This design comes from an exercise in tuning for small area, a short achievable clock period and few clock cycles per item on the open sky130 flow, not from production work.
At most, simulation tests tie the RTL to the original design; equivalence was not proved.
Some runs may be left out. An edit can pass the tests and still lose a function that they never use.
Only the layout flow was run in runs 7 to 9; the RTL was not checked for function there.
Power is estimated from default activity; no workload was simulated. No driver is modelled on the clock port, so clocking that relies on it looks cheaper here than on a real chip.

==> run_1/layers.png <==
Scale bar: 100 um.
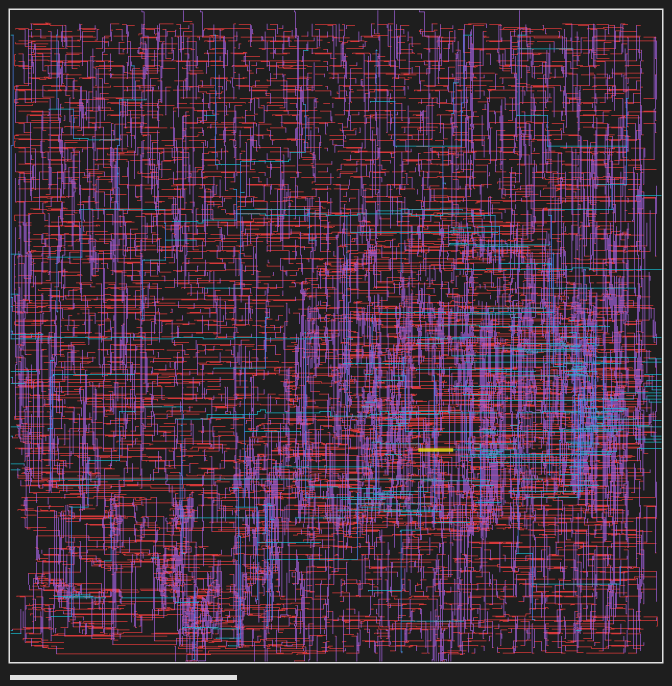
==> run_1/placed.png <==
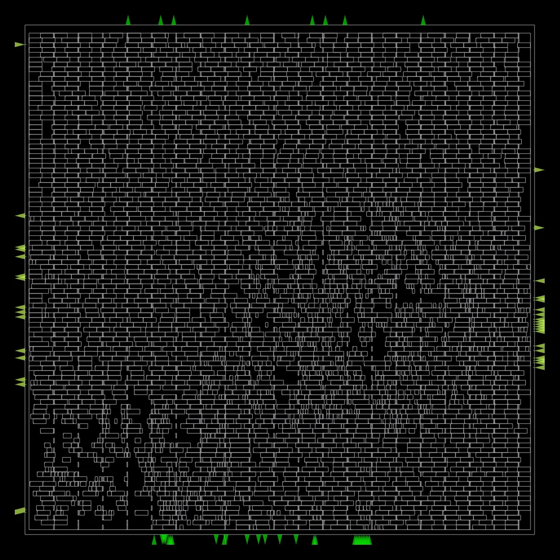
==> run_1/ff_map.png <==
Scale bar: 100 um. Other sequential cells in the stronger gray, the rest of the logic in the fainter gray.
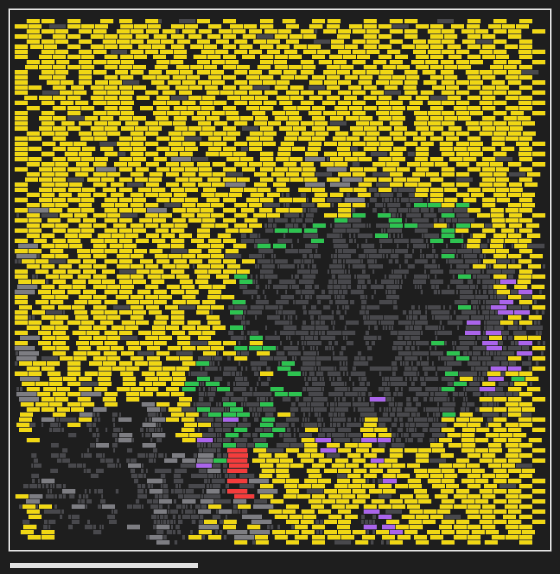
===== config.mk =====
export PLATFORM = sky130hd
export DESIGN_NAME = fft_computer
export DESIGN_NICKNAME = fft_computer
export VERILOG_FILES = /design/flow/design.v
export SDC_FILE = /design/flow/constraint.sdc
export NUM_CORES = 4
export LEC_CHECK = 0
export CAP_MARGIN = 20
export CORE_MARGIN = 2
export CORE_UTILIZATION = 65
export CTS_BUF_LIST = sky130_fd_sc_hd__clkbuf_16
export CTS_CLUSTER_DIAMETER = 70
export CTS_CLUSTER_SIZE = 34
export SLEW_MARGIN = 20
export SYNTH_MEMORY_MAX_BITS = 65536

===== constraint.sdc =====
create_clock -name core_clock -period 10.0 [get_ports {i_clk}]
set_input_delay 2.0000 -clock core_clock [delete_from_list [all_inputs] [get_ports {i_clk}]]
set_output_delay 2.0000 -clock core_clock [all_outputs]
set_load 0.01 [all_outputs]

===== design.v =====
module output_fifo #(
  parameter STAGES = 63,
  parameter RW     = 30
)(
  input           i_clk,
  input  [RW-1:0] i_wr_data,    
  output [RW-1:0] o_tap_pre,    
  output [RW-1:0] o_head        
);
reg [RW*STAGES-1:0] sr;
assign o_tap_pre = sr[RW*STAGES-1 -: RW];
assign o_head    = sr[RW-1:0];
always @(posedge i_clk)
    sr <= {sr[RW*(STAGES-1)-1:0], i_wr_data};
endmodule
module side_fifo #(
  parameter DEPTH = 4,
  parameter AW    = 2,
  parameter DW    = 2
)(
  input           i_clk,
  input           i_rst_n,
  input           i_push,
  input  [DW-1:0] i_data,
  input           i_pop,
  output [DW-1:0] o_data        
);
reg [DW-1:0] mem [0:DEPTH-1];
reg [AW-1:0] wp, rp;
assign o_data = mem[rp];
always @(posedge i_clk)
begin
    if(!i_rst_n)
    begin
        wp <= {AW{1'b0}};
        rp <= {AW{1'b0}};
    end
    else
    begin
        if(i_push)
            wp <= wp + 1'b1;
        if(i_pop)
            rp <= rp + 1'b1;
    end
end
always @(posedge i_clk)
begin
    if(i_push)
        mem[wp] <= i_data;
end
endmodule
module power_tree_a(
  input  [31:0] x,
  input  [31:0] p0,
  output [70:0] m
);
  wire pp1 = x[0] & x[1];
  wire pp2 = x[0] & x[2];
  wire pp3 = x[0] & x[3];
  wire pp4 = x[0] & x[4];
  wire pp5 = x[0] & x[5];
  wire pp6 = x[0] & x[6];
  wire pp7 = x[0] & x[7];
  wire pp8 = x[0] & x[8];
  wire pp9 = x[0] & x[9];
  wire pp10 = x[0] & x[10];
  wire pp11 = x[0] & x[11];
  wire pp12 = x[0] & x[12];
  wire pp13 = x[0] & x[13];
  wire pp14 = x[0] & x[14];
  wire pp15 = x[0] & x[15];
  wire pp16 = x[1] & x[2];
  wire pp17 = x[1] & x[3];
  wire pp18 = x[1] & x[4];
  wire pp19 = x[1] & x[5];
  wire pp20 = x[1] & x[6];
  wire pp21 = x[1] & x[7];
  wire pp22 = x[1] & x[8];
  wire pp23 = x[1] & x[9];
  wire pp24 = x[1] & x[10];
  wire pp25 = x[1] & x[11];
  wire pp26 = x[1] & x[12];
  wire pp27 = x[1] & x[13];
  wire pp28 = x[1] & x[14];
  wire pp29 = x[1] & x[15];
  wire pp30 = x[2] & x[3];
  wire pp31 = x[2] & x[4];
  wire pp32 = x[2] & x[5];
  wire pp33 = x[2] & x[6];
  wire pp34 = x[2] & x[7];
  wire pp35 = x[2] & x[8];
  wire pp36 = x[2] & x[9];
  wire pp37 = x[2] & x[10];
  wire pp38 = x[2] & x[11];
  wire pp39 = x[2] & x[12];
  wire pp40 = x[2] & x[13];
  wire pp41 = x[2] & x[14];
  wire pp42 = x[2] & x[15];
  wire pp43 = x[3] & x[4];
  wire pp44 = x[3] & x[5];
  wire pp45 = x[3] & x[6];
  wire pp46 = x[3] & x[7];
  wire pp47 = x[3] & x[8];
  wire pp48 = x[3] & x[9];
  wire pp49 = x[3] & x[10];
  wire pp50 = x[3] & x[11];
  wire pp51 = x[3] & x[12];
  wire pp52 = x[3] & x[13];
  wire pp53 = x[3] & x[14];
  wire pp54 = x[3] & x[15];
  wire pp55 = x[4] & x[5];
  wire pp56 = x[4] & x[6];
  wire pp57 = x[4] & x[7];
  wire pp58 = x[4] & x[8];
  wire pp59 = x[4] & x[9];
  wire pp60 = x[4] & x[10];
  wire pp61 = x[4] & x[11];
  wire pp62 = x[4] & x[12];
  wire pp63 = x[4] & x[13];
  wire pp64 = x[4] & x[14];
  wire pp65 = x[4] & x[15];
  wire pp66 = x[5] & x[6];
  wire pp67 = x[5] & x[7];
  wire pp68 = x[5] & x[8];
  wire pp69 = x[5] & x[9];
  wire pp70 = x[5] & x[10];
  wire pp71 = x[5] & x[11];
  wire pp72 = x[5] & x[12];
  wire pp73 = x[5] & x[13];
  wire pp74 = x[5] & x[14];
  wire pp75 = x[5] & x[15];
  wire pp76 = x[6] & x[7];
  wire pp77 = x[6] & x[8];
  wire pp78 = x[6] & x[9];
  wire pp79 = x[6] & x[10];
  wire pp80 = x[6] & x[11];
  wire pp81 = x[6] & x[12];
  wire pp82 = x[6] & x[13];
  wire pp83 = x[6] & x[14];
  wire pp84 = x[6] & x[15];
  wire pp85 = x[7] & x[8];
  wire pp86 = x[7] & x[9];
  wire pp87 = x[7] & x[10];
  wire pp88 = x[7] & x[11];
  wire pp89 = x[7] & x[12];
  wire pp90 = x[7] & x[13];
  wire pp91 = x[7] & x[14];
  wire pp92 = x[7] & x[15];
  wire pp93 = x[8] & x[9];
  wire pp94 = x[8] & x[10];
  wire pp95 = x[8] & x[11];
  wire pp96 = x[8] & x[12];
  wire pp97 = x[8] & x[13];
  wire pp98 = x[8] & x[14];
  wire pp99 = x[8] & x[15];
  wire pp100 = x[9] & x[10];
  wire pp101 = x[9] & x[11];
  wire pp102 = x[9] & x[12];
  wire pp103 = x[9] & x[13];
  wire pp104 = x[9] & x[14];
  wire pp105 = x[9] & x[15];
  wire pp106 = x[10] & x[11];
  wire pp107 = x[10] & x[12];
  wire pp108 = x[10] & x[13];
  wire pp109 = x[10] & x[14];
  wire pp110 = x[10] & x[15];
  wire pp111 = x[11] & x[12];
  wire pp112 = x[11] & x[13];
  wire pp113 = x[11] & x[14];
  wire pp114 = x[11] & x[15];
  wire pp115 = x[12] & x[13];
  wire pp116 = x[12] & x[14];
  wire pp117 = x[12] & x[15];
  wire pp118 = x[13] & x[14];
  wire pp119 = x[13] & x[15];
  wire pp120 = x[14] & x[15];
  wire pp121 = x[0] & x[16];
  wire pp122 = x[0] & x[17];
  wire pp123 = x[0] & x[18];
  wire pp124 = x[0] & x[19];
  wire pp125 = x[0] & x[20];
  wire pp126 = x[0] & x[21];
  wire pp127 = x[0] & x[22];
  wire pp128 = x[0] & x[23];
  wire pp129 = x[0] & x[24];
  wire pp130 = x[0] & x[25];
  wire pp131 = x[0] & x[26];
  wire pp132 = x[0] & x[27];
  wire pp133 = x[0] & x[28];
  wire pp134 = x[0] & x[29];
  wire pp135 = x[0] & x[30];
  wire pp136 = x[0] & x[31];
  wire pp137 = x[1] & x[16];
  wire pp138 = x[1] & x[17];
  wire pp139 = x[1] & x[18];
  wire pp140 = x[1] & x[19];
  wire pp141 = x[1] & x[20];
  wire pp142 = x[1] & x[21];
  wire pp143 = x[1] & x[22];
  wire pp144 = x[1] & x[23];
  wire pp145 = x[1] & x[24];
  wire pp146 = x[1] & x[25];
  wire pp147 = x[1] & x[26];
  wire pp148 = x[1] & x[27];
  wire pp149 = x[1] & x[28];
  wire pp150 = x[1] & x[29];
  wire pp151 = x[1] & x[30];
  wire pp152 = x[2] & x[16];
  wire pp153 = x[2] & x[17];
  wire pp154 = x[2] & x[18];
  wire pp155 = x[2] & x[19];
  wire pp156 = x[2] & x[20];
  wire pp157 = x[2] & x[21];
  wire pp158 = x[2] & x[22];
  wire pp159 = x[2] & x[23];
  wire pp160 = x[2] & x[24];
  wire pp161 = x[2] & x[25];
  wire pp162 = x[2] & x[26];
  wire pp163 = x[2] & x[27];
  wire pp164 = x[2] & x[28];
  wire pp165 = x[2] & x[29];
  wire pp166 = x[3] & x[16];
  wire pp167 = x[3] & x[17];
  wire pp168 = x[3] & x[18];
  wire pp169 = x[3] & x[19];
  wire pp170 = x[3] & x[20];
  wire pp171 = x[3] & x[21];
  wire pp172 = x[3] & x[22];
  wire pp173 = x[3] & x[23];
  wire pp174 = x[3] & x[24];
  wire pp175 = x[3] & x[25];
  wire pp176 = x[3] & x[26];
  wire pp177 = x[3] & x[27];
  wire pp178 = x[3] & x[28];
  wire pp179 = x[4] & x[16];
  wire pp180 = x[4] & x[17];
  wire pp181 = x[4] & x[18];
  wire pp182 = x[4] & x[19];
  wire pp183 = x[4] & x[20];
  wire pp184 = x[4] & x[21];
  wire pp185 = x[4] & x[22];
  wire pp186 = x[4] & x[23];
  wire pp187 = x[4] & x[24];
  wire pp188 = x[4] & x[25];
  wire pp189 = x[4] & x[26];
  wire pp190 = x[4] & x[27];
  wire pp191 = x[5] & x[16];
  wire pp192 = x[5] & x[17];
  wire pp193 = x[5] & x[18];
  wire pp194 = x[5] & x[19];
  wire pp195 = x[5] & x[20];
  wire pp196 = x[5] & x[21];
  wire pp197 = x[5] & x[22];
  wire pp198 = x[5] & x[23];
  wire pp199 = x[5] & x[24];
  wire pp200 = x[5] & x[25];
  wire pp201 = x[5] & x[26];
  wire pp202 = x[6] & x[16];
  wire pp203 = x[6] & x[17];
  wire pp204 = x[6] & x[18];
  wire pp205 = x[6] & x[19];
  wire pp206 = x[6] & x[20];
  wire pp207 = x[6] & x[21];
  wire pp208 = x[6] & x[22];
  wire pp209 = x[6] & x[23];
  wire pp210 = x[6] & x[24];
  wire pp211 = x[6] & x[25];
  wire pp212 = x[7] & x[16];
  wire pp213 = x[7] & x[17];
  wire pp214 = x[7] & x[18];
  wire pp215 = x[7] & x[19];
  wire pp216 = x[7] & x[20];
  wire pp217 = x[7] & x[21];
  wire pp218 = x[7] & x[22];
  wire pp219 = x[7] & x[23];
  wire pp220 = x[7] & x[24];
  wire pp221 = x[8] & x[16];
  wire pp222 = x[8] & x[17];
  wire pp223 = x[8] & x[18];
  wire pp224 = x[8] & x[19];
  wire pp225 = x[8] & x[20];
  wire pp226 = x[8] & x[21];
  wire pp227 = x[8] & x[22];
  wire pp228 = x[8] & x[23];
  wire pp229 = x[9] & x[16];
  wire pp230 = x[9] & x[17];
  wire pp231 = x[9] & x[18];
  wire pp232 = x[9] & x[19];
  wire pp233 = x[9] & x[20];
  wire pp234 = x[9] & x[21];
  wire pp235 = x[9] & x[22];
  wire pp236 = x[10] & x[16];
  wire pp237 = x[10] & x[17];
  wire pp238 = x[10] & x[18];
  wire pp239 = x[10] & x[19];
  wire pp240 = x[10] & x[20];
  wire pp241 = x[10] & x[21];
  wire pp242 = x[11] & x[16];
  wire pp243 = x[11] & x[17];
  wire pp244 = x[11] & x[18];
  wire pp245 = x[11] & x[19];
  wire pp246 = x[11] & x[20];
  wire pp247 = x[12] & x[16];
  wire pp248 = x[12] & x[17];
  wire pp249 = x[12] & x[18];
  wire pp250 = x[12] & x[19];
  wire pp251 = x[13] & x[16];
  wire pp252 = x[13] & x[17];
  wire pp253 = x[13] & x[18];
  wire pp254 = x[14] & x[16];
  wire pp255 = x[14] & x[17];
  wire pp256 = x[15] & x[16];
  wire s257 = x[11] ^ pp84;
  wire c258 = x[11] & pp84;
  wire s259 = pp92 ^ pp98;
  wire c260 = pp92 & pp98;
  wire s261 = x[12] ^ pp99 ^ pp104;
  wire c262 = (x[12] & pp99) | (x[12] & pp104) | (pp99 & pp104);
  wire s263 = pp108 ^ pp111;
  wire c264 = pp108 & pp111;
  wire s265 = pp105 ^ pp109 ^ pp112;
  wire c266 = (pp105 & pp109) | (pp105 & pp112) | (pp109 & pp112);
  wire s267 = pp130 ^ pp145;
  wire c268 = pp130 & pp145;
  wire s269 = x[13] ^ pp110 ^ pp113;
  wire c270 = (x[13] & pp110) | (x[13] & pp113) | (pp110 & pp113);
  wire s271 = pp115 ^ pp131 ^ pp146;
  wire c272 = (pp115 & pp131) | (pp115 & pp146) | (pp131 & pp146);
  wire s273 = pp160 ^ pp173;
  wire c274 = pp160 & pp173;
  wire s275 = pp114 ^ pp116 ^ pp132;
  wire c276 = (pp114 & pp116) | (pp114 & pp132) | (pp116 & pp132);
  wire s277 = pp147 ^ pp161 ^ pp174;
  wire c278 = (pp147 & pp161) | (pp147 & pp174) | (pp161 & pp174);
  wire s279 = pp186 ^ pp197;
  wire c280 = pp186 & pp197;
  wire s281 = x[14] ^ pp117 ^ pp118;
  wire c282 = (x[14] & pp117) | (x[14] & pp118) | (pp117 & pp118);
  wire s283 = pp133 ^ pp148 ^ pp162;
  wire c284 = (pp133 & pp148) | (pp133 & pp162) | (pp148 & pp162);
  wire s285 = pp175 ^ pp187 ^ pp198;
  wire c286 = (pp175 & pp187) | (pp175 & pp198) | (pp187 & pp198);
  wire s287 = pp208 ^ pp217;
  wire c288 = pp208 & pp217;
  wire s289 = pp119 ^ pp134 ^ pp149;
  wire c290 = (pp119 & pp134) | (pp119 & pp149) | (pp134 & pp149);
  wire s291 = pp163 ^ pp176 ^ pp188;
  wire c292 = (pp163 & pp176) | (pp163 & pp188) | (pp176 & pp188);
  wire s293 = pp199 ^ pp209 ^ pp218;
  wire c294 = (pp199 & pp209) | (pp199 & pp218) | (pp209 & pp218);
  wire s295 = pp226 ^ pp233;
  wire c296 = pp226 & pp233;
  wire s297 = x[15] ^ pp120 ^ pp135;
  wire c298 = (x[15] & pp120) | (x[15] & pp135) | (pp120 & pp135);
  wire s299 = pp150 ^ pp164 ^ pp177;
  wire c300 = (pp150 & pp164) | (pp150 & pp177) | (pp164 & pp177);
  wire s301 = pp189 ^ pp200 ^ pp210;
  wire c302 = (pp189 & pp200) | (pp189 & pp210) | (pp200 & pp210);
  wire s303 = pp219 ^ pp227 ^ pp234;
  wire c304 = (pp219 & pp227) | (pp219 & pp234) | (pp227 & pp234);
  wire s305 = pp240 ^ pp245;
  wire c306 = pp240 & pp245;
  wire s307 = pp136 ^ pp151 ^ pp165;
  wire s308 = pp178 ^ pp190 ^ pp201;
  wire s309 = pp211 ^ pp220 ^ pp228;
  wire s310 = pp235 ^ pp241 ^ pp246;
  wire s311 = pp250 ^ pp253;
  wire s312 = x[8] ^ pp15 ^ pp28;
  wire c313 = (x[8] & pp15) | (x[8] & pp28) | (pp15 & pp28);
  wire s314 = pp29 ^ pp41 ^ pp52;
  wire c315 = (pp29 & pp41) | (pp29 & pp52) | (pp41 & pp52);
  wire s316 = x[9] ^ pp42 ^ pp53;
  wire c317 = (x[9] & pp42) | (x[9] & pp53) | (pp42 & pp53);
  wire s318 = pp63 ^ pp72 ^ pp80;
  wire c319 = (pp63 & pp72) | (pp63 & pp80) | (pp72 & pp80);
  wire s320 = pp54 ^ pp64 ^ pp73;
  wire c321 = (pp54 & pp64) | (pp54 & pp73) | (pp64 & pp73);
  wire s322 = pp81 ^ pp88 ^ pp94;
  wire c323 = (pp81 & pp88) | (pp81 & pp94) | (pp88 & pp94);
  wire s324 = x[10] ^ pp65 ^ pp74;
  wire c325 = (x[10] & pp65) | (x[10] & pp74) | (pp65 & pp74);
  wire s326 = pp82 ^ pp89 ^ pp95;
  wire c327 = (pp82 & pp89) | (pp82 & pp95) | (pp89 & pp95);
  wire s328 = pp100 ^ pp125 ^ pp140;
  wire c329 = (pp100 & pp125) | (pp100 & pp140) | (pp125 & pp140);
  wire s330 = pp75 ^ pp83 ^ pp90;
  wire c331 = (pp75 & pp83) | (pp75 & pp90) | (pp83 & pp90);
  wire s332 = pp96 ^ pp101 ^ pp126;
  wire c333 = (pp96 & pp101) | (pp96 & pp126) | (pp101 & pp126);
  wire s334 = pp141 ^ pp155 ^ pp168;
  wire c335 = (pp141 & pp155) | (pp141 & pp168) | (pp155 & pp168);
  wire s336 = pp91 ^ pp97 ^ pp102;
  wire c337 = (pp91 & pp97) | (pp91 & pp102) | (pp97 & pp102);
  wire s338 = pp106 ^ pp127 ^ pp142;
  wire c339 = (pp106 & pp127) | (pp106 & pp142) | (pp127 & pp142);
  wire s340 = pp156 ^ pp169 ^ pp181;
  wire c341 = (pp156 & pp169) | (pp156 & pp181) | (pp169 & pp181);
  wire s342 = pp192 ^ pp202;
  wire c343 = pp192 & pp202;
  wire s344 = pp103 ^ pp107 ^ pp128;
  wire c345 = (pp103 & pp107) | (pp103 & pp128) | (pp107 & pp128);
  wire s346 = pp143 ^ pp157 ^ pp170;
  wire c347 = (pp143 & pp157) | (pp143 & pp170) | (pp157 & pp170);
  wire s348 = pp182 ^ pp193 ^ pp203;
  wire c349 = (pp182 & pp193) | (pp182 & pp203) | (pp193 & pp203);
  wire s350 = pp212 ^ p0[23] ^ c258;
  wire c351 = (pp212 & p0[23]) | (pp212 & c258) | (p0[23] & c258);
  wire s352 = pp129 ^ pp144 ^ pp158;
  wire c353 = (pp129 & pp144) | (pp129 & pp158) | (pp144 & pp158);
  wire s354 = pp171 ^ pp183 ^ pp194;
  wire c355 = (pp171 & pp183) | (pp171 & pp194) | (pp183 & pp194);
  wire s356 = pp204 ^ pp213 ^ pp221;
  wire c357 = (pp204 & pp213) | (pp204 & pp221) | (pp213 & pp221);
  wire s358 = p0[24] ^ c260 ^ s261;
  wire c359 = (p0[24] & c260) | (p0[24] & s261) | (c260 & s261);
  wire s360 = pp159 ^ pp172 ^ pp184;
  wire c361 = (pp159 & pp172) | (pp159 & pp184) | (pp172 & pp184);
  wire s362 = pp195 ^ pp205 ^ pp214;
  wire c363 = (pp195 & pp205) | (pp195 & pp214) | (pp205 & pp214);
  wire s364 = pp222 ^ pp229 ^ p0[25];
  wire c365 = (pp222 & pp229) | (pp222 & p0[25]) | (pp229 & p0[25]);
  wire s366 = c262 ^ c264 ^ s265;
  wire c367 = (c262 & c264) | (c262 & s265) | (c264 & s265);
  wire s368 = pp185 ^ pp196 ^ pp206;
  wire c369 = (pp185 & pp196) | (pp185 & pp206) | (pp196 & pp206);
  wire s370 = pp215 ^ pp223 ^ pp230;
  wire c371 = (pp215 & pp223) | (pp215 & pp230) | (pp223 & pp230);
  wire s372 = pp236 ^ p0[26] ^ c266;
  wire c373 = (pp236 & p0[26]) | (pp236 & c266) | (p0[26] & c266);
  wire s374 = c268 ^ s269 ^ s271;
  wire c375 = (c268 & s269) | (c268 & s271) | (s269 & s271);
  wire s376 = pp207 ^ pp216 ^ pp224;
  wire c377 = (pp207 & pp216) | (pp207 & pp224) | (pp216 & pp224);
  wire s378 = pp231 ^ pp237 ^ pp242;
  wire c379 = (pp231 & pp237) | (pp231 & pp242) | (pp237 & pp242);
  wire s380 = p0[27] ^ c270 ^ c272;
  wire c381 = (p0[27] & c270) | (p0[27] & c272) | (c270 & c272);
  wire s382 = c274 ^ s275 ^ s277;
  wire c383 = (c274 & s275) | (c274 & s277) | (s275 & s277);
  wire s384 = pp225 ^ pp232 ^ pp238;
  wire c385 = (pp225 & pp232) | (pp225 & pp238) | (pp232 & pp238);
  wire s386 = pp243 ^ pp247 ^ p0[28];
  wire c387 = (pp243 & pp247) | (pp243 & p0[28]) | (pp247 & p0[28]);
  wire s388 = c276 ^ c278 ^ c280;
  wire c389 = (c276 & c278) | (c276 & c280) | (c278 & c280);
  wire s390 = s281 ^ s283 ^ s285;
  wire c391 = (s281 & s283) | (s281 & s285) | (s283 & s285);
  wire s392 = pp239 ^ pp244 ^ pp248;
  wire c393 = (pp239 & pp244) | (pp239 & pp248) | (pp244 & pp248);
  wire s394 = pp251 ^ p0[29] ^ c282;
  wire c395 = (pp251 & p0[29]) | (pp251 & c282) | (p0[29] & c282);
  wire s396 = c284 ^ c286 ^ c288;
  wire c397 = (c284 & c286) | (c284 & c288) | (c286 & c288);
  wire s398 = s289 ^ s291 ^ s293;
  wire c399 = (s289 & s291) | (s289 & s293) | (s291 & s293);
  wire s400 = pp249 ^ pp252 ^ pp254;
  wire c401 = (pp249 & pp252) | (pp249 & pp254) | (pp252 & pp254);
  wire s402 = p0[30] ^ c290 ^ c292;
  wire c403 = (p0[30] & c290) | (p0[30] & c292) | (c290 & c292);
  wire s404 = c294 ^ c296 ^ s297;
  wire c405 = (c294 & c296) | (c294 & s297) | (c296 & s297);
  wire s406 = s299 ^ s301 ^ s303;
  wire c407 = (s299 & s301) | (s299 & s303) | (s301 & s303);
  wire s408 = pp255 ^ pp256 ^ p0[31];
  wire s409 = c298 ^ c300 ^ c302;
  wire s410 = c304 ^ c306 ^ s307;
  wire s411 = s308 ^ s309 ^ s310;
  wire s412 = x[5] ^ pp9;
  wire c413 = x[5] & pp9;
  wire s414 = pp10 ^ pp23;
  wire c415 = pp10 & pp23;
  wire s416 = x[6] ^ pp11 ^ pp24;
  wire c417 = (x[6] & pp11) | (x[6] & pp24) | (pp11 & pp24);
  wire s418 = pp36 ^ pp47;
  wire c419 = pp36 & pp47;
  wire s420 = pp12 ^ pp25 ^ pp37;
  wire c421 = (pp12 & pp25) | (pp12 & pp37) | (pp25 & pp37);
  wire s422 = pp48 ^ pp58;
  wire c423 = pp48 & pp58;
  wire s424 = x[7] ^ pp13 ^ pp26;
  wire c425 = (x[7] & pp13) | (x[7] & pp26) | (pp13 & pp26);
  wire s426 = pp38 ^ pp49 ^ pp59;
  wire c427 = (pp38 & pp49) | (pp38 & pp59) | (pp49 & pp59);
  wire s428 = pp68 ^ pp76;
  wire c429 = pp68 & pp76;
  wire s430 = pp14 ^ pp27 ^ pp39;
  wire c431 = (pp14 & pp27) | (pp14 & pp39) | (pp27 & pp39);
  wire s432 = pp50 ^ pp60 ^ pp69;
  wire c433 = (pp50 & pp60) | (pp50 & pp69) | (pp60 & pp69);
  wire s434 = pp77 ^ p0[15];
  wire c435 = pp77 & p0[15];
  wire s436 = pp40 ^ pp51 ^ pp61;
  wire c437 = (pp40 & pp51) | (pp40 & pp61) | (pp51 & pp61);
  wire s438 = pp70 ^ pp78 ^ pp85;
  wire c439 = (pp70 & pp78) | (pp70 & pp85) | (pp78 & pp85);
  wire s440 = pp121 ^ p0[16] ^ s312;
  wire c441 = (pp121 & p0[16]) | (pp121 & s312) | (p0[16] & s312);
  wire s442 = pp62 ^ pp71 ^ pp79;
  wire c443 = (pp62 & pp71) | (pp62 & pp79) | (pp71 & pp79);
  wire s444 = pp86 ^ pp122 ^ pp137;
  wire c445 = (pp86 & pp122) | (pp86 & pp137) | (pp122 & pp137);
  wire s446 = p0[17] ^ c313 ^ s314;
  wire c447 = (p0[17] & c313) | (p0[17] & s314) | (c313 & s314);
  wire s448 = pp87 ^ pp93 ^ pp123;
  wire c449 = (pp87 & pp93) | (pp87 & pp123) | (pp93 & pp123);
  wire s450 = pp138 ^ pp152 ^ p0[18];
  wire c451 = (pp138 & pp152) | (pp138 & p0[18]) | (pp152 & p0[18]);
  wire s452 = c315 ^ s316 ^ s318;
  wire c453 = (c315 & s316) | (c315 & s318) | (s316 & s318);
  wire s454 = pp124 ^ pp139 ^ pp153;
  wire c455 = (pp124 & pp139) | (pp124 & pp153) | (pp139 & pp153);
  wire s456 = pp166 ^ p0[19] ^ c317;
  wire c457 = (pp166 & p0[19]) | (pp166 & c317) | (p0[19] & c317);
  wire s458 = c319 ^ s320 ^ s322;
  wire c459 = (c319 & s320) | (c319 & s322) | (s320 & s322);
  wire s460 = pp154 ^ pp167 ^ pp179;
  wire c461 = (pp154 & pp167) | (pp154 & pp179) | (pp167 & pp179);
  wire s462 = p0[20] ^ c321 ^ c323;
  wire c463 = (p0[20] & c321) | (p0[20] & c323) | (c321 & c323);
  wire s464 = s324 ^ s326 ^ s328;
  wire c465 = (s324 & s326) | (s324 & s328) | (s326 & s328);
  wire s466 = pp180 ^ pp191 ^ p0[21];
  wire c467 = (pp180 & pp191) | (pp180 & p0[21]) | (pp191 & p0[21]);
  wire s468 = c325 ^ c327 ^ c329;
  wire c469 = (c325 & c327) | (c325 & c329) | (c327 & c329);
  wire s470 = s330 ^ s332 ^ s334;
  wire c471 = (s330 & s332) | (s330 & s334) | (s332 & s334);
  wire s472 = p0[22] ^ c331 ^ c333;
  wire c473 = (p0[22] & c331) | (p0[22] & c333) | (c331 & c333);
  wire s474 = c335 ^ s336 ^ s338;
  wire c475 = (c335 & s336) | (c335 & s338) | (s336 & s338);
  wire s476 = s340 ^ s342 ^ s257;
  wire c477 = (s340 & s342) | (s340 & s257) | (s342 & s257);
  wire s478 = c337 ^ c339 ^ c341;
  wire c479 = (c337 & c339) | (c337 & c341) | (c339 & c341);
  wire s480 = c343 ^ s344 ^ s346;
  wire c481 = (c343 & s344) | (c343 & s346) | (s344 & s346);
  wire s482 = s348 ^ s259 ^ s350;
  wire c483 = (s348 & s259) | (s348 & s350) | (s259 & s350);
  wire s484 = c345 ^ c347 ^ c349;
  wire c485 = (c345 & c347) | (c345 & c349) | (c347 & c349);
  wire s486 = s352 ^ s354 ^ s356;
  wire c487 = (s352 & s354) | (s352 & s356) | (s354 & s356);
  wire s488 = s263 ^ c351 ^ s358;
  wire c489 = (s263 & c351) | (s263 & s358) | (c351 & s358);
  wire s490 = c353 ^ c355 ^ c357;
  wire c491 = (c353 & c355) | (c353 & c357) | (c355 & c357);
  wire s492 = s360 ^ s362 ^ s364;
  wire c493 = (s360 & s362) | (s360 & s364) | (s362 & s364);
  wire s494 = s267 ^ c359 ^ s366;
  wire c495 = (s267 & c359) | (s267 & s366) | (c359 & s366);
  wire s496 = c361 ^ c363 ^ c365;
  wire c497 = (c361 & c363) | (c361 & c365) | (c363 & c365);
  wire s498 = s368 ^ s370 ^ s273;
  wire c499 = (s368 & s370) | (s368 & s273) | (s370 & s273);
  wire s500 = c367 ^ s372 ^ s374;
  wire c501 = (c367 & s372) | (c367 & s374) | (s372 & s374);
  wire s502 = c369 ^ c371 ^ s376;
  wire c503 = (c369 & c371) | (c369 & s376) | (c371 & s376);
  wire s504 = s378 ^ s279 ^ c373;
  wire c505 = (s378 & s279) | (s378 & c373) | (s279 & c373);
  wire s506 = c375 ^ s380 ^ s382;
  wire c507 = (c375 & s380) | (c375 & s382) | (s380 & s382);
  wire s508 = c377 ^ c379 ^ s384;
  wire c509 = (c377 & c379) | (c377 & s384) | (c379 & s384);
  wire s510 = s386 ^ s287 ^ c381;
  wire c511 = (s386 & s287) | (s386 & c381) | (s287 & c381);
  wire s512 = c383 ^ s388 ^ s390;
  wire c513 = (c383 & s388) | (c383 & s390) | (s388 & s390);
  wire s514 = c385 ^ c387 ^ s392;
  wire c515 = (c385 & c387) | (c385 & s392) | (c387 & s392);
  wire s516 = s295 ^ c389 ^ c391;
  wire c517 = (s295 & c389) | (s295 & c391) | (c389 & c391);
  wire s518 = s394 ^ s396 ^ s398;
  wire c519 = (s394 & s396) | (s394 & s398) | (s396 & s398);
  wire s520 = c393 ^ s400 ^ s305;
  wire c521 = (c393 & s400) | (c393 & s305) | (s400 & s305);
  wire s522 = c395 ^ c397 ^ c399;
  wire c523 = (c395 & c397) | (c395 & c399) | (c397 & c399);
  wire s524 = s402 ^ s404 ^ s406;
  wire c525 = (s402 & s404) | (s402 & s406) | (s404 & s406);
  wire s526 = c401 ^ s408 ^ s311;
  wire s527 = c403 ^ c405 ^ c407;
  wire s528 = s409 ^ s410 ^ s411;
  wire s529 = x[3] ^ pp5;
  wire c530 = x[3] & pp5;
  wire s531 = pp6 ^ pp19;
  wire c532 = pp6 & pp19;
  wire s533 = x[4] ^ pp7 ^ pp20;
  wire c534 = (x[4] & pp7) | (x[4] & pp20) | (pp7 & pp20);
  wire s535 = pp32 ^ pp43;
  wire c536 = pp32 & pp43;
  wire s537 = pp8 ^ pp21 ^ pp33;
  wire c538 = (pp8 & pp21) | (pp8 & pp33) | (pp21 & pp33);
  wire s539 = pp44 ^ p0[9];
  wire c540 = pp44 & p0[9];
  wire s541 = pp22 ^ pp34 ^ pp45;
  wire c542 = (pp22 & pp34) | (pp22 & pp45) | (pp34 & pp45);
  wire s543 = pp55 ^ p0[10] ^ s412;
  wire c544 = (pp55 & p0[10]) | (pp55 & s412) | (p0[10] & s412);
  wire s545 = pp35 ^ pp46 ^ pp56;
  wire c546 = (pp35 & pp46) | (pp35 & pp56) | (pp46 & pp56);
  wire s547 = p0[11] ^ c413 ^ s414;
  wire c548 = (p0[11] & c413) | (p0[11] & s414) | (c413 & s414);
  wire s549 = pp57 ^ pp66 ^ p0[12];
  wire c550 = (pp57 & pp66) | (pp57 & p0[12]) | (pp66 & p0[12]);
  wire s551 = c415 ^ s416 ^ s418;
  wire c552 = (c415 & s416) | (c415 & s418) | (s416 & s418);
  wire s553 = pp67 ^ p0[13] ^ c417;
  wire c554 = (pp67 & p0[13]) | (pp67 & c417) | (p0[13] & c417);
  wire s555 = c419 ^ s420 ^ s422;
  wire c556 = (c419 & s420) | (c419 & s422) | (s420 & s422);
  wire s557 = p0[14] ^ c421 ^ c423;
  wire c558 = (p0[14] & c421) | (p0[14] & c423) | (c421 & c423);
  wire s559 = s424 ^ s426 ^ s428;
  wire c560 = (s424 & s426) | (s424 & s428) | (s426 & s428);
  wire s561 = c425 ^ c427 ^ c429;
  wire c562 = (c425 & c427) | (c425 & c429) | (c427 & c429);
  wire s563 = s430 ^ s432 ^ s434;
  wire c564 = (s430 & s432) | (s430 & s434) | (s432 & s434);
  wire s565 = c431 ^ c433 ^ c435;
  wire c566 = (c431 & c433) | (c431 & c435) | (c433 & c435);
  wire s567 = s436 ^ s438 ^ s440;
  wire c568 = (s436 & s438) | (s436 & s440) | (s438 & s440);
  wire s569 = c437 ^ c439 ^ s442;
  wire c570 = (c437 & c439) | (c437 & s442) | (c439 & s442);
  wire s571 = s444 ^ c441 ^ s446;
  wire c572 = (s444 & c441) | (s444 & s446) | (c441 & s446);
  wire s573 = c443 ^ c445 ^ s448;
  wire c574 = (c443 & c445) | (c443 & s448) | (c445 & s448);
  wire s575 = s450 ^ c447 ^ s452;
  wire c576 = (s450 & c447) | (s450 & s452) | (c447 & s452);
  wire s577 = c449 ^ c451 ^ s454;
  wire c578 = (c449 & c451) | (c449 & s454) | (c451 & s454);
  wire s579 = c453 ^ s456 ^ s458;
  wire c580 = (c453 & s456) | (c453 & s458) | (s456 & s458);
  wire s581 = c455 ^ s460 ^ c457;
  wire c582 = (c455 & s460) | (c455 & c457) | (s460 & c457);
  wire s583 = c459 ^ s462 ^ s464;
  wire c584 = (c459 & s462) | (c459 & s464) | (s462 & s464);
  wire s585 = c461 ^ s466 ^ c463;
  wire c586 = (c461 & s466) | (c461 & c463) | (s466 & c463);
  wire s587 = c465 ^ s468 ^ s470;
  wire c588 = (c465 & s468) | (c465 & s470) | (s468 & s470);
  wire s589 = c467 ^ c469 ^ c471;
  wire c590 = (c467 & c469) | (c467 & c471) | (c469 & c471);
  wire s591 = s472 ^ s474 ^ s476;
  wire c592 = (s472 & s474) | (s472 & s476) | (s474 & s476);
  wire s593 = c473 ^ c475 ^ c477;
  wire c594 = (c473 & c475) | (c473 & c477) | (c475 & c477);
  wire s595 = s478 ^ s480 ^ s482;
  wire c596 = (s478 & s480) | (s478 & s482) | (s480 & s482);
  wire s597 = c479 ^ c481 ^ s484;
  wire c598 = (c479 & c481) | (c479 & s484) | (c481 & s484);
  wire s599 = s486 ^ c483 ^ s488;
  wire c600 = (s486 & c483) | (s486 & s488) | (c483 & s488);
  wire s601 = c485 ^ c487 ^ s490;
  wire c602 = (c485 & c487) | (c485 & s490) | (c487 & s490);
  wire s603 = s492 ^ c489 ^ s494;
  wire c604 = (s492 & c489) | (s492 & s494) | (c489 & s494);
  wire s605 = c491 ^ c493 ^ s496;
  wire c606 = (c491 & c493) | (c491 & s496) | (c493 & s496);
  wire s607 = s498 ^ c495 ^ s500;
  wire c608 = (s498 & c495) | (s498 & s500) | (c495 & s500);
  wire s609 = c497 ^ c499 ^ s502;
  wire c610 = (c497 & c499) | (c497 & s502) | (c499 & s502);
  wire s611 = c501 ^ s504 ^ s506;
  wire c612 = (c501 & s504) | (c501 & s506) | (s504 & s506);
  wire s613 = c503 ^ s508 ^ c505;
  wire c614 = (c503 & s508) | (c503 & c505) | (s508 & c505);
  wire s615 = c507 ^ s510 ^ s512;
  wire c616 = (c507 & s510) | (c507 & s512) | (s510 & s512);
  wire s617 = c509 ^ s514 ^ c511;
  wire c618 = (c509 & s514) | (c509 & c511) | (s514 & c511);
  wire s619 = c513 ^ s516 ^ s518;
  wire c620 = (c513 & s516) | (c513 & s518) | (s516 & s518);
  wire s621 = c515 ^ s520 ^ c517;
  wire c622 = (c515 & s520) | (c515 & c517) | (s520 & c517);
  wire s623 = c519 ^ s522 ^ s524;
  wire c624 = (c519 & s522) | (c519 & s524) | (s522 & s524);
  wire s625 = c521 ^ s526 ^ c523;
  wire s626 = c525 ^ s527 ^ s528;
  wire s627 = x[2] ^ pp3;
  wire c628 = x[2] & pp3;
  wire s629 = pp4 ^ pp17;
  wire c630 = pp4 & pp17;
  wire s631 = pp18 ^ pp30 ^ p0[6];
  wire c632 = (pp18 & pp30) | (pp18 & p0[6]) | (pp30 & p0[6]);
  wire s633 = pp31 ^ p0[7] ^ c530;
  wire c634 = (pp31 & p0[7]) | (pp31 & c530) | (p0[7] & c530);
  wire s635 = p0[8] ^ c532 ^ s533;
  wire c636 = (p0[8] & c532) | (p0[8] & s533) | (c532 & s533);
  wire s637 = c534 ^ c536 ^ s537;
  wire c638 = (c534 & c536) | (c534 & s537) | (c536 & s537);
  wire s639 = c538 ^ c540 ^ s541;
  wire c640 = (c538 & c540) | (c538 & s541) | (c540 & s541);
  wire s641 = c542 ^ s545 ^ c544;
  wire c642 = (c542 & s545) | (c542 & c544) | (s545 & c544);
  wire s643 = c546 ^ s549 ^ c548;
  wire c644 = (c546 & s549) | (c546 & c548) | (s549 & c548);
  wire s645 = c550 ^ c552 ^ s553;
  wire c646 = (c550 & c552) | (c550 & s553) | (c552 & s553);
  wire s647 = c554 ^ c556 ^ s557;
  wire c648 = (c554 & c556) | (c554 & s557) | (c556 & s557);
  wire s649 = c558 ^ c560 ^ s561;
  wire c650 = (c558 & c560) | (c558 & s561) | (c560 & s561);
  wire s651 = c562 ^ c564 ^ s565;
  wire c652 = (c562 & c564) | (c562 & s565) | (c564 & s565);
  wire s653 = c566 ^ s569 ^ c568;
  wire c654 = (c566 & s569) | (c566 & c568) | (s569 & c568);
  wire s655 = c570 ^ s573 ^ c572;
  wire c656 = (c570 & s573) | (c570 & c572) | (s573 & c572);
  wire s657 = c574 ^ s577 ^ c576;
  wire c658 = (c574 & s577) | (c574 & c576) | (s577 & c576);
  wire s659 = c578 ^ c580 ^ s581;
  wire c660 = (c578 & c580) | (c578 & s581) | (c580 & s581);
  wire s661 = c582 ^ c584 ^ s585;
  wire c662 = (c582 & c584) | (c582 & s585) | (c584 & s585);
  wire s663 = c586 ^ c588 ^ s589;
  wire c664 = (c586 & c588) | (c586 & s589) | (c588 & s589);
  wire s665 = c590 ^ c592 ^ s593;
  wire c666 = (c590 & c592) | (c590 & s593) | (c592 & s593);
  wire s667 = c594 ^ s597 ^ c596;
  wire c668 = (c594 & s597) | (c594 & c596) | (s597 & c596);
  wire s669 = c598 ^ s601 ^ c600;
  wire c670 = (c598 & s601) | (c598 & c600) | (s601 & c600);
  wire s671 = c602 ^ s605 ^ c604;
  wire c672 = (c602 & s605) | (c602 & c604) | (s605 & c604);
  wire s673 = c606 ^ s609 ^ c608;
  wire c674 = (c606 & s609) | (c606 & c608) | (s609 & c608);
  wire s675 = c610 ^ c612 ^ s613;
  wire c676 = (c610 & c612) | (c610 & s613) | (c612 & s613);
  wire s677 = c614 ^ c616 ^ s617;
  wire c678 = (c614 & c616) | (c614 & s617) | (c616 & s617);
  wire s679 = c618 ^ c620 ^ s621;
  wire c680 = (c618 & c620) | (c618 & s621) | (c620 & s621);
  wire s681 = x[1] ^ pp1 ^ p0[2];
  wire c682 = (x[1] & pp1) | (x[1] & p0[2]) | (pp1 & p0[2]);
  wire s683 = pp2 ^ p0[3] ^ c682;
  wire c684 = (pp2 & p0[3]) | (pp2 & c682) | (p0[3] & c682);
  wire s685 = pp16 ^ p0[4] ^ s627;
  wire c686 = (pp16 & p0[4]) | (pp16 & s627) | (p0[4] & s627);
  wire s687 = p0[5] ^ c628 ^ s629;
  wire c688 = (p0[5] & c628) | (p0[5] & s629) | (c628 & s629);
  wire s689 = c630 ^ s631 ^ s529;
  wire c690 = (c630 & s631) | (c630 & s529) | (s631 & s529);
  wire s691 = c632 ^ s531 ^ s633;
  wire c692 = (c632 & s531) | (c632 & s633) | (s531 & s633);
  wire s693 = s535 ^ c634 ^ s635;
  wire c694 = (s535 & c634) | (s535 & s635) | (c634 & s635);
  wire s695 = s539 ^ c636 ^ s637;
  wire c696 = (s539 & c636) | (s539 & s637) | (c636 & s637);
  wire s697 = c638 ^ s639 ^ s543;
  wire c698 = (c638 & s639) | (c638 & s543) | (s639 & s543);
  wire s699 = c640 ^ s547 ^ s641;
  wire c700 = (c640 & s547) | (c640 & s641) | (s547 & s641);
  wire s701 = s551 ^ c642 ^ s643;
  wire c702 = (s551 & c642) | (s551 & s643) | (c642 & s643);
  wire s703 = s555 ^ c644 ^ s645;
  wire c704 = (s555 & c644) | (s555 & s645) | (c644 & s645);
  wire s705 = s559 ^ c646 ^ s647;
  wire c706 = (s559 & c646) | (s559 & s647) | (c646 & s647);
  wire s707 = s563 ^ c648 ^ s649;
  wire c708 = (s563 & c648) | (s563 & s649) | (c648 & s649);
  wire s709 = c650 ^ s651 ^ s567;
  wire c710 = (c650 & s651) | (c650 & s567) | (s651 & s567);
  wire s711 = c652 ^ s571 ^ s653;
  wire c712 = (c652 & s571) | (c652 & s653) | (s571 & s653);
  wire s713 = s575 ^ c654 ^ s655;
  wire c714 = (s575 & c654) | (s575 & s655) | (c654 & s655);
  wire s715 = s579 ^ c656 ^ s657;
  wire c716 = (s579 & c656) | (s579 & s657) | (c656 & s657);
  wire s717 = s583 ^ c658 ^ s659;
  wire c718 = (s583 & c658) | (s583 & s659) | (c658 & s659);
  wire s719 = s587 ^ c660 ^ s661;
  wire c720 = (s587 & c660) | (s587 & s661) | (c660 & s661);
  wire s721 = s591 ^ c662 ^ s663;
  wire c722 = (s591 & c662) | (s591 & s663) | (c662 & s663);
  wire s723 = c664 ^ s665 ^ s595;
  wire c724 = (c664 & s665) | (c664 & s595) | (s665 & s595);
  assign m = {s626, s625, c624, c622, c680, s623, s679, c678, s619, s677, c676, s615, s675, c674, s611, s673, c672, s607, s671, c670, s603, s669, c668, c724, s599, s667, c666, s723, c722, s721, c720, s719, c718, s717, c716, s715, c714, s713, c712, s711, c710, s709, c708, s707, c706, s705, c704, s703, c702, s701, c700, s699, c698, s697, c696, s695, c694, s693, c692, s691, c690, s689, c688, s687, c686, s685, c684, s683, s681, p0[0], x[0]};
endmodule
module power_tree_b(
  input  [70:0] m,
  output [31:0] p
);
  wire s725 = m[44] ^ m[45] ^ m[46];
  wire c726 = (m[44] & m[45]) | (m[44] & m[46]) | (m[45] & m[46]);
  wire s727 = m[48] ^ m[49] ^ m[50];
  wire c728 = (m[48] & m[49]) | (m[48] & m[50]) | (m[49] & m[50]);
  wire s729 = m[51] ^ m[52] ^ m[53];
  wire c730 = (m[51] & m[52]) | (m[51] & m[53]) | (m[52] & m[53]);
  wire s731 = m[54] ^ m[55] ^ m[56];
  wire c732 = (m[54] & m[55]) | (m[54] & m[56]) | (m[55] & m[56]);
  wire s733 = m[57] ^ m[58] ^ m[59];
  wire c734 = (m[57] & m[58]) | (m[57] & m[59]) | (m[58] & m[59]);
  wire s735 = m[60] ^ m[61] ^ m[62];
  wire c736 = (m[60] & m[61]) | (m[60] & m[62]) | (m[61] & m[62]);
  wire s737 = m[63] ^ m[64] ^ m[65];
  wire c738 = (m[63] & m[64]) | (m[63] & m[65]) | (m[64] & m[65]);
  wire s739 = m[66] ^ m[67] ^ m[68];
  wire s740 = m[69] ^ m[70];
  wire s741 = c738 ^ s739;
  wire g0_0 = m[0] & m[1];
  wire p0_0 = m[0] ^ m[1];
  wire g0_4 = m[4] & m[5];
  wire p0_4 = m[4] ^ m[5];
  wire g0_5 = m[6] & m[7];
  wire p0_5 = m[6] ^ m[7];
  wire g0_6 = m[8] & m[9];
  wire p0_6 = m[8] ^ m[9];
  wire g0_7 = m[10] & m[11];
  wire p0_7 = m[10] ^ m[11];
  wire g0_8 = m[12] & m[13];
  wire p0_8 = m[12] ^ m[13];
  wire g0_9 = m[14] & m[15];
  wire p0_9 = m[14] ^ m[15];
  wire g0_10 = m[16] & m[17];
  wire p0_10 = m[16] ^ m[17];
  wire g0_11 = m[18] & m[19];
  wire p0_11 = m[18] ^ m[19];
  wire g0_12 = m[20] & m[21];
  wire p0_12 = m[20] ^ m[21];
  wire g0_13 = m[22] & m[23];
  wire p0_13 = m[22] ^ m[23];
  wire g0_14 = m[24] & m[25];
  wire p0_14 = m[24] ^ m[25];
  wire g0_15 = m[26] & m[27];
  wire p0_15 = m[26] ^ m[27];
  wire g0_16 = m[28] & m[29];
  wire p0_16 = m[28] ^ m[29];
  wire g0_17 = m[30] & m[31];
  wire p0_17 = m[30] ^ m[31];
  wire g0_18 = m[32] & m[33];
  wire p0_18 = m[32] ^ m[33];
  wire g0_19 = m[34] & m[35];
  wire p0_19 = m[34] ^ m[35];
  wire g0_20 = m[36] & m[37];
  wire p0_20 = m[36] ^ m[37];
  wire g0_21 = m[38] & m[39];
  wire p0_21 = m[38] ^ m[39];
  wire g0_22 = m[40] & m[41];
  wire p0_22 = m[40] ^ m[41];
  wire g0_23 = m[42] & m[43];
  wire p0_23 = m[42] ^ m[43];
  wire g0_24 = m[47] & s725;
  wire p0_24 = m[47] ^ s725;
  wire g0_25 = c726 & s727;
  wire p0_25 = c726 ^ s727;
  wire g0_26 = c728 & s729;
  wire p0_26 = c728 ^ s729;
  wire g0_27 = c730 & s731;
  wire p0_27 = c730 ^ s731;
  wire g0_28 = c732 & s733;
  wire p0_28 = c732 ^ s733;
  wire g0_29 = c734 & s735;
  wire p0_29 = c734 ^ s735;
  wire g0_30 = c736 & s737;
  wire p0_30 = c736 ^ s737;
  wire g0_31 = s741 & s740;
  wire p0_31 = s741 ^ s740;
  wire Gu0_1 = 1'b0 & g0_0;
  wire Pu0_1 = 1'b0 & p0_0;
  wire Pu0_3 = m[3] & m[2];
  wire Gu0_5 = g0_5 | (p0_5 & g0_4);
  wire Pu0_5 = p0_5 & p0_4;
  wire Gu0_7 = g0_7 | (p0_7 & g0_6);
  wire Pu0_7 = p0_7 & p0_6;
  wire Gu0_9 = g0_9 | (p0_9 & g0_8);
  wire Pu0_9 = p0_9 & p0_8;
  wire Gu0_11 = g0_11 | (p0_11 & g0_10);
  wire Pu0_11 = p0_11 & p0_10;
  wire Gu0_13 = g0_13 | (p0_13 & g0_12);
  wire Pu0_13 = p0_13 & p0_12;
  wire Gu0_15 = g0_15 | (p0_15 & g0_14);
  wire Pu0_15 = p0_15 & p0_14;
  wire Gu0_17 = g0_17 | (p0_17 & g0_16);
  wire Pu0_17 = p0_17 & p0_16;
  wire Gu0_19 = g0_19 | (p0_19 & g0_18);
  wire Pu0_19 = p0_19 & p0_18;
  wire Gu0_21 = g0_21 | (p0_21 & g0_20);
  wire Pu0_21 = p0_21 & p0_20;
  wire Gu0_23 = g0_23 | (p0_23 & g0_22);
  wire Pu0_23 = p0_23 & p0_22;
  wire Gu0_25 = g0_25 | (p0_25 & g0_24);
  wire Pu0_25 = p0_25 & p0_24;
  wire Gu0_27 = g0_27 | (p0_27 & g0_26);
  wire Pu0_27 = p0_27 & p0_26;
  wire Gu0_29 = g0_29 | (p0_29 & g0_28);
  wire Pu0_29 = p0_29 & p0_28;
  wire Gu0_31 = g0_31 | (p0_31 & g0_30);
  wire Pu0_31 = p0_31 & p0_30;
  wire Gu1_3 = Pu0_3 & Gu0_1;
  wire Pu1_3 = Pu0_3 & Pu0_1;
  wire Gu1_7 = Gu0_7 | (Pu0_7 & Gu0_5);
  wire Pu1_7 = Pu0_7 & Pu0_5;
  wire Gu1_11 = Gu0_11 | (Pu0_11 & Gu0_9);
  wire Pu1_11 = Pu0_11 & Pu0_9;
  wire Gu1_15 = Gu0_15 | (Pu0_15 & Gu0_13);
  wire Pu1_15 = Pu0_15 & Pu0_13;
  wire Gu1_19 = Gu0_19 | (Pu0_19 & Gu0_17);
  wire Pu1_19 = Pu0_19 & Pu0_17;
  wire Gu1_23 = Gu0_23 | (Pu0_23 & Gu0_21);
  wire Pu1_23 = Pu0_23 & Pu0_21;
  wire Gu1_27 = Gu0_27 | (Pu0_27 & Gu0_25);
  wire Pu1_27 = Pu0_27 & Pu0_25;
  wire Gu1_31 = Gu0_31 | (Pu0_31 & Gu0_29);
  wire Pu1_31 = Pu0_31 & Pu0_29;
  wire Gu2_7 = Gu1_7 | (Pu1_7 & Gu1_3);
  wire Pu2_7 = Pu1_7 & Pu1_3;
  wire Gu2_15 = Gu1_15 | (Pu1_15 & Gu1_11);
  wire Pu2_15 = Pu1_15 & Pu1_11;
  wire Gu2_23 = Gu1_23 | (Pu1_23 & Gu1_19);
  wire Pu2_23 = Pu1_23 & Pu1_19;
  wire Gu2_31 = Gu1_31 | (Pu1_31 & Gu1_27);
  wire Pu2_31 = Pu1_31 & Pu1_27;
  wire Gu3_15 = Gu2_15 | (Pu2_15 & Gu2_7);
  wire Pu3_15 = Pu2_15 & Pu2_7;
  wire Gu3_31 = Gu2_31 | (Pu2_31 & Gu2_23);
  wire Pu3_31 = Pu2_31 & Pu2_23;
  wire Gu4_31 = Gu3_31 | (Pu3_31 & Gu3_15);
  wire Pu4_31 = Pu3_31 & Pu3_15;
  wire Gd5_23 = Gu2_23 | (Pu2_23 & Gu3_15);
  wire Pd5_23 = Pu2_23 & Pu3_15;
  wire Gd6_11 = Gu1_11 | (Pu1_11 & Gu2_7);
  wire Pd6_11 = Pu1_11 & Pu2_7;
  wire Gd6_19 = Gu1_19 | (Pu1_19 & Gu3_15);
  wire Pd6_19 = Pu1_19 & Pu3_15;
  wire Gd6_27 = Gu1_27 | (Pu1_27 & Gd5_23);
  wire Pd6_27 = Pu1_27 & Pd5_23;
  wire Gd7_5 = Gu0_5 | (Pu0_5 & Gu1_3);
  wire Pd7_5 = Pu0_5 & Pu1_3;
  wire Gd7_9 = Gu0_9 | (Pu0_9 & Gu2_7);
  wire Pd7_9 = Pu0_9 & Pu2_7;
  wire Gd7_13 = Gu0_13 | (Pu0_13 & Gd6_11);
  wire Pd7_13 = Pu0_13 & Pd6_11;
  wire Gd7_17 = Gu0_17 | (Pu0_17 & Gu3_15);
  wire Pd7_17 = Pu0_17 & Pu3_15;
  wire Gd7_21 = Gu0_21 | (Pu0_21 & Gd6_19);
  wire Pd7_21 = Pu0_21 & Pd6_19;
  wire Gd7_25 = Gu0_25 | (Pu0_25 & Gd5_23);
  wire Pd7_25 = Pu0_25 & Pd5_23;
  wire Gd7_29 = Gu0_29 | (Pu0_29 & Gd6_27);
  wire Pd7_29 = Pu0_29 & Pd6_27;
  wire Gd8_2 = m[2] & Gu0_1;
  wire Pd8_2 = m[2] & Pu0_1;
  wire Gd8_4 = g0_4 | (p0_4 & Gu1_3);
  wire Pd8_4 = p0_4 & Pu1_3;
  wire Gd8_6 = g0_6 | (p0_6 & Gd7_5);
  wire Pd8_6 = p0_6 & Pd7_5;
  wire Gd8_8 = g0_8 | (p0_8 & Gu2_7);
  wire Pd8_8 = p0_8 & Pu2_7;
  wire Gd8_10 = g0_10 | (p0_10 & Gd7_9);
  wire Pd8_10 = p0_10 & Pd7_9;
  wire Gd8_12 = g0_12 | (p0_12 & Gd6_11);
  wire Pd8_12 = p0_12 & Pd6_11;
  wire Gd8_14 = g0_14 | (p0_14 & Gd7_13);
  wire Pd8_14 = p0_14 & Pd7_13;
  wire Gd8_16 = g0_16 | (p0_16 & Gu3_15);
  wire Pd8_16 = p0_16 & Pu3_15;
  wire Gd8_18 = g0_18 | (p0_18 & Gd7_17);
  wire Pd8_18 = p0_18 & Pd7_17;
  wire Gd8_20 = g0_20 | (p0_20 & Gd6_19);
  wire Pd8_20 = p0_20 & Pd6_19;
  wire Gd8_22 = g0_22 | (p0_22 & Gd7_21);
  wire Pd8_22 = p0_22 & Pd7_21;
  wire Gd8_24 = g0_24 | (p0_24 & Gd5_23);
  wire Pd8_24 = p0_24 & Pd5_23;
  wire Gd8_26 = g0_26 | (p0_26 & Gd7_25);
  wire Pd8_26 = p0_26 & Pd7_25;
  wire Gd8_28 = g0_28 | (p0_28 & Gd6_27);
  wire Pd8_28 = p0_28 & Pd6_27;
  wire Gd8_30 = g0_30 | (p0_30 & Gd7_29);
  wire Pd8_30 = p0_30 & Pd7_29;
  assign p = {(p0_31 ^ Gd8_30), (p0_30 ^ Gd7_29), (p0_29 ^ Gd8_28), (p0_28 ^ Gd6_27), (p0_27 ^ Gd8_26), (p0_26 ^ Gd7_25), (p0_25 ^ Gd8_24), (p0_24 ^ Gd5_23), (p0_23 ^ Gd8_22), (p0_22 ^ Gd7_21), (p0_21 ^ Gd8_20), (p0_20 ^ Gd6_19), (p0_19 ^ Gd8_18), (p0_18 ^ Gd7_17), (p0_17 ^ Gd8_16), (p0_16 ^ Gu3_15), (p0_15 ^ Gd8_14), (p0_14 ^ Gd7_13), (p0_13 ^ Gd8_12), (p0_12 ^ Gd6_11), (p0_11 ^ Gd8_10), (p0_10 ^ Gd7_9), (p0_9 ^ Gd8_8), (p0_8 ^ Gu2_7), (p0_7 ^ Gd8_6), (p0_6 ^ Gd7_5), (p0_5 ^ Gd8_4), (p0_4 ^ Gu1_3), (m[3] ^ Gd8_2), (m[2] ^ Gu0_1), (1'b0 ^ g0_0), p0_0};
endmodule
module output_ctrl #(
  parameter LAT   = 3,          
  parameter DEPTH = 4           
)(
  input        i_clk,
  input        i_rst_n,
  input        i_data_valid,
  output       o_data_ready,
  output       o_acc,           
  output       o_win,           
  output       o_ld,            
  output       o_data_valid,
  input        i_data_ready,
  input        i_wr_sum,        
  input        i_fl_sum         
);
reg [5:0] k;         
reg       win;       
reg [5:0] din;       
reg [5:0] dout;      
reg [5:0] rcnt;      
reg [2:0] avail;     
reg       pend;      
reg       rdy;
reg       can_ld;
reg       ovalid;
wire acc = i_data_valid & rdy;
wire ld  = can_ld & (~ovalid | i_data_ready);
assign o_data_ready = rdy;
assign o_acc        = acc;
assign o_win        = win;
assign o_ld         = ld;
assign o_data_valid = ovalid;
function rdy_next;
    input       a, l;
    input [5:0] k, din, rcnt;
    input       win, pend;
    input [2:0] base;            
    reg   [5:0] k_n, rcnt_n;
    reg   [3:0] pc_n;
    reg         win_n, pend_n, aligned_n, free_n, first_n;
    begin
        pc_n      = {1'b0, base} + {3'd0, a & win} - {3'd0, l};
        k_n       = a ? k + 6'd1 : k;
        win_n     = (a & (k == 6'd63)) ? ~win : win;
        rcnt_n    = l ? rcnt + 6'd1 : rcnt;
        pend_n    = (pend & ~(l & (rcnt == 6'd63))) | (a & win);
        aligned_n = a | (din == 6'd63);
        first_n   = (k_n == 6'd0) & ~win_n;
        free_n    = win_n ? (pc_n < DEPTH) : (~pend_n | (k_n < rcnt_n));
        rdy_next  = free_n & (aligned_n | (first_n & ~pend_n));
    end
endfunction
wire [2:0] base = avail + {2'd0, i_wr_sum} + {2'd0, i_fl_sum};
wire r00 = rdy_next(1'b0, 1'b0, k, din, rcnt, win, pend, base);
wire r01 = rdy_next(1'b0, 1'b1, k, din, rcnt, win, pend, base);
wire r10 = rdy_next(1'b1, 1'b0, k, din, rcnt, win, pend, base);
wire r11 = rdy_next(1'b1, 1'b1, k, din, rcnt, win, pend, base);
wire [2:0] avw  = avail + {2'd0, i_wr_sum};
wire       c0   = (avw != 3'd0) & (dout == 6'd63);
wire       c1   = (avw != 3'd1) & (dout == 6'd0);
wire       rebase = acc & ~win & (k == 6'd0) & ~pend;
always @(posedge i_clk)
begin
    if(!i_rst_n)
    begin
        k      <= 6'd0;
        win    <= 1'b0;
        din    <= 6'd0;
        dout   <= 6'd0;
        rcnt   <= 6'd0;
        avail  <= 3'd0;
        pend   <= 1'b0;
        rdy    <= 1'b1;
        can_ld <= 1'b0;
        ovalid <= 1'b0;
    end
    else
    begin
        if(acc)
        begin
            k <= k + 6'd1;
            if(k == 6'd63)
                win <= ~win;
        end
        din    <= acc ? 6'd0 : din + 6'd1;
        dout   <= rebase ? 6'd1 - LAT : (ld ? dout : dout + 6'd1);
        if(ld)
            rcnt <= rcnt + 6'd1;
        avail  <= ld ? avw - 3'd1 : avw;
        pend   <= (pend & ~(ld & (rcnt == 6'd63))) | (acc & win);
        rdy    <= acc ? (ld ? r11 : r10) : (ld ? r01 : r00);
        can_ld <= ld ? c1 : c0;
        ovalid <= ld | (ovalid & ~i_data_ready);
    end
end
endmodule
module fft_computer(
input        i_clk,
input        i_rst_n,
input        i_data_valid,
input [31:0] i_data,
output       o_data_ready,
output       o_data_valid,
output [31:0]o_data,
input        i_data_ready
);
localparam MW = 71;      
wire        acc, win, ld;
wire [29:0] tap, head;
wire [31:0] sum, p0;
wire [1:0]  side;
wire [MW-1:0] m_d;
reg  [31:0]   x;         
reg           v1, w1;
reg  [MW-1:0] m;         
reg           v2, w2;
reg  [31:0]   out_r;
output_ctrl ctrl (
    .i_clk(i_clk),
    .i_rst_n(i_rst_n),
    .i_data_valid(i_data_valid),
    .o_data_ready(o_data_ready),
    .o_acc(acc),
    .o_win(win),
    .o_ld(ld),
    .o_data_valid(o_data_valid),
    .i_data_ready(i_data_ready),
    .i_wr_sum(v2 & w2),
    .i_fl_sum(v1 & w1)
);
wire unpack = v1 & w1;
assign p0 = (v1 & ~w1) ? 32'd0 :
            {tap[29:2],
             unpack ? (tap[1] & tap[0]) : tap[1],
             unpack & tap[1] & ~tap[0],
             1'b0,
             tap[0]};
wire pack = v2 & ~w2;
wire [29:0] wr_word = {sum[31:4], pack ? (sum[0] ? sum[3] : sum[2]) : sum[3], sum[0]};
power_tree_a tree_a (
    .x(x),
    .p0(p0),
    .m(m_d)
);
power_tree_b tree_b (
    .m(m),
    .p(sum)
);
output_fifo store (
    .i_clk(i_clk),
    .i_wr_data(wr_word),
    .o_tap_pre(tap),
    .o_head(head)
);
side_fifo side_bits (
    .i_clk(i_clk),
    .i_rst_n(i_rst_n),
    .i_push(v2 & w2),
    .i_data(sum[2:1]),
    .i_pop(ld),
    .o_data(side)
);
always @(posedge i_clk)
begin
    x  <= {i_data[31:16], acc ? i_data[15:0] : 16'd0};
    w1 <= win;
    m  <= m_d;
    w2 <= w1;
    if(ld)
        out_r <= {head[29:2], head[1], side, head[0]};
end
always @(posedge i_clk)
begin
    if(!i_rst_n)
    begin
        v1 <= 1'b0;
        v2 <= 1'b0;
    end
    else
    begin
        v1 <= acc;
        v2 <= v1;
    end
end
assign o_data = out_r;
endmodule

===== flow/run.sh =====
#!/bin/bash
# The standard layout (standard.sh) at the same clock period, with:
# - timing repair aimed at a setup slack of SETUP_SLACK_MARGIN ns instead of 0,
# - port buffers started as buf_2 (repair may resize them),
# - clock tree synthesis without dummy load cells.
set -euo pipefail
CTS="-sink_clustering_enable -repair_clock_nets -sink_clustering_size 34 -sink_clustering_max_diameter 70 -buf_list sky130_fd_sc_hd__clkbuf_16 -dont_use_dummy_load"
bash standard.sh SETUP_SLACK_MARGIN=7.0 "BUFFER_PORTS_ARGS=-buffer_cell sky130_fd_sc_hd__buf_2" "CTS_ARGS=$CTS" finish > make.log 2>&1

===== standard.sh =====
#!/bin/bash
# synth_recipe.tcl (not shown) runs the flow's synth.tcl, then flattens the netlist and writes it again
# the make line also repeats each setting of config.mk as NAME=value (left out here)
make -C /OpenROAD-flow-scripts/flow DESIGN_CONFIG=/design/flow/config.mk WORK_HOME=/design/flow/orfs CLKGATE_MAP_FILE= SYNTH_SCRIPT=/design/flow/synth_recipe.tcl "${@:-finish}"

==> results.yml, run 1 <==
logic_synthesis:
  syn_nets: 3660
  yosysMostFrequentCell: "dfxtp_1"
  ys_top_cells_by_count: "dfxtp_1 (2033), inv_1 (265), fa_1 (223)"
  netlist_top_cells_area: "dfxtp_1 (78%), fa_1 (8.5%), edfxtp_1 (2.3%)"
  synth-edff-count: 40
  synth_top_area_share_pct: 77.9
  ys.flop_type: "dfxtp_1"
  synth_seq_cells: 2073
  synth.avg_cell_area_sq_um: 15.8
  ys_warn_count: 4
  syn-cell-area_sq_mm: 0.0522
sta:
  slew_headroom_pct: 44.7
  fin_tns_setup_ps: 0
  slew_violations: 0
  fmax_mhz: 302
  rsz0062_at_grt: "yes"
  fin_crit_ps: 3320
  setup_viol: 0
  worst_slew_pin_slew_ps: 828
  finalClockSkew_ps: 138
finish:
  final_nets: 3884
  finalNonFillerCells: 4586
  fillCellCount: 4859
clock_network:
  cts_num_sinks: 2073
  clockBufferDepth: 3
  htree_levels: 3
  path_clk_slew_ps: 110
  postCtsHoldBufs: 0
critical_path:
  cp_num_cells: 9
  worstSetupStartpoint: "x[3]"
  crit_path_start_kind: "register"
  crit_family: "adder cells"
  cp-endpoint: "m[43]"
  cp_num_buf_inv: 3
  crit_path_top_delay_cell: "fa_1"
  slowest_delay_ps: 540
  r2r-start: "x[3]"
  endpoint_kind: "register"
  rrSetupSlack_ps: 6680
  worst_path_most_repeated_cell: "fa_2"
route:
  final_antenna_net_count: 0
  routed_via_density: 4.75
  drtIter0Drc: 1109
  drcViolationCount: 0
  dr.pass1.iters: 4
floorplanning:
  rows: 103
  die_area_sq_mm: 0.0826
global_route:
  grt_pass1_vias: 23900
  grt_max_degree: 35
  grt_overflow: 0
job:
  maxCapViolCount: 0
status:
  outcome: "complete, no violations"
placed_design:
  hpwl_mm: 48.0
min_path:
  hold_start: "store.sr[903]"
Testbench counts for the RTL of run 1, summed over its fixed seeds: cycles 8,224, items 4,096.
About layers.png:
[red] M1 | wire length: 38.8 mm
[blue] M4 | wire length: 2740 um
[purple] M2 | wire length: 43.4 mm
[cyan] M3 | wire length: 4040 um
[yellow] M5 | wire length: 13.8 um
via count: 21800
wire length per cell: 19.4 um
Detailed Route WL: 88.9 mm
GRT Resource Usage Total: 22.3%

About placed.png:
Layout Utilization: 73.1%
sequential share of cell area: 72.5%
sequential cell count: 2073
core area: 0.0793 sq mm

About ff_map.png:
[green] m | placed flops: 71
[purple] x | placed flops: 32
[yellow] store.sr | placed flops: 1890 | where: widely spread
[red] side_bits.mem | placed flops: 8 | where: bottom middle
not colored: 72
FF/Latch Area: 0.0420 sq mm
seq pwr: 11.3 mW

[run 1: worst min-delay path by stage]
stage	to	slack (ps)	depth (start not counted)
CTS	store.sr[1441]	280	0
floorplan	store.sr[1000]	310	0
global placement	store.sr[520]	310	0
finish	store.sr[933]	280	0
global route	store.sr[933]	280	0
detailed placement	store.sr[1366]	310	0
[run 1: cell usage in the layout, fill, tap and decap left out, types with 3 or more instances in the layout]
| master | n |
|---|---|
| a211oi_1 | 3 |
| a21o_1 | 4 |
| a21oi_1 | 29 |
| and2_1 | 120 |
| and2_4 | 31 |
| and3_1 | 23 |
| buf_12 | 27 |
| buf_2 | 60 |
| buf_4 | 61 |
| buf_6 | 36 |
| buf_8 | 11 |
| clkbuf_16 | 76 |
| dfxtp_1 | 2001 |
| dfxtp_2 | 9 |
| dfxtp_4 | 23 |
| edfxtp_1 | 40 |
| fa_1 | 164 |
| fa_2 | 59 |
| ha_1 | 80 |
| ha_4 | 6 |
| inv_1 | 214 |
| inv_2 | 49 |
| nand2_1 | 144 |
| nand2_2 | 16 |
| nand2_4 | 13 |
| nand2b_1 | 6 |
| nand3_1 | 16 |
| nand4_1 | 5 |
| nor2_1 | 34 |
| nor3_1 | 3 |
| nor4_1 | 4 |
| o211ai_1 | 3 |
| o21a_1 | 6 |
| o21ai_0 | 15 |
| o21ai_1 | 5 |
| o21bai_1 | 3 |
| or3_1 | 6 |
| xnor2_1 | 51 |
| xor2_1 | 25 |
[run 1: flip-flops by register name (all words and copies together) (netlist names), 8 cells and up]
signal	cells
out_r	32
x	32
store.sr	1890
m	71
side_bits.mem	8
[run 1: logic make-up after synthesis]
kind of cell             synth area share [%]
AO/OA/AOI/OAI                            1.07
buffers and inverters                    2.31
XOR/XNOR                                 1.36
adder cells (fa/ha/maj)                  10.7
AND/OR/NAND/NOR                          4.25
flip-flops                               80.2
multiplexers                            0.146
[run 1: cell type report]
| type | instances | share of cell area [%] |
|---|---|---|
| Inverter | 265 | 1.73 |
| Antenna cell | 1 | 0.00432 |
| Timing Repair Buffer | 200 | 3.45 |
| Clock buffer | 76 | 3.28 |
| Sequential cell | 2073 | 72.5 |
| Multi-Input combinational cell | 921 | 16.7 |
| Tap cell | 1050 | 2.27 |
[run 1: per-stage QoR]
stage | utilization [%] | cell area, sq um | setup WS [ps] | power [mW] | hold WS (ps)
2_1_floorplan | - | 52600 | 6820 | 11.7 | 310
5_1_grt | 73.1 | 57900 | 6620 | 16.7 | 280
6_report | 73.1 | 57900 | 6680 | 16.0 | 280
3_3_place_gp | 67.9 | 53800 | 6070 | 12.2 | 310
3_5_place_dp | 67.9 | 53800 | 6020 | 12.3 | 312
4_1_cts | 72.4 | 57400 | 6610 | 16.1 | 281
[run 1: per-layer routing]
layer	track usage [%]	vias up	wire length, um
met5	0	-	13
met4	6.82	2	2740
met2	37.5	431	43400
met1	29.4	10700	38800
li1	-	10500	-
met3	4.37	181	4040
[run 1: timing repair]
action,4_1_cts,5_1_grt
setup buffers,107,16
cloned,4,0
setup endpoints to repair,106,82
resized for setup,173,133
pin swaps,55,74
[run 1: report_power, final]
part	internal (mW)	leakage [nW]	switching [mW]
sequential	10.6	17.2	0.700
combinational	0.477	6.20	0.641
clock	1.38	0.937	2.25
==> run_1/congestion_map.png <==
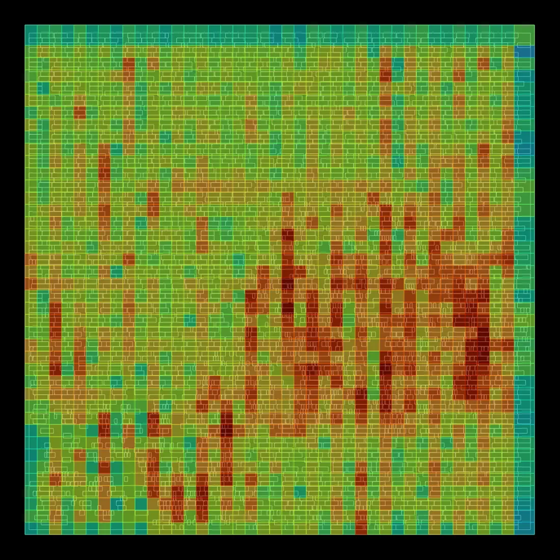

==> run 2: changes to the inputs <==
--- a/config.mk
+++ b/config.mk
@@ -7,7 +7,7 @@
 export LEC_CHECK = 0
 export CAP_MARGIN = 20
 export CORE_MARGIN = 2
-export CORE_UTILIZATION = 65
+export CORE_UTILIZATION = 55
 export CTS_BUF_LIST = sky130_fd_sc_hd__clkbuf_16
 export CTS_CLUSTER_DIAMETER = 70
 export CTS_CLUSTER_SIZE = 34
==> run_2/congestion_map.png <==
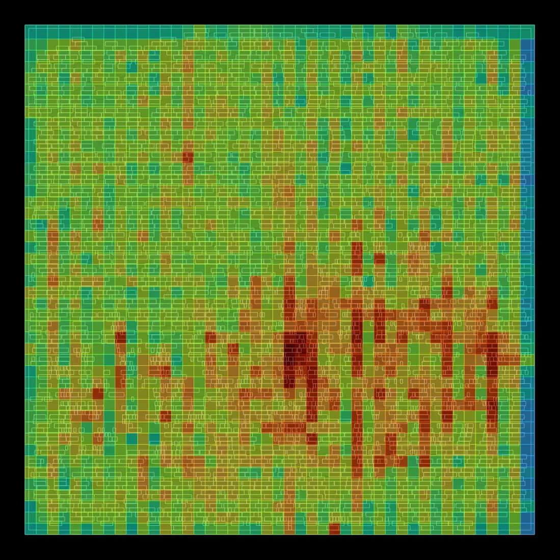
wire length per cell: 17.0 um
met3 usage: 3.18%
grt met2 use: 27.9%
GR peak layer: met2
met1 usage: 24.2%

==> run 2 against run 1 <==
  * Routed wire length is 8.2% lower
  * Sequential cell count stayed put
  * Final cell count is 4.7% higher
  * Critical endpoint is now o_data[28]
  * Largest cell class unchanged
==> results.yml, run 2 <==
sta:
  slew_headroom_pct: 49.9
  fmax_mhz: 299
  worst_slew_pin_slew_ps: 751
  fin_tns_setup_ps: 0
  fin_crit_ps: 3340
  slew_violations: 0
  setup_viol: 0
  finalClockSkew_ps: 122
  rsz0062_at_grt: "yes"
route:
  drtIter0Drc: 978
  routed_via_density: 4.52
  vias: 21700
  drt-total-wl_mm: 81.6
  dr.pass1.iters: 6
  final_antenna_net_count: 0
logic_synthesis:
  synth_top_area_share_pct: 77.9
  ys.flop_type: "dfxtp_1"
  yosysMostFrequentCell: "dfxtp_1"
  ys_top_cells_by_count: "dfxtp_1 (2033), inv_1 (265), fa_1 (223)"
  ys_warn_count: 4
  synth-edff-count: 40
  synth_seq_cells: 2073
  synth.avg_cell_area_sq_um: 15.8
  netlist_top_cells_area: "dfxtp_1 (78%), fa_1 (8.5%), edfxtp_1 (2.3%)"
  syn-cell-area_sq_mm: 0.0522
  syn_nets: 3660
critical_path:
  crit_path_top_delay_cell: "edfxtp_1"
  crit_family: "flip-flops"
  slowest_delay_ps: 490
  endpoint_kind: "primary output"
  cp_num_buf_inv: 1
  crit_path_start_kind: "register"
clock_network:
  cts_num_sinks: 2073
  postCtsHoldBufs: 0
  path_clk_slew_ps: 110
  htree_levels: 3
power:
  power.switching_mw: 3.44
  power_mw: 16.0
  power.share.combinational_pct: 6.9
  swShare_pct: 21.5
  internal_power_mw: 12.5
global_route:
  grt_max_degree: 35
  grt_overflow: 0
  grt_use_total_pct: 17.4
  grt_pass1_vias: 23100
finish:
  antenna_cells: 0
  fillCellCount: 7008
  final_common_cell: "dfxtp_1"
  top_register: "store.sr"
  largest_reg_flops: 1890
  final_nets: 3886
  seq_area_sq_mm: 0.0420
  largest_registers: "store.sr (1890), m (71)"
placed_design:
  hpwl_mm: 47.2
job:
  maxCapViolCount: 0
floorplanning:
  core_sq_mm: 0.0946
  rows: 113
status:
  outcome: "complete, no violations"
==> run_2/blocks.png <==
Other sequential cells in the stronger gray, the rest of the logic in the fainter gray.
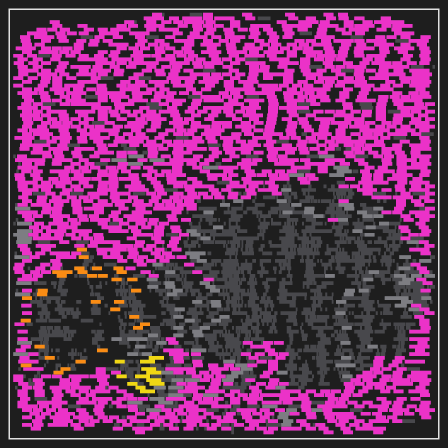
[magenta] store | placed flops: 1890 | where: widely spread
[yellow] side_bits | placed flops: 12
[orange] ctrl | placed flops: 32
die area: 0.0975 sq mm
non-filler instance count after layout: 4802
Layout Utilization: 61.5%

==> run 2: cell counts after synthesis <==
No cell type changed its count.
==> run 2: area by class of cell <==
cell class	count	share of cell area, %
Clock buffer	83	3.57
Inverter	265	1.73
Multi-Input combinational cell	921	16.6
Sequential cell	2073	72.2
Tap cell	1265	2.72
Timing Repair Buffer	195	3.22
==> run 2: metal layers <==
| metal | up-vias | global-route usage [%] | part of all wire (%) |
|---|---|---|---|
| met4 | 2 | 5.39 | 3.1 |
| met2 | 320 | 27.9 | 46 |
| met1 | 10800 | 24.2 | 47 |
| met3 | 138 | 3.18 | 3.9 |
| li1 | 10500 | - | - |
| met5 | - | 0 | 0.015 |
==> run 2: path summary, 6_finish.rpt <==
path	start	to	slack, ps	cells after the start
max	out_r[28]	o_data[28]	6660	1
min	store.sr[1749]	store.sr[1779]	230	0
max reg2reg	x[12]	m[58]	6710	11
min reg2reg	store.sr[1749]	store.sr[1779]	230	0
==> run 2: through the flow <==
step,setup slack (ps),std cells,cell area (sq um),hold WS [ps]
floorplan,6820,3313,52600,310
global placement,6010,4598,54100,310
detailed placement,6010,4598,54100,312
CTS,6560,4789,57800,234
global route,6570,4802,58200,229
finish,6660,4802,58200,227
==> run 2: timing repair <==
action | CTS | global route
pin swaps | 53 | 50
resized for setup | 216 | 101
endpoints found under the hold margin | 0 | 0
endpoints found under the setup margin | 114 | 85
buffers inserted | 105 | 13
gates cloned | 3 | 0
==> run 2: kinds of logic (layout without fill, tap and decap cells) <==
family,after synthesis,after routing,share of synthesized area [%]
flops,2073,2073,80.2
mux,5,5,0.146
buf+inv,319,543,2.31
fa+ha+maj,311,311,10.7
compound gates,89,89,1.07
simple gates,437,437,4.25
xor+xnor,79,79,1.36
==> run 2: power by group through the flow <==
| stage | Combinational [mW] | Sequential [mW] | Clock [mW] |
|---|---|---|---|
| 5_1_grt | 1.23 | 11.4 | 4.14 |
| 3_3_place_gp | 0.877 | 11.4 | 0 |
| 4_1_cts | 1.07 | 11.2 | 3.86 |
| 6_report | 1.10 | 11.2 | 3.72 |
| 2_1_floorplan | 0.585 | 11.1 | 0 |
| 3_5_place_dp | 0.883 | 11.4 | 0 |
==> run_2/pinout.png <==
Scale bar: 100 um. Pins as bars across the die edge, other pins in gray.
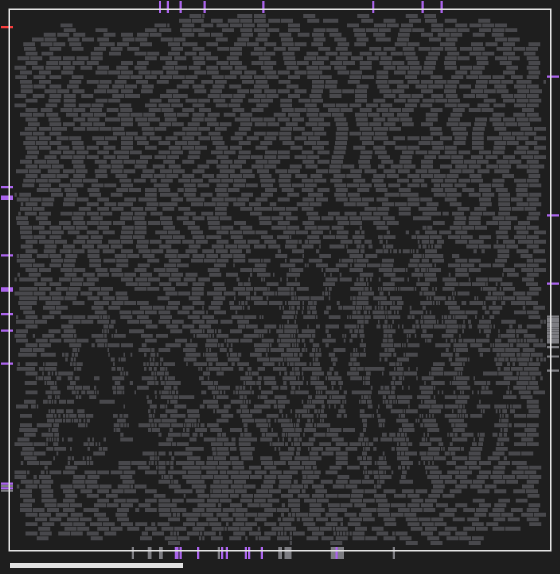

==> run 3: changes to the inputs <==
--- a/config.mk
+++ b/config.mk
@@ -7,9 +7,10 @@
 export LEC_CHECK = 0
 export CAP_MARGIN = 20
 export CORE_MARGIN = 2
-export CORE_UTILIZATION = 55
+export CORE_UTILIZATION = 60
 export CTS_BUF_LIST = sky130_fd_sc_hd__clkbuf_16
 export CTS_CLUSTER_DIAMETER = 70
 export CTS_CLUSTER_SIZE = 34
+export PLACE_DENSITY = 0.72
 export SLEW_MARGIN = 20
 export SYNTH_MEMORY_MAX_BITS = 65536
==> run_3/pinout.png <==
Scale bar: 100 um. Pins as bars across the die edge, other pins in gray.
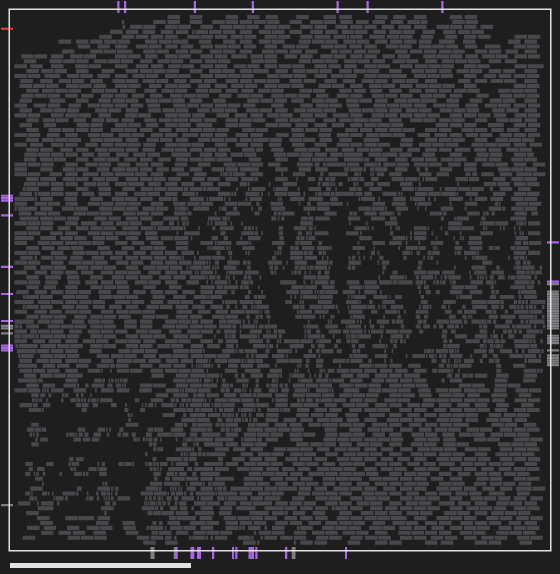
[purple] o_data | pins: 32 | direction: output | edge: 13 bottom, 10 left, 7 top, 2 right
[red] i_clk | pins: 1 | direction: input | edge: left
IO Port Bufs: 69
Die Y: 299 um
Chip Width: 299 um

==> run_3/layers.png <==
Scale bar: 100 um.
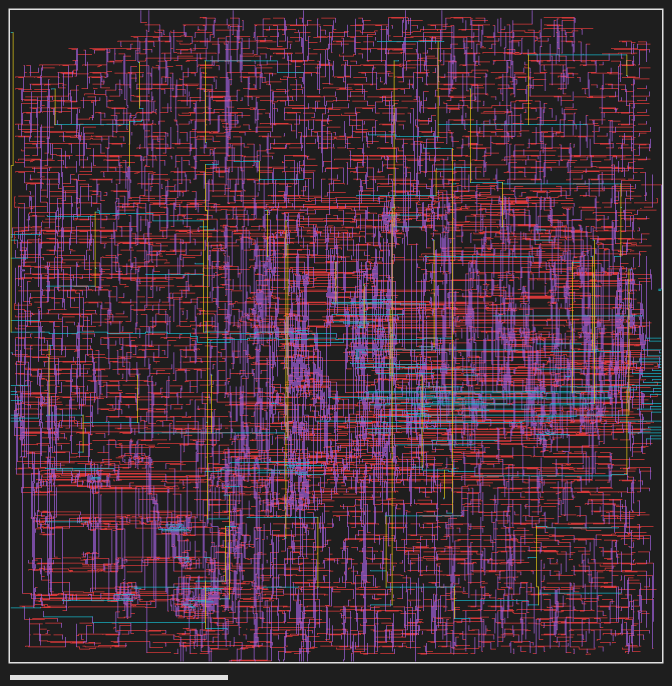
[cyan] M3 | wire length: 3970 um
[red] M1 | wire length: 40.1 mm
[purple] M2 | wire length: 37.1 mm
[yellow] M4 | wire length: 2130 um
wire length per cell: 17.8 um
via count: 21500
Detailed Route WL: 83.3 mm

==> run 3 against run 2 <==
  * Cell area fell by 0.82%
  * Sequential cell count did not move
  * Sequential share of layout area rose by 0.61 points
  * Non-clock buffer count fell by 3
  * Highest routed layer is now met4
  * Utilization rose by 5.2 points
  * Clock power fell by 3%
  * Still clean on timing, DRC and antenna
  * Maximum frequency rose by 0.55%
  * Synthesized cell count did not move
==> results.yml, run 3 <==
route:
  routed_via_density: 4.59
  drcViolationCount: 0
  final_antenna_net_count: 0
  dr.pass1.iters: 5
critical_path:
  rrSetupSlack_ps: 6710
  cp_num_cells: 1
  crit_family: "flip-flops"
  cp-endpoint: "o_data[30]"
  reg2reg_to: "m[41]"
  crit_path_top_delay_cell: "edfxtp_1"
  slowest_delay_ps: 520
  crit_path_start_kind: "register"
logic_synthesis:
  syn-cell-area_sq_mm: 0.0522
  yosysMostFrequentCell: "dfxtp_1"
  synth_seq_cells: 2073
  ys_warn_count: 4
  synth_top_area_share_pct: 77.9
  syn_nets: 3660
  netlist_top_cells_area: "dfxtp_1 (78%), fa_1 (8.5%), edfxtp_1 (2.3%)"
  ys.flop_type: "dfxtp_1"
  synth-edff-count: 40
global_route:
  grt_pass1_vias: 22900
  grt_use_total_pct: 19.0
  grt_max_degree: 35
placed_design:
  hpwl_mm: 47.7
  dp.cells: 4486
status:
  outcome: "complete, no violations"
finish:
  final_common_cell: "dfxtp_1"
  largest_registers: "store.sr (1890), m (71)"
  layout_common_cells: "dfxtp_1 (2001), inv_1 (223), fa_1 (173)"
  largest_reg_flops: 1890
  top_register: "store.sr"
  finalNonFillerCells: 4687
sta:
  slew_headroom_pct: 44.1
  rsz0062_at_grt: "yes"
  worst_slew_pin_slew_ps: 837
  fin_tns_setup_ps: 0
  fmax_mhz: 301
  fin_crit_ps: 3320
  slew_violations: 0
  finalClockSkew_ps: 103
power:
  swShare_pct: 21.7
  internal_power_mw: 12.4
  power.switching_mw: 3.44
  clkPwrFrac_pct: 22.6
job:
  maxCapViolCount: 0
floorplanning:
  rows: 108
  die_area_sq_mm: 0.0894
clock_network:
  path_clk_slew_ps: 110
  clockBufferDepth: 3
min_path:
  whs_path_depth: 0
-- run 3: changes by cell type in the layout (fill, tap and decap cells not counted), sizes merged --
cell      delta
clkbuf       -4
bufbuf       -3
diode        +3
buf          -2
clkinvlp     +1
-- run 3: worst min-delay path by stage --
| stage | from | endpoint | slack, ps |
|---|---|---|---|
| 2_1_floorplan | store.sr[970] | store.sr[1000] | 310 |
| 3_3_place_gp | store.sr[190] | store.sr[220] | 310 |
| 3_5_place_dp | store.sr[1054] | store.sr[1084] | 310 |
| 4_1_cts | store.sr[1702] | store.sr[1732] | 240 |
| 5_1_grt | store.sr[1702] | store.sr[1732] | 240 |
| 6_report | store.sr[1702] | store.sr[1732] | 260 |
-- run 3: cells by family after synthesis --
group / after synthesis / synth area share, %
compound gates: 89 / 1.07
xor+xnor: 79 / 1.36
fa+ha+maj: 311 / 10.7
buf+inv: 319 / 2.31
flops: 2073 / 80.2
mux: 5 / 0.146
simple gates: 437 / 4.25
-- run 3: per-layer routing --
| metal | track usage, % | vias to the layer above | share of wire, % |
|---|---|---|---|
| met2 | 29.7 | 369 | 45 |
| met3 | 3.04 | 109 | 4.8 |
| met5 | 0 | - | 0 |
| met4 | 5.49 | 0 | 2.6 |
| li1 | - | 10400 | - |
| met1 | 27.9 | 10600 | 48 |
-- run 3: per-stage QoR --
step | power (mW) | area, sq um | utilization (%) | setup slack (ps)
6_report | 15.9 | 57700 | 66.7 | 6680
5_1_grt | 16.6 | 57700 | 66.7 | 6630
4_1_cts | 16.0 | 57300 | 66.2 | 6630
3_5_place_dp | 12.3 | 54000 | 62.4 | 5980
3_3_place_gp | 12.2 | 54000 | 62.4 | 6000
2_1_floorplan | 11.7 | 52600 | - | 6820
-- run 3: timing repair --
| item | in CTS | in global routing |
|---|---|---|
| hold endpoints to repair | 0 | 0 |
| hold buffers | 0 | 0 |
| buffers inserted | 102 | 17 |
| pin swaps | 44 | 47 |
| setup endpoints to repair | 108 | 80 |
| resized for setup | 144 | 95 |
| gates cloned | 1 | 1 |
-- run 3: power by group through the flow --
stage	logic (mW)	registers, mW	clock network (mW)
2_1_floorplan	0.585	11.1	0
3_3_place_gp	0.847	11.4	0
3_5_place_dp	0.851	11.4	0
4_1_cts	1.02	11.3	3.69
5_1_grt	1.17	11.4	3.97
6_report	1.06	11.2	3.59
-- run 3: layout make-up --
cell class,count,area [sq um]
flip-flops and latches,2073,42000
fillers,5891,28800
multi-input cells,921,9600
clock buffers,77,1930
repair buffers,192,1730
well taps,1155,1450
inverters,265,1010
diodes,3,7.51
repair inverters,1,6.26
==> run_3/congestion_map.png <==
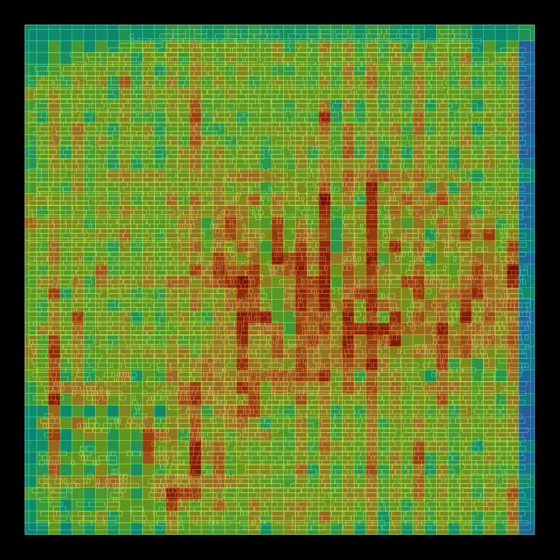

==> run 4: changes to the inputs <==
--- a/config.mk
+++ b/config.mk
@@ -11,6 +11,5 @@
 export CTS_BUF_LIST = sky130_fd_sc_hd__clkbuf_16
 export CTS_CLUSTER_DIAMETER = 70
 export CTS_CLUSTER_SIZE = 34
-export PLACE_DENSITY = 0.72
 export SLEW_MARGIN = 20
 export SYNTH_MEMORY_MAX_BITS = 65536
==> run_4/congestion_map.png <==
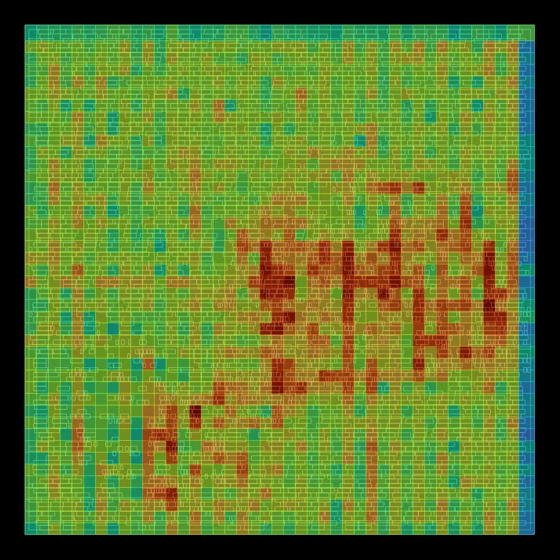
met1 usage: 25.9%
Layout Utilization: 66.6%

==> run_4/layers.png <==
Scale bar: 100 um.
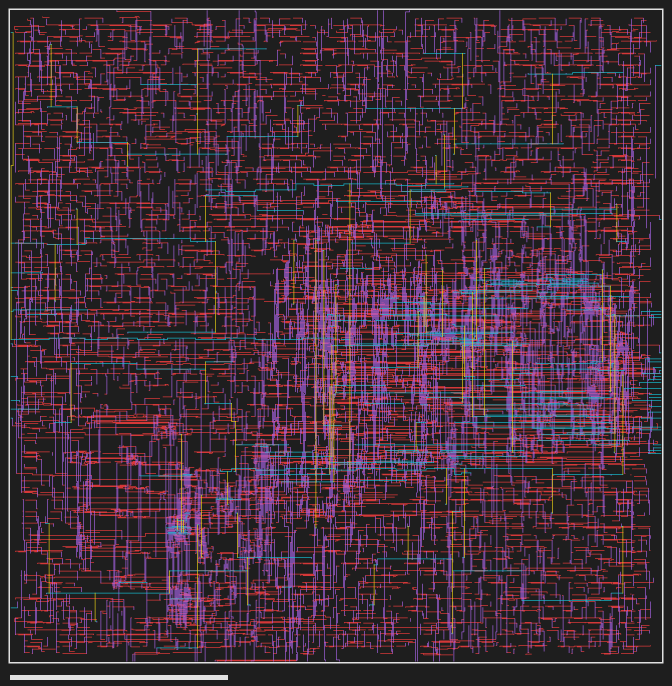
[red] M1 | wire length: 37.5 mm
[purple] M2 | wire length: 34.1 mm
[yellow] M4 | wire length: 2210 um
[cyan] M3 | wire length: 4510 um
wire length per cell: 16.8 um
Detailed Route WL: 78.3 mm
GRT Resource Usage Total: 17.9%
via count: 21400

==> run 4 against run 3 <==
  * Register-to-register slack better by 20 ps
  * Sequential cell count is the same
  * Sequential power is essentially flat
  * Setup slack better by 14 ps
  * First-iteration DRC count fell by 11%
  * Via count is 0.39% lower
  * Critical endpoint is now o_data[31]
  * Largest power group unchanged
  * Highest routed layer unchanged
==> results.yml, run 4 <==
finish:
  final_common_cell: "dfxtp_1"
  layout_common_cells: "dfxtp_1 (2001), inv_1 (217), fa_1 (169)"
  largest_registers: "store.sr (1890), m (71)"
  multiInputGateArea_sq_mm: 0.00962
  fillCellCount: 6016
  final_nets: 3864
  seq_area_sq_mm: 0.0420
logic_synthesis:
  ys_warn_count: 4
  synth_top_area_share_pct: 77.9
  syn_nets: 3660
  muxShareOfSynthArea_pct: 0.146
  synth-adder-area-share_pct: 10.7
  ys.flop_type: "dfxtp_1"
  synthXorXnorAreaFrac_pct: 1.36
  synth-compound-area-share_pct: 1.07
  ys_top_cells_by_count: "dfxtp_1 (2033), inv_1 (265), fa_1 (223)"
  syn-cell-area_sq_mm: 0.0522
  synth_seq_cells: 2073
  synth_top_family_by_area: "adder cells"
  netlist_top_cells_area: "dfxtp_1 (78%), fa_1 (8.5%), edfxtp_1 (2.3%)"
  yosysMostFrequentCell: "dfxtp_1"
  yosys.area_share.simple_pct: 4.25
route:
  routed_via_density: 4.59
  final_antenna_net_count: 0
  wl_met2_mm: 34.1
  drtIter0Drc: 1093
  wl_met3_mm: 4.51
  routedLengthMet1_mm: 37.5
job:
  maxCapViolCount: 0
power:
  internal_power_mw: 12.4
  swShare_pct: 21.3
  seq_power_share_pct: 70.8
  power_mw: 15.8
  power.share.combinational_pct: 6.6
  clkPwrFrac_pct: 22.6
global_route:
  grt_max_degree: 38
  grt_overflow: 0
  grt_pass1_vias: 22800
critical_path:
  crit_path_top_delay_cell: "edfxtp_1"
  slowest_delay_ps: 510
  crit_path_start_kind: "register"
  endpoint_kind: "primary output"
sta:
  setup_viol: 0
  fin_tns_setup_ps: 0
  fmax_mhz: 302
  finalClockSkew_ps: 95.3
  slew_violations: 0
  fin_crit_ps: 3310
floorplanning:
  rows: 108
  die_area_sq_mm: 0.0894
  core_sq_mm: 0.0865
  die_width_um: 299
status:
  outcome: "complete, no violations"
placed_design:
  port_buffers: 69
clock_network:
  postCtsHoldBufs: 0
  clockBufferDepth: 3
-- run 4: repair_timing --
action | 4_1_cts | 5_1_grt
setup endpoints to repair | 115 | 78
resized for setup | 164 | 95
buffers inserted | 78 | 23
pin swaps | 49 | 59
gates cloned | 3 | 1
-- run 4: logic make-up (layout without fill, tap and decap cells) --
logic type | Yosys count | count (layout)
flops | 2073 | 2073
simple gates | 437 | 437
buf+inv | 319 | 521
fa+ha+maj | 311 | 311
compound gates | 89 | 89
xor+xnor | 79 | 79
mux | 5 | 5
-- run 4: metal layers --
metal,vias to the layer above,global-route usage (%)
met5,-,0
met4,0,5.42
met3,138,3.92
met2,415,27.3
met1,10500,25.9
li1,10400,-
-- run 4: worst register-to-register path, cell delays in order (launching register included) --
cell and delay, ps:
dfxtp_4 370, buf_8 140, and2_4 160, fa_1 520, inv_1 50, fa_1 490, inv_1 50, fa_1 490
inv_2 50, fa_2 330, inv_2 60, fa_2 420
-- run 4: layout make-up --
cell class | count | share of cell area, %
well taps | 1155 | 2.51
inverters | 265 | 1.74
clock buffers | 77 | 3.34
repair buffers | 179 | 2.87
multi-input cells | 921 | 16.7
flip-flops and latches | 2073 | 72.8
-- run 4: path summary, 6_finish.rpt --
check,startpoint,end,slack [ps],cells past startpoint
max reg2reg,x[1],m[58],6730,11
min reg2reg,store.sr[52],store.sr[82],280,0
min,store.sr[52],store.sr[82],280,0
max,out_r[31],o_data[31],6690,1
-- run 4: power groups by stage --
stage | registers (mW) | clock network (mW) | logic (mW)
2_1_floorplan | 11.1 | 0 | 0.585
3_3_place_gp | 11.4 | 0 | 0.845
3_5_place_dp | 11.4 | 0 | 0.849
4_1_cts | 11.2 | 3.68 | 1.01
5_1_grt | 11.4 | 3.95 | 1.17
6_report | 11.2 | 3.56 | 1.04
-- run 4: through the flow --
step,cell area [sq um],hold slack (ps),instances,setup slack [ps]
finish,57600,280,4670,6690
global route,57600,280,4670,6630
CTS,57200,274,4646,6650
detailed placement,54000,312,4488,5940
global placement,54000,310,4488,5980
floorplan,52600,310,3313,6820
==> run_4/pinout.png <==
Scale bar: 100 um. Pins as bars across the die edge, other pins in gray.
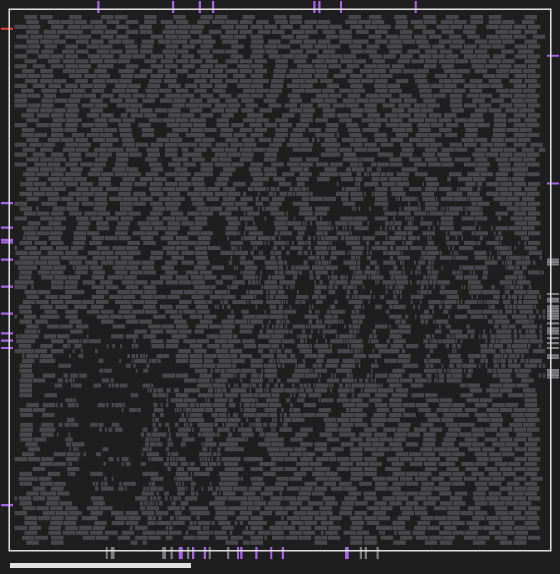

==> run 5: changes to the inputs <==
--- a/flow/run.sh
+++ b/flow/run.sh
@@ -5,4 +5,4 @@
 # - clock tree synthesis without dummy load cells.
 set -euo pipefail
 CTS="-sink_clustering_enable -repair_clock_nets -sink_clustering_size 34 -sink_clustering_max_diameter 70 -buf_list sky130_fd_sc_hd__clkbuf_16 -dont_use_dummy_load"
-bash standard.sh SETUP_SLACK_MARGIN=7.0 "BUFFER_PORTS_ARGS=-buffer_cell sky130_fd_sc_hd__buf_2" "CTS_ARGS=$CTS" finish > make.log 2>&1
+bash standard.sh SETUP_SLACK_MARGIN=6.85 "BUFFER_PORTS_ARGS=-buffer_cell sky130_fd_sc_hd__buf_2" "CTS_ARGS=$CTS" finish > make.log 2>&1
==> run_5/pinout.png <==
Scale bar: 100 um. Pins as bars across the die edge, other pins in gray.
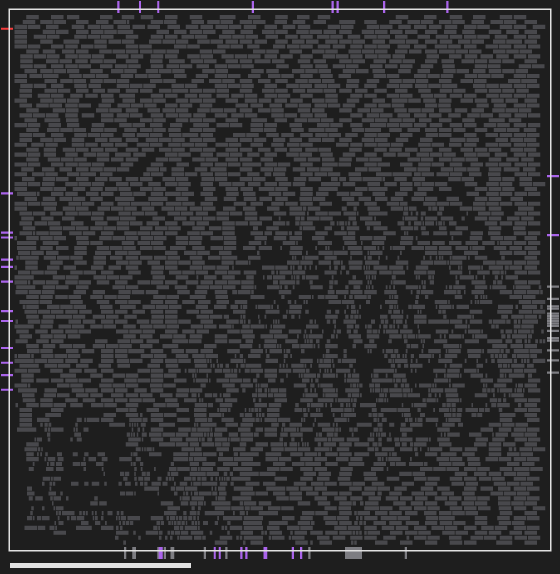
[red] i_clk | pins: 1 | direction: input | edge: left
[purple] o_data | pins: 32 | direction: output | edge: 12 left, 10 bottom, 8 top, 2 right
all pins by edge: 31 bottom, 18 right, 13 left, 8 top

==> run 5 against run 4 <==
  * Non-clock buffer count down 17
  * Combinational power about the same
  * Maximum frequency up 0.57%
  * Largest cell class unchanged
  * Sequential power about the same
  * Critical path depth up 8
  * Cell area down 0.70%
  * Highest routed layer unchanged
  * Clock skew down 4.8 ps
  * Via count down 0.94%
  * Critical path type is now register to register
  * Synthesized area unchanged
==> results.yml, run 5 <==
finish:
  final_nets: 3847
  multiInputGateArea_sq_mm: 0.00939
  seq_area_sq_mm: 0.0420
  fin_util_pct: 66.2
  largest_registers: "store.sr (1890), m (71)"
  fillCellCount: 6085
  final_common_cell: "dfxtp_1"
  top_register: "store.sr"
  largest_reg_flops: 1890
  layout_common_cells: "dfxtp_1 (2002), inv_1 (241), fa_1 (190)"
power:
  clkPwrFrac_pct: 22.7
  power.share.combinational_pct: 6.4
  power.switching_mw: 3.38
  seq_power_share_pct: 70.9
  p_leak_nw: 24.1
  p_per_area_mw_per_mm2: 276
  internal_power_mw: 12.4
  swShare_pct: 21.4
route:
  drt-total-wl_mm: 78.8
  final_antenna_net_count: 0
  routed_via_density: 4.56
  dr.pass1.iters: 6
  drcViolationCount: 0
  drtIter0Drc: 982
sta:
  finalClockSkew_ps: 90.5
  slew_violations: 0
  rsz0062_at_grt: "yes"
  fin_crit_ps: 3290
  hold_violations: 0
  slew_headroom_pct: 40.0
  worst_slew_pin_slew_ps: 900
  setup_viol: 0
  fin_tns_setup_ps: 0
  fmax_mhz: 304
clock_network:
  clkLatencyLatePin_ps: 640
  htree_levels: 3
  clockBufferDepth: 3
  cts_num_sinks: 2073
  cts_root_buf: "clkbuf_16"
  path_clk_slew_ps: 120
global_route:
  grt_overflow: 0
  grt_pass1_wl_mm: 126
  grt_pass1_vias: 22500
  grt_max_degree: 35
floorplanning:
  core_sq_mm: 0.0865
  die_area_sq_mm: 0.0894
  dieHeight_um: 299
  rows: 108
  die_width_um: 299
placed_design:
  hpwl_mm: 46.7
  port_buffers: 69
  gp_congestion: 0.807
logic_synthesis:
  netlist_top_cells_area: "dfxtp_1 (78%), fa_1 (8.5%), edfxtp_1 (2.3%)"
  synth_top_area_share_pct: 77.9
  synth-edff-count: 40
  syn_nets: 3660
  syn-cell-area_sq_mm: 0.0522
  yosysMostFrequentCell: "dfxtp_1"
  async_reset_ff_share_pct: 0
  synth_seq_cells: 2073
  synth.avg_cell_area_sq_um: 15.8
  ys.flop_type: "dfxtp_1"
  ys_top_cells_by_count: "dfxtp_1 (2033), inv_1 (265), fa_1 (223)"
  synthCells: 3313
  ys_warn_count: 4
critical_path:
  endpoint_kind: "register"
  rrSetupSlack_ps: 6710
  crit_path_start_kind: "register"
job:
  maxCapViolCount: 0
status:
  outcome: "complete, no violations"
==> run_5/layers.png <==
Scale bar: 100 um.
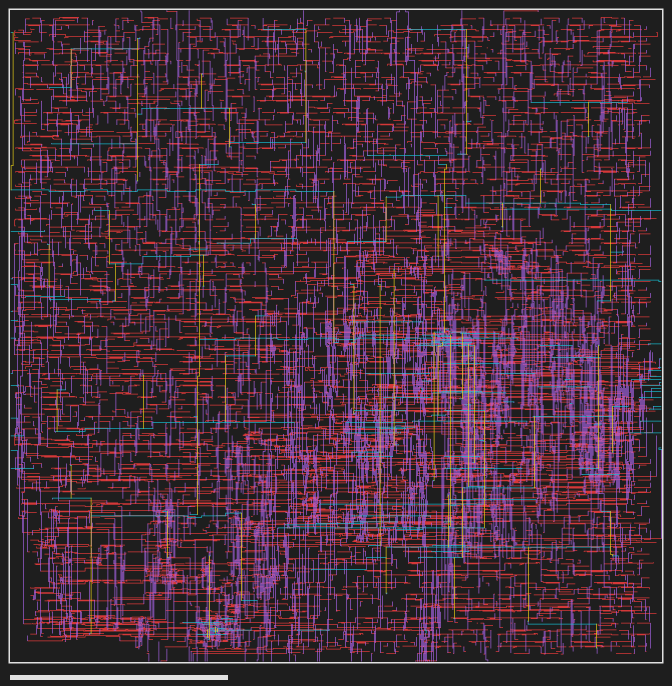
[purple] M2 | wire length: 35.2 mm
[red] M1 | wire length: 38.7 mm
[cyan] M3 | wire length: 2890 um
[yellow] M4 | wire length: 2040 um
GRT Resource Usage Total: 18.2%
wire length per cell: 16.9 um
via count: 21200

## run 5: cell counts after synthesis
No cell type changed its count.
## run 5: layout make-up
cell class	instances	share of cell area, %
inverters	265	1.75
diodes	1	0.00437
repair buffers	162	2.58
multi-input cells	921	16.4
well taps	1155	2.52
clock buffers	77	3.37
flip-flops and latches	2073	73.4
## run 5: routing by layer
layer / global-route usage [%] / vias to the layer above / share of wire, %
met1: 26.6 / 10400 / 49
li1: - / 10400 / -
met3: 2.65 / 127 / 3.7
met5: 0 / - / 0
met2: 28.4 / 285 / 45
met4: 5.55 / 0 / 2.6
## run 5: through the flow
| stage | hold slack, ps | std cells | total power, mW | worst slack, ps | instance area, sq um |
|---|---|---|---|---|---|
| after floorplan | 310 | 3313 | 11.7 | 6820 | 52500 |
| after global placement | 310 | 4487 | 12.2 | 5910 | 53900 |
| after detailed placement | 312 | 4487 | 12.3 | 5790 | 53900 |
| after CTS | 236 | 4631 | 15.9 | 6650 | 56800 |
| after global routing | 238 | 4653 | 16.5 | 6640 | 57200 |
| final | 249 | 4654 | 15.8 | 6710 | 57200 |
## run 5: logic make-up (layout without fill, tap and decap cells)
logic type	count (synthesis)	after routing	share of synthesized area [%]
simple gates	437	437	4.25
flops	2073	2073	80.2
compound gates	89	89	1.07
other cells	0	1	0
buf+inv	319	504	2.31
mux	5	5	0.146
xor+xnor	79	79	1.36
fa+ha+maj	311	311	10.7
## run 5: what timing repair did
action                     4_1_cts  5_1_grt
cloned                           3        2
buffers inserted                64       20
hold buffers                     0        0
pin swaps                       19       43
setup endpoints to repair      102       67
resized for setup              101       77
## run 5: power by group through the flow
stage          Sequential (mW)  Clock [mW]  Combinational, mW
2_1_floorplan             11.1           0              0.578
3_3_place_gp              11.4           0              0.857
3_5_place_dp              11.4           0              0.863
4_1_cts                   11.2        3.69              0.988
5_1_grt                   11.4        3.96               1.15
6_report                  11.2        3.57               1.02
## run 5: worst paths after layout
| path | startpoint | to | depth (start not counted) |
|---|---|---|---|
| hold reg to reg | store.sr[1678] | store.sr[1708] | 0 |
| setup / recovery | x[13] | m[39] | 9 |
| hold / removal | store.sr[1678] | store.sr[1708] | 0 |
| setup reg to reg | x[13] | m[39] | 9 |
## run 5: worst max-delay path, cell delays in order (launching register included)
cell and delay, ps:
dfxtp_4 450, nand2_1 110, fa_1 570, inv_2 50, fa_1 570, inv_2 50, fa_2 340, fa_2 540
inv_2 40, fa_2 510
==> run_5/blocks.png <==
Other sequential cells in the stronger gray, the rest of the logic in the fainter gray.
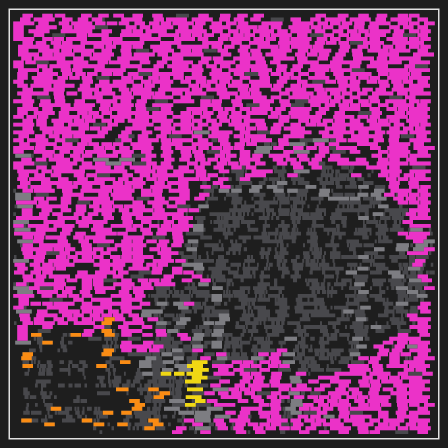

==> run 6: changes to the inputs <==
--- a/flow/run.sh
+++ b/flow/run.sh
@@ -5,4 +5,4 @@
 # - clock tree synthesis without dummy load cells.
 set -euo pipefail
 CTS="-sink_clustering_enable -repair_clock_nets -sink_clustering_size 34 -sink_clustering_max_diameter 70 -buf_list sky130_fd_sc_hd__clkbuf_16 -dont_use_dummy_load"
-bash standard.sh SETUP_SLACK_MARGIN=6.85 "BUFFER_PORTS_ARGS=-buffer_cell sky130_fd_sc_hd__buf_2" "CTS_ARGS=$CTS" finish > make.log 2>&1
+bash standard.sh SETUP_SLACK_MARGIN=7.15 "BUFFER_PORTS_ARGS=-buffer_cell sky130_fd_sc_hd__buf_2" "CTS_ARGS=$CTS" finish > make.log 2>&1
==> run_6/blocks.png <==
Other sequential cells in the stronger gray, the rest of the logic in the fainter gray.
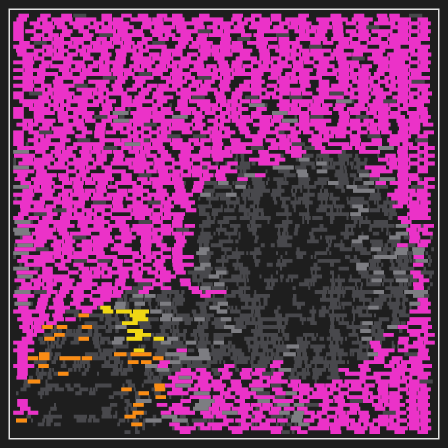
[yellow] side_bits | placed flops: 12
[orange] ctrl | placed flops: 32 | where: bottom left
[magenta] store | placed flops: 1890 | where: widely spread
not colored: 139
Layout Utilization: 66.8%
non-filler instance count after layout: 4669
die area: 0.0894 sq mm

==> run_6/congestion_map.png <==
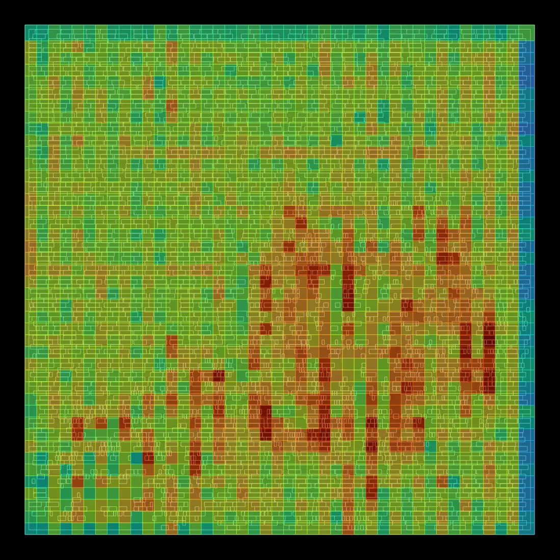
met3 usage: 2.95%
wire length per cell: 17.3 um
GRT Resource Usage Total: 18.6%

==> run 6 against run 5 <==
  * Still clean on timing, DRC and antenna
  * Synthesized cell count unchanged
  * Die area unchanged
  * Sequential cell count unchanged
==> results.yml, run 6 <==
floorplanning:
  dieHeight_um: 299
  die_width_um: 299
  initial_core_util_pct: 60.4
  core_sq_mm: 0.0865
  pin_count: 70
  rows: 108
route:
  drcViolationCount: 0
  routed_via_density: 4.55
  drtIter0Drc: 998
  dr.pass1.iters: 5
  final_antenna_net_count: 0
  drt-total-wl_mm: 80.6
  vias: 21200
logic_synthesis:
  ys_warn_count: 4
  synth.avg_cell_area_sq_um: 15.8
  muxShareOfSynthArea_pct: 0.146
  yosys.area_share.simple_pct: 4.25
  synthXorXnorAreaFrac_pct: 1.36
  syn-cell-area_sq_mm: 0.0522
  ys.flop_type: "dfxtp_1"
  synth_top_family_by_area: "adder cells"
  synth_seq_cells: 2073
  synthCells: 3313
  synth-adder-area-share_pct: 10.7
  ys_top_cells_by_count: "dfxtp_1 (2033), inv_1 (265), fa_1 (223)"
  netlist_top_cells_area: "dfxtp_1 (78%), fa_1 (8.5%), edfxtp_1 (2.3%)"
  async_reset_ff_share_pct: 0
  synth-edff-count: 40
  yosysMostFrequentCell: "dfxtp_1"
  syn_nets: 3660
  seq_area_frac_synth_pct: 80.2
  synth_area_leader_cell: "dfxtp_1"
  synth_cell_type_count: 54
  synth_top_area_share_pct: 77.9
  synth-compound-area-share_pct: 1.07
sta:
  hold_violations: 0
  worst_slew_pin_slew_ps: 785
  fin_tns_setup_ps: 0
  slew_violations: 0
  slew_headroom_pct: 47.6
  rsz0062_at_grt: "yes"
  fin_crit_ps: 3340
  finalClockSkew_ps: 127
  setup_viol: 0
  fmax_mhz: 300
  min_period_over_period_pct: 33.4
placed_design:
  gp_congestion: 0.815
  hpwl_mm: 47.3
  port_buffers: 69
  dp.cells: 4485
  dpl_cell_area_sq_mm: 0.0540
finish:
  largest_reg_flops: 1890
  final_common_cell: "dfxtp_1"
  layout_common_cells: "dfxtp_1 (1994), inv_1 (218), fa_1 (164)"
  final_area_sq_mm: 0.0577
  largest_registers: "store.sr (1890), m (71)"
  top_register: "store.sr"
  drive_gt1_share_pct: 14.1
  area_growth_pct: 10.6
  final_nets: 3862
critical_path:
  cp.arrival_ps: 3820
  endpoint_kind: "register"
  setup.worst_path.class: "register to register"
  crit_path_start_kind: "register"
  crit_chain: "buf_12, and2_4, fa_1, inv_1, fa_1, inv_2, fa_1, inv_2, fa_2, inv_2, fa_2"
  crit_path_top_delay_cell: "fa_1"
  crit_family: "adder cells"
  slowest_delay_ps: 490
  cp_num_buf_inv: 5
  required_ps: 10490
  worst-path-max-fanout: 5
global_route:
  grt_pass1_vias: 22400
  antenna_found_initial: 0
  grt_pass1_wl_mm: 127
  grt_max_degree: 48
  grt_overflow: 0
clock_network:
  cts_tree: "done"
  htree_levels: 3
  cts_num_sinks: 2073
  numCtsBuffers: 76
  clkLatencyLatePin_ps: 680
  clockBufferDepth: 3
  path_clk_slew_ps: 120
  cts_root_buf: "clkbuf_16"
  postCtsHoldBufs: 0
status:
  outcome: "complete, no violations"
power:
  p_per_area_mw_per_mm2: 276
  p_leak_nw: 24.1
  vdd_drop_max_uv: 223
min_path:
  hold_class: "register to register"
job:
  maxCapViolCount: 0
## run 6: layout make-up
class                   count  area (sq um)
clock buffers              76          1900
inverters                 265          1000
fillers                  5974         28700
flip-flops and latches   2073         42000
multi-input cells         921          9770
well taps                1155          1450
diodes                      1          2.50
repair buffers            178          1620
## run 6: path summary, 6_finish.rpt
| check | from | slack [ps] | endpoint | cells after the start |
|---|---|---|---|---|
| setup / recovery | x[3] | 6660 | m[58] | 11 |
| hold reg to reg | store.sr[728] | 260 | store.sr[758] | 0 |
| hold / removal | store.sr[728] | 260 | store.sr[758] | 0 |
| setup reg to reg | x[3] | 6660 | m[58] | 11 |
## run 6: kinds of logic (layout without fill, tap and decap cells)
| kind of cell | after synthesis | after routing |
|---|---|---|
| AO/OA/AOI/OAI | 89 | 89 |
| buffers and inverters | 319 | 519 |
| multiplexers | 5 | 5 |
| XOR/XNOR | 79 | 79 |
| flip-flops | 2073 | 2073 |
| AND/OR/NAND/NOR | 437 | 437 |
| other | 0 | 1 |
| adder cells (fa/ha/maj) | 311 | 311 |
## run 6: report_power, final
part,leakage (nW),total (mW),switching (mW),internal (mW)
clock network,0.937,3.57,2.19,1.38
logic,5.95,1.15,0.671,0.482
registers,17.2,11.2,0.618,10.6
total,24.1,15.9,3.48,12.4
## run 6: worst register-to-register path: cells and delay by family (launching register included)
kind	cells	cell delay [ps]
and+or+nand+nor	1	160
buffers and inverters	5	370
adders and majority gates	5	2210
DFF	1	410
## run 6: per-layer routing
layer,part of all wire [%],routed length [um],global-route usage [%]
met4,3.2,2550,5.87
met2,45,36500,29.3
met1,48,38800,26.6
met3,3.5,2820,2.95
met5,0,0,0
## run 6: what timing repair did
action | 4_1_cts | 5_1_grt
gates resized for setup | 174 | 66
endpoints found under the hold margin | 0 | 0
cloned | 1 | 0
setup buffers | 91 | 15
endpoints found under the setup margin | 97 | 95
pin swaps | 60 | 54
## run 6: stage by stage
stage	worst slack [ps]	hold slack [ps]	power, mW
2_1_floorplan	6820	310	11.7
3_3_place_gp	6060	310	12.3
3_5_place_dp	6170	312	12.3
4_1_cts	6660	255	16.0
5_1_grt	6590	250	16.6
6_report	6660	256	15.9
==> run_6/ff_map.png <==
Scale bar: 100 um. Other sequential cells in the stronger gray, the rest of the logic in the fainter gray.
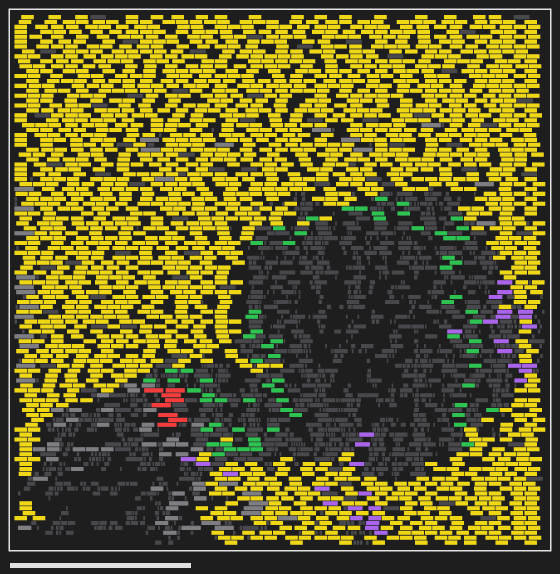

==> run 7: changes to the inputs <==
--- a/design.v
+++ b/design.v
@@ -1,58 +1,21 @@
 module output_fifo #(
-  parameter STAGES = 63,
-  parameter RW     = 30
+  parameter NPOINTS = 64
 )(
-  input           i_clk,
-  input  [RW-1:0] i_wr_data,    
-  output [RW-1:0] o_tap_pre,    
-  output [RW-1:0] o_head        
+  input         i_clk,
+  input  [31:0] i_wr_data,    
+  output [31:0] o_tap_pre,    
+  output [31:0] o_head        
 );
-reg [RW*STAGES-1:0] sr;
-assign o_tap_pre = sr[RW*STAGES-1 -: RW];
-assign o_head    = sr[RW-1:0];
+reg [32*NPOINTS-1:0] sr;
+assign o_tap_pre = sr[32*(NPOINTS-1)-1 -: 32];
+assign o_head    = sr[31:0];
 always @(posedge i_clk)
-    sr <= {sr[RW*(STAGES-1)-1:0], i_wr_data};
-endmodule
-module side_fifo #(
-  parameter DEPTH = 4,
-  parameter AW    = 2,
-  parameter DW    = 2
-)(
-  input           i_clk,
-  input           i_rst_n,
-  input           i_push,
-  input  [DW-1:0] i_data,
-  input           i_pop,
-  output [DW-1:0] o_data        
-);
-reg [DW-1:0] mem [0:DEPTH-1];
-reg [AW-1:0] wp, rp;
-assign o_data = mem[rp];
-always @(posedge i_clk)
-begin
-    if(!i_rst_n)
-    begin
-        wp <= {AW{1'b0}};
-        rp <= {AW{1'b0}};
-    end
-    else
-    begin
-        if(i_push)
-            wp <= wp + 1'b1;
-        if(i_pop)
-            rp <= rp + 1'b1;
-    end
-end
-always @(posedge i_clk)
-begin
-    if(i_push)
-        mem[wp] <= i_data;
-end
+    sr <= {sr[32*(NPOINTS-1)-1:0], i_wr_data};
 endmodule
 module power_tree_a(
   input  [31:0] x,
   input  [31:0] p0,
-  output [70:0] m
+  output [69:0] m
 );
   wire pp1 = x[0] & x[1];
   wire pp2 = x[0] & x[2];
@@ -734,134 +697,133 @@
   wire c678 = (c614 & c616) | (c614 & s617) | (c616 & s617);
   wire s679 = c618 ^ c620 ^ s621;
   wire c680 = (c618 & c620) | (c618 & s621) | (c620 & s621);
-  wire s681 = x[1] ^ pp1 ^ p0[2];
-  wire c682 = (x[1] & pp1) | (x[1] & p0[2]) | (pp1 & p0[2]);
-  wire s683 = pp2 ^ p0[3] ^ c682;
-  wire c684 = (pp2 & p0[3]) | (pp2 & c682) | (p0[3] & c682);
-  wire s685 = pp16 ^ p0[4] ^ s627;
-  wire c686 = (pp16 & p0[4]) | (pp16 & s627) | (p0[4] & s627);
-  wire s687 = p0[5] ^ c628 ^ s629;
-  wire c688 = (p0[5] & c628) | (p0[5] & s629) | (c628 & s629);
-  wire s689 = c630 ^ s631 ^ s529;
-  wire c690 = (c630 & s631) | (c630 & s529) | (s631 & s529);
-  wire s691 = c632 ^ s531 ^ s633;
-  wire c692 = (c632 & s531) | (c632 & s633) | (s531 & s633);
-  wire s693 = s535 ^ c634 ^ s635;
-  wire c694 = (s535 & c634) | (s535 & s635) | (c634 & s635);
-  wire s695 = s539 ^ c636 ^ s637;
-  wire c696 = (s539 & c636) | (s539 & s637) | (c636 & s637);
-  wire s697 = c638 ^ s639 ^ s543;
-  wire c698 = (c638 & s639) | (c638 & s543) | (s639 & s543);
-  wire s699 = c640 ^ s547 ^ s641;
-  wire c700 = (c640 & s547) | (c640 & s641) | (s547 & s641);
-  wire s701 = s551 ^ c642 ^ s643;
-  wire c702 = (s551 & c642) | (s551 & s643) | (c642 & s643);
-  wire s703 = s555 ^ c644 ^ s645;
-  wire c704 = (s555 & c644) | (s555 & s645) | (c644 & s645);
-  wire s705 = s559 ^ c646 ^ s647;
-  wire c706 = (s559 & c646) | (s559 & s647) | (c646 & s647);
-  wire s707 = s563 ^ c648 ^ s649;
-  wire c708 = (s563 & c648) | (s563 & s649) | (c648 & s649);
-  wire s709 = c650 ^ s651 ^ s567;
-  wire c710 = (c650 & s651) | (c650 & s567) | (s651 & s567);
-  wire s711 = c652 ^ s571 ^ s653;
-  wire c712 = (c652 & s571) | (c652 & s653) | (s571 & s653);
-  wire s713 = s575 ^ c654 ^ s655;
-  wire c714 = (s575 & c654) | (s575 & s655) | (c654 & s655);
-  wire s715 = s579 ^ c656 ^ s657;
-  wire c716 = (s579 & c656) | (s579 & s657) | (c656 & s657);
-  wire s717 = s583 ^ c658 ^ s659;
-  wire c718 = (s583 & c658) | (s583 & s659) | (c658 & s659);
-  wire s719 = s587 ^ c660 ^ s661;
-  wire c720 = (s587 & c660) | (s587 & s661) | (c660 & s661);
-  wire s721 = s591 ^ c662 ^ s663;
-  wire c722 = (s591 & c662) | (s591 & s663) | (c662 & s663);
-  wire s723 = c664 ^ s665 ^ s595;
-  wire c724 = (c664 & s665) | (c664 & s595) | (s665 & s595);
-  assign m = {s626, s625, c624, c622, c680, s623, s679, c678, s619, s677, c676, s615, s675, c674, s611, s673, c672, s607, s671, c670, s603, s669, c668, c724, s599, s667, c666, s723, c722, s721, c720, s719, c718, s717, c716, s715, c714, s713, c712, s711, c710, s709, c708, s707, c706, s705, c704, s703, c702, s701, c700, s699, c698, s697, c696, s695, c694, s693, c692, s691, c690, s689, c688, s687, c686, s685, c684, s683, s681, p0[0], x[0]};
+  wire s681 = c622 ^ c624 ^ s625;
+  wire s682 = x[1] ^ pp1 ^ p0[2];
+  wire c683 = (x[1] & pp1) | (x[1] & p0[2]) | (pp1 & p0[2]);
+  wire s684 = pp2 ^ p0[3] ^ c683;
+  wire c685 = (pp2 & p0[3]) | (pp2 & c683) | (p0[3] & c683);
+  wire s686 = pp16 ^ p0[4] ^ s627;
+  wire c687 = (pp16 & p0[4]) | (pp16 & s627) | (p0[4] & s627);
+  wire s688 = p0[5] ^ c628 ^ s629;
+  wire c689 = (p0[5] & c628) | (p0[5] & s629) | (c628 & s629);
+  wire s690 = c630 ^ s631 ^ s529;
+  wire c691 = (c630 & s631) | (c630 & s529) | (s631 & s529);
+  wire s692 = c632 ^ s531 ^ s633;
+  wire c693 = (c632 & s531) | (c632 & s633) | (s531 & s633);
+  wire s694 = s535 ^ c634 ^ s635;
+  wire c695 = (s535 & c634) | (s535 & s635) | (c634 & s635);
+  wire s696 = s539 ^ c636 ^ s637;
+  wire c697 = (s539 & c636) | (s539 & s637) | (c636 & s637);
+  wire s698 = c638 ^ s639 ^ s543;
+  wire c699 = (c638 & s639) | (c638 & s543) | (s639 & s543);
+  wire s700 = c640 ^ s547 ^ s641;
+  wire c701 = (c640 & s547) | (c640 & s641) | (s547 & s641);
+  wire s702 = s551 ^ c642 ^ s643;
+  wire c703 = (s551 & c642) | (s551 & s643) | (c642 & s643);
+  wire s704 = s555 ^ c644 ^ s645;
+  wire c705 = (s555 & c644) | (s555 & s645) | (c644 & s645);
+  wire s706 = s559 ^ c646 ^ s647;
+  wire c707 = (s559 & c646) | (s559 & s647) | (c646 & s647);
+  wire s708 = s563 ^ c648 ^ s649;
+  wire c709 = (s563 & c648) | (s563 & s649) | (c648 & s649);
+  wire s710 = c650 ^ s651 ^ s567;
+  wire c711 = (c650 & s651) | (c650 & s567) | (s651 & s567);
+  wire s712 = c652 ^ s571 ^ s653;
+  wire c713 = (c652 & s571) | (c652 & s653) | (s571 & s653);
+  wire s714 = s575 ^ c654 ^ s655;
+  wire c715 = (s575 & c654) | (s575 & s655) | (c654 & s655);
+  wire s716 = s579 ^ c656 ^ s657;
+  wire c717 = (s579 & c656) | (s579 & s657) | (c656 & s657);
+  wire s718 = s583 ^ c658 ^ s659;
+  wire c719 = (s583 & c658) | (s583 & s659) | (c658 & s659);
+  wire s720 = s587 ^ c660 ^ s661;
+  wire c721 = (s587 & c660) | (s587 & s661) | (c660 & s661);
+  wire s722 = s591 ^ c662 ^ s663;
+  wire c723 = (s591 & c662) | (s591 & s663) | (c662 & s663);
+  wire s724 = c664 ^ s665 ^ s595;
+  wire c725 = (c664 & s665) | (c664 & s595) | (s665 & s595);
+  assign m = {s626, s681, c680, s623, s679, c678, s619, s677, c676, s615, s675, c674, s611, s673, c672, s607, s671, c670, s603, s669, c668, c725, s599, s667, c666, s724, c723, s722, c721, s720, c719, s718, c717, s716, c715, s714, c713, s712, c711, s710, c709, s708, c707, s706, c705, s704, c703, s702, c701, s700, c699, s698, c697, s696, c695, s694, c693, s692, c691, s690, c689, s688, c687, s686, c685, s684, s682, p0[1], p0[0], x[0]};
 endmodule
 module power_tree_b(
-  input  [70:0] m,
+  input  [69:0] m,
   output [31:0] p
 );
-  wire s725 = m[44] ^ m[45] ^ m[46];
-  wire c726 = (m[44] & m[45]) | (m[44] & m[46]) | (m[45] & m[46]);
-  wire s727 = m[48] ^ m[49] ^ m[50];
-  wire c728 = (m[48] & m[49]) | (m[48] & m[50]) | (m[49] & m[50]);
-  wire s729 = m[51] ^ m[52] ^ m[53];
-  wire c730 = (m[51] & m[52]) | (m[51] & m[53]) | (m[52] & m[53]);
-  wire s731 = m[54] ^ m[55] ^ m[56];
-  wire c732 = (m[54] & m[55]) | (m[54] & m[56]) | (m[55] & m[56]);
-  wire s733 = m[57] ^ m[58] ^ m[59];
-  wire c734 = (m[57] & m[58]) | (m[57] & m[59]) | (m[58] & m[59]);
-  wire s735 = m[60] ^ m[61] ^ m[62];
-  wire c736 = (m[60] & m[61]) | (m[60] & m[62]) | (m[61] & m[62]);
-  wire s737 = m[63] ^ m[64] ^ m[65];
-  wire c738 = (m[63] & m[64]) | (m[63] & m[65]) | (m[64] & m[65]);
-  wire s739 = m[66] ^ m[67] ^ m[68];
-  wire s740 = m[69] ^ m[70];
-  wire s741 = c738 ^ s739;
+  wire s726 = m[45] ^ m[46] ^ m[47];
+  wire c727 = (m[45] & m[46]) | (m[45] & m[47]) | (m[46] & m[47]);
+  wire s728 = m[49] ^ m[50] ^ m[51];
+  wire c729 = (m[49] & m[50]) | (m[49] & m[51]) | (m[50] & m[51]);
+  wire s730 = m[52] ^ m[53] ^ m[54];
+  wire c731 = (m[52] & m[53]) | (m[52] & m[54]) | (m[53] & m[54]);
+  wire s732 = m[55] ^ m[56] ^ m[57];
+  wire c733 = (m[55] & m[56]) | (m[55] & m[57]) | (m[56] & m[57]);
+  wire s734 = m[58] ^ m[59] ^ m[60];
+  wire c735 = (m[58] & m[59]) | (m[58] & m[60]) | (m[59] & m[60]);
+  wire s736 = m[61] ^ m[62] ^ m[63];
+  wire c737 = (m[61] & m[62]) | (m[61] & m[63]) | (m[62] & m[63]);
+  wire s738 = m[64] ^ m[65] ^ m[66];
+  wire c739 = (m[64] & m[65]) | (m[64] & m[66]) | (m[65] & m[66]);
+  wire s740 = m[67] ^ m[68] ^ m[69];
   wire g0_0 = m[0] & m[1];
   wire p0_0 = m[0] ^ m[1];
-  wire g0_4 = m[4] & m[5];
-  wire p0_4 = m[4] ^ m[5];
-  wire g0_5 = m[6] & m[7];
-  wire p0_5 = m[6] ^ m[7];
-  wire g0_6 = m[8] & m[9];
-  wire p0_6 = m[8] ^ m[9];
-  wire g0_7 = m[10] & m[11];
-  wire p0_7 = m[10] ^ m[11];
-  wire g0_8 = m[12] & m[13];
-  wire p0_8 = m[12] ^ m[13];
-  wire g0_9 = m[14] & m[15];
-  wire p0_9 = m[14] ^ m[15];
-  wire g0_10 = m[16] & m[17];
-  wire p0_10 = m[16] ^ m[17];
-  wire g0_11 = m[18] & m[19];
-  wire p0_11 = m[18] ^ m[19];
-  wire g0_12 = m[20] & m[21];
-  wire p0_12 = m[20] ^ m[21];
-  wire g0_13 = m[22] & m[23];
-  wire p0_13 = m[22] ^ m[23];
-  wire g0_14 = m[24] & m[25];
-  wire p0_14 = m[24] ^ m[25];
-  wire g0_15 = m[26] & m[27];
-  wire p0_15 = m[26] ^ m[27];
-  wire g0_16 = m[28] & m[29];
-  wire p0_16 = m[28] ^ m[29];
-  wire g0_17 = m[30] & m[31];
-  wire p0_17 = m[30] ^ m[31];
-  wire g0_18 = m[32] & m[33];
-  wire p0_18 = m[32] ^ m[33];
-  wire g0_19 = m[34] & m[35];
-  wire p0_19 = m[34] ^ m[35];
-  wire g0_20 = m[36] & m[37];
-  wire p0_20 = m[36] ^ m[37];
-  wire g0_21 = m[38] & m[39];
-  wire p0_21 = m[38] ^ m[39];
-  wire g0_22 = m[40] & m[41];
-  wire p0_22 = m[40] ^ m[41];
-  wire g0_23 = m[42] & m[43];
-  wire p0_23 = m[42] ^ m[43];
-  wire g0_24 = m[47] & s725;
-  wire p0_24 = m[47] ^ s725;
-  wire g0_25 = c726 & s727;
-  wire p0_25 = c726 ^ s727;
-  wire g0_26 = c728 & s729;
-  wire p0_26 = c728 ^ s729;
-  wire g0_27 = c730 & s731;
-  wire p0_27 = c730 ^ s731;
-  wire g0_28 = c732 & s733;
-  wire p0_28 = c732 ^ s733;
-  wire g0_29 = c734 & s735;
-  wire p0_29 = c734 ^ s735;
-  wire g0_30 = c736 & s737;
-  wire p0_30 = c736 ^ s737;
-  wire g0_31 = s741 & s740;
-  wire p0_31 = s741 ^ s740;
-  wire Gu0_1 = 1'b0 & g0_0;
-  wire Pu0_1 = 1'b0 & p0_0;
-  wire Pu0_3 = m[3] & m[2];
+  wire g0_4 = m[5] & m[6];
+  wire p0_4 = m[5] ^ m[6];
+  wire g0_5 = m[7] & m[8];
+  wire p0_5 = m[7] ^ m[8];
+  wire g0_6 = m[9] & m[10];
+  wire p0_6 = m[9] ^ m[10];
+  wire g0_7 = m[11] & m[12];
+  wire p0_7 = m[11] ^ m[12];
+  wire g0_8 = m[13] & m[14];
+  wire p0_8 = m[13] ^ m[14];
+  wire g0_9 = m[15] & m[16];
+  wire p0_9 = m[15] ^ m[16];
+  wire g0_10 = m[17] & m[18];
+  wire p0_10 = m[17] ^ m[18];
+  wire g0_11 = m[19] & m[20];
+  wire p0_11 = m[19] ^ m[20];
+  wire g0_12 = m[21] & m[22];
+  wire p0_12 = m[21] ^ m[22];
+  wire g0_13 = m[23] & m[24];
+  wire p0_13 = m[23] ^ m[24];
+  wire g0_14 = m[25] & m[26];
+  wire p0_14 = m[25] ^ m[26];
+  wire g0_15 = m[27] & m[28];
+  wire p0_15 = m[27] ^ m[28];
+  wire g0_16 = m[29] & m[30];
+  wire p0_16 = m[29] ^ m[30];
+  wire g0_17 = m[31] & m[32];
+  wire p0_17 = m[31] ^ m[32];
+  wire g0_18 = m[33] & m[34];
+  wire p0_18 = m[33] ^ m[34];
+  wire g0_19 = m[35] & m[36];
+  wire p0_19 = m[35] ^ m[36];
+  wire g0_20 = m[37] & m[38];
+  wire p0_20 = m[37] ^ m[38];
+  wire g0_21 = m[39] & m[40];
+  wire p0_21 = m[39] ^ m[40];
+  wire g0_22 = m[41] & m[42];
+  wire p0_22 = m[41] ^ m[42];
+  wire g0_23 = m[43] & m[44];
+  wire p0_23 = m[43] ^ m[44];
+  wire g0_24 = s726 & m[48];
+  wire p0_24 = s726 ^ m[48];
+  wire g0_25 = c727 & s728;
+  wire p0_25 = c727 ^ s728;
+  wire g0_26 = c729 & s730;
+  wire p0_26 = c729 ^ s730;
+  wire g0_27 = c731 & s732;
+  wire p0_27 = c731 ^ s732;
+  wire g0_28 = c733 & s734;
+  wire p0_28 = c733 ^ s734;
+  wire g0_29 = c735 & s736;
+  wire p0_29 = c735 ^ s736;
+  wire g0_30 = c737 & s738;
+  wire p0_30 = c737 ^ s738;
+  wire g0_31 = c739 & s740;
+  wire p0_31 = c739 ^ s740;
+  wire Gu0_1 = m[2] & g0_0;
+  wire Pu0_1 = m[2] & p0_0;
+  wire Pu0_3 = m[4] & m[3];
   wire Gu0_5 = g0_5 | (p0_5 & g0_4);
   wire Pu0_5 = p0_5 & p0_4;
   wire Gu0_7 = g0_7 | (p0_7 & g0_6);
@@ -942,8 +904,8 @@
   wire Pd7_25 = Pu0_25 & Pd5_23;
   wire Gd7_29 = Gu0_29 | (Pu0_29 & Gd6_27);
   wire Pd7_29 = Pu0_29 & Pd6_27;
-  wire Gd8_2 = m[2] & Gu0_1;
-  wire Pd8_2 = m[2] & Pu0_1;
+  wire Gd8_2 = m[3] & Gu0_1;
+  wire Pd8_2 = m[3] & Pu0_1;
   wire Gd8_4 = g0_4 | (p0_4 & Gu1_3);
   wire Pd8_4 = p0_4 & Pu1_3;
   wire Gd8_6 = g0_6 | (p0_6 & Gd7_5);
@@ -972,11 +934,10 @@
   wire Pd8_28 = p0_28 & Pd6_27;
   wire Gd8_30 = g0_30 | (p0_30 & Gd7_29);
   wire Pd8_30 = p0_30 & Pd7_29;
-  assign p = {(p0_31 ^ Gd8_30), (p0_30 ^ Gd7_29), (p0_29 ^ Gd8_28), (p0_28 ^ Gd6_27), (p0_27 ^ Gd8_26), (p0_26 ^ Gd7_25), (p0_25 ^ Gd8_24), (p0_24 ^ Gd5_23), (p0_23 ^ Gd8_22), (p0_22 ^ Gd7_21), (p0_21 ^ Gd8_20), (p0_20 ^ Gd6_19), (p0_19 ^ Gd8_18), (p0_18 ^ Gd7_17), (p0_17 ^ Gd8_16), (p0_16 ^ Gu3_15), (p0_15 ^ Gd8_14), (p0_14 ^ Gd7_13), (p0_13 ^ Gd8_12), (p0_12 ^ Gd6_11), (p0_11 ^ Gd8_10), (p0_10 ^ Gd7_9), (p0_9 ^ Gd8_8), (p0_8 ^ Gu2_7), (p0_7 ^ Gd8_6), (p0_6 ^ Gd7_5), (p0_5 ^ Gd8_4), (p0_4 ^ Gu1_3), (m[3] ^ Gd8_2), (m[2] ^ Gu0_1), (1'b0 ^ g0_0), p0_0};
+  assign p = {(p0_31 ^ Gd8_30), (p0_30 ^ Gd7_29), (p0_29 ^ Gd8_28), (p0_28 ^ Gd6_27), (p0_27 ^ Gd8_26), (p0_26 ^ Gd7_25), (p0_25 ^ Gd8_24), (p0_24 ^ Gd5_23), (p0_23 ^ Gd8_22), (p0_22 ^ Gd7_21), (p0_21 ^ Gd8_20), (p0_20 ^ Gd6_19), (p0_19 ^ Gd8_18), (p0_18 ^ Gd7_17), (p0_17 ^ Gd8_16), (p0_16 ^ Gu3_15), (p0_15 ^ Gd8_14), (p0_14 ^ Gd7_13), (p0_13 ^ Gd8_12), (p0_12 ^ Gd6_11), (p0_11 ^ Gd8_10), (p0_10 ^ Gd7_9), (p0_9 ^ Gd8_8), (p0_8 ^ Gu2_7), (p0_7 ^ Gd8_6), (p0_6 ^ Gd7_5), (p0_5 ^ Gd8_4), (p0_4 ^ Gu1_3), (m[4] ^ Gd8_2), (m[3] ^ Gu0_1), (m[2] ^ g0_0), p0_0};
 endmodule
 module output_ctrl #(
-  parameter LAT   = 3,          
-  parameter DEPTH = 4           
+  parameter LAT = 3             
 )(
   input        i_clk,
   input        i_rst_n,
@@ -987,15 +948,14 @@
   output       o_ld,            
   output       o_data_valid,
   input        i_data_ready,
-  input        i_wr_sum,        
-  input        i_fl_sum         
+  input        i_wr_sum         
 );
 reg [5:0] k;         
 reg       win;       
 reg [5:0] din;       
 reg [5:0] dout;      
 reg [5:0] rcnt;      
-reg [2:0] avail;     
+reg [6:0] avail;     
 reg       pend;      
 reg       rdy;
 reg       can_ld;
@@ -1011,30 +971,26 @@
     input       a, l;
     input [5:0] k, din, rcnt;
     input       win, pend;
-    input [2:0] base;            
     reg   [5:0] k_n, rcnt_n;
-    reg   [3:0] pc_n;
     reg         win_n, pend_n, aligned_n, free_n, first_n;
     begin
-        pc_n      = {1'b0, base} + {3'd0, a & win} - {3'd0, l};
         k_n       = a ? k + 6'd1 : k;
         win_n     = (a & (k == 6'd63)) ? ~win : win;
         rcnt_n    = l ? rcnt + 6'd1 : rcnt;
         pend_n    = (pend & ~(l & (rcnt == 6'd63))) | (a & win);
         aligned_n = a | (din == 6'd63);
         first_n   = (k_n == 6'd0) & ~win_n;
-        free_n    = win_n ? (pc_n < DEPTH) : (~pend_n | (k_n < rcnt_n));
+        free_n    = win_n | ~pend_n | (k_n < rcnt_n);
         rdy_next  = free_n & (aligned_n | (first_n & ~pend_n));
     end
 endfunction
-wire [2:0] base = avail + {2'd0, i_wr_sum} + {2'd0, i_fl_sum};
-wire r00 = rdy_next(1'b0, 1'b0, k, din, rcnt, win, pend, base);
-wire r01 = rdy_next(1'b0, 1'b1, k, din, rcnt, win, pend, base);
-wire r10 = rdy_next(1'b1, 1'b0, k, din, rcnt, win, pend, base);
-wire r11 = rdy_next(1'b1, 1'b1, k, din, rcnt, win, pend, base);
-wire [2:0] avw  = avail + {2'd0, i_wr_sum};
-wire       c0   = (avw != 3'd0) & (dout == 6'd63);
-wire       c1   = (avw != 3'd1) & (dout == 6'd0);
+wire r00 = rdy_next(1'b0, 1'b0, k, din, rcnt, win, pend);
+wire r01 = rdy_next(1'b0, 1'b1, k, din, rcnt, win, pend);
+wire r10 = rdy_next(1'b1, 1'b0, k, din, rcnt, win, pend);
+wire r11 = rdy_next(1'b1, 1'b1, k, din, rcnt, win, pend);
+wire [6:0] avw  = avail + {6'd0, i_wr_sum};
+wire       c0   = (avw != 7'd0) & (dout == 6'd63);
+wire       c1   = (avw != 7'd1) & (dout == 6'd0);
 wire       rebase = acc & ~win & (k == 6'd0) & ~pend;
 always @(posedge i_clk)
 begin
@@ -1045,7 +1001,7 @@
         din    <= 6'd0;
         dout   <= 6'd0;
         rcnt   <= 6'd0;
-        avail  <= 3'd0;
+        avail  <= 7'd0;
         pend   <= 1'b0;
         rdy    <= 1'b1;
         can_ld <= 1'b0;
@@ -1063,7 +1019,7 @@
         dout   <= rebase ? 6'd1 - LAT : (ld ? dout : dout + 6'd1);
         if(ld)
             rcnt <= rcnt + 6'd1;
-        avail  <= ld ? avw - 3'd1 : avw;
+        avail  <= ld ? avw - 7'd1 : avw;
         pend   <= (pend & ~(ld & (rcnt == 6'd63))) | (acc & win);
         rdy    <= acc ? (ld ? r11 : r10) : (ld ? r01 : r00);
         can_ld <= ld ? c1 : c0;
@@ -1081,11 +1037,9 @@
 output [31:0]o_data,
 input        i_data_ready
 );
-localparam MW = 71;      
+localparam MW = 70;      
 wire        acc, win, ld;
-wire [29:0] tap, head;
-wire [31:0] sum, p0;
-wire [1:0]  side;
+wire [31:0] tap, head, sum;
 wire [MW-1:0] m_d;
 reg  [31:0]   x;         
 reg           v1, w1;
@@ -1102,21 +1056,11 @@
     .o_ld(ld),
     .o_data_valid(o_data_valid),
     .i_data_ready(i_data_ready),
-    .i_wr_sum(v2 & w2),
-    .i_fl_sum(v1 & w1)
+    .i_wr_sum(v2 & w2)
 );
-wire unpack = v1 & w1;
-assign p0 = (v1 & ~w1) ? 32'd0 :
-            {tap[29:2],
-             unpack ? (tap[1] & tap[0]) : tap[1],
-             unpack & tap[1] & ~tap[0],
-             1'b0,
-             tap[0]};
-wire pack = v2 & ~w2;
-wire [29:0] wr_word = {sum[31:4], pack ? (sum[0] ? sum[3] : sum[2]) : sum[3], sum[0]};
 power_tree_a tree_a (
     .x(x),
-    .p0(p0),
+    .p0((v1 & ~w1) ? 32'd0 : tap),
     .m(m_d)
 );
 power_tree_b tree_b (
@@ -1125,18 +1069,10 @@
 );
 output_fifo store (
     .i_clk(i_clk),
-    .i_wr_data(wr_word),
+    .i_wr_data(sum),
     .o_tap_pre(tap),
     .o_head(head)
 );
-side_fifo side_bits (
-    .i_clk(i_clk),
-    .i_rst_n(i_rst_n),
-    .i_push(v2 & w2),
-    .i_data(sum[2:1]),
-    .i_pop(ld),
-    .o_data(side)
-);
 always @(posedge i_clk)
 begin
     x  <= {i_data[31:16], acc ? i_data[15:0] : 16'd0};
@@ -1144,7 +1080,7 @@
     m  <= m_d;
     w2 <= w1;
     if(ld)
-        out_r <= {head[29:2], head[1], side, head[0]};
+        out_r <= head;
 end
 always @(posedge i_clk)
 begin
==> flow/run.sh (replaced) <==
#!/bin/bash
# The standard layout (standard.sh) at the same clock period, with
# timing repair aimed at a setup slack of SETUP_SLACK_MARGIN ns instead of 0
# and the port buffers started as buf_2 (repair may resize them).
set -euo pipefail
bash standard.sh SETUP_SLACK_MARGIN=6.75 "BUFFER_PORTS_ARGS=-buffer_cell sky130_fd_sc_hd__buf_2" finish > make.log 2>&1
--- a/config.mk
+++ b/config.mk
@@ -9,7 +9,7 @@
 export CORE_MARGIN = 2
 export CORE_UTILIZATION = 60
 export CTS_BUF_LIST = sky130_fd_sc_hd__clkbuf_16
-export CTS_CLUSTER_DIAMETER = 70
-export CTS_CLUSTER_SIZE = 34
+export CTS_CLUSTER_DIAMETER = 80
+export CTS_CLUSTER_SIZE = 36
 export SLEW_MARGIN = 20
 export SYNTH_MEMORY_MAX_BITS = 65536
==> run_7/ff_map.png <==
Scale bar: 100 um. Other sequential cells in the stronger gray, the rest of the logic in the fainter gray.
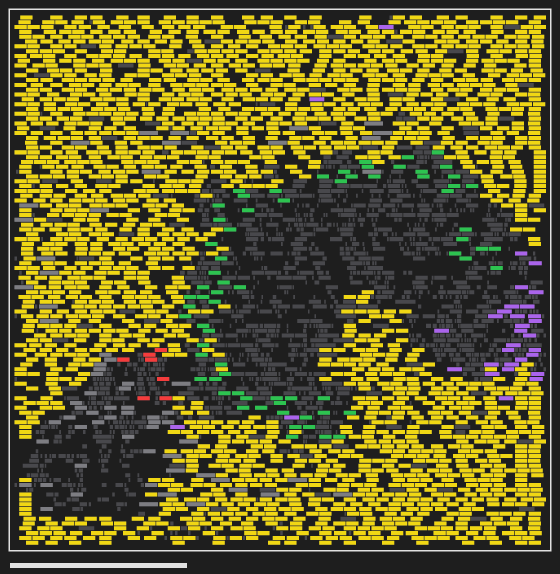
[purple] x | placed flops: 32 | where: right middle
[red] ctrl.avail | placed flops: 7
[yellow] store.sr | placed flops: 2016 | where: widely spread
[green] m | placed flops: 70
seq pwr: 11.6 mW
sequential share of cell area: 74.0%
FF/Latch Area: 0.0442 sq mm
Layout Utilization: 66.5%

==> run 7 against run 6 <==
  * Largest cell class unchanged
  * Non-clock buffer count shrank 16
  * Still clean on timing, DRC and antenna
  * Routed wire length is essentially flat
  * Final cell count grew 2.7%
  * Sequential cell count grew 117
  * Synthesized cell count grew 2.8%
  * Clock power grew 7.3%
  * Utilization shrank 0.25 points
==> results.yml, run 7 <==
critical_path:
  worst-path-max-fanout: 5
  cp.arrival_ps: 4000
  setup.worst_path.class: "register to register"
  crit_family: "adder cells"
  r2r_cells: 13
  crit_path_top_delay_cell: "fa_1"
  cp_num_buf_inv: 4
sta:
  slew_violations: 0
  finalClockSkew_ps: 42.1
  worst_slew_pin_slew_ps: 515
  layout_setup_ws_ps: 6590
  setup_viol: 0
  min_period_over_period_pct: 34.1
  hold_violations: 0
  rsz0062_at_grt: "yes"
min_path:
  whs_path_depth: 0
floorplanning:
  initial_core_util_pct: 60.4
  pin_count: 70
  die_area_sq_mm: 0.0929
  core_sq_mm: 0.0899
finish:
  multiInputGateArea_sq_mm: 0.00922
  antenna_cells: 0
  layout_common_cells: "dfxtp_1 (2131), inv_1 (257), fa_1 (188)"
  largest_reg_flops: 2016
  fillCellCount: 6273
  final_nets: 3930
  area_growth_pct: 10.2
  final_area_sq_mm: 0.0598
clock_network:
  clockBufferDepth: 3
  path_clk_slew_ps: 120
  cts_num_sinks: 2190
logic_synthesis:
  synth_area_leader_cell: "dfxtp_1"
  ys_warn_count: 3
  async_reset_ff_share_pct: 0
  ys.flop_type: "dfxtp_1"
  synth.avg_cell_area_sq_um: 15.9
global_route:
  grt_overflow: 0
  grt_use_total_pct: 17.9
  grt_max_degree: 46
route:
  drt-total-wl_mm: 80.6
  wl_per_cell_um: 16.8
placed_design:
  gp_congestion: 0.787
status:
  outcome: "complete, no violations"
job:
  maxCapViolCount: 0
power:
  vdd_drop_max_uv: 234
  p_per_area_mw_per_mm2: 275
==> run_7/placed.png <==
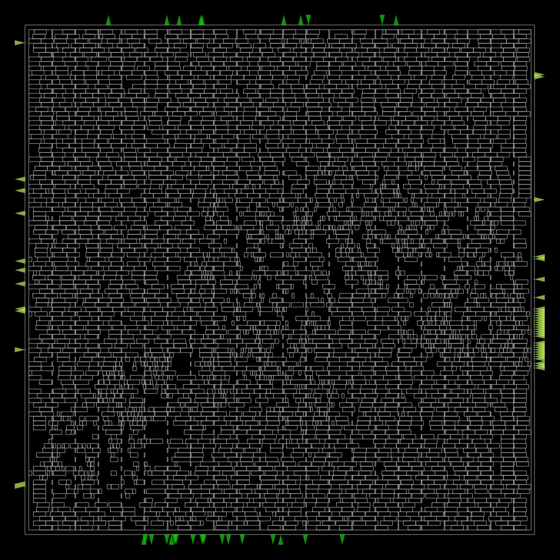
non-filler instance count after layout: 4797
Tapcells: 1176

## run 7: changes by cell type in the layout (fill, tap and decap cells not counted), sizes merged, moves of 8 or more
cell and delta:
nand2 +8, edfxtp -8, clkinv +8, a21boi +10
bufbuf +9, inv +16, dfxtp +125, buf -26
a21o +9, a21oi -16
## run 7: cell families (layout without fill, tap and decap cells)
group,count (synthesis),in the layout,share of synthesized area [%]
and+or+nand+nor,434,434,3.99
muxes,1,1,0.0184
adders and majority gates,305,305,10.1
DFF,2190,2190,81.4
buffers and inverters,311,527,2.15
xor gates and xnor gates,85,85,1.37
AOI/OAI and AO/OA,79,79,0.973
## run 7: final cells by class
type	instances	area share, %
clock inverters	33	0.529
clock buffers	75	3.14
repair buffers	162	2.83
well taps	1176	2.46
multi-input cells	904	15.4
inverters	257	1.62
flip-flops and latches	2190	74.0
## run 7: path summary, 6_finish.rpt
check                 startpoint        endpoint  slack, ps
setup / recovery            x[4]           m[68]       6590
hold / removal    store.sr[1966]  store.sr[1998]        320
setup reg to reg            x[4]           m[68]       6590
hold reg to reg   store.sr[1966]  store.sr[1998]        320
## run 7: routing by layer
layer	vias to the layer above	GRT usage, %	wire length, um
met5	-	0	0
li1	10600	-	-
met3	129	3.66	3470
met1	10700	26.5	39900
met2	349	27.0	35000
met4	0	5.27	2250
## run 7: repair_timing
action | in CTS | in global routing
gates resized for setup | 143 | 60
gates cloned | 11 | 1
setup endpoints to repair | 87 | 63
pin swaps | 32 | 36
buffers inserted | 51 | 15
## run 7: worst reg2reg max path, stage by stage, from the launching register on
cell	delay, ps
dfxtp_4	380
buf_12	140
and2_4	160
fa_1	550
inv_1	60
fa_1	500
inv_1	50
fa_1	490
inv_1	60
fa_2	360
xnor2_2	150
xnor2_1	160
xnor2_1	150
xnor2_1	140
## run 7: where the power goes
part | internal (mW) | switching (mW)
Sequential | 11.0 | 0.593
Combinational | 0.431 | 0.564
Clock | 1.43 | 2.40
Total | 12.9 | 3.55
==> run_7/blocks.png <==
Other sequential cells in the stronger gray, the rest of the logic in the fainter gray.
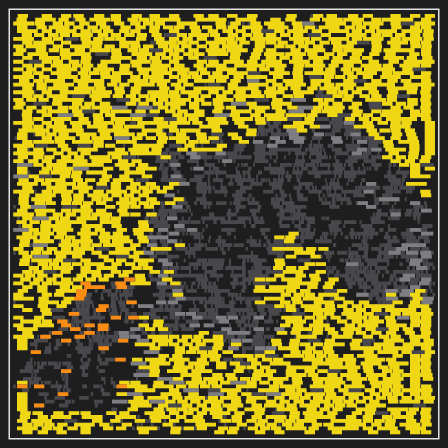

==> run 8: changes to the inputs <==
==> flow/run.sh (replaced) <==
#!/bin/bash
# The standard layout (standard.sh) at the same clock period, with
# timing repair aimed at a setup slack of SETUP_SLACK_MARGIN ns instead of 0
# and the port buffers started as buf_2 (repair may resize them).
set -euo pipefail
bash standard.sh SETUP_SLACK_MARGIN=7.00 "BUFFER_PORTS_ARGS=-buffer_cell sky130_fd_sc_hd__buf_2" finish > make.log 2>&1
==> run_8/blocks.png <==
Other sequential cells in the stronger gray, the rest of the logic in the fainter gray.
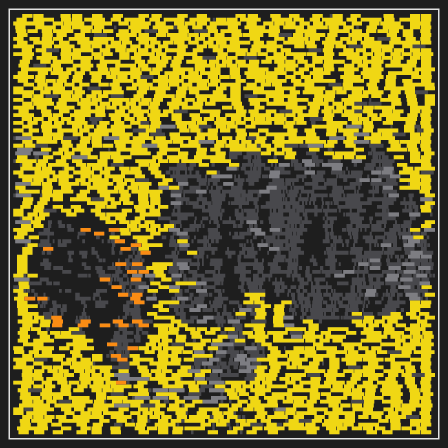
[orange] ctrl | placed flops: 36
[yellow] store | placed flops: 2016 | where: widely spread
not colored: 138
Layout Utilization: 67.1%
non-filler instance count after layout: 4823
die area: 0.0929 sq mm

==> run 8 against run 7 <==
  * Largest power group unchanged
  * Setup slack gained 68 ps
  * Still clean
  * Critical endpoint is now m[65]
  * Maximum frequency increased by 2.0%
  * Via count increased by 0.84%
==> results.yml, run 8 <==
power:
  p_per_area_mw_per_mm2: 275
  vdd_drop_max_uv: 193
  power_mw: 16.6
clock_network:
  cts_num_sinks: 2190
  cts_tree: "done"
  postCtsHoldBufs: 0
  clockBufferDepth: 3
  clkLatencyLatePin_ps: 690
  numCtsBuffers: 75
  path_clk_slew_ps: 120
global_route:
  grt_use_total_pct: 18.0
  grt_pass1_vias: 23300
  grt_overflow: 0
  grt_pass1_wl_mm: 130
  antenna_found_initial: 4
floorplanning:
  core_sq_mm: 0.0899
  initial_core_util_pct: 60.4
logic_synthesis:
  yosys.area_share.simple_pct: 3.99
  synth-compound-area-share_pct: 0.973
  synth_top_family_by_area: "adder cells"
  async_reset_ff_share_pct: 0
  yosysMostFrequentCell: "dfxtp_1"
  synth_area_leader_cell: "dfxtp_1"
  synth-adder-area-share_pct: 10.1
  syn-cell-area_sq_mm: 0.0543
  syn_nets: 3746
critical_path:
  cp.arrival_ps: 3880
  cp-endpoint: "m[65]"
  required_ps: 10540
  worst-path-max-fanout: 6
  worstSetupStartpoint: "x[13]"
  r2r-start: "x[13]"
  r2r_cells: 11
  rrSetupSlack_ps: 6660
  endpoint_kind: "register"
sta:
  finalClockSkew_ps: 41.0
  hold_violations: 0
  fin_tns_setup_ps: 0
  slew_headroom_pct: 62.2
  setup_viol: 0
  slew_violations: 0
  fin_crit_ps: 3340
finish:
  top_register: "store.sr"
  drive_gt1_share_pct: 14.1
  largest_registers: "store.sr (2016), m (70)"
  final_area_sq_mm: 0.0603
  final_nets: 3955
min_path:
  hold_class: "register to register"
route:
  final_antenna_net_count: 0
  vias: 22000
  drt-total-wl_mm: 80.8
  dr.pass1.iters: 5
placed_design:
  hpwl_mm: 46.5
  dpl_cell_area_sq_mm: 0.0561
status:
  outcome: "complete, no violations"
==> run_8/pinout.png <==
Scale bar: 100 um. Pins as bars across the die edge, other pins in gray.
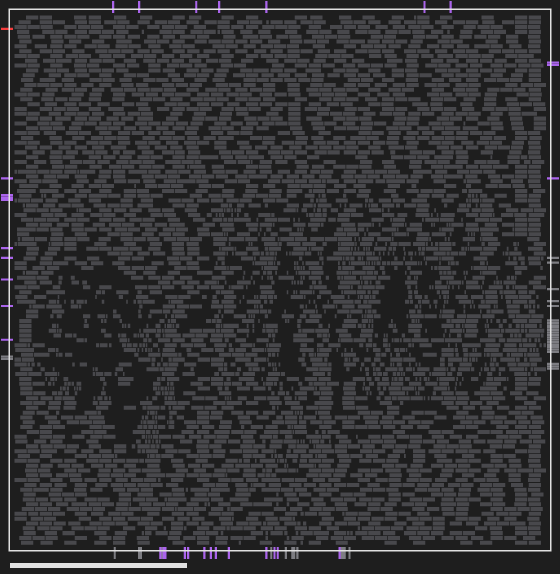
[red] i_clk | pins: 1 | direction: input | edge: left
[purple] o_data | pins: 32 | direction: output | edge: 13 bottom, 9 left, 7 top, 3 right
all pins by edge: 26 bottom, 25 right, 12 left, 7 top
Chip Width: 305 um
Die Y: 305 um

==> run 8: logic make-up after synthesis <==
kind of cell             count (synthesis)
flip-flops                            2190
buffers and inverters                  311
AND/OR/NAND/NOR                        434
adder cells (fa/ha/maj)                305
multiplexers                             1
AO/OA/AOI/OAI                           79
XOR/XNOR                                85
==> run 8: worst min path at each step <==
stage,end,slack (ps),startpoint,cells past startpoint
after CTS,store.sr[385],320,store.sr[353],0
after global placement,store.sr[198],310,store.sr[166],0
after floorplan,store.sr[1000],310,store.sr[968],0
after global routing,store.sr[385],310,store.sr[353],0
final,store.sr[1970],320,store.sr[1938],0
after detailed placement,store.sr[1263],310,store.sr[1231],0
==> run 8: timing repair <==
item,4_1_cts,5_1_grt
buffers inserted,81,25
cloned,5,0
pin swaps,40,43
resized for setup,174,103
endpoints found under the setup margin,119,85
==> run 8: layer usage <==
| layer | GRT usage, % | vias to the layer above | part of all wire, % |
|---|---|---|---|
| met5 | 0 | - | 0 |
| met3 | 2.97 | 150 | 3.9 |
| met2 | 28.0 | 330 | 44 |
| met1 | 25.9 | 10800 | 49 |
| met4 | 6.07 | 0 | 3.2 |
| li1 | - | 10700 | - |
==> run 8: cell type report <==
cell class,instances,area [sq um]
repair buffers,186,1740
fillers,6263,29600
multi-input cells,904,9570
well taps,1176,1470
inverters,257,973
clock inverters,32,382
flip-flops and latches,2190,44300
diodes,3,7.51
clock buffers,75,1880
==> run 8: worst max-delay path, cell delays in order (launching register included) <==
cell and delay (ps):
dfxtp_4 400, buf_12 150, and2_4 140, fa_1 560, inv_2 40, fa_1 500
inv_1 60, fa_1 500, inv_2 40, fa_2 330, inv_2 70, fa_2 420
==> run 8: where the power goes <==
group	leakage, nW	switching (mW)	internal (mW)
Sequential	18.2	0.598	11.0
Combinational	5.93	0.617	0.460
Clock	1.14	2.44	1.45
==> run_8/congestion_map.png <==
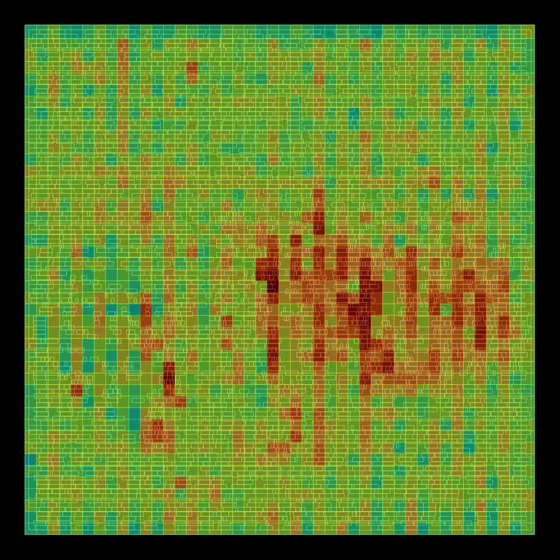

==> run 9: changes to the inputs <==
--- a/design.v
+++ b/design.v
@@ -15,7 +15,7 @@
 module power_tree_a(
   input  [31:0] x,
   input  [31:0] p0,
-  output [69:0] m
+  output [91:0] m
 );
   wire pp1 = x[0] & x[1];
   wire pp2 = x[0] & x[2];
@@ -698,115 +698,119 @@
   wire s679 = c618 ^ c620 ^ s621;
   wire c680 = (c618 & c620) | (c618 & s621) | (c620 & s621);
   wire s681 = c622 ^ c624 ^ s625;
-  wire s682 = x[1] ^ pp1 ^ p0[2];
-  wire c683 = (x[1] & pp1) | (x[1] & p0[2]) | (pp1 & p0[2]);
-  wire s684 = pp2 ^ p0[3] ^ c683;
-  wire c685 = (pp2 & p0[3]) | (pp2 & c683) | (p0[3] & c683);
-  wire s686 = pp16 ^ p0[4] ^ s627;
-  wire c687 = (pp16 & p0[4]) | (pp16 & s627) | (p0[4] & s627);
-  wire s688 = p0[5] ^ c628 ^ s629;
-  wire c689 = (p0[5] & c628) | (p0[5] & s629) | (c628 & s629);
-  wire s690 = c630 ^ s631 ^ s529;
-  wire c691 = (c630 & s631) | (c630 & s529) | (s631 & s529);
-  wire s692 = c632 ^ s531 ^ s633;
-  wire c693 = (c632 & s531) | (c632 & s633) | (s531 & s633);
-  wire s694 = s535 ^ c634 ^ s635;
-  wire c695 = (s535 & c634) | (s535 & s635) | (c634 & s635);
-  wire s696 = s539 ^ c636 ^ s637;
-  wire c697 = (s539 & c636) | (s539 & s637) | (c636 & s637);
-  wire s698 = c638 ^ s639 ^ s543;
-  wire c699 = (c638 & s639) | (c638 & s543) | (s639 & s543);
-  wire s700 = c640 ^ s547 ^ s641;
-  wire c701 = (c640 & s547) | (c640 & s641) | (s547 & s641);
-  wire s702 = s551 ^ c642 ^ s643;
-  wire c703 = (s551 & c642) | (s551 & s643) | (c642 & s643);
-  wire s704 = s555 ^ c644 ^ s645;
-  wire c705 = (s555 & c644) | (s555 & s645) | (c644 & s645);
-  wire s706 = s559 ^ c646 ^ s647;
-  wire c707 = (s559 & c646) | (s559 & s647) | (c646 & s647);
-  wire s708 = s563 ^ c648 ^ s649;
-  wire c709 = (s563 & c648) | (s563 & s649) | (c648 & s649);
-  wire s710 = c650 ^ s651 ^ s567;
-  wire c711 = (c650 & s651) | (c650 & s567) | (s651 & s567);
-  wire s712 = c652 ^ s571 ^ s653;
-  wire c713 = (c652 & s571) | (c652 & s653) | (s571 & s653);
-  wire s714 = s575 ^ c654 ^ s655;
-  wire c715 = (s575 & c654) | (s575 & s655) | (c654 & s655);
-  wire s716 = s579 ^ c656 ^ s657;
-  wire c717 = (s579 & c656) | (s579 & s657) | (c656 & s657);
-  wire s718 = s583 ^ c658 ^ s659;
-  wire c719 = (s583 & c658) | (s583 & s659) | (c658 & s659);
-  wire s720 = s587 ^ c660 ^ s661;
-  wire c721 = (s587 & c660) | (s587 & s661) | (c660 & s661);
-  wire s722 = s591 ^ c662 ^ s663;
-  wire c723 = (s591 & c662) | (s591 & s663) | (c662 & s663);
-  wire s724 = c664 ^ s665 ^ s595;
-  wire c725 = (c664 & s665) | (c664 & s595) | (s665 & s595);
-  assign m = {s626, s681, c680, s623, s679, c678, s619, s677, c676, s615, s675, c674, s611, s673, c672, s607, s671, c670, s603, s669, c668, c725, s599, s667, c666, s724, c723, s722, c721, s720, c719, s718, c717, s716, c715, s714, c713, s712, c711, s710, c709, s708, c707, s706, c705, s704, c703, s702, c701, s700, c699, s698, c697, s696, c695, s694, c693, s692, c691, s690, c689, s688, c687, s686, c685, s684, s682, p0[1], p0[0], x[0]};
+  assign m = {s626, s681, c680, s623, s679, c678, s619, s677, c676, s615, s675, c674, s611, s673, c672, s607, s671, c670, s603, s669, c668, s599, s667, c666, s595, s665, c664, s591, s663, c662, s587, s661, c660, s583, s659, c658, s579, s657, c656, s575, s655, c654, s571, s653, c652, s567, s651, c650, s563, s649, c648, s559, s647, c646, s555, s645, c644, s551, s643, c642, s547, s641, c640, s543, s639, c638, s539, s637, c636, s535, s635, c634, s531, s633, c632, s529, s631, c630, p0[5], s629, c628, p0[4], pp16, s627, p0[3], pp2, p0[2], pp1, x[1], p0[1], p0[0], x[0]};
 endmodule
 module power_tree_b(
-  input  [69:0] m,
+  input  [91:0] m,
   output [31:0] p
 );
-  wire s726 = m[45] ^ m[46] ^ m[47];
-  wire c727 = (m[45] & m[46]) | (m[45] & m[47]) | (m[46] & m[47]);
-  wire s728 = m[49] ^ m[50] ^ m[51];
-  wire c729 = (m[49] & m[50]) | (m[49] & m[51]) | (m[50] & m[51]);
-  wire s730 = m[52] ^ m[53] ^ m[54];
-  wire c731 = (m[52] & m[53]) | (m[52] & m[54]) | (m[53] & m[54]);
-  wire s732 = m[55] ^ m[56] ^ m[57];
-  wire c733 = (m[55] & m[56]) | (m[55] & m[57]) | (m[56] & m[57]);
-  wire s734 = m[58] ^ m[59] ^ m[60];
-  wire c735 = (m[58] & m[59]) | (m[58] & m[60]) | (m[59] & m[60]);
-  wire s736 = m[61] ^ m[62] ^ m[63];
-  wire c737 = (m[61] & m[62]) | (m[61] & m[63]) | (m[62] & m[63]);
-  wire s738 = m[64] ^ m[65] ^ m[66];
-  wire c739 = (m[64] & m[65]) | (m[64] & m[66]) | (m[65] & m[66]);
-  wire s740 = m[67] ^ m[68] ^ m[69];
+  wire s682 = m[3] ^ m[4];
+  wire c683 = m[3] & m[4];
+  wire s684 = m[6] ^ m[7];
+  wire c685 = m[6] & m[7];
+  wire s686 = m[8] ^ m[9] ^ m[10];
+  wire c687 = (m[8] & m[9]) | (m[8] & m[10]) | (m[9] & m[10]);
+  wire s688 = m[11] ^ m[12] ^ m[13];
+  wire c689 = (m[11] & m[12]) | (m[11] & m[13]) | (m[12] & m[13]);
+  wire s690 = m[14] ^ m[15] ^ m[16];
+  wire c691 = (m[14] & m[15]) | (m[14] & m[16]) | (m[15] & m[16]);
+  wire s692 = m[17] ^ m[18] ^ m[19];
+  wire c693 = (m[17] & m[18]) | (m[17] & m[19]) | (m[18] & m[19]);
+  wire s694 = m[20] ^ m[21] ^ m[22];
+  wire c695 = (m[20] & m[21]) | (m[20] & m[22]) | (m[21] & m[22]);
+  wire s696 = m[23] ^ m[24] ^ m[25];
+  wire c697 = (m[23] & m[24]) | (m[23] & m[25]) | (m[24] & m[25]);
+  wire s698 = m[26] ^ m[27] ^ m[28];
+  wire c699 = (m[26] & m[27]) | (m[26] & m[28]) | (m[27] & m[28]);
+  wire s700 = m[29] ^ m[30] ^ m[31];
+  wire c701 = (m[29] & m[30]) | (m[29] & m[31]) | (m[30] & m[31]);
+  wire s702 = m[32] ^ m[33] ^ m[34];
+  wire c703 = (m[32] & m[33]) | (m[32] & m[34]) | (m[33] & m[34]);
+  wire s704 = m[35] ^ m[36] ^ m[37];
+  wire c705 = (m[35] & m[36]) | (m[35] & m[37]) | (m[36] & m[37]);
+  wire s706 = m[38] ^ m[39] ^ m[40];
+  wire c707 = (m[38] & m[39]) | (m[38] & m[40]) | (m[39] & m[40]);
+  wire s708 = m[41] ^ m[42] ^ m[43];
+  wire c709 = (m[41] & m[42]) | (m[41] & m[43]) | (m[42] & m[43]);
+  wire s710 = m[44] ^ m[45] ^ m[46];
+  wire c711 = (m[44] & m[45]) | (m[44] & m[46]) | (m[45] & m[46]);
+  wire s712 = m[47] ^ m[48] ^ m[49];
+  wire c713 = (m[47] & m[48]) | (m[47] & m[49]) | (m[48] & m[49]);
+  wire s714 = m[50] ^ m[51] ^ m[52];
+  wire c715 = (m[50] & m[51]) | (m[50] & m[52]) | (m[51] & m[52]);
+  wire s716 = m[53] ^ m[54] ^ m[55];
+  wire c717 = (m[53] & m[54]) | (m[53] & m[55]) | (m[54] & m[55]);
+  wire s718 = m[56] ^ m[57] ^ m[58];
+  wire c719 = (m[56] & m[57]) | (m[56] & m[58]) | (m[57] & m[58]);
+  wire s720 = m[59] ^ m[60] ^ m[61];
+  wire c721 = (m[59] & m[60]) | (m[59] & m[61]) | (m[60] & m[61]);
+  wire s722 = m[62] ^ m[63] ^ m[64];
+  wire c723 = (m[62] & m[63]) | (m[62] & m[64]) | (m[63] & m[64]);
+  wire s724 = m[65] ^ m[66] ^ m[67];
+  wire c725 = (m[65] & m[66]) | (m[65] & m[67]) | (m[66] & m[67]);
+  wire s726 = m[68] ^ m[69] ^ m[70];
+  wire c727 = (m[68] & m[69]) | (m[68] & m[70]) | (m[69] & m[70]);
+  wire s728 = m[71] ^ m[72] ^ m[73];
+  wire c729 = (m[71] & m[72]) | (m[71] & m[73]) | (m[72] & m[73]);
+  wire s730 = m[74] ^ m[75] ^ m[76];
+  wire c731 = (m[74] & m[75]) | (m[74] & m[76]) | (m[75] & m[76]);
+  wire s732 = m[77] ^ m[78] ^ m[79];
+  wire c733 = (m[77] & m[78]) | (m[77] & m[79]) | (m[78] & m[79]);
+  wire s734 = m[80] ^ m[81] ^ m[82];
+  wire c735 = (m[80] & m[81]) | (m[80] & m[82]) | (m[81] & m[82]);
+  wire s736 = m[83] ^ m[84] ^ m[85];
+  wire c737 = (m[83] & m[84]) | (m[83] & m[85]) | (m[84] & m[85]);
+  wire s738 = m[86] ^ m[87] ^ m[88];
+  wire c739 = (m[86] & m[87]) | (m[86] & m[88]) | (m[87] & m[88]);
+  wire s740 = m[89] ^ m[90] ^ m[91];
   wire g0_0 = m[0] & m[1];
   wire p0_0 = m[0] ^ m[1];
-  wire g0_4 = m[5] & m[6];
-  wire p0_4 = m[5] ^ m[6];
-  wire g0_5 = m[7] & m[8];
-  wire p0_5 = m[7] ^ m[8];
-  wire g0_6 = m[9] & m[10];
-  wire p0_6 = m[9] ^ m[10];
-  wire g0_7 = m[11] & m[12];
-  wire p0_7 = m[11] ^ m[12];
-  wire g0_8 = m[13] & m[14];
-  wire p0_8 = m[13] ^ m[14];
-  wire g0_9 = m[15] & m[16];
-  wire p0_9 = m[15] ^ m[16];
-  wire g0_10 = m[17] & m[18];
-  wire p0_10 = m[17] ^ m[18];
-  wire g0_11 = m[19] & m[20];
-  wire p0_11 = m[19] ^ m[20];
-  wire g0_12 = m[21] & m[22];
-  wire p0_12 = m[21] ^ m[22];
-  wire g0_13 = m[23] & m[24];
-  wire p0_13 = m[23] ^ m[24];
-  wire g0_14 = m[25] & m[26];
-  wire p0_14 = m[25] ^ m[26];
-  wire g0_15 = m[27] & m[28];
-  wire p0_15 = m[27] ^ m[28];
-  wire g0_16 = m[29] & m[30];
-  wire p0_16 = m[29] ^ m[30];
-  wire g0_17 = m[31] & m[32];
-  wire p0_17 = m[31] ^ m[32];
-  wire g0_18 = m[33] & m[34];
-  wire p0_18 = m[33] ^ m[34];
-  wire g0_19 = m[35] & m[36];
-  wire p0_19 = m[35] ^ m[36];
-  wire g0_20 = m[37] & m[38];
-  wire p0_20 = m[37] ^ m[38];
-  wire g0_21 = m[39] & m[40];
-  wire p0_21 = m[39] ^ m[40];
-  wire g0_22 = m[41] & m[42];
-  wire p0_22 = m[41] ^ m[42];
-  wire g0_23 = m[43] & m[44];
-  wire p0_23 = m[43] ^ m[44];
-  wire g0_24 = s726 & m[48];
-  wire p0_24 = s726 ^ m[48];
+  wire g0_2 = s682 & m[5];
+  wire p0_2 = s682 ^ m[5];
+  wire g0_3 = c683 & s684;
+  wire p0_3 = c683 ^ s684;
+  wire g0_4 = c685 & s686;
+  wire p0_4 = c685 ^ s686;
+  wire g0_5 = c687 & s688;
+  wire p0_5 = c687 ^ s688;
+  wire g0_6 = c689 & s690;
+  wire p0_6 = c689 ^ s690;
+  wire g0_7 = c691 & s692;
+  wire p0_7 = c691 ^ s692;
+  wire g0_8 = c693 & s694;
+  wire p0_8 = c693 ^ s694;
+  wire g0_9 = c695 & s696;
+  wire p0_9 = c695 ^ s696;
+  wire g0_10 = c697 & s698;
+  wire p0_10 = c697 ^ s698;
+  wire g0_11 = c699 & s700;
+  wire p0_11 = c699 ^ s700;
+  wire g0_12 = c701 & s702;
+  wire p0_12 = c701 ^ s702;
+  wire g0_13 = c703 & s704;
+  wire p0_13 = c703 ^ s704;
+  wire g0_14 = c705 & s706;
+  wire p0_14 = c705 ^ s706;
+  wire g0_15 = c707 & s708;
+  wire p0_15 = c707 ^ s708;
+  wire g0_16 = c709 & s710;
+  wire p0_16 = c709 ^ s710;
+  wire g0_17 = c711 & s712;
+  wire p0_17 = c711 ^ s712;
+  wire g0_18 = c713 & s714;
+  wire p0_18 = c713 ^ s714;
+  wire g0_19 = c715 & s716;
+  wire p0_19 = c715 ^ s716;
+  wire g0_20 = c717 & s718;
+  wire p0_20 = c717 ^ s718;
+  wire g0_21 = c719 & s720;
+  wire p0_21 = c719 ^ s720;
+  wire g0_22 = c721 & s722;
+  wire p0_22 = c721 ^ s722;
+  wire g0_23 = c723 & s724;
+  wire p0_23 = c723 ^ s724;
+  wire g0_24 = c725 & s726;
+  wire p0_24 = c725 ^ s726;
   wire g0_25 = c727 & s728;
   wire p0_25 = c727 ^ s728;
   wire g0_26 = c729 & s730;
@@ -823,7 +827,8 @@
   wire p0_31 = c739 ^ s740;
   wire Gu0_1 = m[2] & g0_0;
   wire Pu0_1 = m[2] & p0_0;
-  wire Pu0_3 = m[4] & m[3];
+  wire Gu0_3 = g0_3 | (p0_3 & g0_2);
+  wire Pu0_3 = p0_3 & p0_2;
   wire Gu0_5 = g0_5 | (p0_5 & g0_4);
   wire Pu0_5 = p0_5 & p0_4;
   wire Gu0_7 = g0_7 | (p0_7 & g0_6);
@@ -852,7 +857,7 @@
   wire Pu0_29 = p0_29 & p0_28;
   wire Gu0_31 = g0_31 | (p0_31 & g0_30);
   wire Pu0_31 = p0_31 & p0_30;
-  wire Gu1_3 = Pu0_3 & Gu0_1;
+  wire Gu1_3 = Gu0_3 | (Pu0_3 & Gu0_1);
   wire Pu1_3 = Pu0_3 & Pu0_1;
   wire Gu1_7 = Gu0_7 | (Pu0_7 & Gu0_5);
   wire Pu1_7 = Pu0_7 & Pu0_5;
@@ -904,8 +909,8 @@
   wire Pd7_25 = Pu0_25 & Pd5_23;
   wire Gd7_29 = Gu0_29 | (Pu0_29 & Gd6_27);
   wire Pd7_29 = Pu0_29 & Pd6_27;
-  wire Gd8_2 = m[3] & Gu0_1;
-  wire Pd8_2 = m[3] & Pu0_1;
+  wire Gd8_2 = g0_2 | (p0_2 & Gu0_1);
+  wire Pd8_2 = p0_2 & Pu0_1;
   wire Gd8_4 = g0_4 | (p0_4 & Gu1_3);
   wire Pd8_4 = p0_4 & Pu1_3;
   wire Gd8_6 = g0_6 | (p0_6 & Gd7_5);
@@ -934,7 +939,7 @@
   wire Pd8_28 = p0_28 & Pd6_27;
   wire Gd8_30 = g0_30 | (p0_30 & Gd7_29);
   wire Pd8_30 = p0_30 & Pd7_29;
-  assign p = {(p0_31 ^ Gd8_30), (p0_30 ^ Gd7_29), (p0_29 ^ Gd8_28), (p0_28 ^ Gd6_27), (p0_27 ^ Gd8_26), (p0_26 ^ Gd7_25), (p0_25 ^ Gd8_24), (p0_24 ^ Gd5_23), (p0_23 ^ Gd8_22), (p0_22 ^ Gd7_21), (p0_21 ^ Gd8_20), (p0_20 ^ Gd6_19), (p0_19 ^ Gd8_18), (p0_18 ^ Gd7_17), (p0_17 ^ Gd8_16), (p0_16 ^ Gu3_15), (p0_15 ^ Gd8_14), (p0_14 ^ Gd7_13), (p0_13 ^ Gd8_12), (p0_12 ^ Gd6_11), (p0_11 ^ Gd8_10), (p0_10 ^ Gd7_9), (p0_9 ^ Gd8_8), (p0_8 ^ Gu2_7), (p0_7 ^ Gd8_6), (p0_6 ^ Gd7_5), (p0_5 ^ Gd8_4), (p0_4 ^ Gu1_3), (m[4] ^ Gd8_2), (m[3] ^ Gu0_1), (m[2] ^ g0_0), p0_0};
+  assign p = {(p0_31 ^ Gd8_30), (p0_30 ^ Gd7_29), (p0_29 ^ Gd8_28), (p0_28 ^ Gd6_27), (p0_27 ^ Gd8_26), (p0_26 ^ Gd7_25), (p0_25 ^ Gd8_24), (p0_24 ^ Gd5_23), (p0_23 ^ Gd8_22), (p0_22 ^ Gd7_21), (p0_21 ^ Gd8_20), (p0_20 ^ Gd6_19), (p0_19 ^ Gd8_18), (p0_18 ^ Gd7_17), (p0_17 ^ Gd8_16), (p0_16 ^ Gu3_15), (p0_15 ^ Gd8_14), (p0_14 ^ Gd7_13), (p0_13 ^ Gd8_12), (p0_12 ^ Gd6_11), (p0_11 ^ Gd8_10), (p0_10 ^ Gd7_9), (p0_9 ^ Gd8_8), (p0_8 ^ Gu2_7), (p0_7 ^ Gd8_6), (p0_6 ^ Gd7_5), (p0_5 ^ Gd8_4), (p0_4 ^ Gu1_3), (p0_3 ^ Gd8_2), (p0_2 ^ Gu0_1), (m[2] ^ g0_0), p0_0};
 endmodule
 module output_ctrl #(
   parameter LAT = 3             
@@ -1037,7 +1042,7 @@
 output [31:0]o_data,
 input        i_data_ready
 );
-localparam MW = 70;      
+localparam MW = 92;      
 wire        acc, win, ld;
 wire [31:0] tap, head, sum;
 wire [MW-1:0] m_d;
==> flow/run.sh (replaced) <==
#!/bin/bash
# The standard layout (standard.sh) at the same clock period, with
# timing repair aimed at a setup slack of SETUP_SLACK_MARGIN ns instead of 0
# and the port buffers started as buf_2 (repair may resize them).
set -euo pipefail
bash standard.sh SETUP_SLACK_MARGIN=7.0 "BUFFER_PORTS_ARGS=-buffer_cell sky130_fd_sc_hd__buf_2" finish > make.log 2>&1
==> run_9/congestion_map.png <==
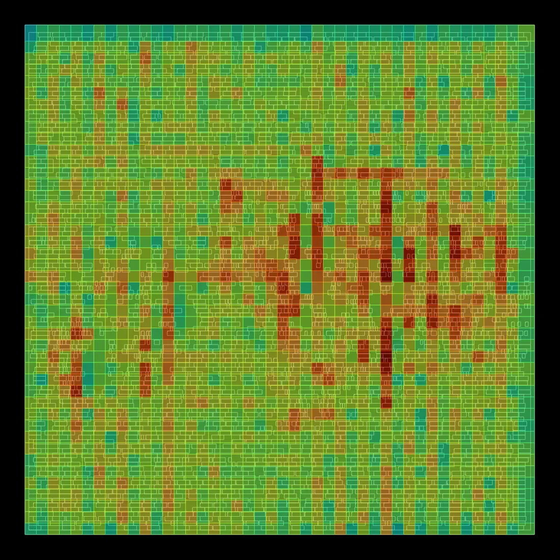
wire length per cell: 16.1 um
met3 usage: 3.10%

==> run_9/blocks.png <==
Other sequential cells in the stronger gray, the rest of the logic in the fainter gray.
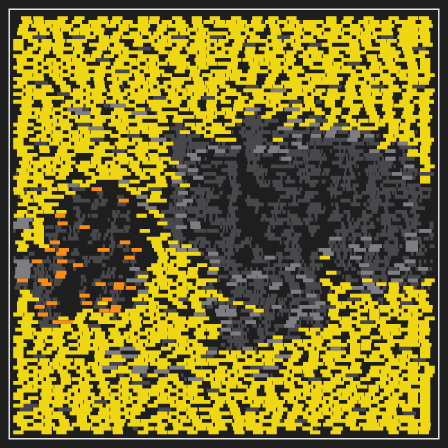
[orange] ctrl | placed flops: 36
[yellow] store | placed flops: 2016 | where: widely spread
not colored: 160
non-filler instance count after layout: 4806
Layout Utilization: 66.7%
die area: 0.0939 sq mm

==> run 9 against run 8 <==
  * Still clean
  * Global-route usage shrank 0.88 points
  * Register-to-register slack gained 60 ps
  * Non-clock buffer count shrank 42
  * Sequential share of layout area grew 0.82 points
  * Critical path depth grew 1
  * Combinational power shrank 4%
  * Hold slack lost 4.0 ps
  * Clock-buffer cell count grew 2
  * Die area grew 1.1%
  * Synthesized area grew 1.1%
  * Maximum frequency grew 1.8%
  * Sequential cell count grew 22
==> results.yml, run 9 <==
status:
  outcome: "complete, no violations"
logic_synthesis:
  synthCells: 3430
  ys_warn_count: 3
  synth_area_leader_cell: "dfxtp_1"
  ys_top_cells_by_count: "dfxtp_1 (2180), inv_1 (259), fa_1 (223)"
  synth-edff-count: 32
  async_reset_ff_share_pct: 0
  syn_nets: 3774
  yosysMostFrequentCell: "dfxtp_1"
  synth_seq_cells: 2212
  netlist_top_cells_area: "dfxtp_1 (80%), fa_1 (8.1%), and2_1 (2.3%)"
  ys.flop_type: "dfxtp_1"
  synth_cell_type_count: 49
  synth_top_area_share_pct: 79.5
  syn-cell-area_sq_mm: 0.0549
  synth.avg_cell_area_sq_um: 16.0
  seq_area_frac_synth_pct: 81.3
floorplanning:
  die_width_um: 306
  core_sq_mm: 0.0903
  rows: 110
  initial_core_util_pct: 60.8
  pin_count: 70
  dieHeight_um: 306
clock_network:
  clockBufferDepth: 3
  postCtsHoldBufs: 0
  path_clk_slew_ps: 110
  cts_root_buf: "clkbuf_16"
  numCtsBuffers: 76
  cts_tree: "done"
  cts_num_sinks: 2212
  clkLatencyLatePin_ps: 660
  htree_levels: 3
route:
  vias: 21700
  wl_met3_mm: 3.27
  dr.pass1.iters: 5
  drtIter0Drc: 1098
  drt-total-wl_mm: 77.5
  routedLengthMet1_mm: 39.0
  final_antenna_net_count: 0
  wl_met2_mm: 33.5
  top_layer: "met4"
  drcViolationCount: 0
  routed_via_density: 4.52
power:
  p_per_area_mw_per_mm2: 277
  power.switching_mw: 3.62
  swShare_pct: 21.7
  clkPwrFrac_pct: 23.4
  seq_power_share_pct: 70.3
  power.share.combinational_pct: 6.3
  vdd_drop_max_uv: 266
  internal_power_mw: 13.0
  p_leak_nw: 25.6
placed_design:
  hpwl_mm: 47.1
  gp_congestion: 0.805
  port_buffers: 69
job:
  maxCapViolCount: 0
finish:
  top_register: "store.sr"
  area_growth_pct: 9.70
  largest_registers: "store.sr (2016), m (92)"
  drive_gt1_share_pct: 11.1
  final_nets: 3944
  largest_reg_flops: 2016
  layout_common_cells: "dfxtp_1 (2144), inv_1 (247), and2_1 (185)"
  fillCellCount: 6315
  final_common_cell: "dfxtp_1"
sta:
  hold_violations: 0
  fmax_mhz: 304
  setup_viol: 0
  rsz0062_at_grt: "yes"
  fin_crit_ps: 3290
  finalClockSkew_ps: 39.2
  slew_headroom_pct: 48.1
  worst_slew_pin_slew_ps: 778
  slew_violations: 0
  min_period_over_period_pct: 32.9
  fin_tns_setup_ps: 0
global_route:
  grt_overflow: 0
  antenna_found_initial: 9
  grt_pass1_wl_mm: 125
  grt_max_degree: 38
  grt_use_total_pct: 17.1
  grt_pass1_vias: 22700
critical_path:
  worst-path-max-fanout: 3
  r2r_cells: 12
  setup.worst_path.class: "register to register"
  crit_path_start_kind: "register"
  endpoint_kind: "register"
  reg2reg_to: "m[90]"
  worstSetupStartpoint: "x[6]"
  rrSetupSlack_ps: 6710
  cp-endpoint: "m[90]"
  cp.arrival_ps: 3850
  r2r-start: "x[6]"
  required_ps: 10560
min_path:
  hold_class: "register to register"
==> run 9: cells by family after synthesis <==
family / synth area share, %
xor+xnor: 1.28
fa+ha+maj: 10.1
compound gates: 1.03
simple gates: 4.16
mux: 0.0388
buf+inv: 2.13
flops: 81.3
==> run 9: how the worst min path moves through the flow <==
stage | start | end | slack (ps) | depth (start not counted)
2_1_floorplan | store.sr[968] | store.sr[1000] | 310 | 0
3_3_place_gp | store.sr[1083] | store.sr[1115] | 310 | 0
4_1_cts | store.sr[1942] | store.sr[1974] | 320 | 0
5_1_grt | store.sr[1942] | store.sr[1974] | 330 | 0
6_report | store.sr[1942] | store.sr[1974] | 320 | 0
3_5_place_dp | store.sr[69] | store.sr[101] | 310 | 0
==> run 9: metrics by stage <==
| step | setup slack [ps] | hold slack [ps] | std cells | power [mW] | area [sq um] |
|---|---|---|---|---|---|
| final | 6710 | 318 | 4806 | 16.6 | 60200 |
| after global routing | 6560 | 329 | 4804 | 17.4 | 60200 |
| after CTS | 6660 | 320 | 4790 | 16.8 | 59800 |
| after detailed placement | 6120 | 312 | 4628 | 12.8 | 56700 |
| after global placement | 6210 | 310 | 4628 | 12.7 | 56700 |
| after floorplan | 6780 | 310 | 3430 | 12.2 | 55200 |
==> run 9: power groups by stage <==
| stage | Clock, mW | Sequential [mW] | Combinational (mW) |
|---|---|---|---|
| after global routing | 4.33 | 11.9 | 1.16 |
| after global placement | 0 | 11.9 | 0.808 |
| final | 3.90 | 11.7 | 1.04 |
| after CTS | 4.03 | 11.8 | 0.959 |
| after floorplan | 0 | 11.6 | 0.588 |
| after detailed placement | 0 | 12.0 | 0.819 |
==> run 9: layout make-up <==
type	instances	area, sq um	share of cell area [%]
flip-flops and latches	2212	44700	74.2
multi-input cells	907	9600	16.0
clock buffers	77	1930	3.20
well taps	1176	1470	2.44
repair buffers	144	1190	1.97
inverters	259	987	1.64
clock inverters	29	322	0.534
diodes	2	5.00	0.00831
==> run 9: metal layers <==
metal | up-vias | track usage (%)
met1 | 10600 | 25.8
met3 | 104 | 3.10
met4 | 0 | 4.64
met2 | 311 | 25.6
li1 | 10700 | -
met5 | - | 0
==> run 9: worst max-delay path, stage by stage (launching register included) <==
cell,delay [ps]
dfxtp_4,370
buf_12,120
and2_4,130
fa_1,470
inv_1,50
fa_1,500
inv_1,50
fa_1,500
fa_2,380
xnor2_2,180
xnor2_1,150
xnor2_1,150
xnor2_1,140
==> run 9: what timing repair did <==
item                       in CTS  in global routing
pin swaps                      32                 26
setup endpoints to repair      87                 76
cloned                          1                  0
resized for setup             132                 83
buffers inserted               55                 14
==> run_9/placed.png <==
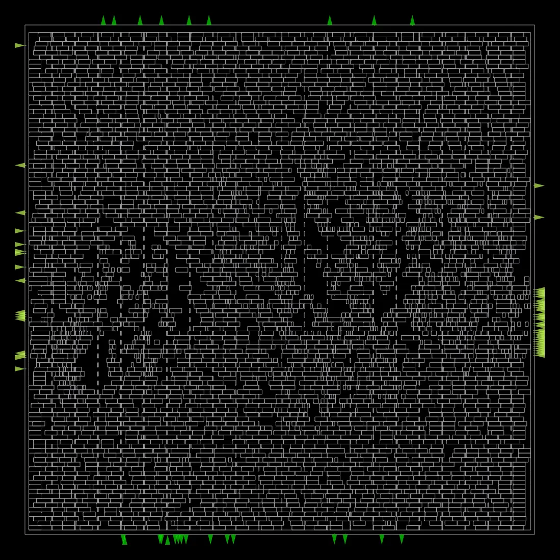

==> run 10: changes to the inputs <==
--- a/design.v
+++ b/design.v
@@ -1,21 +1,22 @@
 module output_fifo #(
-  parameter NPOINTS = 64
+  parameter STAGES = 63,
+  parameter HEAD   = 60         
 )(
   input         i_clk,
-  input  [31:0] i_wr_data,    
-  output [31:0] o_tap_pre,    
-  output [31:0] o_head        
+  input  [31:0] i_wr_data,      
+  output [31:0] o_tap_pre,      
+  output [31:0] o_head          
 );
-reg [32*NPOINTS-1:0] sr;
-assign o_tap_pre = sr[32*(NPOINTS-1)-1 -: 32];
-assign o_head    = sr[31:0];
+reg [32*STAGES-1:0] sr;
+assign o_tap_pre = sr[32*STAGES-1 -: 32];
+assign o_head    = sr[32*(HEAD+1)-1 -: 32];
 always @(posedge i_clk)
-    sr <= {sr[32*(NPOINTS-1)-1:0], i_wr_data};
+    sr <= {sr[32*(STAGES-1)-1:0], i_wr_data};
 endmodule
 module power_tree_a(
   input  [31:0] x,
   input  [31:0] p0,
-  output [91:0] m
+  output [71:0] m
 );
   wire pp1 = x[0] & x[1];
   wire pp2 = x[0] & x[2];
@@ -697,138 +698,134 @@
   wire c678 = (c614 & c616) | (c614 & s617) | (c616 & s617);
   wire s679 = c618 ^ c620 ^ s621;
   wire c680 = (c618 & c620) | (c618 & s621) | (c620 & s621);
-  wire s681 = c622 ^ c624 ^ s625;
-  assign m = {s626, s681, c680, s623, s679, c678, s619, s677, c676, s615, s675, c674, s611, s673, c672, s607, s671, c670, s603, s669, c668, s599, s667, c666, s595, s665, c664, s591, s663, c662, s587, s661, c660, s583, s659, c658, s579, s657, c656, s575, s655, c654, s571, s653, c652, s567, s651, c650, s563, s649, c648, s559, s647, c646, s555, s645, c644, s551, s643, c642, s547, s641, c640, s543, s639, c638, s539, s637, c636, s535, s635, c634, s531, s633, c632, s529, s631, c630, p0[5], s629, c628, p0[4], pp16, s627, p0[3], pp2, p0[2], pp1, x[1], p0[1], p0[0], x[0]};
+  wire s681 = x[1] ^ pp1 ^ p0[2];
+  wire c682 = (x[1] & pp1) | (x[1] & p0[2]) | (pp1 & p0[2]);
+  wire s683 = pp2 ^ p0[3] ^ c682;
+  wire c684 = (pp2 & p0[3]) | (pp2 & c682) | (p0[3] & c682);
+  wire s685 = pp16 ^ p0[4] ^ s627;
+  wire c686 = (pp16 & p0[4]) | (pp16 & s627) | (p0[4] & s627);
+  wire s687 = p0[5] ^ c628 ^ s629;
+  wire c688 = (p0[5] & c628) | (p0[5] & s629) | (c628 & s629);
+  wire s689 = c630 ^ s631 ^ s529;
+  wire c690 = (c630 & s631) | (c630 & s529) | (s631 & s529);
+  wire s691 = c632 ^ s531 ^ s633;
+  wire c692 = (c632 & s531) | (c632 & s633) | (s531 & s633);
+  wire s693 = s535 ^ c634 ^ s635;
+  wire c694 = (s535 & c634) | (s535 & s635) | (c634 & s635);
+  wire s695 = s539 ^ c636 ^ s637;
+  wire c696 = (s539 & c636) | (s539 & s637) | (c636 & s637);
+  wire s697 = c638 ^ s639 ^ s543;
+  wire c698 = (c638 & s639) | (c638 & s543) | (s639 & s543);
+  wire s699 = c640 ^ s547 ^ s641;
+  wire c700 = (c640 & s547) | (c640 & s641) | (s547 & s641);
+  wire s701 = s551 ^ c642 ^ s643;
+  wire c702 = (s551 & c642) | (s551 & s643) | (c642 & s643);
+  wire s703 = s555 ^ c644 ^ s645;
+  wire c704 = (s555 & c644) | (s555 & s645) | (c644 & s645);
+  wire s705 = s559 ^ c646 ^ s647;
+  wire c706 = (s559 & c646) | (s559 & s647) | (c646 & s647);
+  wire s707 = s563 ^ c648 ^ s649;
+  wire c708 = (s563 & c648) | (s563 & s649) | (c648 & s649);
+  wire s709 = c650 ^ s651 ^ s567;
+  wire c710 = (c650 & s651) | (c650 & s567) | (s651 & s567);
+  wire s711 = c652 ^ s571 ^ s653;
+  wire c712 = (c652 & s571) | (c652 & s653) | (s571 & s653);
+  wire s713 = s575 ^ c654 ^ s655;
+  wire c714 = (s575 & c654) | (s575 & s655) | (c654 & s655);
+  wire s715 = s579 ^ c656 ^ s657;
+  wire c716 = (s579 & c656) | (s579 & s657) | (c656 & s657);
+  wire s717 = s583 ^ c658 ^ s659;
+  wire c718 = (s583 & c658) | (s583 & s659) | (c658 & s659);
+  wire s719 = s587 ^ c660 ^ s661;
+  wire c720 = (s587 & c660) | (s587 & s661) | (c660 & s661);
+  wire s721 = s591 ^ c662 ^ s663;
+  wire c722 = (s591 & c662) | (s591 & s663) | (c662 & s663);
+  wire s723 = c664 ^ s665 ^ s595;
+  wire c724 = (c664 & s665) | (c664 & s595) | (s665 & s595);
+  assign m = {s626, s625, c624, c622, c680, s623, s679, c678, s619, s677, c676, s615, s675, c674, s611, s673, c672, s607, s671, c670, s603, s669, c668, c724, s599, s667, c666, s723, c722, s721, c720, s719, c718, s717, c716, s715, c714, s713, c712, s711, c710, s709, c708, s707, c706, s705, c704, s703, c702, s701, c700, s699, c698, s697, c696, s695, c694, s693, c692, s691, c690, s689, c688, s687, c686, s685, c684, s683, s681, p0[1], p0[0], x[0]};
 endmodule
 module power_tree_b(
-  input  [91:0] m,
+  input  [71:0] m,
   output [31:0] p
 );
-  wire s682 = m[3] ^ m[4];
-  wire c683 = m[3] & m[4];
-  wire s684 = m[6] ^ m[7];
-  wire c685 = m[6] & m[7];
-  wire s686 = m[8] ^ m[9] ^ m[10];
-  wire c687 = (m[8] & m[9]) | (m[8] & m[10]) | (m[9] & m[10]);
-  wire s688 = m[11] ^ m[12] ^ m[13];
-  wire c689 = (m[11] & m[12]) | (m[11] & m[13]) | (m[12] & m[13]);
-  wire s690 = m[14] ^ m[15] ^ m[16];
-  wire c691 = (m[14] & m[15]) | (m[14] & m[16]) | (m[15] & m[16]);
-  wire s692 = m[17] ^ m[18] ^ m[19];
-  wire c693 = (m[17] & m[18]) | (m[17] & m[19]) | (m[18] & m[19]);
-  wire s694 = m[20] ^ m[21] ^ m[22];
-  wire c695 = (m[20] & m[21]) | (m[20] & m[22]) | (m[21] & m[22]);
-  wire s696 = m[23] ^ m[24] ^ m[25];
-  wire c697 = (m[23] & m[24]) | (m[23] & m[25]) | (m[24] & m[25]);
-  wire s698 = m[26] ^ m[27] ^ m[28];
-  wire c699 = (m[26] & m[27]) | (m[26] & m[28]) | (m[27] & m[28]);
-  wire s700 = m[29] ^ m[30] ^ m[31];
-  wire c701 = (m[29] & m[30]) | (m[29] & m[31]) | (m[30] & m[31]);
-  wire s702 = m[32] ^ m[33] ^ m[34];
-  wire c703 = (m[32] & m[33]) | (m[32] & m[34]) | (m[33] & m[34]);
-  wire s704 = m[35] ^ m[36] ^ m[37];
-  wire c705 = (m[35] & m[36]) | (m[35] & m[37]) | (m[36] & m[37]);
-  wire s706 = m[38] ^ m[39] ^ m[40];
-  wire c707 = (m[38] & m[39]) | (m[38] & m[40]) | (m[39] & m[40]);
-  wire s708 = m[41] ^ m[42] ^ m[43];
-  wire c709 = (m[41] & m[42]) | (m[41] & m[43]) | (m[42] & m[43]);
-  wire s710 = m[44] ^ m[45] ^ m[46];
-  wire c711 = (m[44] & m[45]) | (m[44] & m[46]) | (m[45] & m[46]);
-  wire s712 = m[47] ^ m[48] ^ m[49];
-  wire c713 = (m[47] & m[48]) | (m[47] & m[49]) | (m[48] & m[49]);
-  wire s714 = m[50] ^ m[51] ^ m[52];
-  wire c715 = (m[50] & m[51]) | (m[50] & m[52]) | (m[51] & m[52]);
-  wire s716 = m[53] ^ m[54] ^ m[55];
-  wire c717 = (m[53] & m[54]) | (m[53] & m[55]) | (m[54] & m[55]);
-  wire s718 = m[56] ^ m[57] ^ m[58];
-  wire c719 = (m[56] & m[57]) | (m[56] & m[58]) | (m[57] & m[58]);
-  wire s720 = m[59] ^ m[60] ^ m[61];
-  wire c721 = (m[59] & m[60]) | (m[59] & m[61]) | (m[60] & m[61]);
-  wire s722 = m[62] ^ m[63] ^ m[64];
-  wire c723 = (m[62] & m[63]) | (m[62] & m[64]) | (m[63] & m[64]);
-  wire s724 = m[65] ^ m[66] ^ m[67];
-  wire c725 = (m[65] & m[66]) | (m[65] & m[67]) | (m[66] & m[67]);
-  wire s726 = m[68] ^ m[69] ^ m[70];
-  wire c727 = (m[68] & m[69]) | (m[68] & m[70]) | (m[69] & m[70]);
-  wire s728 = m[71] ^ m[72] ^ m[73];
-  wire c729 = (m[71] & m[72]) | (m[71] & m[73]) | (m[72] & m[73]);
-  wire s730 = m[74] ^ m[75] ^ m[76];
-  wire c731 = (m[74] & m[75]) | (m[74] & m[76]) | (m[75] & m[76]);
-  wire s732 = m[77] ^ m[78] ^ m[79];
-  wire c733 = (m[77] & m[78]) | (m[77] & m[79]) | (m[78] & m[79]);
-  wire s734 = m[80] ^ m[81] ^ m[82];
-  wire c735 = (m[80] & m[81]) | (m[80] & m[82]) | (m[81] & m[82]);
-  wire s736 = m[83] ^ m[84] ^ m[85];
-  wire c737 = (m[83] & m[84]) | (m[83] & m[85]) | (m[84] & m[85]);
-  wire s738 = m[86] ^ m[87] ^ m[88];
-  wire c739 = (m[86] & m[87]) | (m[86] & m[88]) | (m[87] & m[88]);
-  wire s740 = m[89] ^ m[90] ^ m[91];
+  wire s725 = m[45] ^ m[46] ^ m[47];
+  wire c726 = (m[45] & m[46]) | (m[45] & m[47]) | (m[46] & m[47]);
+  wire s727 = m[49] ^ m[50] ^ m[51];
+  wire c728 = (m[49] & m[50]) | (m[49] & m[51]) | (m[50] & m[51]);
+  wire s729 = m[52] ^ m[53] ^ m[54];
+  wire c730 = (m[52] & m[53]) | (m[52] & m[54]) | (m[53] & m[54]);
+  wire s731 = m[55] ^ m[56] ^ m[57];
+  wire c732 = (m[55] & m[56]) | (m[55] & m[57]) | (m[56] & m[57]);
+  wire s733 = m[58] ^ m[59] ^ m[60];
+  wire c734 = (m[58] & m[59]) | (m[58] & m[60]) | (m[59] & m[60]);
+  wire s735 = m[61] ^ m[62] ^ m[63];
+  wire c736 = (m[61] & m[62]) | (m[61] & m[63]) | (m[62] & m[63]);
+  wire s737 = m[64] ^ m[65] ^ m[66];
+  wire c738 = (m[64] & m[65]) | (m[64] & m[66]) | (m[65] & m[66]);
+  wire s739 = m[67] ^ m[68] ^ m[69];
+  wire s740 = m[70] ^ m[71];
+  wire s741 = c738 ^ s739;
   wire g0_0 = m[0] & m[1];
   wire p0_0 = m[0] ^ m[1];
-  wire g0_2 = s682 & m[5];
-  wire p0_2 = s682 ^ m[5];
-  wire g0_3 = c683 & s684;
-  wire p0_3 = c683 ^ s684;
-  wire g0_4 = c685 & s686;
-  wire p0_4 = c685 ^ s686;
-  wire g0_5 = c687 & s688;
-  wire p0_5 = c687 ^ s688;
-  wire g0_6 = c689 & s690;
-  wire p0_6 = c689 ^ s690;
-  wire g0_7 = c691 & s692;
-  wire p0_7 = c691 ^ s692;
-  wire g0_8 = c693 & s694;
-  wire p0_8 = c693 ^ s694;
-  wire g0_9 = c695 & s696;
-  wire p0_9 = c695 ^ s696;
-  wire g0_10 = c697 & s698;
-  wire p0_10 = c697 ^ s698;
-  wire g0_11 = c699 & s700;
-  wire p0_11 = c699 ^ s700;
-  wire g0_12 = c701 & s702;
-  wire p0_12 = c701 ^ s702;
-  wire g0_13 = c703 & s704;
-  wire p0_13 = c703 ^ s704;
-  wire g0_14 = c705 & s706;
-  wire p0_14 = c705 ^ s706;
-  wire g0_15 = c707 & s708;
-  wire p0_15 = c707 ^ s708;
-  wire g0_16 = c709 & s710;
-  wire p0_16 = c709 ^ s710;
-  wire g0_17 = c711 & s712;
-  wire p0_17 = c711 ^ s712;
-  wire g0_18 = c713 & s714;
-  wire p0_18 = c713 ^ s714;
-  wire g0_19 = c715 & s716;
-  wire p0_19 = c715 ^ s716;
-  wire g0_20 = c717 & s718;
-  wire p0_20 = c717 ^ s718;
-  wire g0_21 = c719 & s720;
-  wire p0_21 = c719 ^ s720;
-  wire g0_22 = c721 & s722;
-  wire p0_22 = c721 ^ s722;
-  wire g0_23 = c723 & s724;
-  wire p0_23 = c723 ^ s724;
-  wire g0_24 = c725 & s726;
-  wire p0_24 = c725 ^ s726;
-  wire g0_25 = c727 & s728;
-  wire p0_25 = c727 ^ s728;
-  wire g0_26 = c729 & s730;
-  wire p0_26 = c729 ^ s730;
-  wire g0_27 = c731 & s732;
-  wire p0_27 = c731 ^ s732;
-  wire g0_28 = c733 & s734;
-  wire p0_28 = c733 ^ s734;
-  wire g0_29 = c735 & s736;
-  wire p0_29 = c735 ^ s736;
-  wire g0_30 = c737 & s738;
-  wire p0_30 = c737 ^ s738;
-  wire g0_31 = c739 & s740;
-  wire p0_31 = c739 ^ s740;
+  wire g0_4 = m[5] & m[6];
+  wire p0_4 = m[5] ^ m[6];
+  wire g0_5 = m[7] & m[8];
+  wire p0_5 = m[7] ^ m[8];
+  wire g0_6 = m[9] & m[10];
+  wire p0_6 = m[9] ^ m[10];
+  wire g0_7 = m[11] & m[12];
+  wire p0_7 = m[11] ^ m[12];
+  wire g0_8 = m[13] & m[14];
+  wire p0_8 = m[13] ^ m[14];
+  wire g0_9 = m[15] & m[16];
+  wire p0_9 = m[15] ^ m[16];
+  wire g0_10 = m[17] & m[18];
+  wire p0_10 = m[17] ^ m[18];
+  wire g0_11 = m[19] & m[20];
+  wire p0_11 = m[19] ^ m[20];
+  wire g0_12 = m[21] & m[22];
+  wire p0_12 = m[21] ^ m[22];
+  wire g0_13 = m[23] & m[24];
+  wire p0_13 = m[23] ^ m[24];
+  wire g0_14 = m[25] & m[26];
+  wire p0_14 = m[25] ^ m[26];
+  wire g0_15 = m[27] & m[28];
+  wire p0_15 = m[27] ^ m[28];
+  wire g0_16 = m[29] & m[30];
+  wire p0_16 = m[29] ^ m[30];
+  wire g0_17 = m[31] & m[32];
+  wire p0_17 = m[31] ^ m[32];
+  wire g0_18 = m[33] & m[34];
+  wire p0_18 = m[33] ^ m[34];
+  wire g0_19 = m[35] & m[36];
+  wire p0_19 = m[35] ^ m[36];
+  wire g0_20 = m[37] & m[38];
+  wire p0_20 = m[37] ^ m[38];
+  wire g0_21 = m[39] & m[40];
+  wire p0_21 = m[39] ^ m[40];
+  wire g0_22 = m[41] & m[42];
+  wire p0_22 = m[41] ^ m[42];
+  wire g0_23 = m[43] & m[44];
+  wire p0_23 = m[43] ^ m[44];
+  wire g0_24 = m[48] & s725;
+  wire p0_24 = m[48] ^ s725;
+  wire g0_25 = c726 & s727;
+  wire p0_25 = c726 ^ s727;
+  wire g0_26 = c728 & s729;
+  wire p0_26 = c728 ^ s729;
+  wire g0_27 = c730 & s731;
+  wire p0_27 = c730 ^ s731;
+  wire g0_28 = c732 & s733;
+  wire p0_28 = c732 ^ s733;
+  wire g0_29 = c734 & s735;
+  wire p0_29 = c734 ^ s735;
+  wire g0_30 = c736 & s737;
+  wire p0_30 = c736 ^ s737;
+  wire g0_31 = s741 & s740;
+  wire p0_31 = s741 ^ s740;
   wire Gu0_1 = m[2] & g0_0;
   wire Pu0_1 = m[2] & p0_0;
-  wire Gu0_3 = g0_3 | (p0_3 & g0_2);
-  wire Pu0_3 = p0_3 & p0_2;
+  wire Pu0_3 = m[4] & m[3];
   wire Gu0_5 = g0_5 | (p0_5 & g0_4);
   wire Pu0_5 = p0_5 & p0_4;
   wire Gu0_7 = g0_7 | (p0_7 & g0_6);
@@ -857,7 +854,7 @@
   wire Pu0_29 = p0_29 & p0_28;
   wire Gu0_31 = g0_31 | (p0_31 & g0_30);
   wire Pu0_31 = p0_31 & p0_30;
-  wire Gu1_3 = Gu0_3 | (Pu0_3 & Gu0_1);
+  wire Gu1_3 = Pu0_3 & Gu0_1;
   wire Pu1_3 = Pu0_3 & Pu0_1;
   wire Gu1_7 = Gu0_7 | (Pu0_7 & Gu0_5);
   wire Pu1_7 = Pu0_7 & Pu0_5;
@@ -909,8 +906,8 @@
   wire Pd7_25 = Pu0_25 & Pd5_23;
   wire Gd7_29 = Gu0_29 | (Pu0_29 & Gd6_27);
   wire Pd7_29 = Pu0_29 & Pd6_27;
-  wire Gd8_2 = g0_2 | (p0_2 & Gu0_1);
-  wire Pd8_2 = p0_2 & Pu0_1;
+  wire Gd8_2 = m[3] & Gu0_1;
+  wire Pd8_2 = m[3] & Pu0_1;
   wire Gd8_4 = g0_4 | (p0_4 & Gu1_3);
   wire Pd8_4 = p0_4 & Pu1_3;
   wire Gd8_6 = g0_6 | (p0_6 & Gd7_5);
@@ -939,10 +936,10 @@
   wire Pd8_28 = p0_28 & Pd6_27;
   wire Gd8_30 = g0_30 | (p0_30 & Gd7_29);
   wire Pd8_30 = p0_30 & Pd7_29;
-  assign p = {(p0_31 ^ Gd8_30), (p0_30 ^ Gd7_29), (p0_29 ^ Gd8_28), (p0_28 ^ Gd6_27), (p0_27 ^ Gd8_26), (p0_26 ^ Gd7_25), (p0_25 ^ Gd8_24), (p0_24 ^ Gd5_23), (p0_23 ^ Gd8_22), (p0_22 ^ Gd7_21), (p0_21 ^ Gd8_20), (p0_20 ^ Gd6_19), (p0_19 ^ Gd8_18), (p0_18 ^ Gd7_17), (p0_17 ^ Gd8_16), (p0_16 ^ Gu3_15), (p0_15 ^ Gd8_14), (p0_14 ^ Gd7_13), (p0_13 ^ Gd8_12), (p0_12 ^ Gd6_11), (p0_11 ^ Gd8_10), (p0_10 ^ Gd7_9), (p0_9 ^ Gd8_8), (p0_8 ^ Gu2_7), (p0_7 ^ Gd8_6), (p0_6 ^ Gd7_5), (p0_5 ^ Gd8_4), (p0_4 ^ Gu1_3), (p0_3 ^ Gd8_2), (p0_2 ^ Gu0_1), (m[2] ^ g0_0), p0_0};
+  assign p = {(p0_31 ^ Gd8_30), (p0_30 ^ Gd7_29), (p0_29 ^ Gd8_28), (p0_28 ^ Gd6_27), (p0_27 ^ Gd8_26), (p0_26 ^ Gd7_25), (p0_25 ^ Gd8_24), (p0_24 ^ Gd5_23), (p0_23 ^ Gd8_22), (p0_22 ^ Gd7_21), (p0_21 ^ Gd8_20), (p0_20 ^ Gd6_19), (p0_19 ^ Gd8_18), (p0_18 ^ Gd7_17), (p0_17 ^ Gd8_16), (p0_16 ^ Gu3_15), (p0_15 ^ Gd8_14), (p0_14 ^ Gd7_13), (p0_13 ^ Gd8_12), (p0_12 ^ Gd6_11), (p0_11 ^ Gd8_10), (p0_10 ^ Gd7_9), (p0_9 ^ Gd8_8), (p0_8 ^ Gu2_7), (p0_7 ^ Gd8_6), (p0_6 ^ Gd7_5), (p0_5 ^ Gd8_4), (p0_4 ^ Gu1_3), (m[4] ^ Gd8_2), (m[3] ^ Gu0_1), (m[2] ^ g0_0), p0_0};
 endmodule
 module output_ctrl #(
-  parameter LAT = 3             
+  parameter LAT = 63            
 )(
   input        i_clk,
   input        i_rst_n,
@@ -952,21 +949,21 @@
   output       o_win,           
   output       o_ld,            
   output       o_data_valid,
-  input        i_data_ready,
-  input        i_wr_sum         
+  input        i_data_ready
 );
 reg [5:0] k;         
 reg       win;       
 reg [5:0] din;       
 reg [5:0] dout;      
 reg [5:0] rcnt;      
-reg [6:0] avail;     
 reg       pend;      
+reg       done;      
 reg       rdy;
 reg       can_ld;
 reg       ovalid;
-wire acc = i_data_valid & rdy;
-wire ld  = can_ld & (~ovalid | i_data_ready);
+wire acc  = i_data_valid & rdy;
+wire comp = acc & win & (k == 6'd63);             
+wire ld   = (can_ld | comp) & (~ovalid | i_data_ready);
 assign o_data_ready = rdy;
 assign o_acc        = acc;
 assign o_win        = win;
@@ -993,9 +990,9 @@
 wire r01 = rdy_next(1'b0, 1'b1, k, din, rcnt, win, pend);
 wire r10 = rdy_next(1'b1, 1'b0, k, din, rcnt, win, pend);
 wire r11 = rdy_next(1'b1, 1'b1, k, din, rcnt, win, pend);
-wire [6:0] avw  = avail + {6'd0, i_wr_sum};
-wire       c0   = (avw != 7'd0) & (dout == 6'd63);
-wire       c1   = (avw != 7'd1) & (dout == 6'd0);
+wire       dn   = done | comp;
+wire       c0   = dn & (dout == 6'd63);
+wire       c1   = dn & (rcnt != 6'd63) & (dout == 6'd0);
 wire       rebase = acc & ~win & (k == 6'd0) & ~pend;
 always @(posedge i_clk)
 begin
@@ -1006,8 +1003,8 @@
         din    <= 6'd0;
         dout   <= 6'd0;
         rcnt   <= 6'd0;
-        avail  <= 7'd0;
         pend   <= 1'b0;
+        done   <= 1'b0;
         rdy    <= 1'b1;
         can_ld <= 1'b0;
         ovalid <= 1'b0;
@@ -1024,8 +1021,8 @@
         dout   <= rebase ? 6'd1 - LAT : (ld ? dout : dout + 6'd1);
         if(ld)
             rcnt <= rcnt + 6'd1;
-        avail  <= ld ? avw - 7'd1 : avw;
         pend   <= (pend & ~(ld & (rcnt == 6'd63))) | (acc & win);
+        done   <= dn & ~(ld & (rcnt == 6'd63));
         rdy    <= acc ? (ld ? r11 : r10) : (ld ? r01 : r00);
         can_ld <= ld ? c1 : c0;
         ovalid <= ld | (ovalid & ~i_data_ready);
@@ -1042,16 +1039,18 @@
 output [31:0]o_data,
 input        i_data_ready
 );
-localparam MW = 92;      
+localparam MW   = 72;    
+localparam HEAD = 60;    
 wire        acc, win, ld;
 wire [31:0] tap, head, sum;
 wire [MW-1:0] m_d;
 reg  [31:0]   x;         
 reg           v1, w1;
 reg  [MW-1:0] m;         
-reg           v2, w2;
 reg  [31:0]   out_r;
-output_ctrl ctrl (
+output_ctrl #(
+    .LAT(3 + HEAD)
+) ctrl (
     .i_clk(i_clk),
     .i_rst_n(i_rst_n),
     .i_data_valid(i_data_valid),
@@ -1060,8 +1059,7 @@
     .o_win(win),
     .o_ld(ld),
     .o_data_valid(o_data_valid),
-    .i_data_ready(i_data_ready),
-    .i_wr_sum(v2 & w2)
+    .i_data_ready(i_data_ready)
 );
 power_tree_a tree_a (
     .x(x),
@@ -1072,7 +1070,9 @@
     .m(m),
     .p(sum)
 );
-output_fifo store (
+output_fifo #(
+    .HEAD(HEAD)
+) store (
     .i_clk(i_clk),
     .i_wr_data(sum),
     .o_tap_pre(tap),
@@ -1083,22 +1083,15 @@
     x  <= {i_data[31:16], acc ? i_data[15:0] : 16'd0};
     w1 <= win;
     m  <= m_d;
-    w2 <= w1;
     if(ld)
         out_r <= head;
 end
 always @(posedge i_clk)
 begin
     if(!i_rst_n)
-    begin
         v1 <= 1'b0;
-        v2 <= 1'b0;
-    end
     else
-    begin
         v1 <= acc;
-        v2 <= v1;
-    end
 end
 assign o_data = out_r;
 endmodule
==> flow/run.sh (replaced) <==
#!/bin/bash
# The standard layout (standard.sh) at the same clock period, with:
# - timing repair aimed at a setup slack of SETUP_SLACK_MARGIN ns instead of 0,
# - port buffers started as buf_2 (repair may resize them),
# - clock tree synthesis without dummy load cells.
set -euo pipefail
CTS="-sink_clustering_enable -repair_clock_nets -sink_clustering_size 32 -sink_clustering_max_diameter 70 -buf_list sky130_fd_sc_hd__clkbuf_16 -dont_use_dummy_load"
bash standard.sh SETUP_SLACK_MARGIN=7.0 "BUFFER_PORTS_ARGS=-buffer_cell sky130_fd_sc_hd__buf_2" "CTS_ARGS=$CTS" finish > make.log 2>&1
--- a/config.mk
+++ b/config.mk
@@ -9,7 +9,7 @@
 export CORE_MARGIN = 2
 export CORE_UTILIZATION = 60
 export CTS_BUF_LIST = sky130_fd_sc_hd__clkbuf_16
-export CTS_CLUSTER_DIAMETER = 80
-export CTS_CLUSTER_SIZE = 36
+export CTS_CLUSTER_DIAMETER = 70
+export CTS_CLUSTER_SIZE = 32
 export SLEW_MARGIN = 20
 export SYNTH_MEMORY_MAX_BITS = 65536
==> run_10/placed.png <==
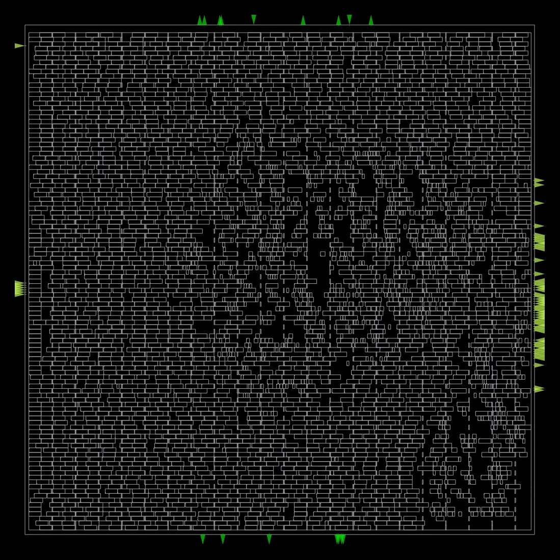
Layout Utilization: 66.3%
row count: 109

==> run 10 against run 9 <==
  * Critical path type unchanged
  * Die area shrank 1.7%
  * Power shrank 2.5%
  * First-iteration DRC count shrank 5.6%
  * Highest routed layer is now met5
  * Utilization shrank 0.37 points
  * Final cell count shrank 2.0%
  * Critical path depth shrank 2
  * Global-route usage grew 0.46 points
==> results.yml, run 10 <==
route:
  drt-total-wl_mm: 78.8
  dr.pass1.iters: 5
  wl_met3_mm: 3.95
  routedLengthMet1_mm: 39.7
global_route:
  grt_use_total_pct: 17.6
  grt_max_degree: 38
  grt_pass1_wl_mm: 126
  antenna_found_initial: 8
clock_network:
  clockBufferDepth: 3
  cts_num_sinks: 2184
  path_clk_slew_ps: 110
  numCtsBuffers: 83
  cts_root_buf: "clkbuf_16"
  postCtsHoldBufs: 0
  cts_tree: "done"
sta:
  rsz0062_at_grt: "yes"
  hold_violations: 0
  worst_slew_pin_slew_ps: 737
  slew_violations: 0
  fin_tns_setup_ps: 0
  slew_headroom_pct: 49.6
  finalClockSkew_ps: 88.9
critical_path:
  slowest_delay_ps: 540
  cp.arrival_ps: 3720
  worst_path_most_repeated_cell: "fa_2"
  setup.worst_path.class: "register to register"
power:
  p_per_area_mw_per_mm2: 276
  clkPwrFrac_pct: 23.4
  internal_power_mw: 12.9
  power.share.combinational_pct: 5.3
placed_design:
  dpl_cell_area_sq_mm: 0.0557
  dp_slack_ps: 6200
finish:
  fillCellCount: 6102
  area_growth_pct: 9.17
  final_area_sq_mm: 0.0589
logic_synthesis:
  synthCells: 3363
  seq_area_frac_synth_pct: 81.7
  syn-cell-area_sq_mm: 0.0539
  ys_warn_count: 3
  netlist_top_cells_area: "dfxtp_1 (80%), fa_1 (8.3%), ha_1 (1.8%)"
floorplanning:
  initial_core_util_pct: 60.7
  die_width_um: 304
job:
  maxCapViolCount: 0
status:
  outcome: "complete, no violations"
Testbench counts for the RTL of run 10, summed over its fixed seeds: cycles 8,704, items 4,096.
==> run_10/blocks.png <==
Other sequential cells in the stronger gray, the rest of the logic in the fainter gray.
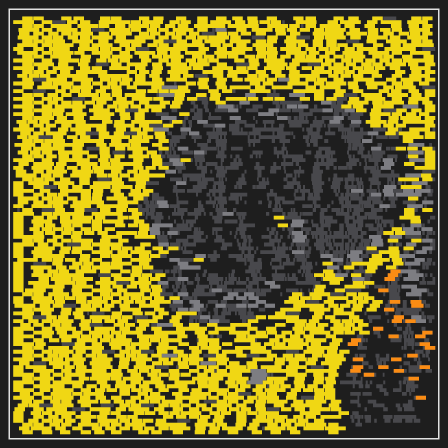
[yellow] store | placed flops: 2016 | where: widely spread
[orange] ctrl | placed flops: 30 | where: bottom right
non-filler instance count after layout: 4712
die area: 0.0923 sq mm

==> run 10: final timing paths <==
path             startpoint              to  slack (ps)  depth (start not counted)
max reg2reg           x[15]           m[36]        6730                         10
min reg2reg  store.sr[1396]  store.sr[1428]         260                          0
min          store.sr[1396]  store.sr[1428]         260                          0
max                   x[15]           m[36]        6730                         10
==> run 10: through the flow <==
step / util, % / instances
floorplan: - / 3363
global placement: 62.8 / 4550
detailed placement: 62.8 / 4550
CTS: 66.1 / 4706
global route: 66.3 / 4711
finish: 66.3 / 4712
==> run 10: critical path: cells and delay by family (launching register included) <==
kind	cells	cell delay, ps
adders and majority gates	5	2180
buffers and inverters	4	400
DFF	1	390
and+or+nand+nor	1	150
==> run 10: cell type report <==
cell class | count | area (sq um) | area share [%]
sequential | 2184 | 44100 | 75.0
multi-input combinational | 876 | 9050 | 15.4
clock buffer | 83 | 2080 | 3.53
tap | 1165 | 1460 | 2.48
timing repair buffer | 151 | 1190 | 2.02
inverter | 252 | 961 | 1.63
antenna | 1 | 2.50 | 0.00425
==> run 10: metal layers <==
layer	up-vias	GRT usage, %
met5	-	0
met4	10	5.18
met3	143	3.84
met2	314	26.1
met1	10500	26.1
li1	10500	-
==> run 10: kinds of logic (layout without fill, tap and decap cells) <==
kind of cell             Yosys count  after routing  share of synthesized area (%)
other                              0              1                              0
buffers and inverters            303            486                           2.12
AND/OR/NAND/NOR                  416            416                           3.92
XOR/XNOR                          74             74                           1.20
flip-flops                      2184           2184                           81.7
AO/OA/AOI/OAI                     85             85                          0.986
adder cells (fa/ha/maj)          301            301                           10.1
==> run 10: repair_timing <==
action                                  CTS  global route
hold endpoints to repair                  0             0
cloned                                    1             0
resized for setup                        96            43
pin swaps                                35            21
setup buffers                            72             5
endpoints found under the setup margin   97            75
==> run 10: power by group through the flow <==
stage	logic, mW	clock network (mW)	registers, mW
after floorplan	0.544	0	11.5
after global placement	0.751	0	11.7
after detailed placement	0.745	0	11.8
after CTS	0.859	3.92	11.6
after global routing	0.994	4.21	11.8
final	0.864	3.80	11.6
==> run_10/congestion_map.png <==
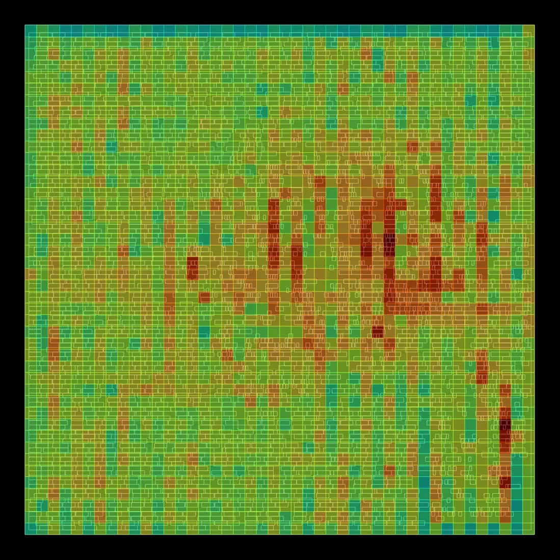

==> run 11: changes to the inputs <==
==> flow/run.sh (replaced) <==
#!/bin/bash
# The standard layout (standard.sh) at the same clock period, with:
# - timing repair aimed at a setup slack of SETUP_SLACK_MARGIN ns instead of 0,
# - port buffers started as buf_2 (repair may resize them),
# - clock tree synthesis without dummy load cells.
set -euo pipefail
CTS="-sink_clustering_enable -repair_clock_nets -sink_clustering_size 34 -sink_clustering_max_diameter 70 -buf_list sky130_fd_sc_hd__clkbuf_16 -dont_use_dummy_load"
bash standard.sh SETUP_SLACK_MARGIN=7.0 "BUFFER_PORTS_ARGS=-buffer_cell sky130_fd_sc_hd__buf_2" "CTS_ARGS=$CTS" finish > make.log 2>&1
--- a/config.mk
+++ b/config.mk
@@ -10,6 +10,6 @@
 export CORE_UTILIZATION = 60
 export CTS_BUF_LIST = sky130_fd_sc_hd__clkbuf_16
 export CTS_CLUSTER_DIAMETER = 70
-export CTS_CLUSTER_SIZE = 32
+export CTS_CLUSTER_SIZE = 34
 export SLEW_MARGIN = 20
 export SYNTH_MEMORY_MAX_BITS = 65536
==> run_11/congestion_map.png <==
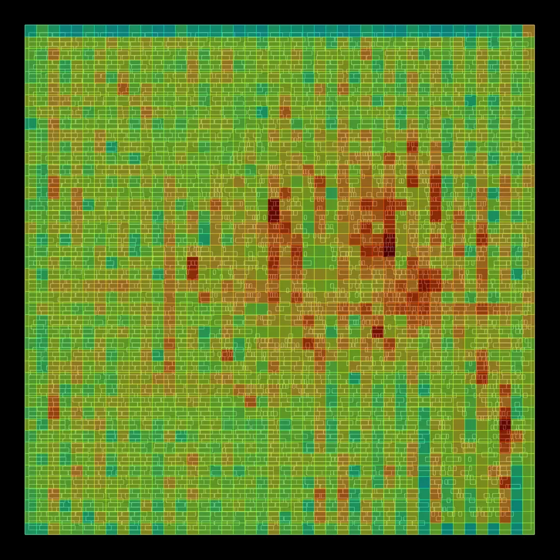
wire length per cell: 16.7 um
met1 usage: 26.4%

==> run_11/pinout.png <==
Scale bar: 100 um. Pins as bars across the die edge, other pins in gray.
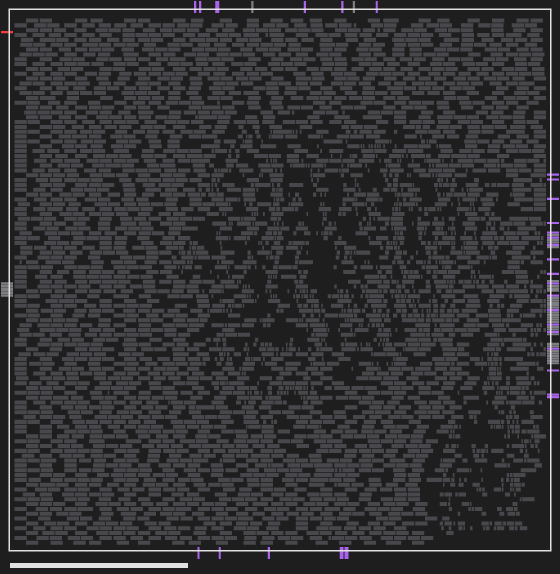
[red] i_clk | pins: 1 | direction: input | edge: left
[purple] o_data | pins: 32 | direction: output | edge: 18 right, 7 top, 7 bottom
Die Y: 304 um
Chip Width: 304 um

==> run 11 against run 10 <==
  * Largest power group unchanged
  * Sequential cell count did not move
  * Synthesized area unchanged
  * Clock skew down 5.4 ps
==> results.yml, run 11 <==
power:
  p_per_area_mw_per_mm2: 274
  p_leak_nw: 24.7
  vdd_drop_max_uv: 270
floorplanning:
  pin_count: 70
  initial_core_util_pct: 60.7
  rows: 109
  die_area_sq_mm: 0.0923
  core_sq_mm: 0.0888
critical_path:
  crit_path_start_kind: "register"
  endpoint_kind: "register"
  worst_path_most_repeated_cell: "fa_1"
  cp.arrival_ps: 3820
  crit_chain: "buf_12, buf_8, nand2_4, fa_1, inv_1, fa_1, inv_2, fa_2, fa_1, inv_1, fa_2"
  crit_path_top_delay_cell: "fa_1"
  setup.worst_path.class: "register to register"
  worst-path-max-fanout: 6
  slowest_delay_ps: 540
  required_ps: 10560
logic_synthesis:
  synth-edff-count: 32
  synth_cell_type_count: 51
  synth_top_family_by_area: "adder cells"
  seq_area_frac_synth_pct: 81.7
  yosys.area_share.simple_pct: 3.92
  ys_warn_count: 3
  synth_seq_cells: 2184
  async_reset_ff_share_pct: 0
  netlist_top_cells_area: "dfxtp_1 (80%), fa_1 (8.3%), ha_1 (1.8%)"
  synth.avg_cell_area_sq_um: 16.0
  synth_top_area_share_pct: 79.9
  yosysMostFrequentCell: "dfxtp_1"
  ys.flop_type: "dfxtp_1"
  syn-cell-area_sq_mm: 0.0539
  synth-adder-area-share_pct: 10.1
  syn_nets: 3700
  ys_top_cells_by_count: "dfxtp_1 (2152), inv_1 (250), fa_1 (223)"
  synthCells: 3363
  synth-compound-area-share_pct: 0.986
  synth_area_leader_cell: "dfxtp_1"
  muxShareOfSynthArea_pct: 0
  synthXorXnorAreaFrac_pct: 1.20
finish:
  largest_registers: "store.sr (2016), m (72)"
  top_register: "store.sr"
  largest_reg_flops: 2016
  layout_common_cells: "dfxtp_1 (2123), inv_1 (216), fa_1 (178)"
  drive_gt1_share_pct: 11.8
  final_common_cell: "dfxtp_1"
  final_nets: 3897
  area_growth_pct: 9.46
clock_network:
  path_clk_slew_ps: 110
  numCtsBuffers: 79
  postCtsHoldBufs: 0
  htree_levels: 3
  cts_root_buf: "clkbuf_16"
  cts_tree: "done"
  clockBufferDepth: 3
  cts_num_sinks: 2184
  clkLatencyLatePin_ps: 690
sta:
  worst_slew_pin_slew_ps: 827
  setup_viol: 0
  fin_crit_ps: 3260
  fmax_mhz: 307
  min_period_over_period_pct: 32.6
  fin_tns_setup_ps: 0
  slew_headroom_pct: 43.5
  slew_violations: 0
  rsz0062_at_grt: "yes"
  finalClockSkew_ps: 83.6
  layout_setup_ws_ps: 6740
  hold_violations: 0
  holdWs_ps: 277
job:
  maxCapViolCount: 0
route:
  wl_met2_mm: 33.5
  drcViolationCount: 0
  drt-total-wl_mm: 78.9
  dr.pass1.iters: 5
  vias: 21400
  wl_met3_mm: 3.74
  top_layer: "met5"
  routedLengthMet1_mm: 39.7
  final_antenna_net_count: 0
  routed_via_density: 4.53
  drtIter0Drc: 1133
global_route:
  grt_max_degree: 38
  grt_overflow: 0
  grt_use_total_pct: 17.7
  antenna_found_initial: 7
  grt_pass1_vias: 22700
  grt_pass1_wl_mm: 127
status:
  outcome: "complete, no violations"
placed_design:
  dp_slack_ps: 6200
  port_buffers: 69
  gp_congestion: 0.815
  hpwl_mm: 47.0
min_path:
  hold_class: "register to register"
-- run 11: cell counts after synthesis --
No cell type changed its count.
-- run 11: path summary, 6_finish.rpt --
check | from | end | slack [ps] | cells after the start
min reg2reg | store.sr[684] | store.sr[716] | 280 | 0
max reg2reg | x[15] | m[38] | 6740 | 11
max | x[15] | m[38] | 6740 | 11
min | store.sr[684] | store.sr[716] | 280 | 0
-- run 11: power breakdown --
| group | switching [mW] | internal [mW] |
|---|---|---|
| clock network | 2.29 | 1.43 |
| registers | 0.618 | 11.0 |
| logic | 0.486 | 0.399 |
| total | 3.39 | 12.8 |
-- run 11: through the flow --
stage                     area, sq um  total power, mW  instances  util, %
after detailed placement        55700             12.5       4550     62.8
after CTS                       58800             16.4       4716     66.2
after global routing            59000             17.0       4723     66.5
after floorplan                 54400             12.0       3363        -
final                           59000             16.2       4728     66.5
after global placement          55700             12.5       4550     62.8
-- run 11: per-layer routing --
layer	global-route usage, %	vias up
met5	0	-
met4	4.93	4
met1	26.4	10500
met2	26.4	315
li1	-	10500
met3	3.65	121
-- run 11: critical path, delay by kind of cell, from the launching register on --
kind	cells	cell delay, ps
simple gates	1	50
fa+ha+maj	5	2400
buf+inv	5	390
flops	1	370
-- run 11: logic make-up (layout without fill, tap and decap cells) --
kind of cell	after synthesis	in the layout
buf+inv	303	498
compound gates	85	85
xor+xnor	74	74
other cells	0	5
fa+ha+maj	301	301
flops	2184	2184
simple gates	416	416
-- run 11: area by class of cell --
class / instances / area [sq um]
multi-input combinational: 876 / 9110
fill: 6089 / 29800
sequential: 2184 / 44100
clock buffer: 79 / 1980
tap: 1165 / 1460
antenna: 5 / 12.5
timing repair buffer: 167 / 1380
inverter: 252 / 958
-- run 11: what timing repair did --
action                                 4_1_cts  5_1_grt
endpoints found under the hold margin        0        0
setup buffers                               87        7
resized for setup                          133       55
setup endpoints to repair                   97       76
pin swaps                                   43       38
==> run_11/blocks.png <==
Other sequential cells in the stronger gray, the rest of the logic in the fainter gray.
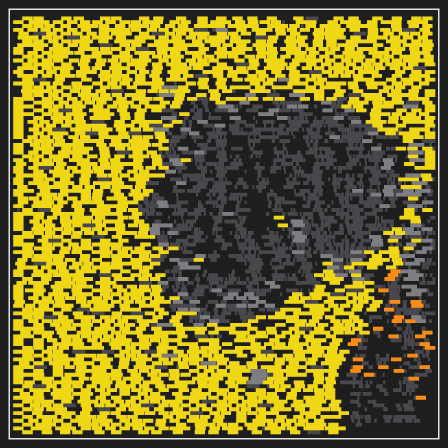

==> run 12: changes to the inputs <==
--- a/config.mk
+++ b/config.mk
@@ -7,7 +7,7 @@
 export LEC_CHECK = 0
 export CAP_MARGIN = 20
 export CORE_MARGIN = 2
-export CORE_UTILIZATION = 60
+export CORE_UTILIZATION = 62
 export CTS_BUF_LIST = sky130_fd_sc_hd__clkbuf_16
 export CTS_CLUSTER_DIAMETER = 70
 export CTS_CLUSTER_SIZE = 34
==> run_12/blocks.png <==
Other sequential cells in the stronger gray, the rest of the logic in the fainter gray.
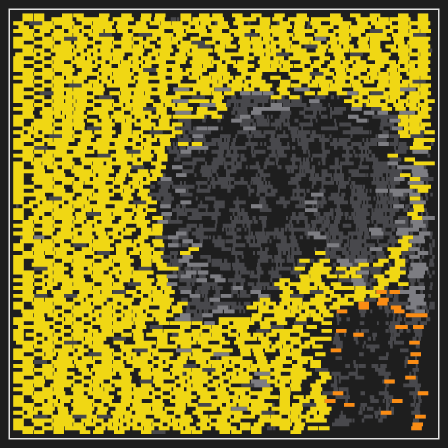
[yellow] store | placed flops: 2016 | where: widely spread
[orange] ctrl | placed flops: 30 | where: bottom right
non-filler instance count after layout: 4720
Layout Utilization: 68.3%
die area: 0.0893 sq mm

==> run 12 against run 11 <==
  * Sequential share of layout area barely moved
  * Utilization rose by 1.8 points
  * Register-to-register slack improved by 20 ps
  * Die area fell by 3.2%
  * Combinational power rose by 5.6%
  * Sequential cell count did not move
  * Final cell count fell by 0.17%
  * Via count fell by 0.21%
  * Synthesized cell count did not move
  * Clock skew rose by 33 ps
  * Maximum frequency fell by 0.90%
==> results.yml, run 12 <==
status:
  outcome: "complete, no violations"
clock_network:
  postCtsHoldBufs: 0
  clockBufferDepth: 3
  numCtsBuffers: 78
  cts_tree: "done"
  clkLatencyLatePin_ps: 680
  cts_num_sinks: 2184
  cts_root_buf: "clkbuf_16"
route:
  dr.pass1.iters: 7
  drtIter0Drc: 1101
  top_layer: "met5"
  wl_met3_mm: 4.37
  drcViolationCount: 0
  routedLengthMet1_mm: 40.2
  routed_via_density: 4.53
sta:
  fin_crit_ps: 3290
  fmax_mhz: 304
  rsz0062_at_grt: "yes"
  setup_viol: 0
  fin_tns_setup_ps: 0
  min_period_over_period_pct: 32.9
finish:
  area_growth_pct: 9.54
  final_area_sq_mm: 0.0591
  final_nets: 3901
  final_common_cell: "dfxtp_1"
critical_path:
  cp_num_buf_inv: 1
  r2r-start: "x[14]"
  slowest_delay_ps: 440
  worst-path-max-fanout: 1
  crit_path_top_delay_cell: "edfxtp_1"
  r2r_cells: 10
  crit_path_start_kind: "register"
  worstSetupStartpoint: "out_r[15]"
  crit_family: "flip-flops"
  cp.arrival_ps: 1290
power:
  power.switching_mw: 3.46
  p_per_area_mw_per_mm2: 275
  swShare_pct: 21.3
  power.share.combinational_pct: 5.8
job:
  maxCapViolCount: 0
logic_synthesis:
  muxShareOfSynthArea_pct: 0
  synth_top_family_by_area: "adder cells"
  synth-edff-count: 32
  synthCells: 3363
  ys.flop_type: "dfxtp_1"
  synth_seq_cells: 2184
  ys_warn_count: 3
global_route:
  grt_pass1_wl_mm: 130
  antenna_found_initial: 5
min_path:
  hold_class: "register to register"
floorplanning:
  initial_core_util_pct: 62.3
  dieHeight_um: 299
  rows: 108
  pin_count: 70
placed_design:
  gp_congestion: 0.799
  dpl_cell_area_sq_mm: 0.0557
  hpwl_mm: 47.6
==> run_12/layers.png <==
Scale bar: 100 um.
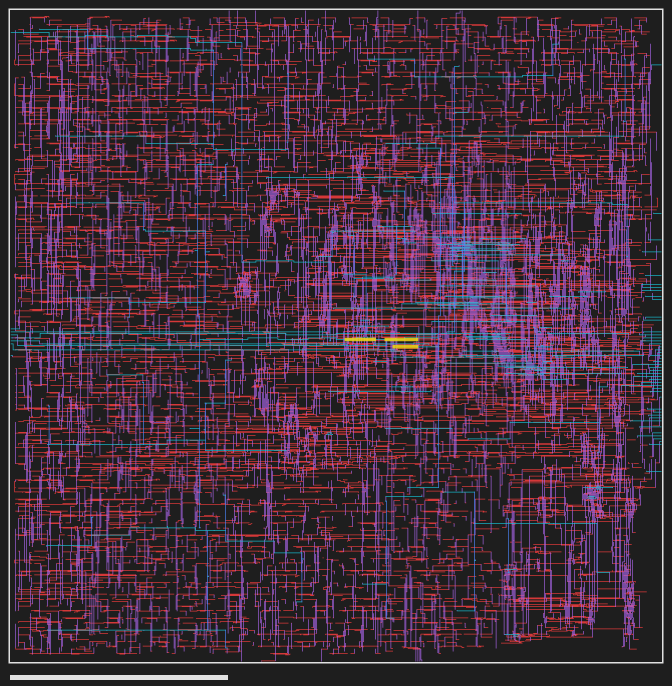
[blue] M4 | wire length: 1450 um
[red] M1 | wire length: 40.2 mm
[purple] M2 | wire length: 35.7 mm
[cyan] M3 | wire length: 4370 um
[yellow] M5 | wire length: 36.8 um
Detailed Route WL: 81.8 mm
GRT Resource Usage Total: 18.9%
via count: 21400
wire length per cell: 17.3 um

-- run 12: stage by stage --
| stage | setup WS [ps] | cells | hold slack [ps] | util (%) | total power [mW] |
|---|---|---|---|---|---|
| global route | 6630 | 4719 | 279 | 68.3 | 17.0 |
| detailed placement | 6170 | 4540 | 312 | 64.4 | 12.5 |
| CTS | 6640 | 4704 | 275 | 68.0 | 16.4 |
| finish | 6710 | 4720 | 274 | 68.3 | 16.3 |
| floorplan | 6820 | 3363 | 310 | - | 12.0 |
| global placement | 6210 | 4540 | 310 | 64.4 | 12.5 |
-- run 12: per-layer routing --
metal / up-vias / global-route usage (%)
met1: 10400 / 27.9
met5: - / 0
met2: 348 / 28.9
met3: 116 / 3.95
li1: 10500 / -
met4: 6 / 4.50
-- run 12: logic make-up after synthesis --
group                      count (synthesis)
adders and majority gates                301
and+or+nand+nor                          416
DFF                                     2184
AOI/OAI and AO/OA                         85
xor gates and xnor gates                  74
buffers and inverters                    303
-- run 12: cell type report --
| type | count | area [sq um] |
|---|---|---|
| multi-input cells | 876 | 9130 |
| inverters | 252 | 958 |
| flip-flops and latches | 2184 | 44100 |
| diodes | 3 | 7.51 |
| fillers | 5718 | 27400 |
| repair buffers | 172 | 1430 |
| clock buffers | 78 | 1950 |
| well taps | 1155 | 1450 |
-- run 12: worst min-delay path by stage --
stage / start / end / cells after the start / slack, ps
CTS: store.sr[1455] / store.sr[1487] / 0 / 280
global route: store.sr[1760] / store.sr[1792] / 0 / 280
finish: store.sr[1455] / store.sr[1487] / 0 / 270
global placement: store.sr[1605] / store.sr[1637] / 0 / 310
detailed placement: store.sr[1388] / store.sr[1420] / 0 / 310
floorplan: store.sr[968] / store.sr[1000] / 0 / 310
-- run 12: power groups by stage --
stage	Clock, mW	Combinational (mW)	Sequential, mW
6_report	3.71	0.935	11.6
5_1_grt	4.10	1.06	11.8
4_1_cts	3.82	0.905	11.7
3_5_place_dp	0	0.763	11.8
3_3_place_gp	0	0.758	11.7
2_1_floorplan	0	0.544	11.5
-- run 12: repair_timing --
item / in CTS / in global routing
buffers inserted: 85 / 13
pin swaps: 41 / 41
setup endpoints to repair: 91 / 75
gates cloned: 1 / 0
gates resized for setup: 120 / 64
==> run_12/pinout.png <==
Scale bar: 100 um. Pins as bars across the die edge, other pins in gray.
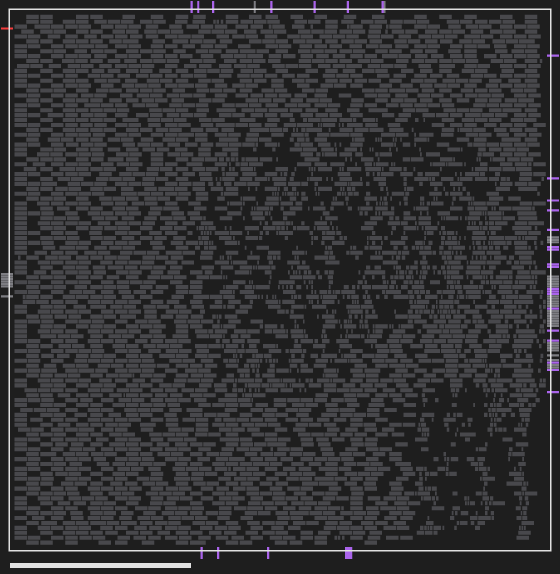

==> run 13: changes to the inputs <==
--- a/flow/run.sh
+++ b/flow/run.sh
@@ -5,4 +5,4 @@
 # - clock tree synthesis without dummy load cells.
 set -euo pipefail
 CTS="-sink_clustering_enable -repair_clock_nets -sink_clustering_size 34 -sink_clustering_max_diameter 70 -buf_list sky130_fd_sc_hd__clkbuf_16 -dont_use_dummy_load"
-bash standard.sh SETUP_SLACK_MARGIN=7.0 "BUFFER_PORTS_ARGS=-buffer_cell sky130_fd_sc_hd__buf_2" "CTS_ARGS=$CTS" finish > make.log 2>&1
+bash standard.sh SETUP_SLACK_MARGIN=7.1 "BUFFER_PORTS_ARGS=-buffer_cell sky130_fd_sc_hd__buf_2" "CTS_ARGS=$CTS" finish > make.log 2>&1
--- a/config.mk
+++ b/config.mk
@@ -7,7 +7,7 @@
 export LEC_CHECK = 0
 export CAP_MARGIN = 20
 export CORE_MARGIN = 2
-export CORE_UTILIZATION = 62
+export CORE_UTILIZATION = 60
 export CTS_BUF_LIST = sky130_fd_sc_hd__clkbuf_16
 export CTS_CLUSTER_DIAMETER = 70
 export CTS_CLUSTER_SIZE = 34
==> run_13/pinout.png <==
Scale bar: 100 um. Pins as bars across the die edge, other pins in gray.
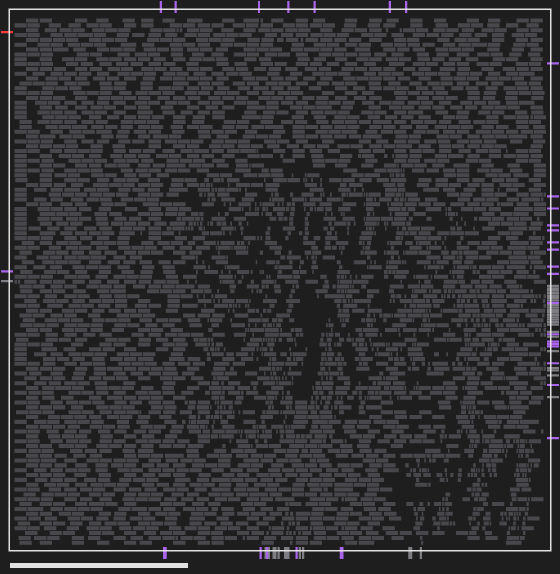
[red] i_clk | pins: 1 | direction: input | edge: left
[purple] o_data | pins: 32 | direction: output | edge: 17 right, 7 top, 7 bottom, 1 left
all pins by edge: 40 right, 20 bottom, 7 top, 3 left

==> run_13/placed.png <==
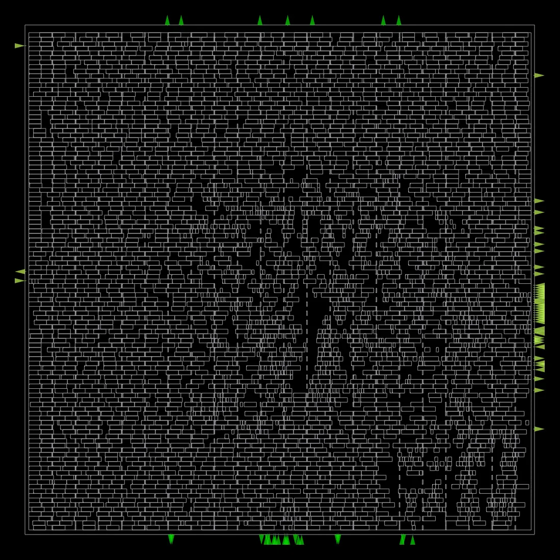
non-filler instance count after layout: 4769
Layout Utilization: 67.5%
sequential share of cell area: 73.6%

==> run 13 against run 12 <==
  * Clock power barely moved
  * Non-clock buffer count rose by 38
  * Clock skew fell by 35 ps
  * Final cell count rose by 1.0%
  * Critical path depth rose by 10
  * Largest cell class unchanged
==> results.yml, run 13 <==
sta:
  fmax_mhz: 302
  finalClockSkew_ps: 81.5
  fin_tns_setup_ps: 0
  worst_slew_pin_slew_ps: 553
  setup_viol: 0
critical_path:
  cp.arrival_ps: 3830
  slowest_delay_ps: 530
  crit_path_top_delay_cell: "fa_1"
  crit_path_start_kind: "register"
  worst-path-max-fanout: 4
floorplanning:
  die_area_sq_mm: 0.0923
  dieHeight_um: 304
  rows: 109
  initial_core_util_pct: 60.7
  die_width_um: 304
clock_network:
  cts_tree: "done"
  clockBufferDepth: 3
  path_clk_slew_ps: 120
  numCtsBuffers: 80
  htree_levels: 3
logic_synthesis:
  synth_seq_cells: 2184
  netlist_top_cells_area: "dfxtp_1 (80%), fa_1 (8.3%), ha_1 (1.8%)"
  synth_cell_type_count: 51
  syn_nets: 3700
  ys.flop_type: "dfxtp_1"
  synth-edff-count: 32
  synth_top_area_share_pct: 79.9
  syn-cell-area_sq_mm: 0.0539
finish:
  area_growth_pct: 11.1
  seq_area_sq_mm: 0.0441
  fillCellCount: 6006
route:
  wl_per_cell_um: 17.2
  drcViolationCount: 0
  drt-total-wl_mm: 82.0
  dr.pass1.iters: 6
job:
  maxCapViolCount: 0
global_route:
  grt_pass1_vias: 22800
  grt_use_total_pct: 18.3
placed_design:
  dp.cells: 4549
  gp_congestion: 0.836
status:
  outcome: "complete, no violations"
-- run 13: cell counts after synthesis --
Identical to the previous run, type by type.
-- run 13: cells by family after synthesis --
group	synth area share (%)
AOI/OAI and AO/OA	0.986
xor gates and xnor gates	1.20
adders and majority gates	10.1
buffers and inverters	2.12
DFF	81.7
and+or+nand+nor	3.92
-- run 13: report_power, final --
group / total, mW / internal, mW / leakage (nW) / switching (mW)
clock: 3.73 / 1.45 / 0.986 / 2.28
combinational: 1.01 / 0.456 / 6.10 / 0.555
sequential: 11.6 / 11.0 / 18.1 / 0.594
total: 16.3 / 12.9 / 25.2 / 3.43
-- run 13: worst paths after layout --
path                                startpoint             end  slack [ps]  cells after the start
worst max-delay path                      x[1]           m[59]        6690                     11
worst min register to register  store.sr[1278]  store.sr[1310]         270                      0
worst min-delay path            store.sr[1278]  store.sr[1310]         270                      0
worst max register to register            x[1]           m[59]        6690                     11
-- run 13: routing by layer --
metal  track usage, %  wire (um)  up-vias
li1                 -          -    10600
met2             27.4      35100      374
met3             4.39       5170      111
met1             27.0      39700    10500
met5                0          0        -
met4             5.09       2040        0
-- run 13: critical path, delay by kind of cell, from the launching register on --
family	cells	cell delay (ps)
buf+inv	5	340
flops	1	380
simple gates	1	130
fa+ha+maj	5	2320
-- run 13: per-stage QoR --
stage          power [mW]  setup slack, ps  util (%)
3_5_place_dp         12.6             6130      62.8
2_1_floorplan        12.0             6820         -
6_report             16.3             6690      67.5
3_3_place_gp         12.5             6130      62.8
5_1_grt              17.1             6630      67.5
4_1_cts              16.5             6620      67.1
-- run 13: timing repair --
action,CTS,global route
setup buffers,120,15
setup endpoints to repair,133,87
resized for setup,205,91
hold buffers,0,0
pin swaps,75,55
cloned,3,1
-- run 13: area by class of cell --
cell class              count  share of cell area (%)
multi-input cells         876                    15.5
diodes                      1                 0.00418
repair inverters            1                  0.0146
clock buffers              80                    3.34
repair buffers            210                    3.48
inverters                 252                    1.61
flip-flops and latches   2184                    73.6
well taps                1165                    2.43
==> run_13/congestion_map.png <==
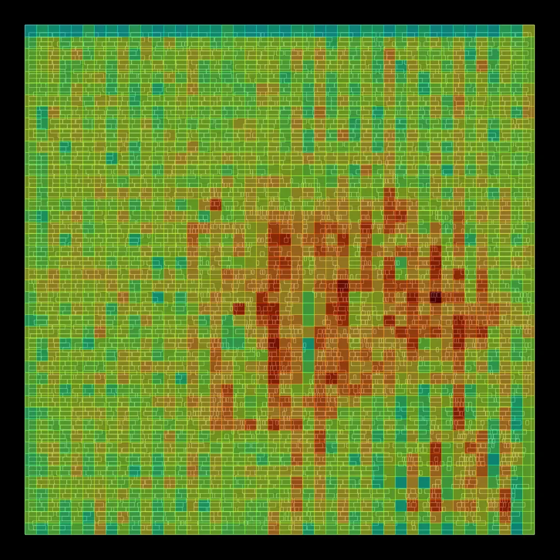

==> run 14: changes to the inputs <==
==> flow/run.sh (replaced) <==
#!/bin/bash
# The standard layout (standard.sh) at the same clock period, with:
# - timing repair aimed at a setup slack of SETUP_SLACK_MARGIN ns instead of 0,
# - port buffers started as buf_2 (repair may resize them),
# - clock tree synthesis without dummy load cells.
set -euo pipefail
CTS="-sink_clustering_enable -repair_clock_nets -sink_clustering_size 34 -sink_clustering_max_diameter 70 -buf_list sky130_fd_sc_hd__clkbuf_16 -dont_use_dummy_load -balance_levels"
bash standard.sh SETUP_SLACK_MARGIN=7.0 "BUFFER_PORTS_ARGS=-buffer_cell sky130_fd_sc_hd__buf_2" "CTS_ARGS=$CTS" finish > make.log 2>&1
--- a/config.mk
+++ b/config.mk
@@ -7,7 +7,7 @@
 export LEC_CHECK = 0
 export CAP_MARGIN = 20
 export CORE_MARGIN = 2
-export CORE_UTILIZATION = 60
+export CORE_UTILIZATION = 62
 export CTS_BUF_LIST = sky130_fd_sc_hd__clkbuf_16
 export CTS_CLUSTER_DIAMETER = 70
 export CTS_CLUSTER_SIZE = 34
==> run_14/congestion_map.png <==
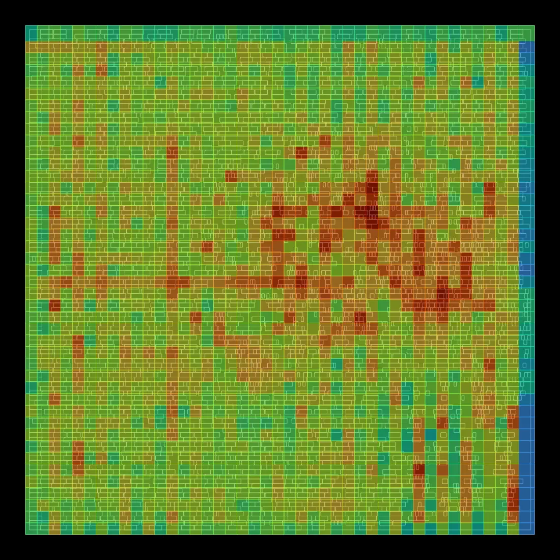
met1 usage: 27.9%
met3 usage: 3.95%

==> run_14/placed.png <==
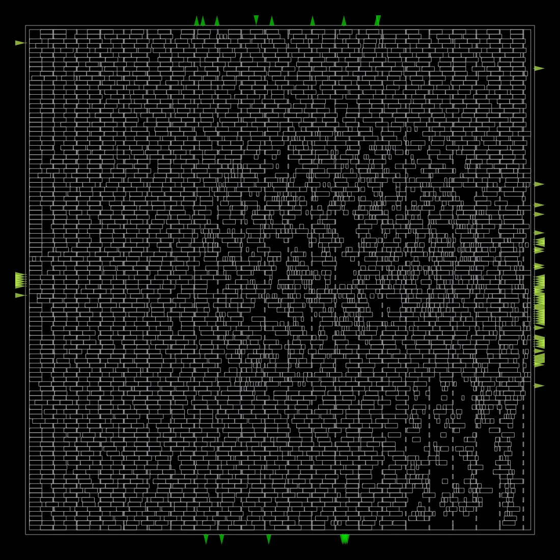
core area: 0.0865 sq mm
sequential share of cell area: 74.7%
Layout Utilization: 68.3%
Tapcells: 1155
row count: 108

==> run 14 against run 13 <==
  * First-iteration DRC count shrank 4.3%
  * Via count decreased by 1.1%
  * Clock power is essentially flat
  * Global-route usage is 0.55 points higher
  * Synthesized cell count did not move
  * Setup slack improved by 25 ps
  * Critical path depth shrank 10
  * Power decreased by 0.23%
  * Critical path type is now register to primary output
  * Largest cell class unchanged
==> results.yml, run 14 <==
status:
  outcome: "complete, no violations"
power:
  vdd_drop_max_uv: 292
  power.share.combinational_pct: 5.8
  swShare_pct: 21.3
  internal_power_mw: 12.8
  clkPwrFrac_pct: 22.8
  seq_power_share_pct: 71.4
  p_per_area_mw_per_mm2: 275
  power.switching_mw: 3.46
  p_leak_nw: 24.8
  power_mw: 16.3
placed_design:
  hpwl_mm: 47.6
  gp_congestion: 0.799
  port_buffers: 69
route:
  drcViolationCount: 0
  drtIter0Drc: 1101
  final_antenna_net_count: 0
  wl_per_cell_um: 17.3
  routed_via_density: 4.53
  drt-total-wl_mm: 81.8
  vias: 21400
  dr.pass1.iters: 7
clock_network:
  cts_root_buf: "clkbuf_16"
  numCtsBuffers: 78
  cts_tree: "done"
  clkLatencyLatePin_ps: 680
  path_clk_slew_ps: 120
  cts_num_sinks: 2184
  postCtsHoldBufs: 0
  clockBufferDepth: 3
  htree_levels: 3
critical_path:
  slowest_delay_ps: 440
  required_ps: 8000
  crit_path_top_delay_cell: "edfxtp_1"
  endpoint_kind: "primary output"
  cp_num_buf_inv: 1
  cp.arrival_ps: 1290
  crit_path_start_kind: "register"
  crit_family: "flip-flops"
  worst-path-max-fanout: 1
  crit_chain: "buf_2"
  setup.worst_path.class: "register to primary output"
finish:
  fillCellCount: 5718
  largest_reg_flops: 2016
  layout_common_cells: "dfxtp_1 (2121), inv_1 (216), fa_1 (179)"
  largest_registers: "store.sr (2016), m (72)"
  drive_gt1_share_pct: 11.9
  area_growth_pct: 9.54
  final_common_cell: "dfxtp_1"
  top_register: "store.sr"
  final_nets: 3901
logic_synthesis:
  synth-edff-count: 32
  ys_top_cells_by_count: "dfxtp_1 (2152), inv_1 (250), fa_1 (223)"
  seq_area_frac_synth_pct: 81.7
  ys.flop_type: "dfxtp_1"
  synth_cell_type_count: 51
  synth.avg_cell_area_sq_um: 16.0
  yosysMostFrequentCell: "dfxtp_1"
  synthCells: 3363
  netlist_top_cells_area: "dfxtp_1 (80%), fa_1 (8.3%), ha_1 (1.8%)"
  synth_seq_cells: 2184
  synth_area_leader_cell: "dfxtp_1"
  syn_nets: 3700
  async_reset_ff_share_pct: 0
  syn-cell-area_sq_mm: 0.0539
  synth_top_area_share_pct: 79.9
  ys_warn_count: 3
min_path:
  hold_class: "register to register"
floorplanning:
  dieHeight_um: 299
  initial_core_util_pct: 62.3
  pin_count: 70
  die_area_sq_mm: 0.0893
  die_width_um: 299
global_route:
  antenna_found_initial: 5
  grt_use_total_pct: 18.9
  grt_pass1_wl_mm: 130
  grt_pass1_vias: 22900
  grt_overflow: 0
  grt_max_degree: 38
sta:
  setup_viol: 0
  rsz0062_at_grt: "yes"
  fin_crit_ps: 3290
  worst_slew_pin_slew_ps: 833
  slew_violations: 0
  slew_headroom_pct: 43.1
  fmax_mhz: 304
  min_period_over_period_pct: 32.9
  finalClockSkew_ps: 117
  fin_tns_setup_ps: 0
  hold_violations: 0
job:
  maxCapViolCount: 0
[run 14: cell counts after synthesis]
No cell type changed its count.
[run 14: cells by family after synthesis]
logic type | Yosys count | synth area share (%)
AO/OA/AOI/OAI | 85 | 0.986
XOR/XNOR | 74 | 1.20
adder cells (fa/ha/maj) | 301 | 10.1
buffers and inverters | 303 | 2.12
flip-flops | 2184 | 81.7
AND/OR/NAND/NOR | 416 | 3.92
[run 14: power by group through the flow]
stage	logic, mW	clock network [mW]	registers (mW)
after floorplan	0.544	0	11.5
after global placement	0.758	0	11.7
after detailed placement	0.763	0	11.8
after CTS	0.905	3.82	11.7
after global routing	1.06	4.10	11.8
final	0.935	3.71	11.6
[run 14: metal layers]
layer,global-route usage (%),routed length [um],vias to the layer above
met4,4.50,1450,6
met5,0,36,-
met1,27.9,40200,10400
li1,-,-,10500
met2,28.9,35700,348
met3,3.95,4370,116
[run 14: layout make-up]
type,instances,area [sq um],share of cell area [%]
repair buffers,172,1430,2.42
clock buffers,78,1950,3.30
well taps,1155,1450,2.45
multi-input cells,876,9130,15.5
flip-flops and latches,2184,44100,74.7
diodes,3,7.51,0.0127
inverters,252,958,1.62
[run 14: metrics by stage]
step           instance area, sq um  hold slack [ps]  setup WS (ps)  instances
2_1_floorplan                 54400              310           6820       3363
3_3_place_gp                  55700              310           6210       4540
3_5_place_dp                  55700              312           6170       4540
4_1_cts                       58800              275           6640       4704
5_1_grt                       59100              279           6630       4719
6_report                      59100              274           6710       4720
[run 14: timing repair]
action                                  CTS  global route
buffers inserted                         85            13
endpoints found under the setup margin   91            75
pin swaps                                41            41
gates cloned                              1             0
resized for setup                       120            64
[run 14: worst paths after layout]
check / startpoint / to / slack, ps / cells past startpoint
worst max-delay path: out_r[15] / o_data[15] / 6710 / 1
worst min-delay path: store.sr[1455] / store.sr[1487] / 270 / 0
worst min register to register: store.sr[1455] / store.sr[1487] / 270 / 0
worst max register to register: x[14] / m[50] / 6760 / 10
==> run_14/ff_map.png <==
Scale bar: 100 um. Other sequential cells in the stronger gray, the rest of the logic in the fainter gray.
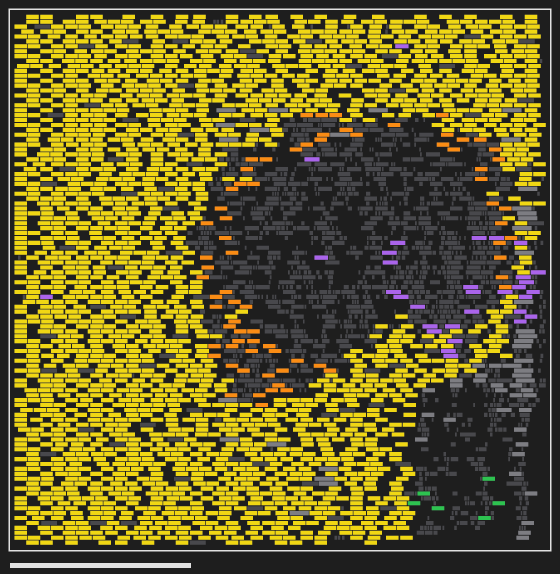

==> run 15: changes to the inputs <==
==> flow/run.sh (replaced) <==
#!/bin/bash
# The standard layout (standard.sh) at the same clock period, with:
# - timing repair aimed at a setup slack of SETUP_SLACK_MARGIN ns instead of 0,
# - port buffers started as buf_2 (repair may resize them),
# - clock tree synthesis without dummy load cells.
set -euo pipefail
CTS="-sink_clustering_enable -repair_clock_nets -sink_clustering_size 40 -sink_clustering_max_diameter 50 -buf_list sky130_fd_sc_hd__clkbuf_16 -dont_use_dummy_load"
bash standard.sh SETUP_SLACK_MARGIN=7.0 "BUFFER_PORTS_ARGS=-buffer_cell sky130_fd_sc_hd__buf_2" "CTS_ARGS=$CTS" finish > make.log 2>&1
--- a/config.mk
+++ b/config.mk
@@ -9,7 +9,7 @@
 export CORE_MARGIN = 2
 export CORE_UTILIZATION = 62
 export CTS_BUF_LIST = sky130_fd_sc_hd__clkbuf_16
-export CTS_CLUSTER_DIAMETER = 70
-export CTS_CLUSTER_SIZE = 34
+export CTS_CLUSTER_DIAMETER = 50
+export CTS_CLUSTER_SIZE = 40
 export SLEW_MARGIN = 20
 export SYNTH_MEMORY_MAX_BITS = 65536
==> run_15/ff_map.png <==
Scale bar: 100 um. Other sequential cells in the stronger gray, the rest of the logic in the fainter gray.
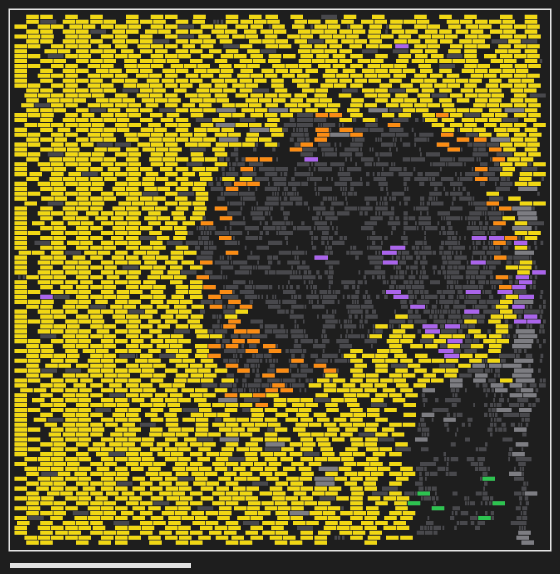
[orange] m | placed flops: 72
[purple] x | placed flops: 32 | where: right middle
[yellow] store.sr | placed flops: 2016 | where: widely spread
[green] ctrl.rcnt | placed flops: 6 | where: bottom right
not colored: 58
FF/Latch Area: 0.0441 sq mm
sequential share of cell area: 73.5%
Layout Utilization: 69.5%

==> run_15/congestion_map.png <==
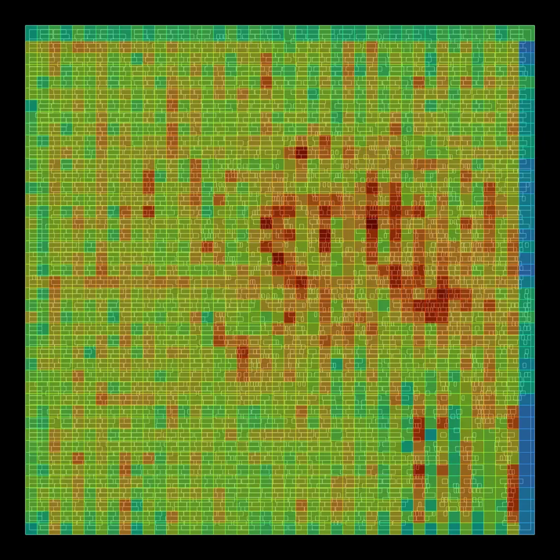
met1 usage: 28.2%
GRT Resource Usage Total: 19.7%
wire length per cell: 17.8 um

==> run 15 against run 14 <==
  * Via count increased by 1.5%
  * Global-route usage up 0.78 points
  * Still clean on timing, DRC and antenna
  * Synthesized area stayed put
  * Critical endpoint unchanged
  * Clock skew up 15 ps
  * Cell area up 1.7%
  * Utilization increased by 1.2 points
==> results.yml, run 15 <==
sta:
  finalClockSkew_ps: 131
  min_period_over_period_pct: 33.0
  rsz0062_at_grt: "yes"
  fmax_mhz: 303
  fin_crit_ps: 3300
  slew_headroom_pct: 43.7
  slew_violations: 0
  setup_viol: 0
  worst_slew_pin_slew_ps: 823
  hold_violations: 0
  fin_tns_setup_ps: 0
power:
  vdd_drop_max_uv: 239
  p_per_area_mw_per_mm2: 285
  p_leak_nw: 25.3
  power.switching_mw: 3.65
  internal_power_mw: 13.5
  swShare_pct: 21.3
  power.share.combinational_pct: 5.5
  seq_power_share_pct: 68.1
  clkPwrFrac_pct: 26.4
global_route:
  grt_max_degree: 39
  grt_overflow: 0
  antenna_found_initial: 8
  grt_pass1_wl_mm: 134
  grt_pass1_vias: 23700
logic_synthesis:
  async_reset_ff_share_pct: 0
  seq_area_frac_synth_pct: 81.7
  syn_nets: 3700
  synth_top_area_share_pct: 79.9
  synth.avg_cell_area_sq_um: 16.0
  synthCells: 3363
  synth-edff-count: 32
  ys_top_cells_by_count: "dfxtp_1 (2152), inv_1 (250), fa_1 (223)"
  ys.flop_type: "dfxtp_1"
  syn-cell-area_sq_mm: 0.0539
  yosysMostFrequentCell: "dfxtp_1"
  ys_warn_count: 3
  synth_cell_type_count: 51
  synth_seq_cells: 2184
  synth_area_leader_cell: "dfxtp_1"
  netlist_top_cells_area: "dfxtp_1 (80%), fa_1 (8.3%), ha_1 (1.8%)"
critical_path:
  cp.arrival_ps: 1300
  crit_chain: "buf_2"
  crit_path_start_kind: "register"
  cp_num_buf_inv: 1
  worst-path-max-fanout: 1
  crit_path_top_delay_cell: "edfxtp_1"
  setup.worst_path.class: "register to primary output"
  endpoint_kind: "primary output"
  crit_family: "flip-flops"
  required_ps: 8000
  slowest_delay_ps: 430
floorplanning:
  initial_core_util_pct: 62.3
  dieHeight_um: 299
  pin_count: 70
  die_area_sq_mm: 0.0893
  rows: 108
  die_width_um: 299
  core_sq_mm: 0.0865
finish:
  final_nets: 3943
  drive_gt1_share_pct: 13.2
  layout_common_cells: "dfxtp_1 (2119), inv_1 (212), fa_1 (176)"
  largest_reg_flops: 2016
  top_register: "store.sr"
  final_common_cell: "dfxtp_1"
  fillCellCount: 5545
  multiInputGateArea_sq_mm: 0.00914
  final_area_sq_mm: 0.0601
  area_growth_pct: 11.4
  largest_registers: "store.sr (2016), m (72)"
route:
  routed_via_density: 4.56
  drt-total-wl_mm: 84.7
  final_antenna_net_count: 0
  drcViolationCount: 0
  drtIter0Drc: 984
  vias: 21700
  dr.pass1.iters: 5
placed_design:
  dpl_cell_area_sq_mm: 0.0557
  gp_congestion: 0.799
  hpwl_mm: 47.6
  port_buffers: 69
status:
  outcome: "complete, no violations"
clock_network:
  path_clk_slew_ps: 110
  clkLatencyLatePin_ps: 750
  cts_num_sinks: 2184
  clockBufferDepth: 3
  cts_tree: "done"
  numCtsBuffers: 117
  cts_root_buf: "clkbuf_16"
  htree_levels: 3
job:
  maxCapViolCount: 0
min_path:
  hold_class: "register to register"
-- run 15: changes by cell type in the layout (fill, tap and decap cells not counted), moves of 3 or more --
cell	before	now
and2_1	131	127
buf_6	25	33
clkbuf_16	78	117
dfxtp_2	8	13
dfxtp_4	23	20
fa_1	179	176
fa_2	44	47
inv_1	216	212
inv_2	34	38
-- run 15: timing repair --
item / CTS / global route
setup buffers: 83 / 18
gates resized for setup: 135 / 59
pin swaps: 39 / 39
hold buffers: 0 / 0
endpoints found under the setup margin: 88 / 76
cloned: 1 / 0
-- run 15: metrics by stage --
stage | hold slack (ps) | total power, mW | setup slack (ps) | cells
global placement | 310 | 12.5 | 6210 | 4540
floorplan | 310 | 12.0 | 6820 | 3363
global route | 291 | 17.8 | 6610 | 4761
finish | 287 | 17.1 | 6700 | 4762
CTS | 289 | 17.2 | 6620 | 4741
detailed placement | 312 | 12.5 | 6170 | 4540
-- run 15: routing by layer --
layer | vias up | global-route usage (%) | wire length (um)
li1 | 10600 | - | -
met1 | 10600 | 28.2 | 40600
met2 | 374 | 30.6 | 38000
met3 | 149 | 4.44 | 4350
met4 | 4 | 5.00 | 1790
met5 | - | 0 | 18
-- run 15: final timing paths --
| check | cells past startpoint | slack, ps | startpoint | endpoint |
|---|---|---|---|---|
| max reg2reg | 11 | 6710 | x[15] | m[36] |
| min reg2reg | 0 | 290 | store.sr[88] | store.sr[120] |
| min | 0 | 290 | store.sr[88] | store.sr[120] |
| max | 1 | 6700 | out_r[15] | o_data[15] |
-- run 15: final cells by class --
cell class | instances | area share (%)
Antenna cell | 3 | 0.0125
Clock buffer | 117 | 4.87
Inverter | 252 | 1.60
Multi-Input combinational cell | 876 | 15.2
Sequential cell | 2184 | 73.5
Tap cell | 1155 | 2.41
Timing Repair Buffer | 175 | 2.43
-- run 15: power groups by stage --
stage	clock, mW	sequential [mW]	combinational, mW
6_report	4.53	11.6	0.941
5_1_grt	4.92	11.9	1.06
3_5_place_dp	0	11.8	0.763
4_1_cts	4.64	11.7	0.896
3_3_place_gp	0	11.7	0.758
2_1_floorplan	0	11.5	0.544
-- run 15: cells by family after synthesis --
| family | Yosys count | synth area share (%) |
|---|---|---|
| compound gates | 85 | 0.986 |
| xor+xnor | 74 | 1.20 |
| fa+ha+maj | 301 | 10.1 |
| buf+inv | 303 | 2.12 |
| flops | 2184 | 81.7 |
| simple gates | 416 | 3.92 |

==> notes/layouts.md <==
Pictures saved along the way, in no particular order.

Sequential cells colored by instance or generate block.
Other sequential cells in the stronger gray, the rest of the logic in the fainter gray.
Plate I
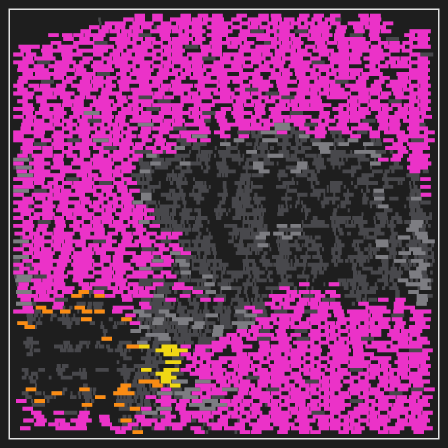
Plate II
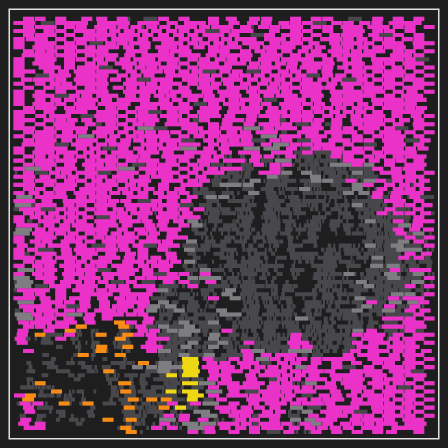
Plate III
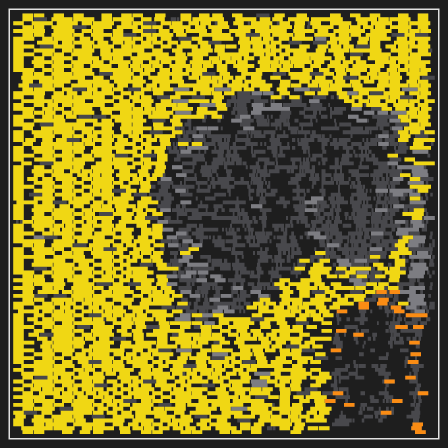
Plate IV
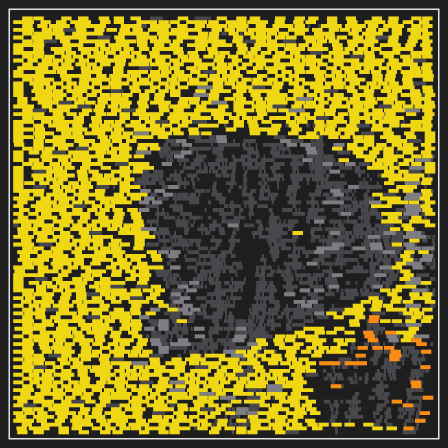
Plate I: run 3
Plate IV: run 13
Plate II: run 1
Plate III: run 15

Key to Plate I:
[yellow] side_bits | placed flops: 12
[orange] ctrl | placed flops: 32 | where: bottom left
[magenta] store | placed flops: 1890 | where: widely spread
not colored: 139

[static timing again, ports no longer ideal]
No port has a modelled driver above. Below, the same layouts with a new extraction and two added sets of constraints.
Step 1 assumes that a clkbuf_16 drives the clock port and a buf_2 every other input.
Step 2, shift: input delay + t, output delay - t, t = (earliest + latest rising clock arrival at the registers) / 2. This alone moves slack from input paths to output paths.
a / b / c = ideal / step 1 / step 2; a / b = the first two.
run | shift t [ns] | setup slack, ns | latest minus earliest clock arrival (ns) | slew at the worst register clock pin (ns)
run 1 | 0.686 | 6.684 / 6.634 / 6.502 | 0.139 / 0.139 | 0.12 / 0.12
run 2 | 0.703 | 6.657 / 6.591 / 6.468 | 0.126 / 0.126 | 0.12 / 0.12
run 3 | 0.684 | 6.675 / 6.612 / 6.492 | 0.120 / 0.120 | 0.12 / 0.12
run 4 | 0.689 | 6.689 / 6.627 / 6.432 | 0.106 / 0.105 | 0.12 / 0.12
run 5 | 0.681 | 6.707 / 6.679 / 6.307 | 0.131 / 0.131 | 0.12 / 0.12
run 6 | 0.680 | 6.662 / 6.658 / 6.594 | 0.128 / 0.128 | 0.12 / 0.12
run 7 | 0.720 | 6.588 / 6.588 / 6.247 | 0.048 / 0.049 | 0.12 / 0.12
run 8 | 0.738 | 6.656 / 6.630 / 6.452 | 0.042 / 0.042 | 0.12 / 0.12
run 9 | 0.707 | 6.714 / 6.669 / 6.410 | 0.041 / 0.042 | 0.12 / 0.12
run 10 | 0.691 | 6.729 / 6.708 / 6.447 | 0.114 / 0.114 | 0.11 / 0.11
run 11 | 0.707 | 6.743 / 6.716 / 6.465 | 0.106 / 0.105 | 0.12 / 0.12
run 12 | 0.697 | 6.713 / 6.646 / 6.464 | 0.126 / 0.126 | 0.12 / 0.12
run 13 | 0.699 | 6.689 / 6.646 / 6.440 | 0.102 / 0.102 | 0.12 / 0.12
run 14 | 0.697 | 6.713 / 6.646 / 6.464 | 0.126 / 0.126 | 0.12 / 0.12
run 15 | 0.751 | 6.697 / 6.629 / 6.428 | 0.154 / 0.154 | 0.12 / 0.12
After both steps every run listed still meets setup and hold. The setup slack of run 5, which loses most, moves by -0.028 ns with the drivers and by -0.400 ns with both steps.
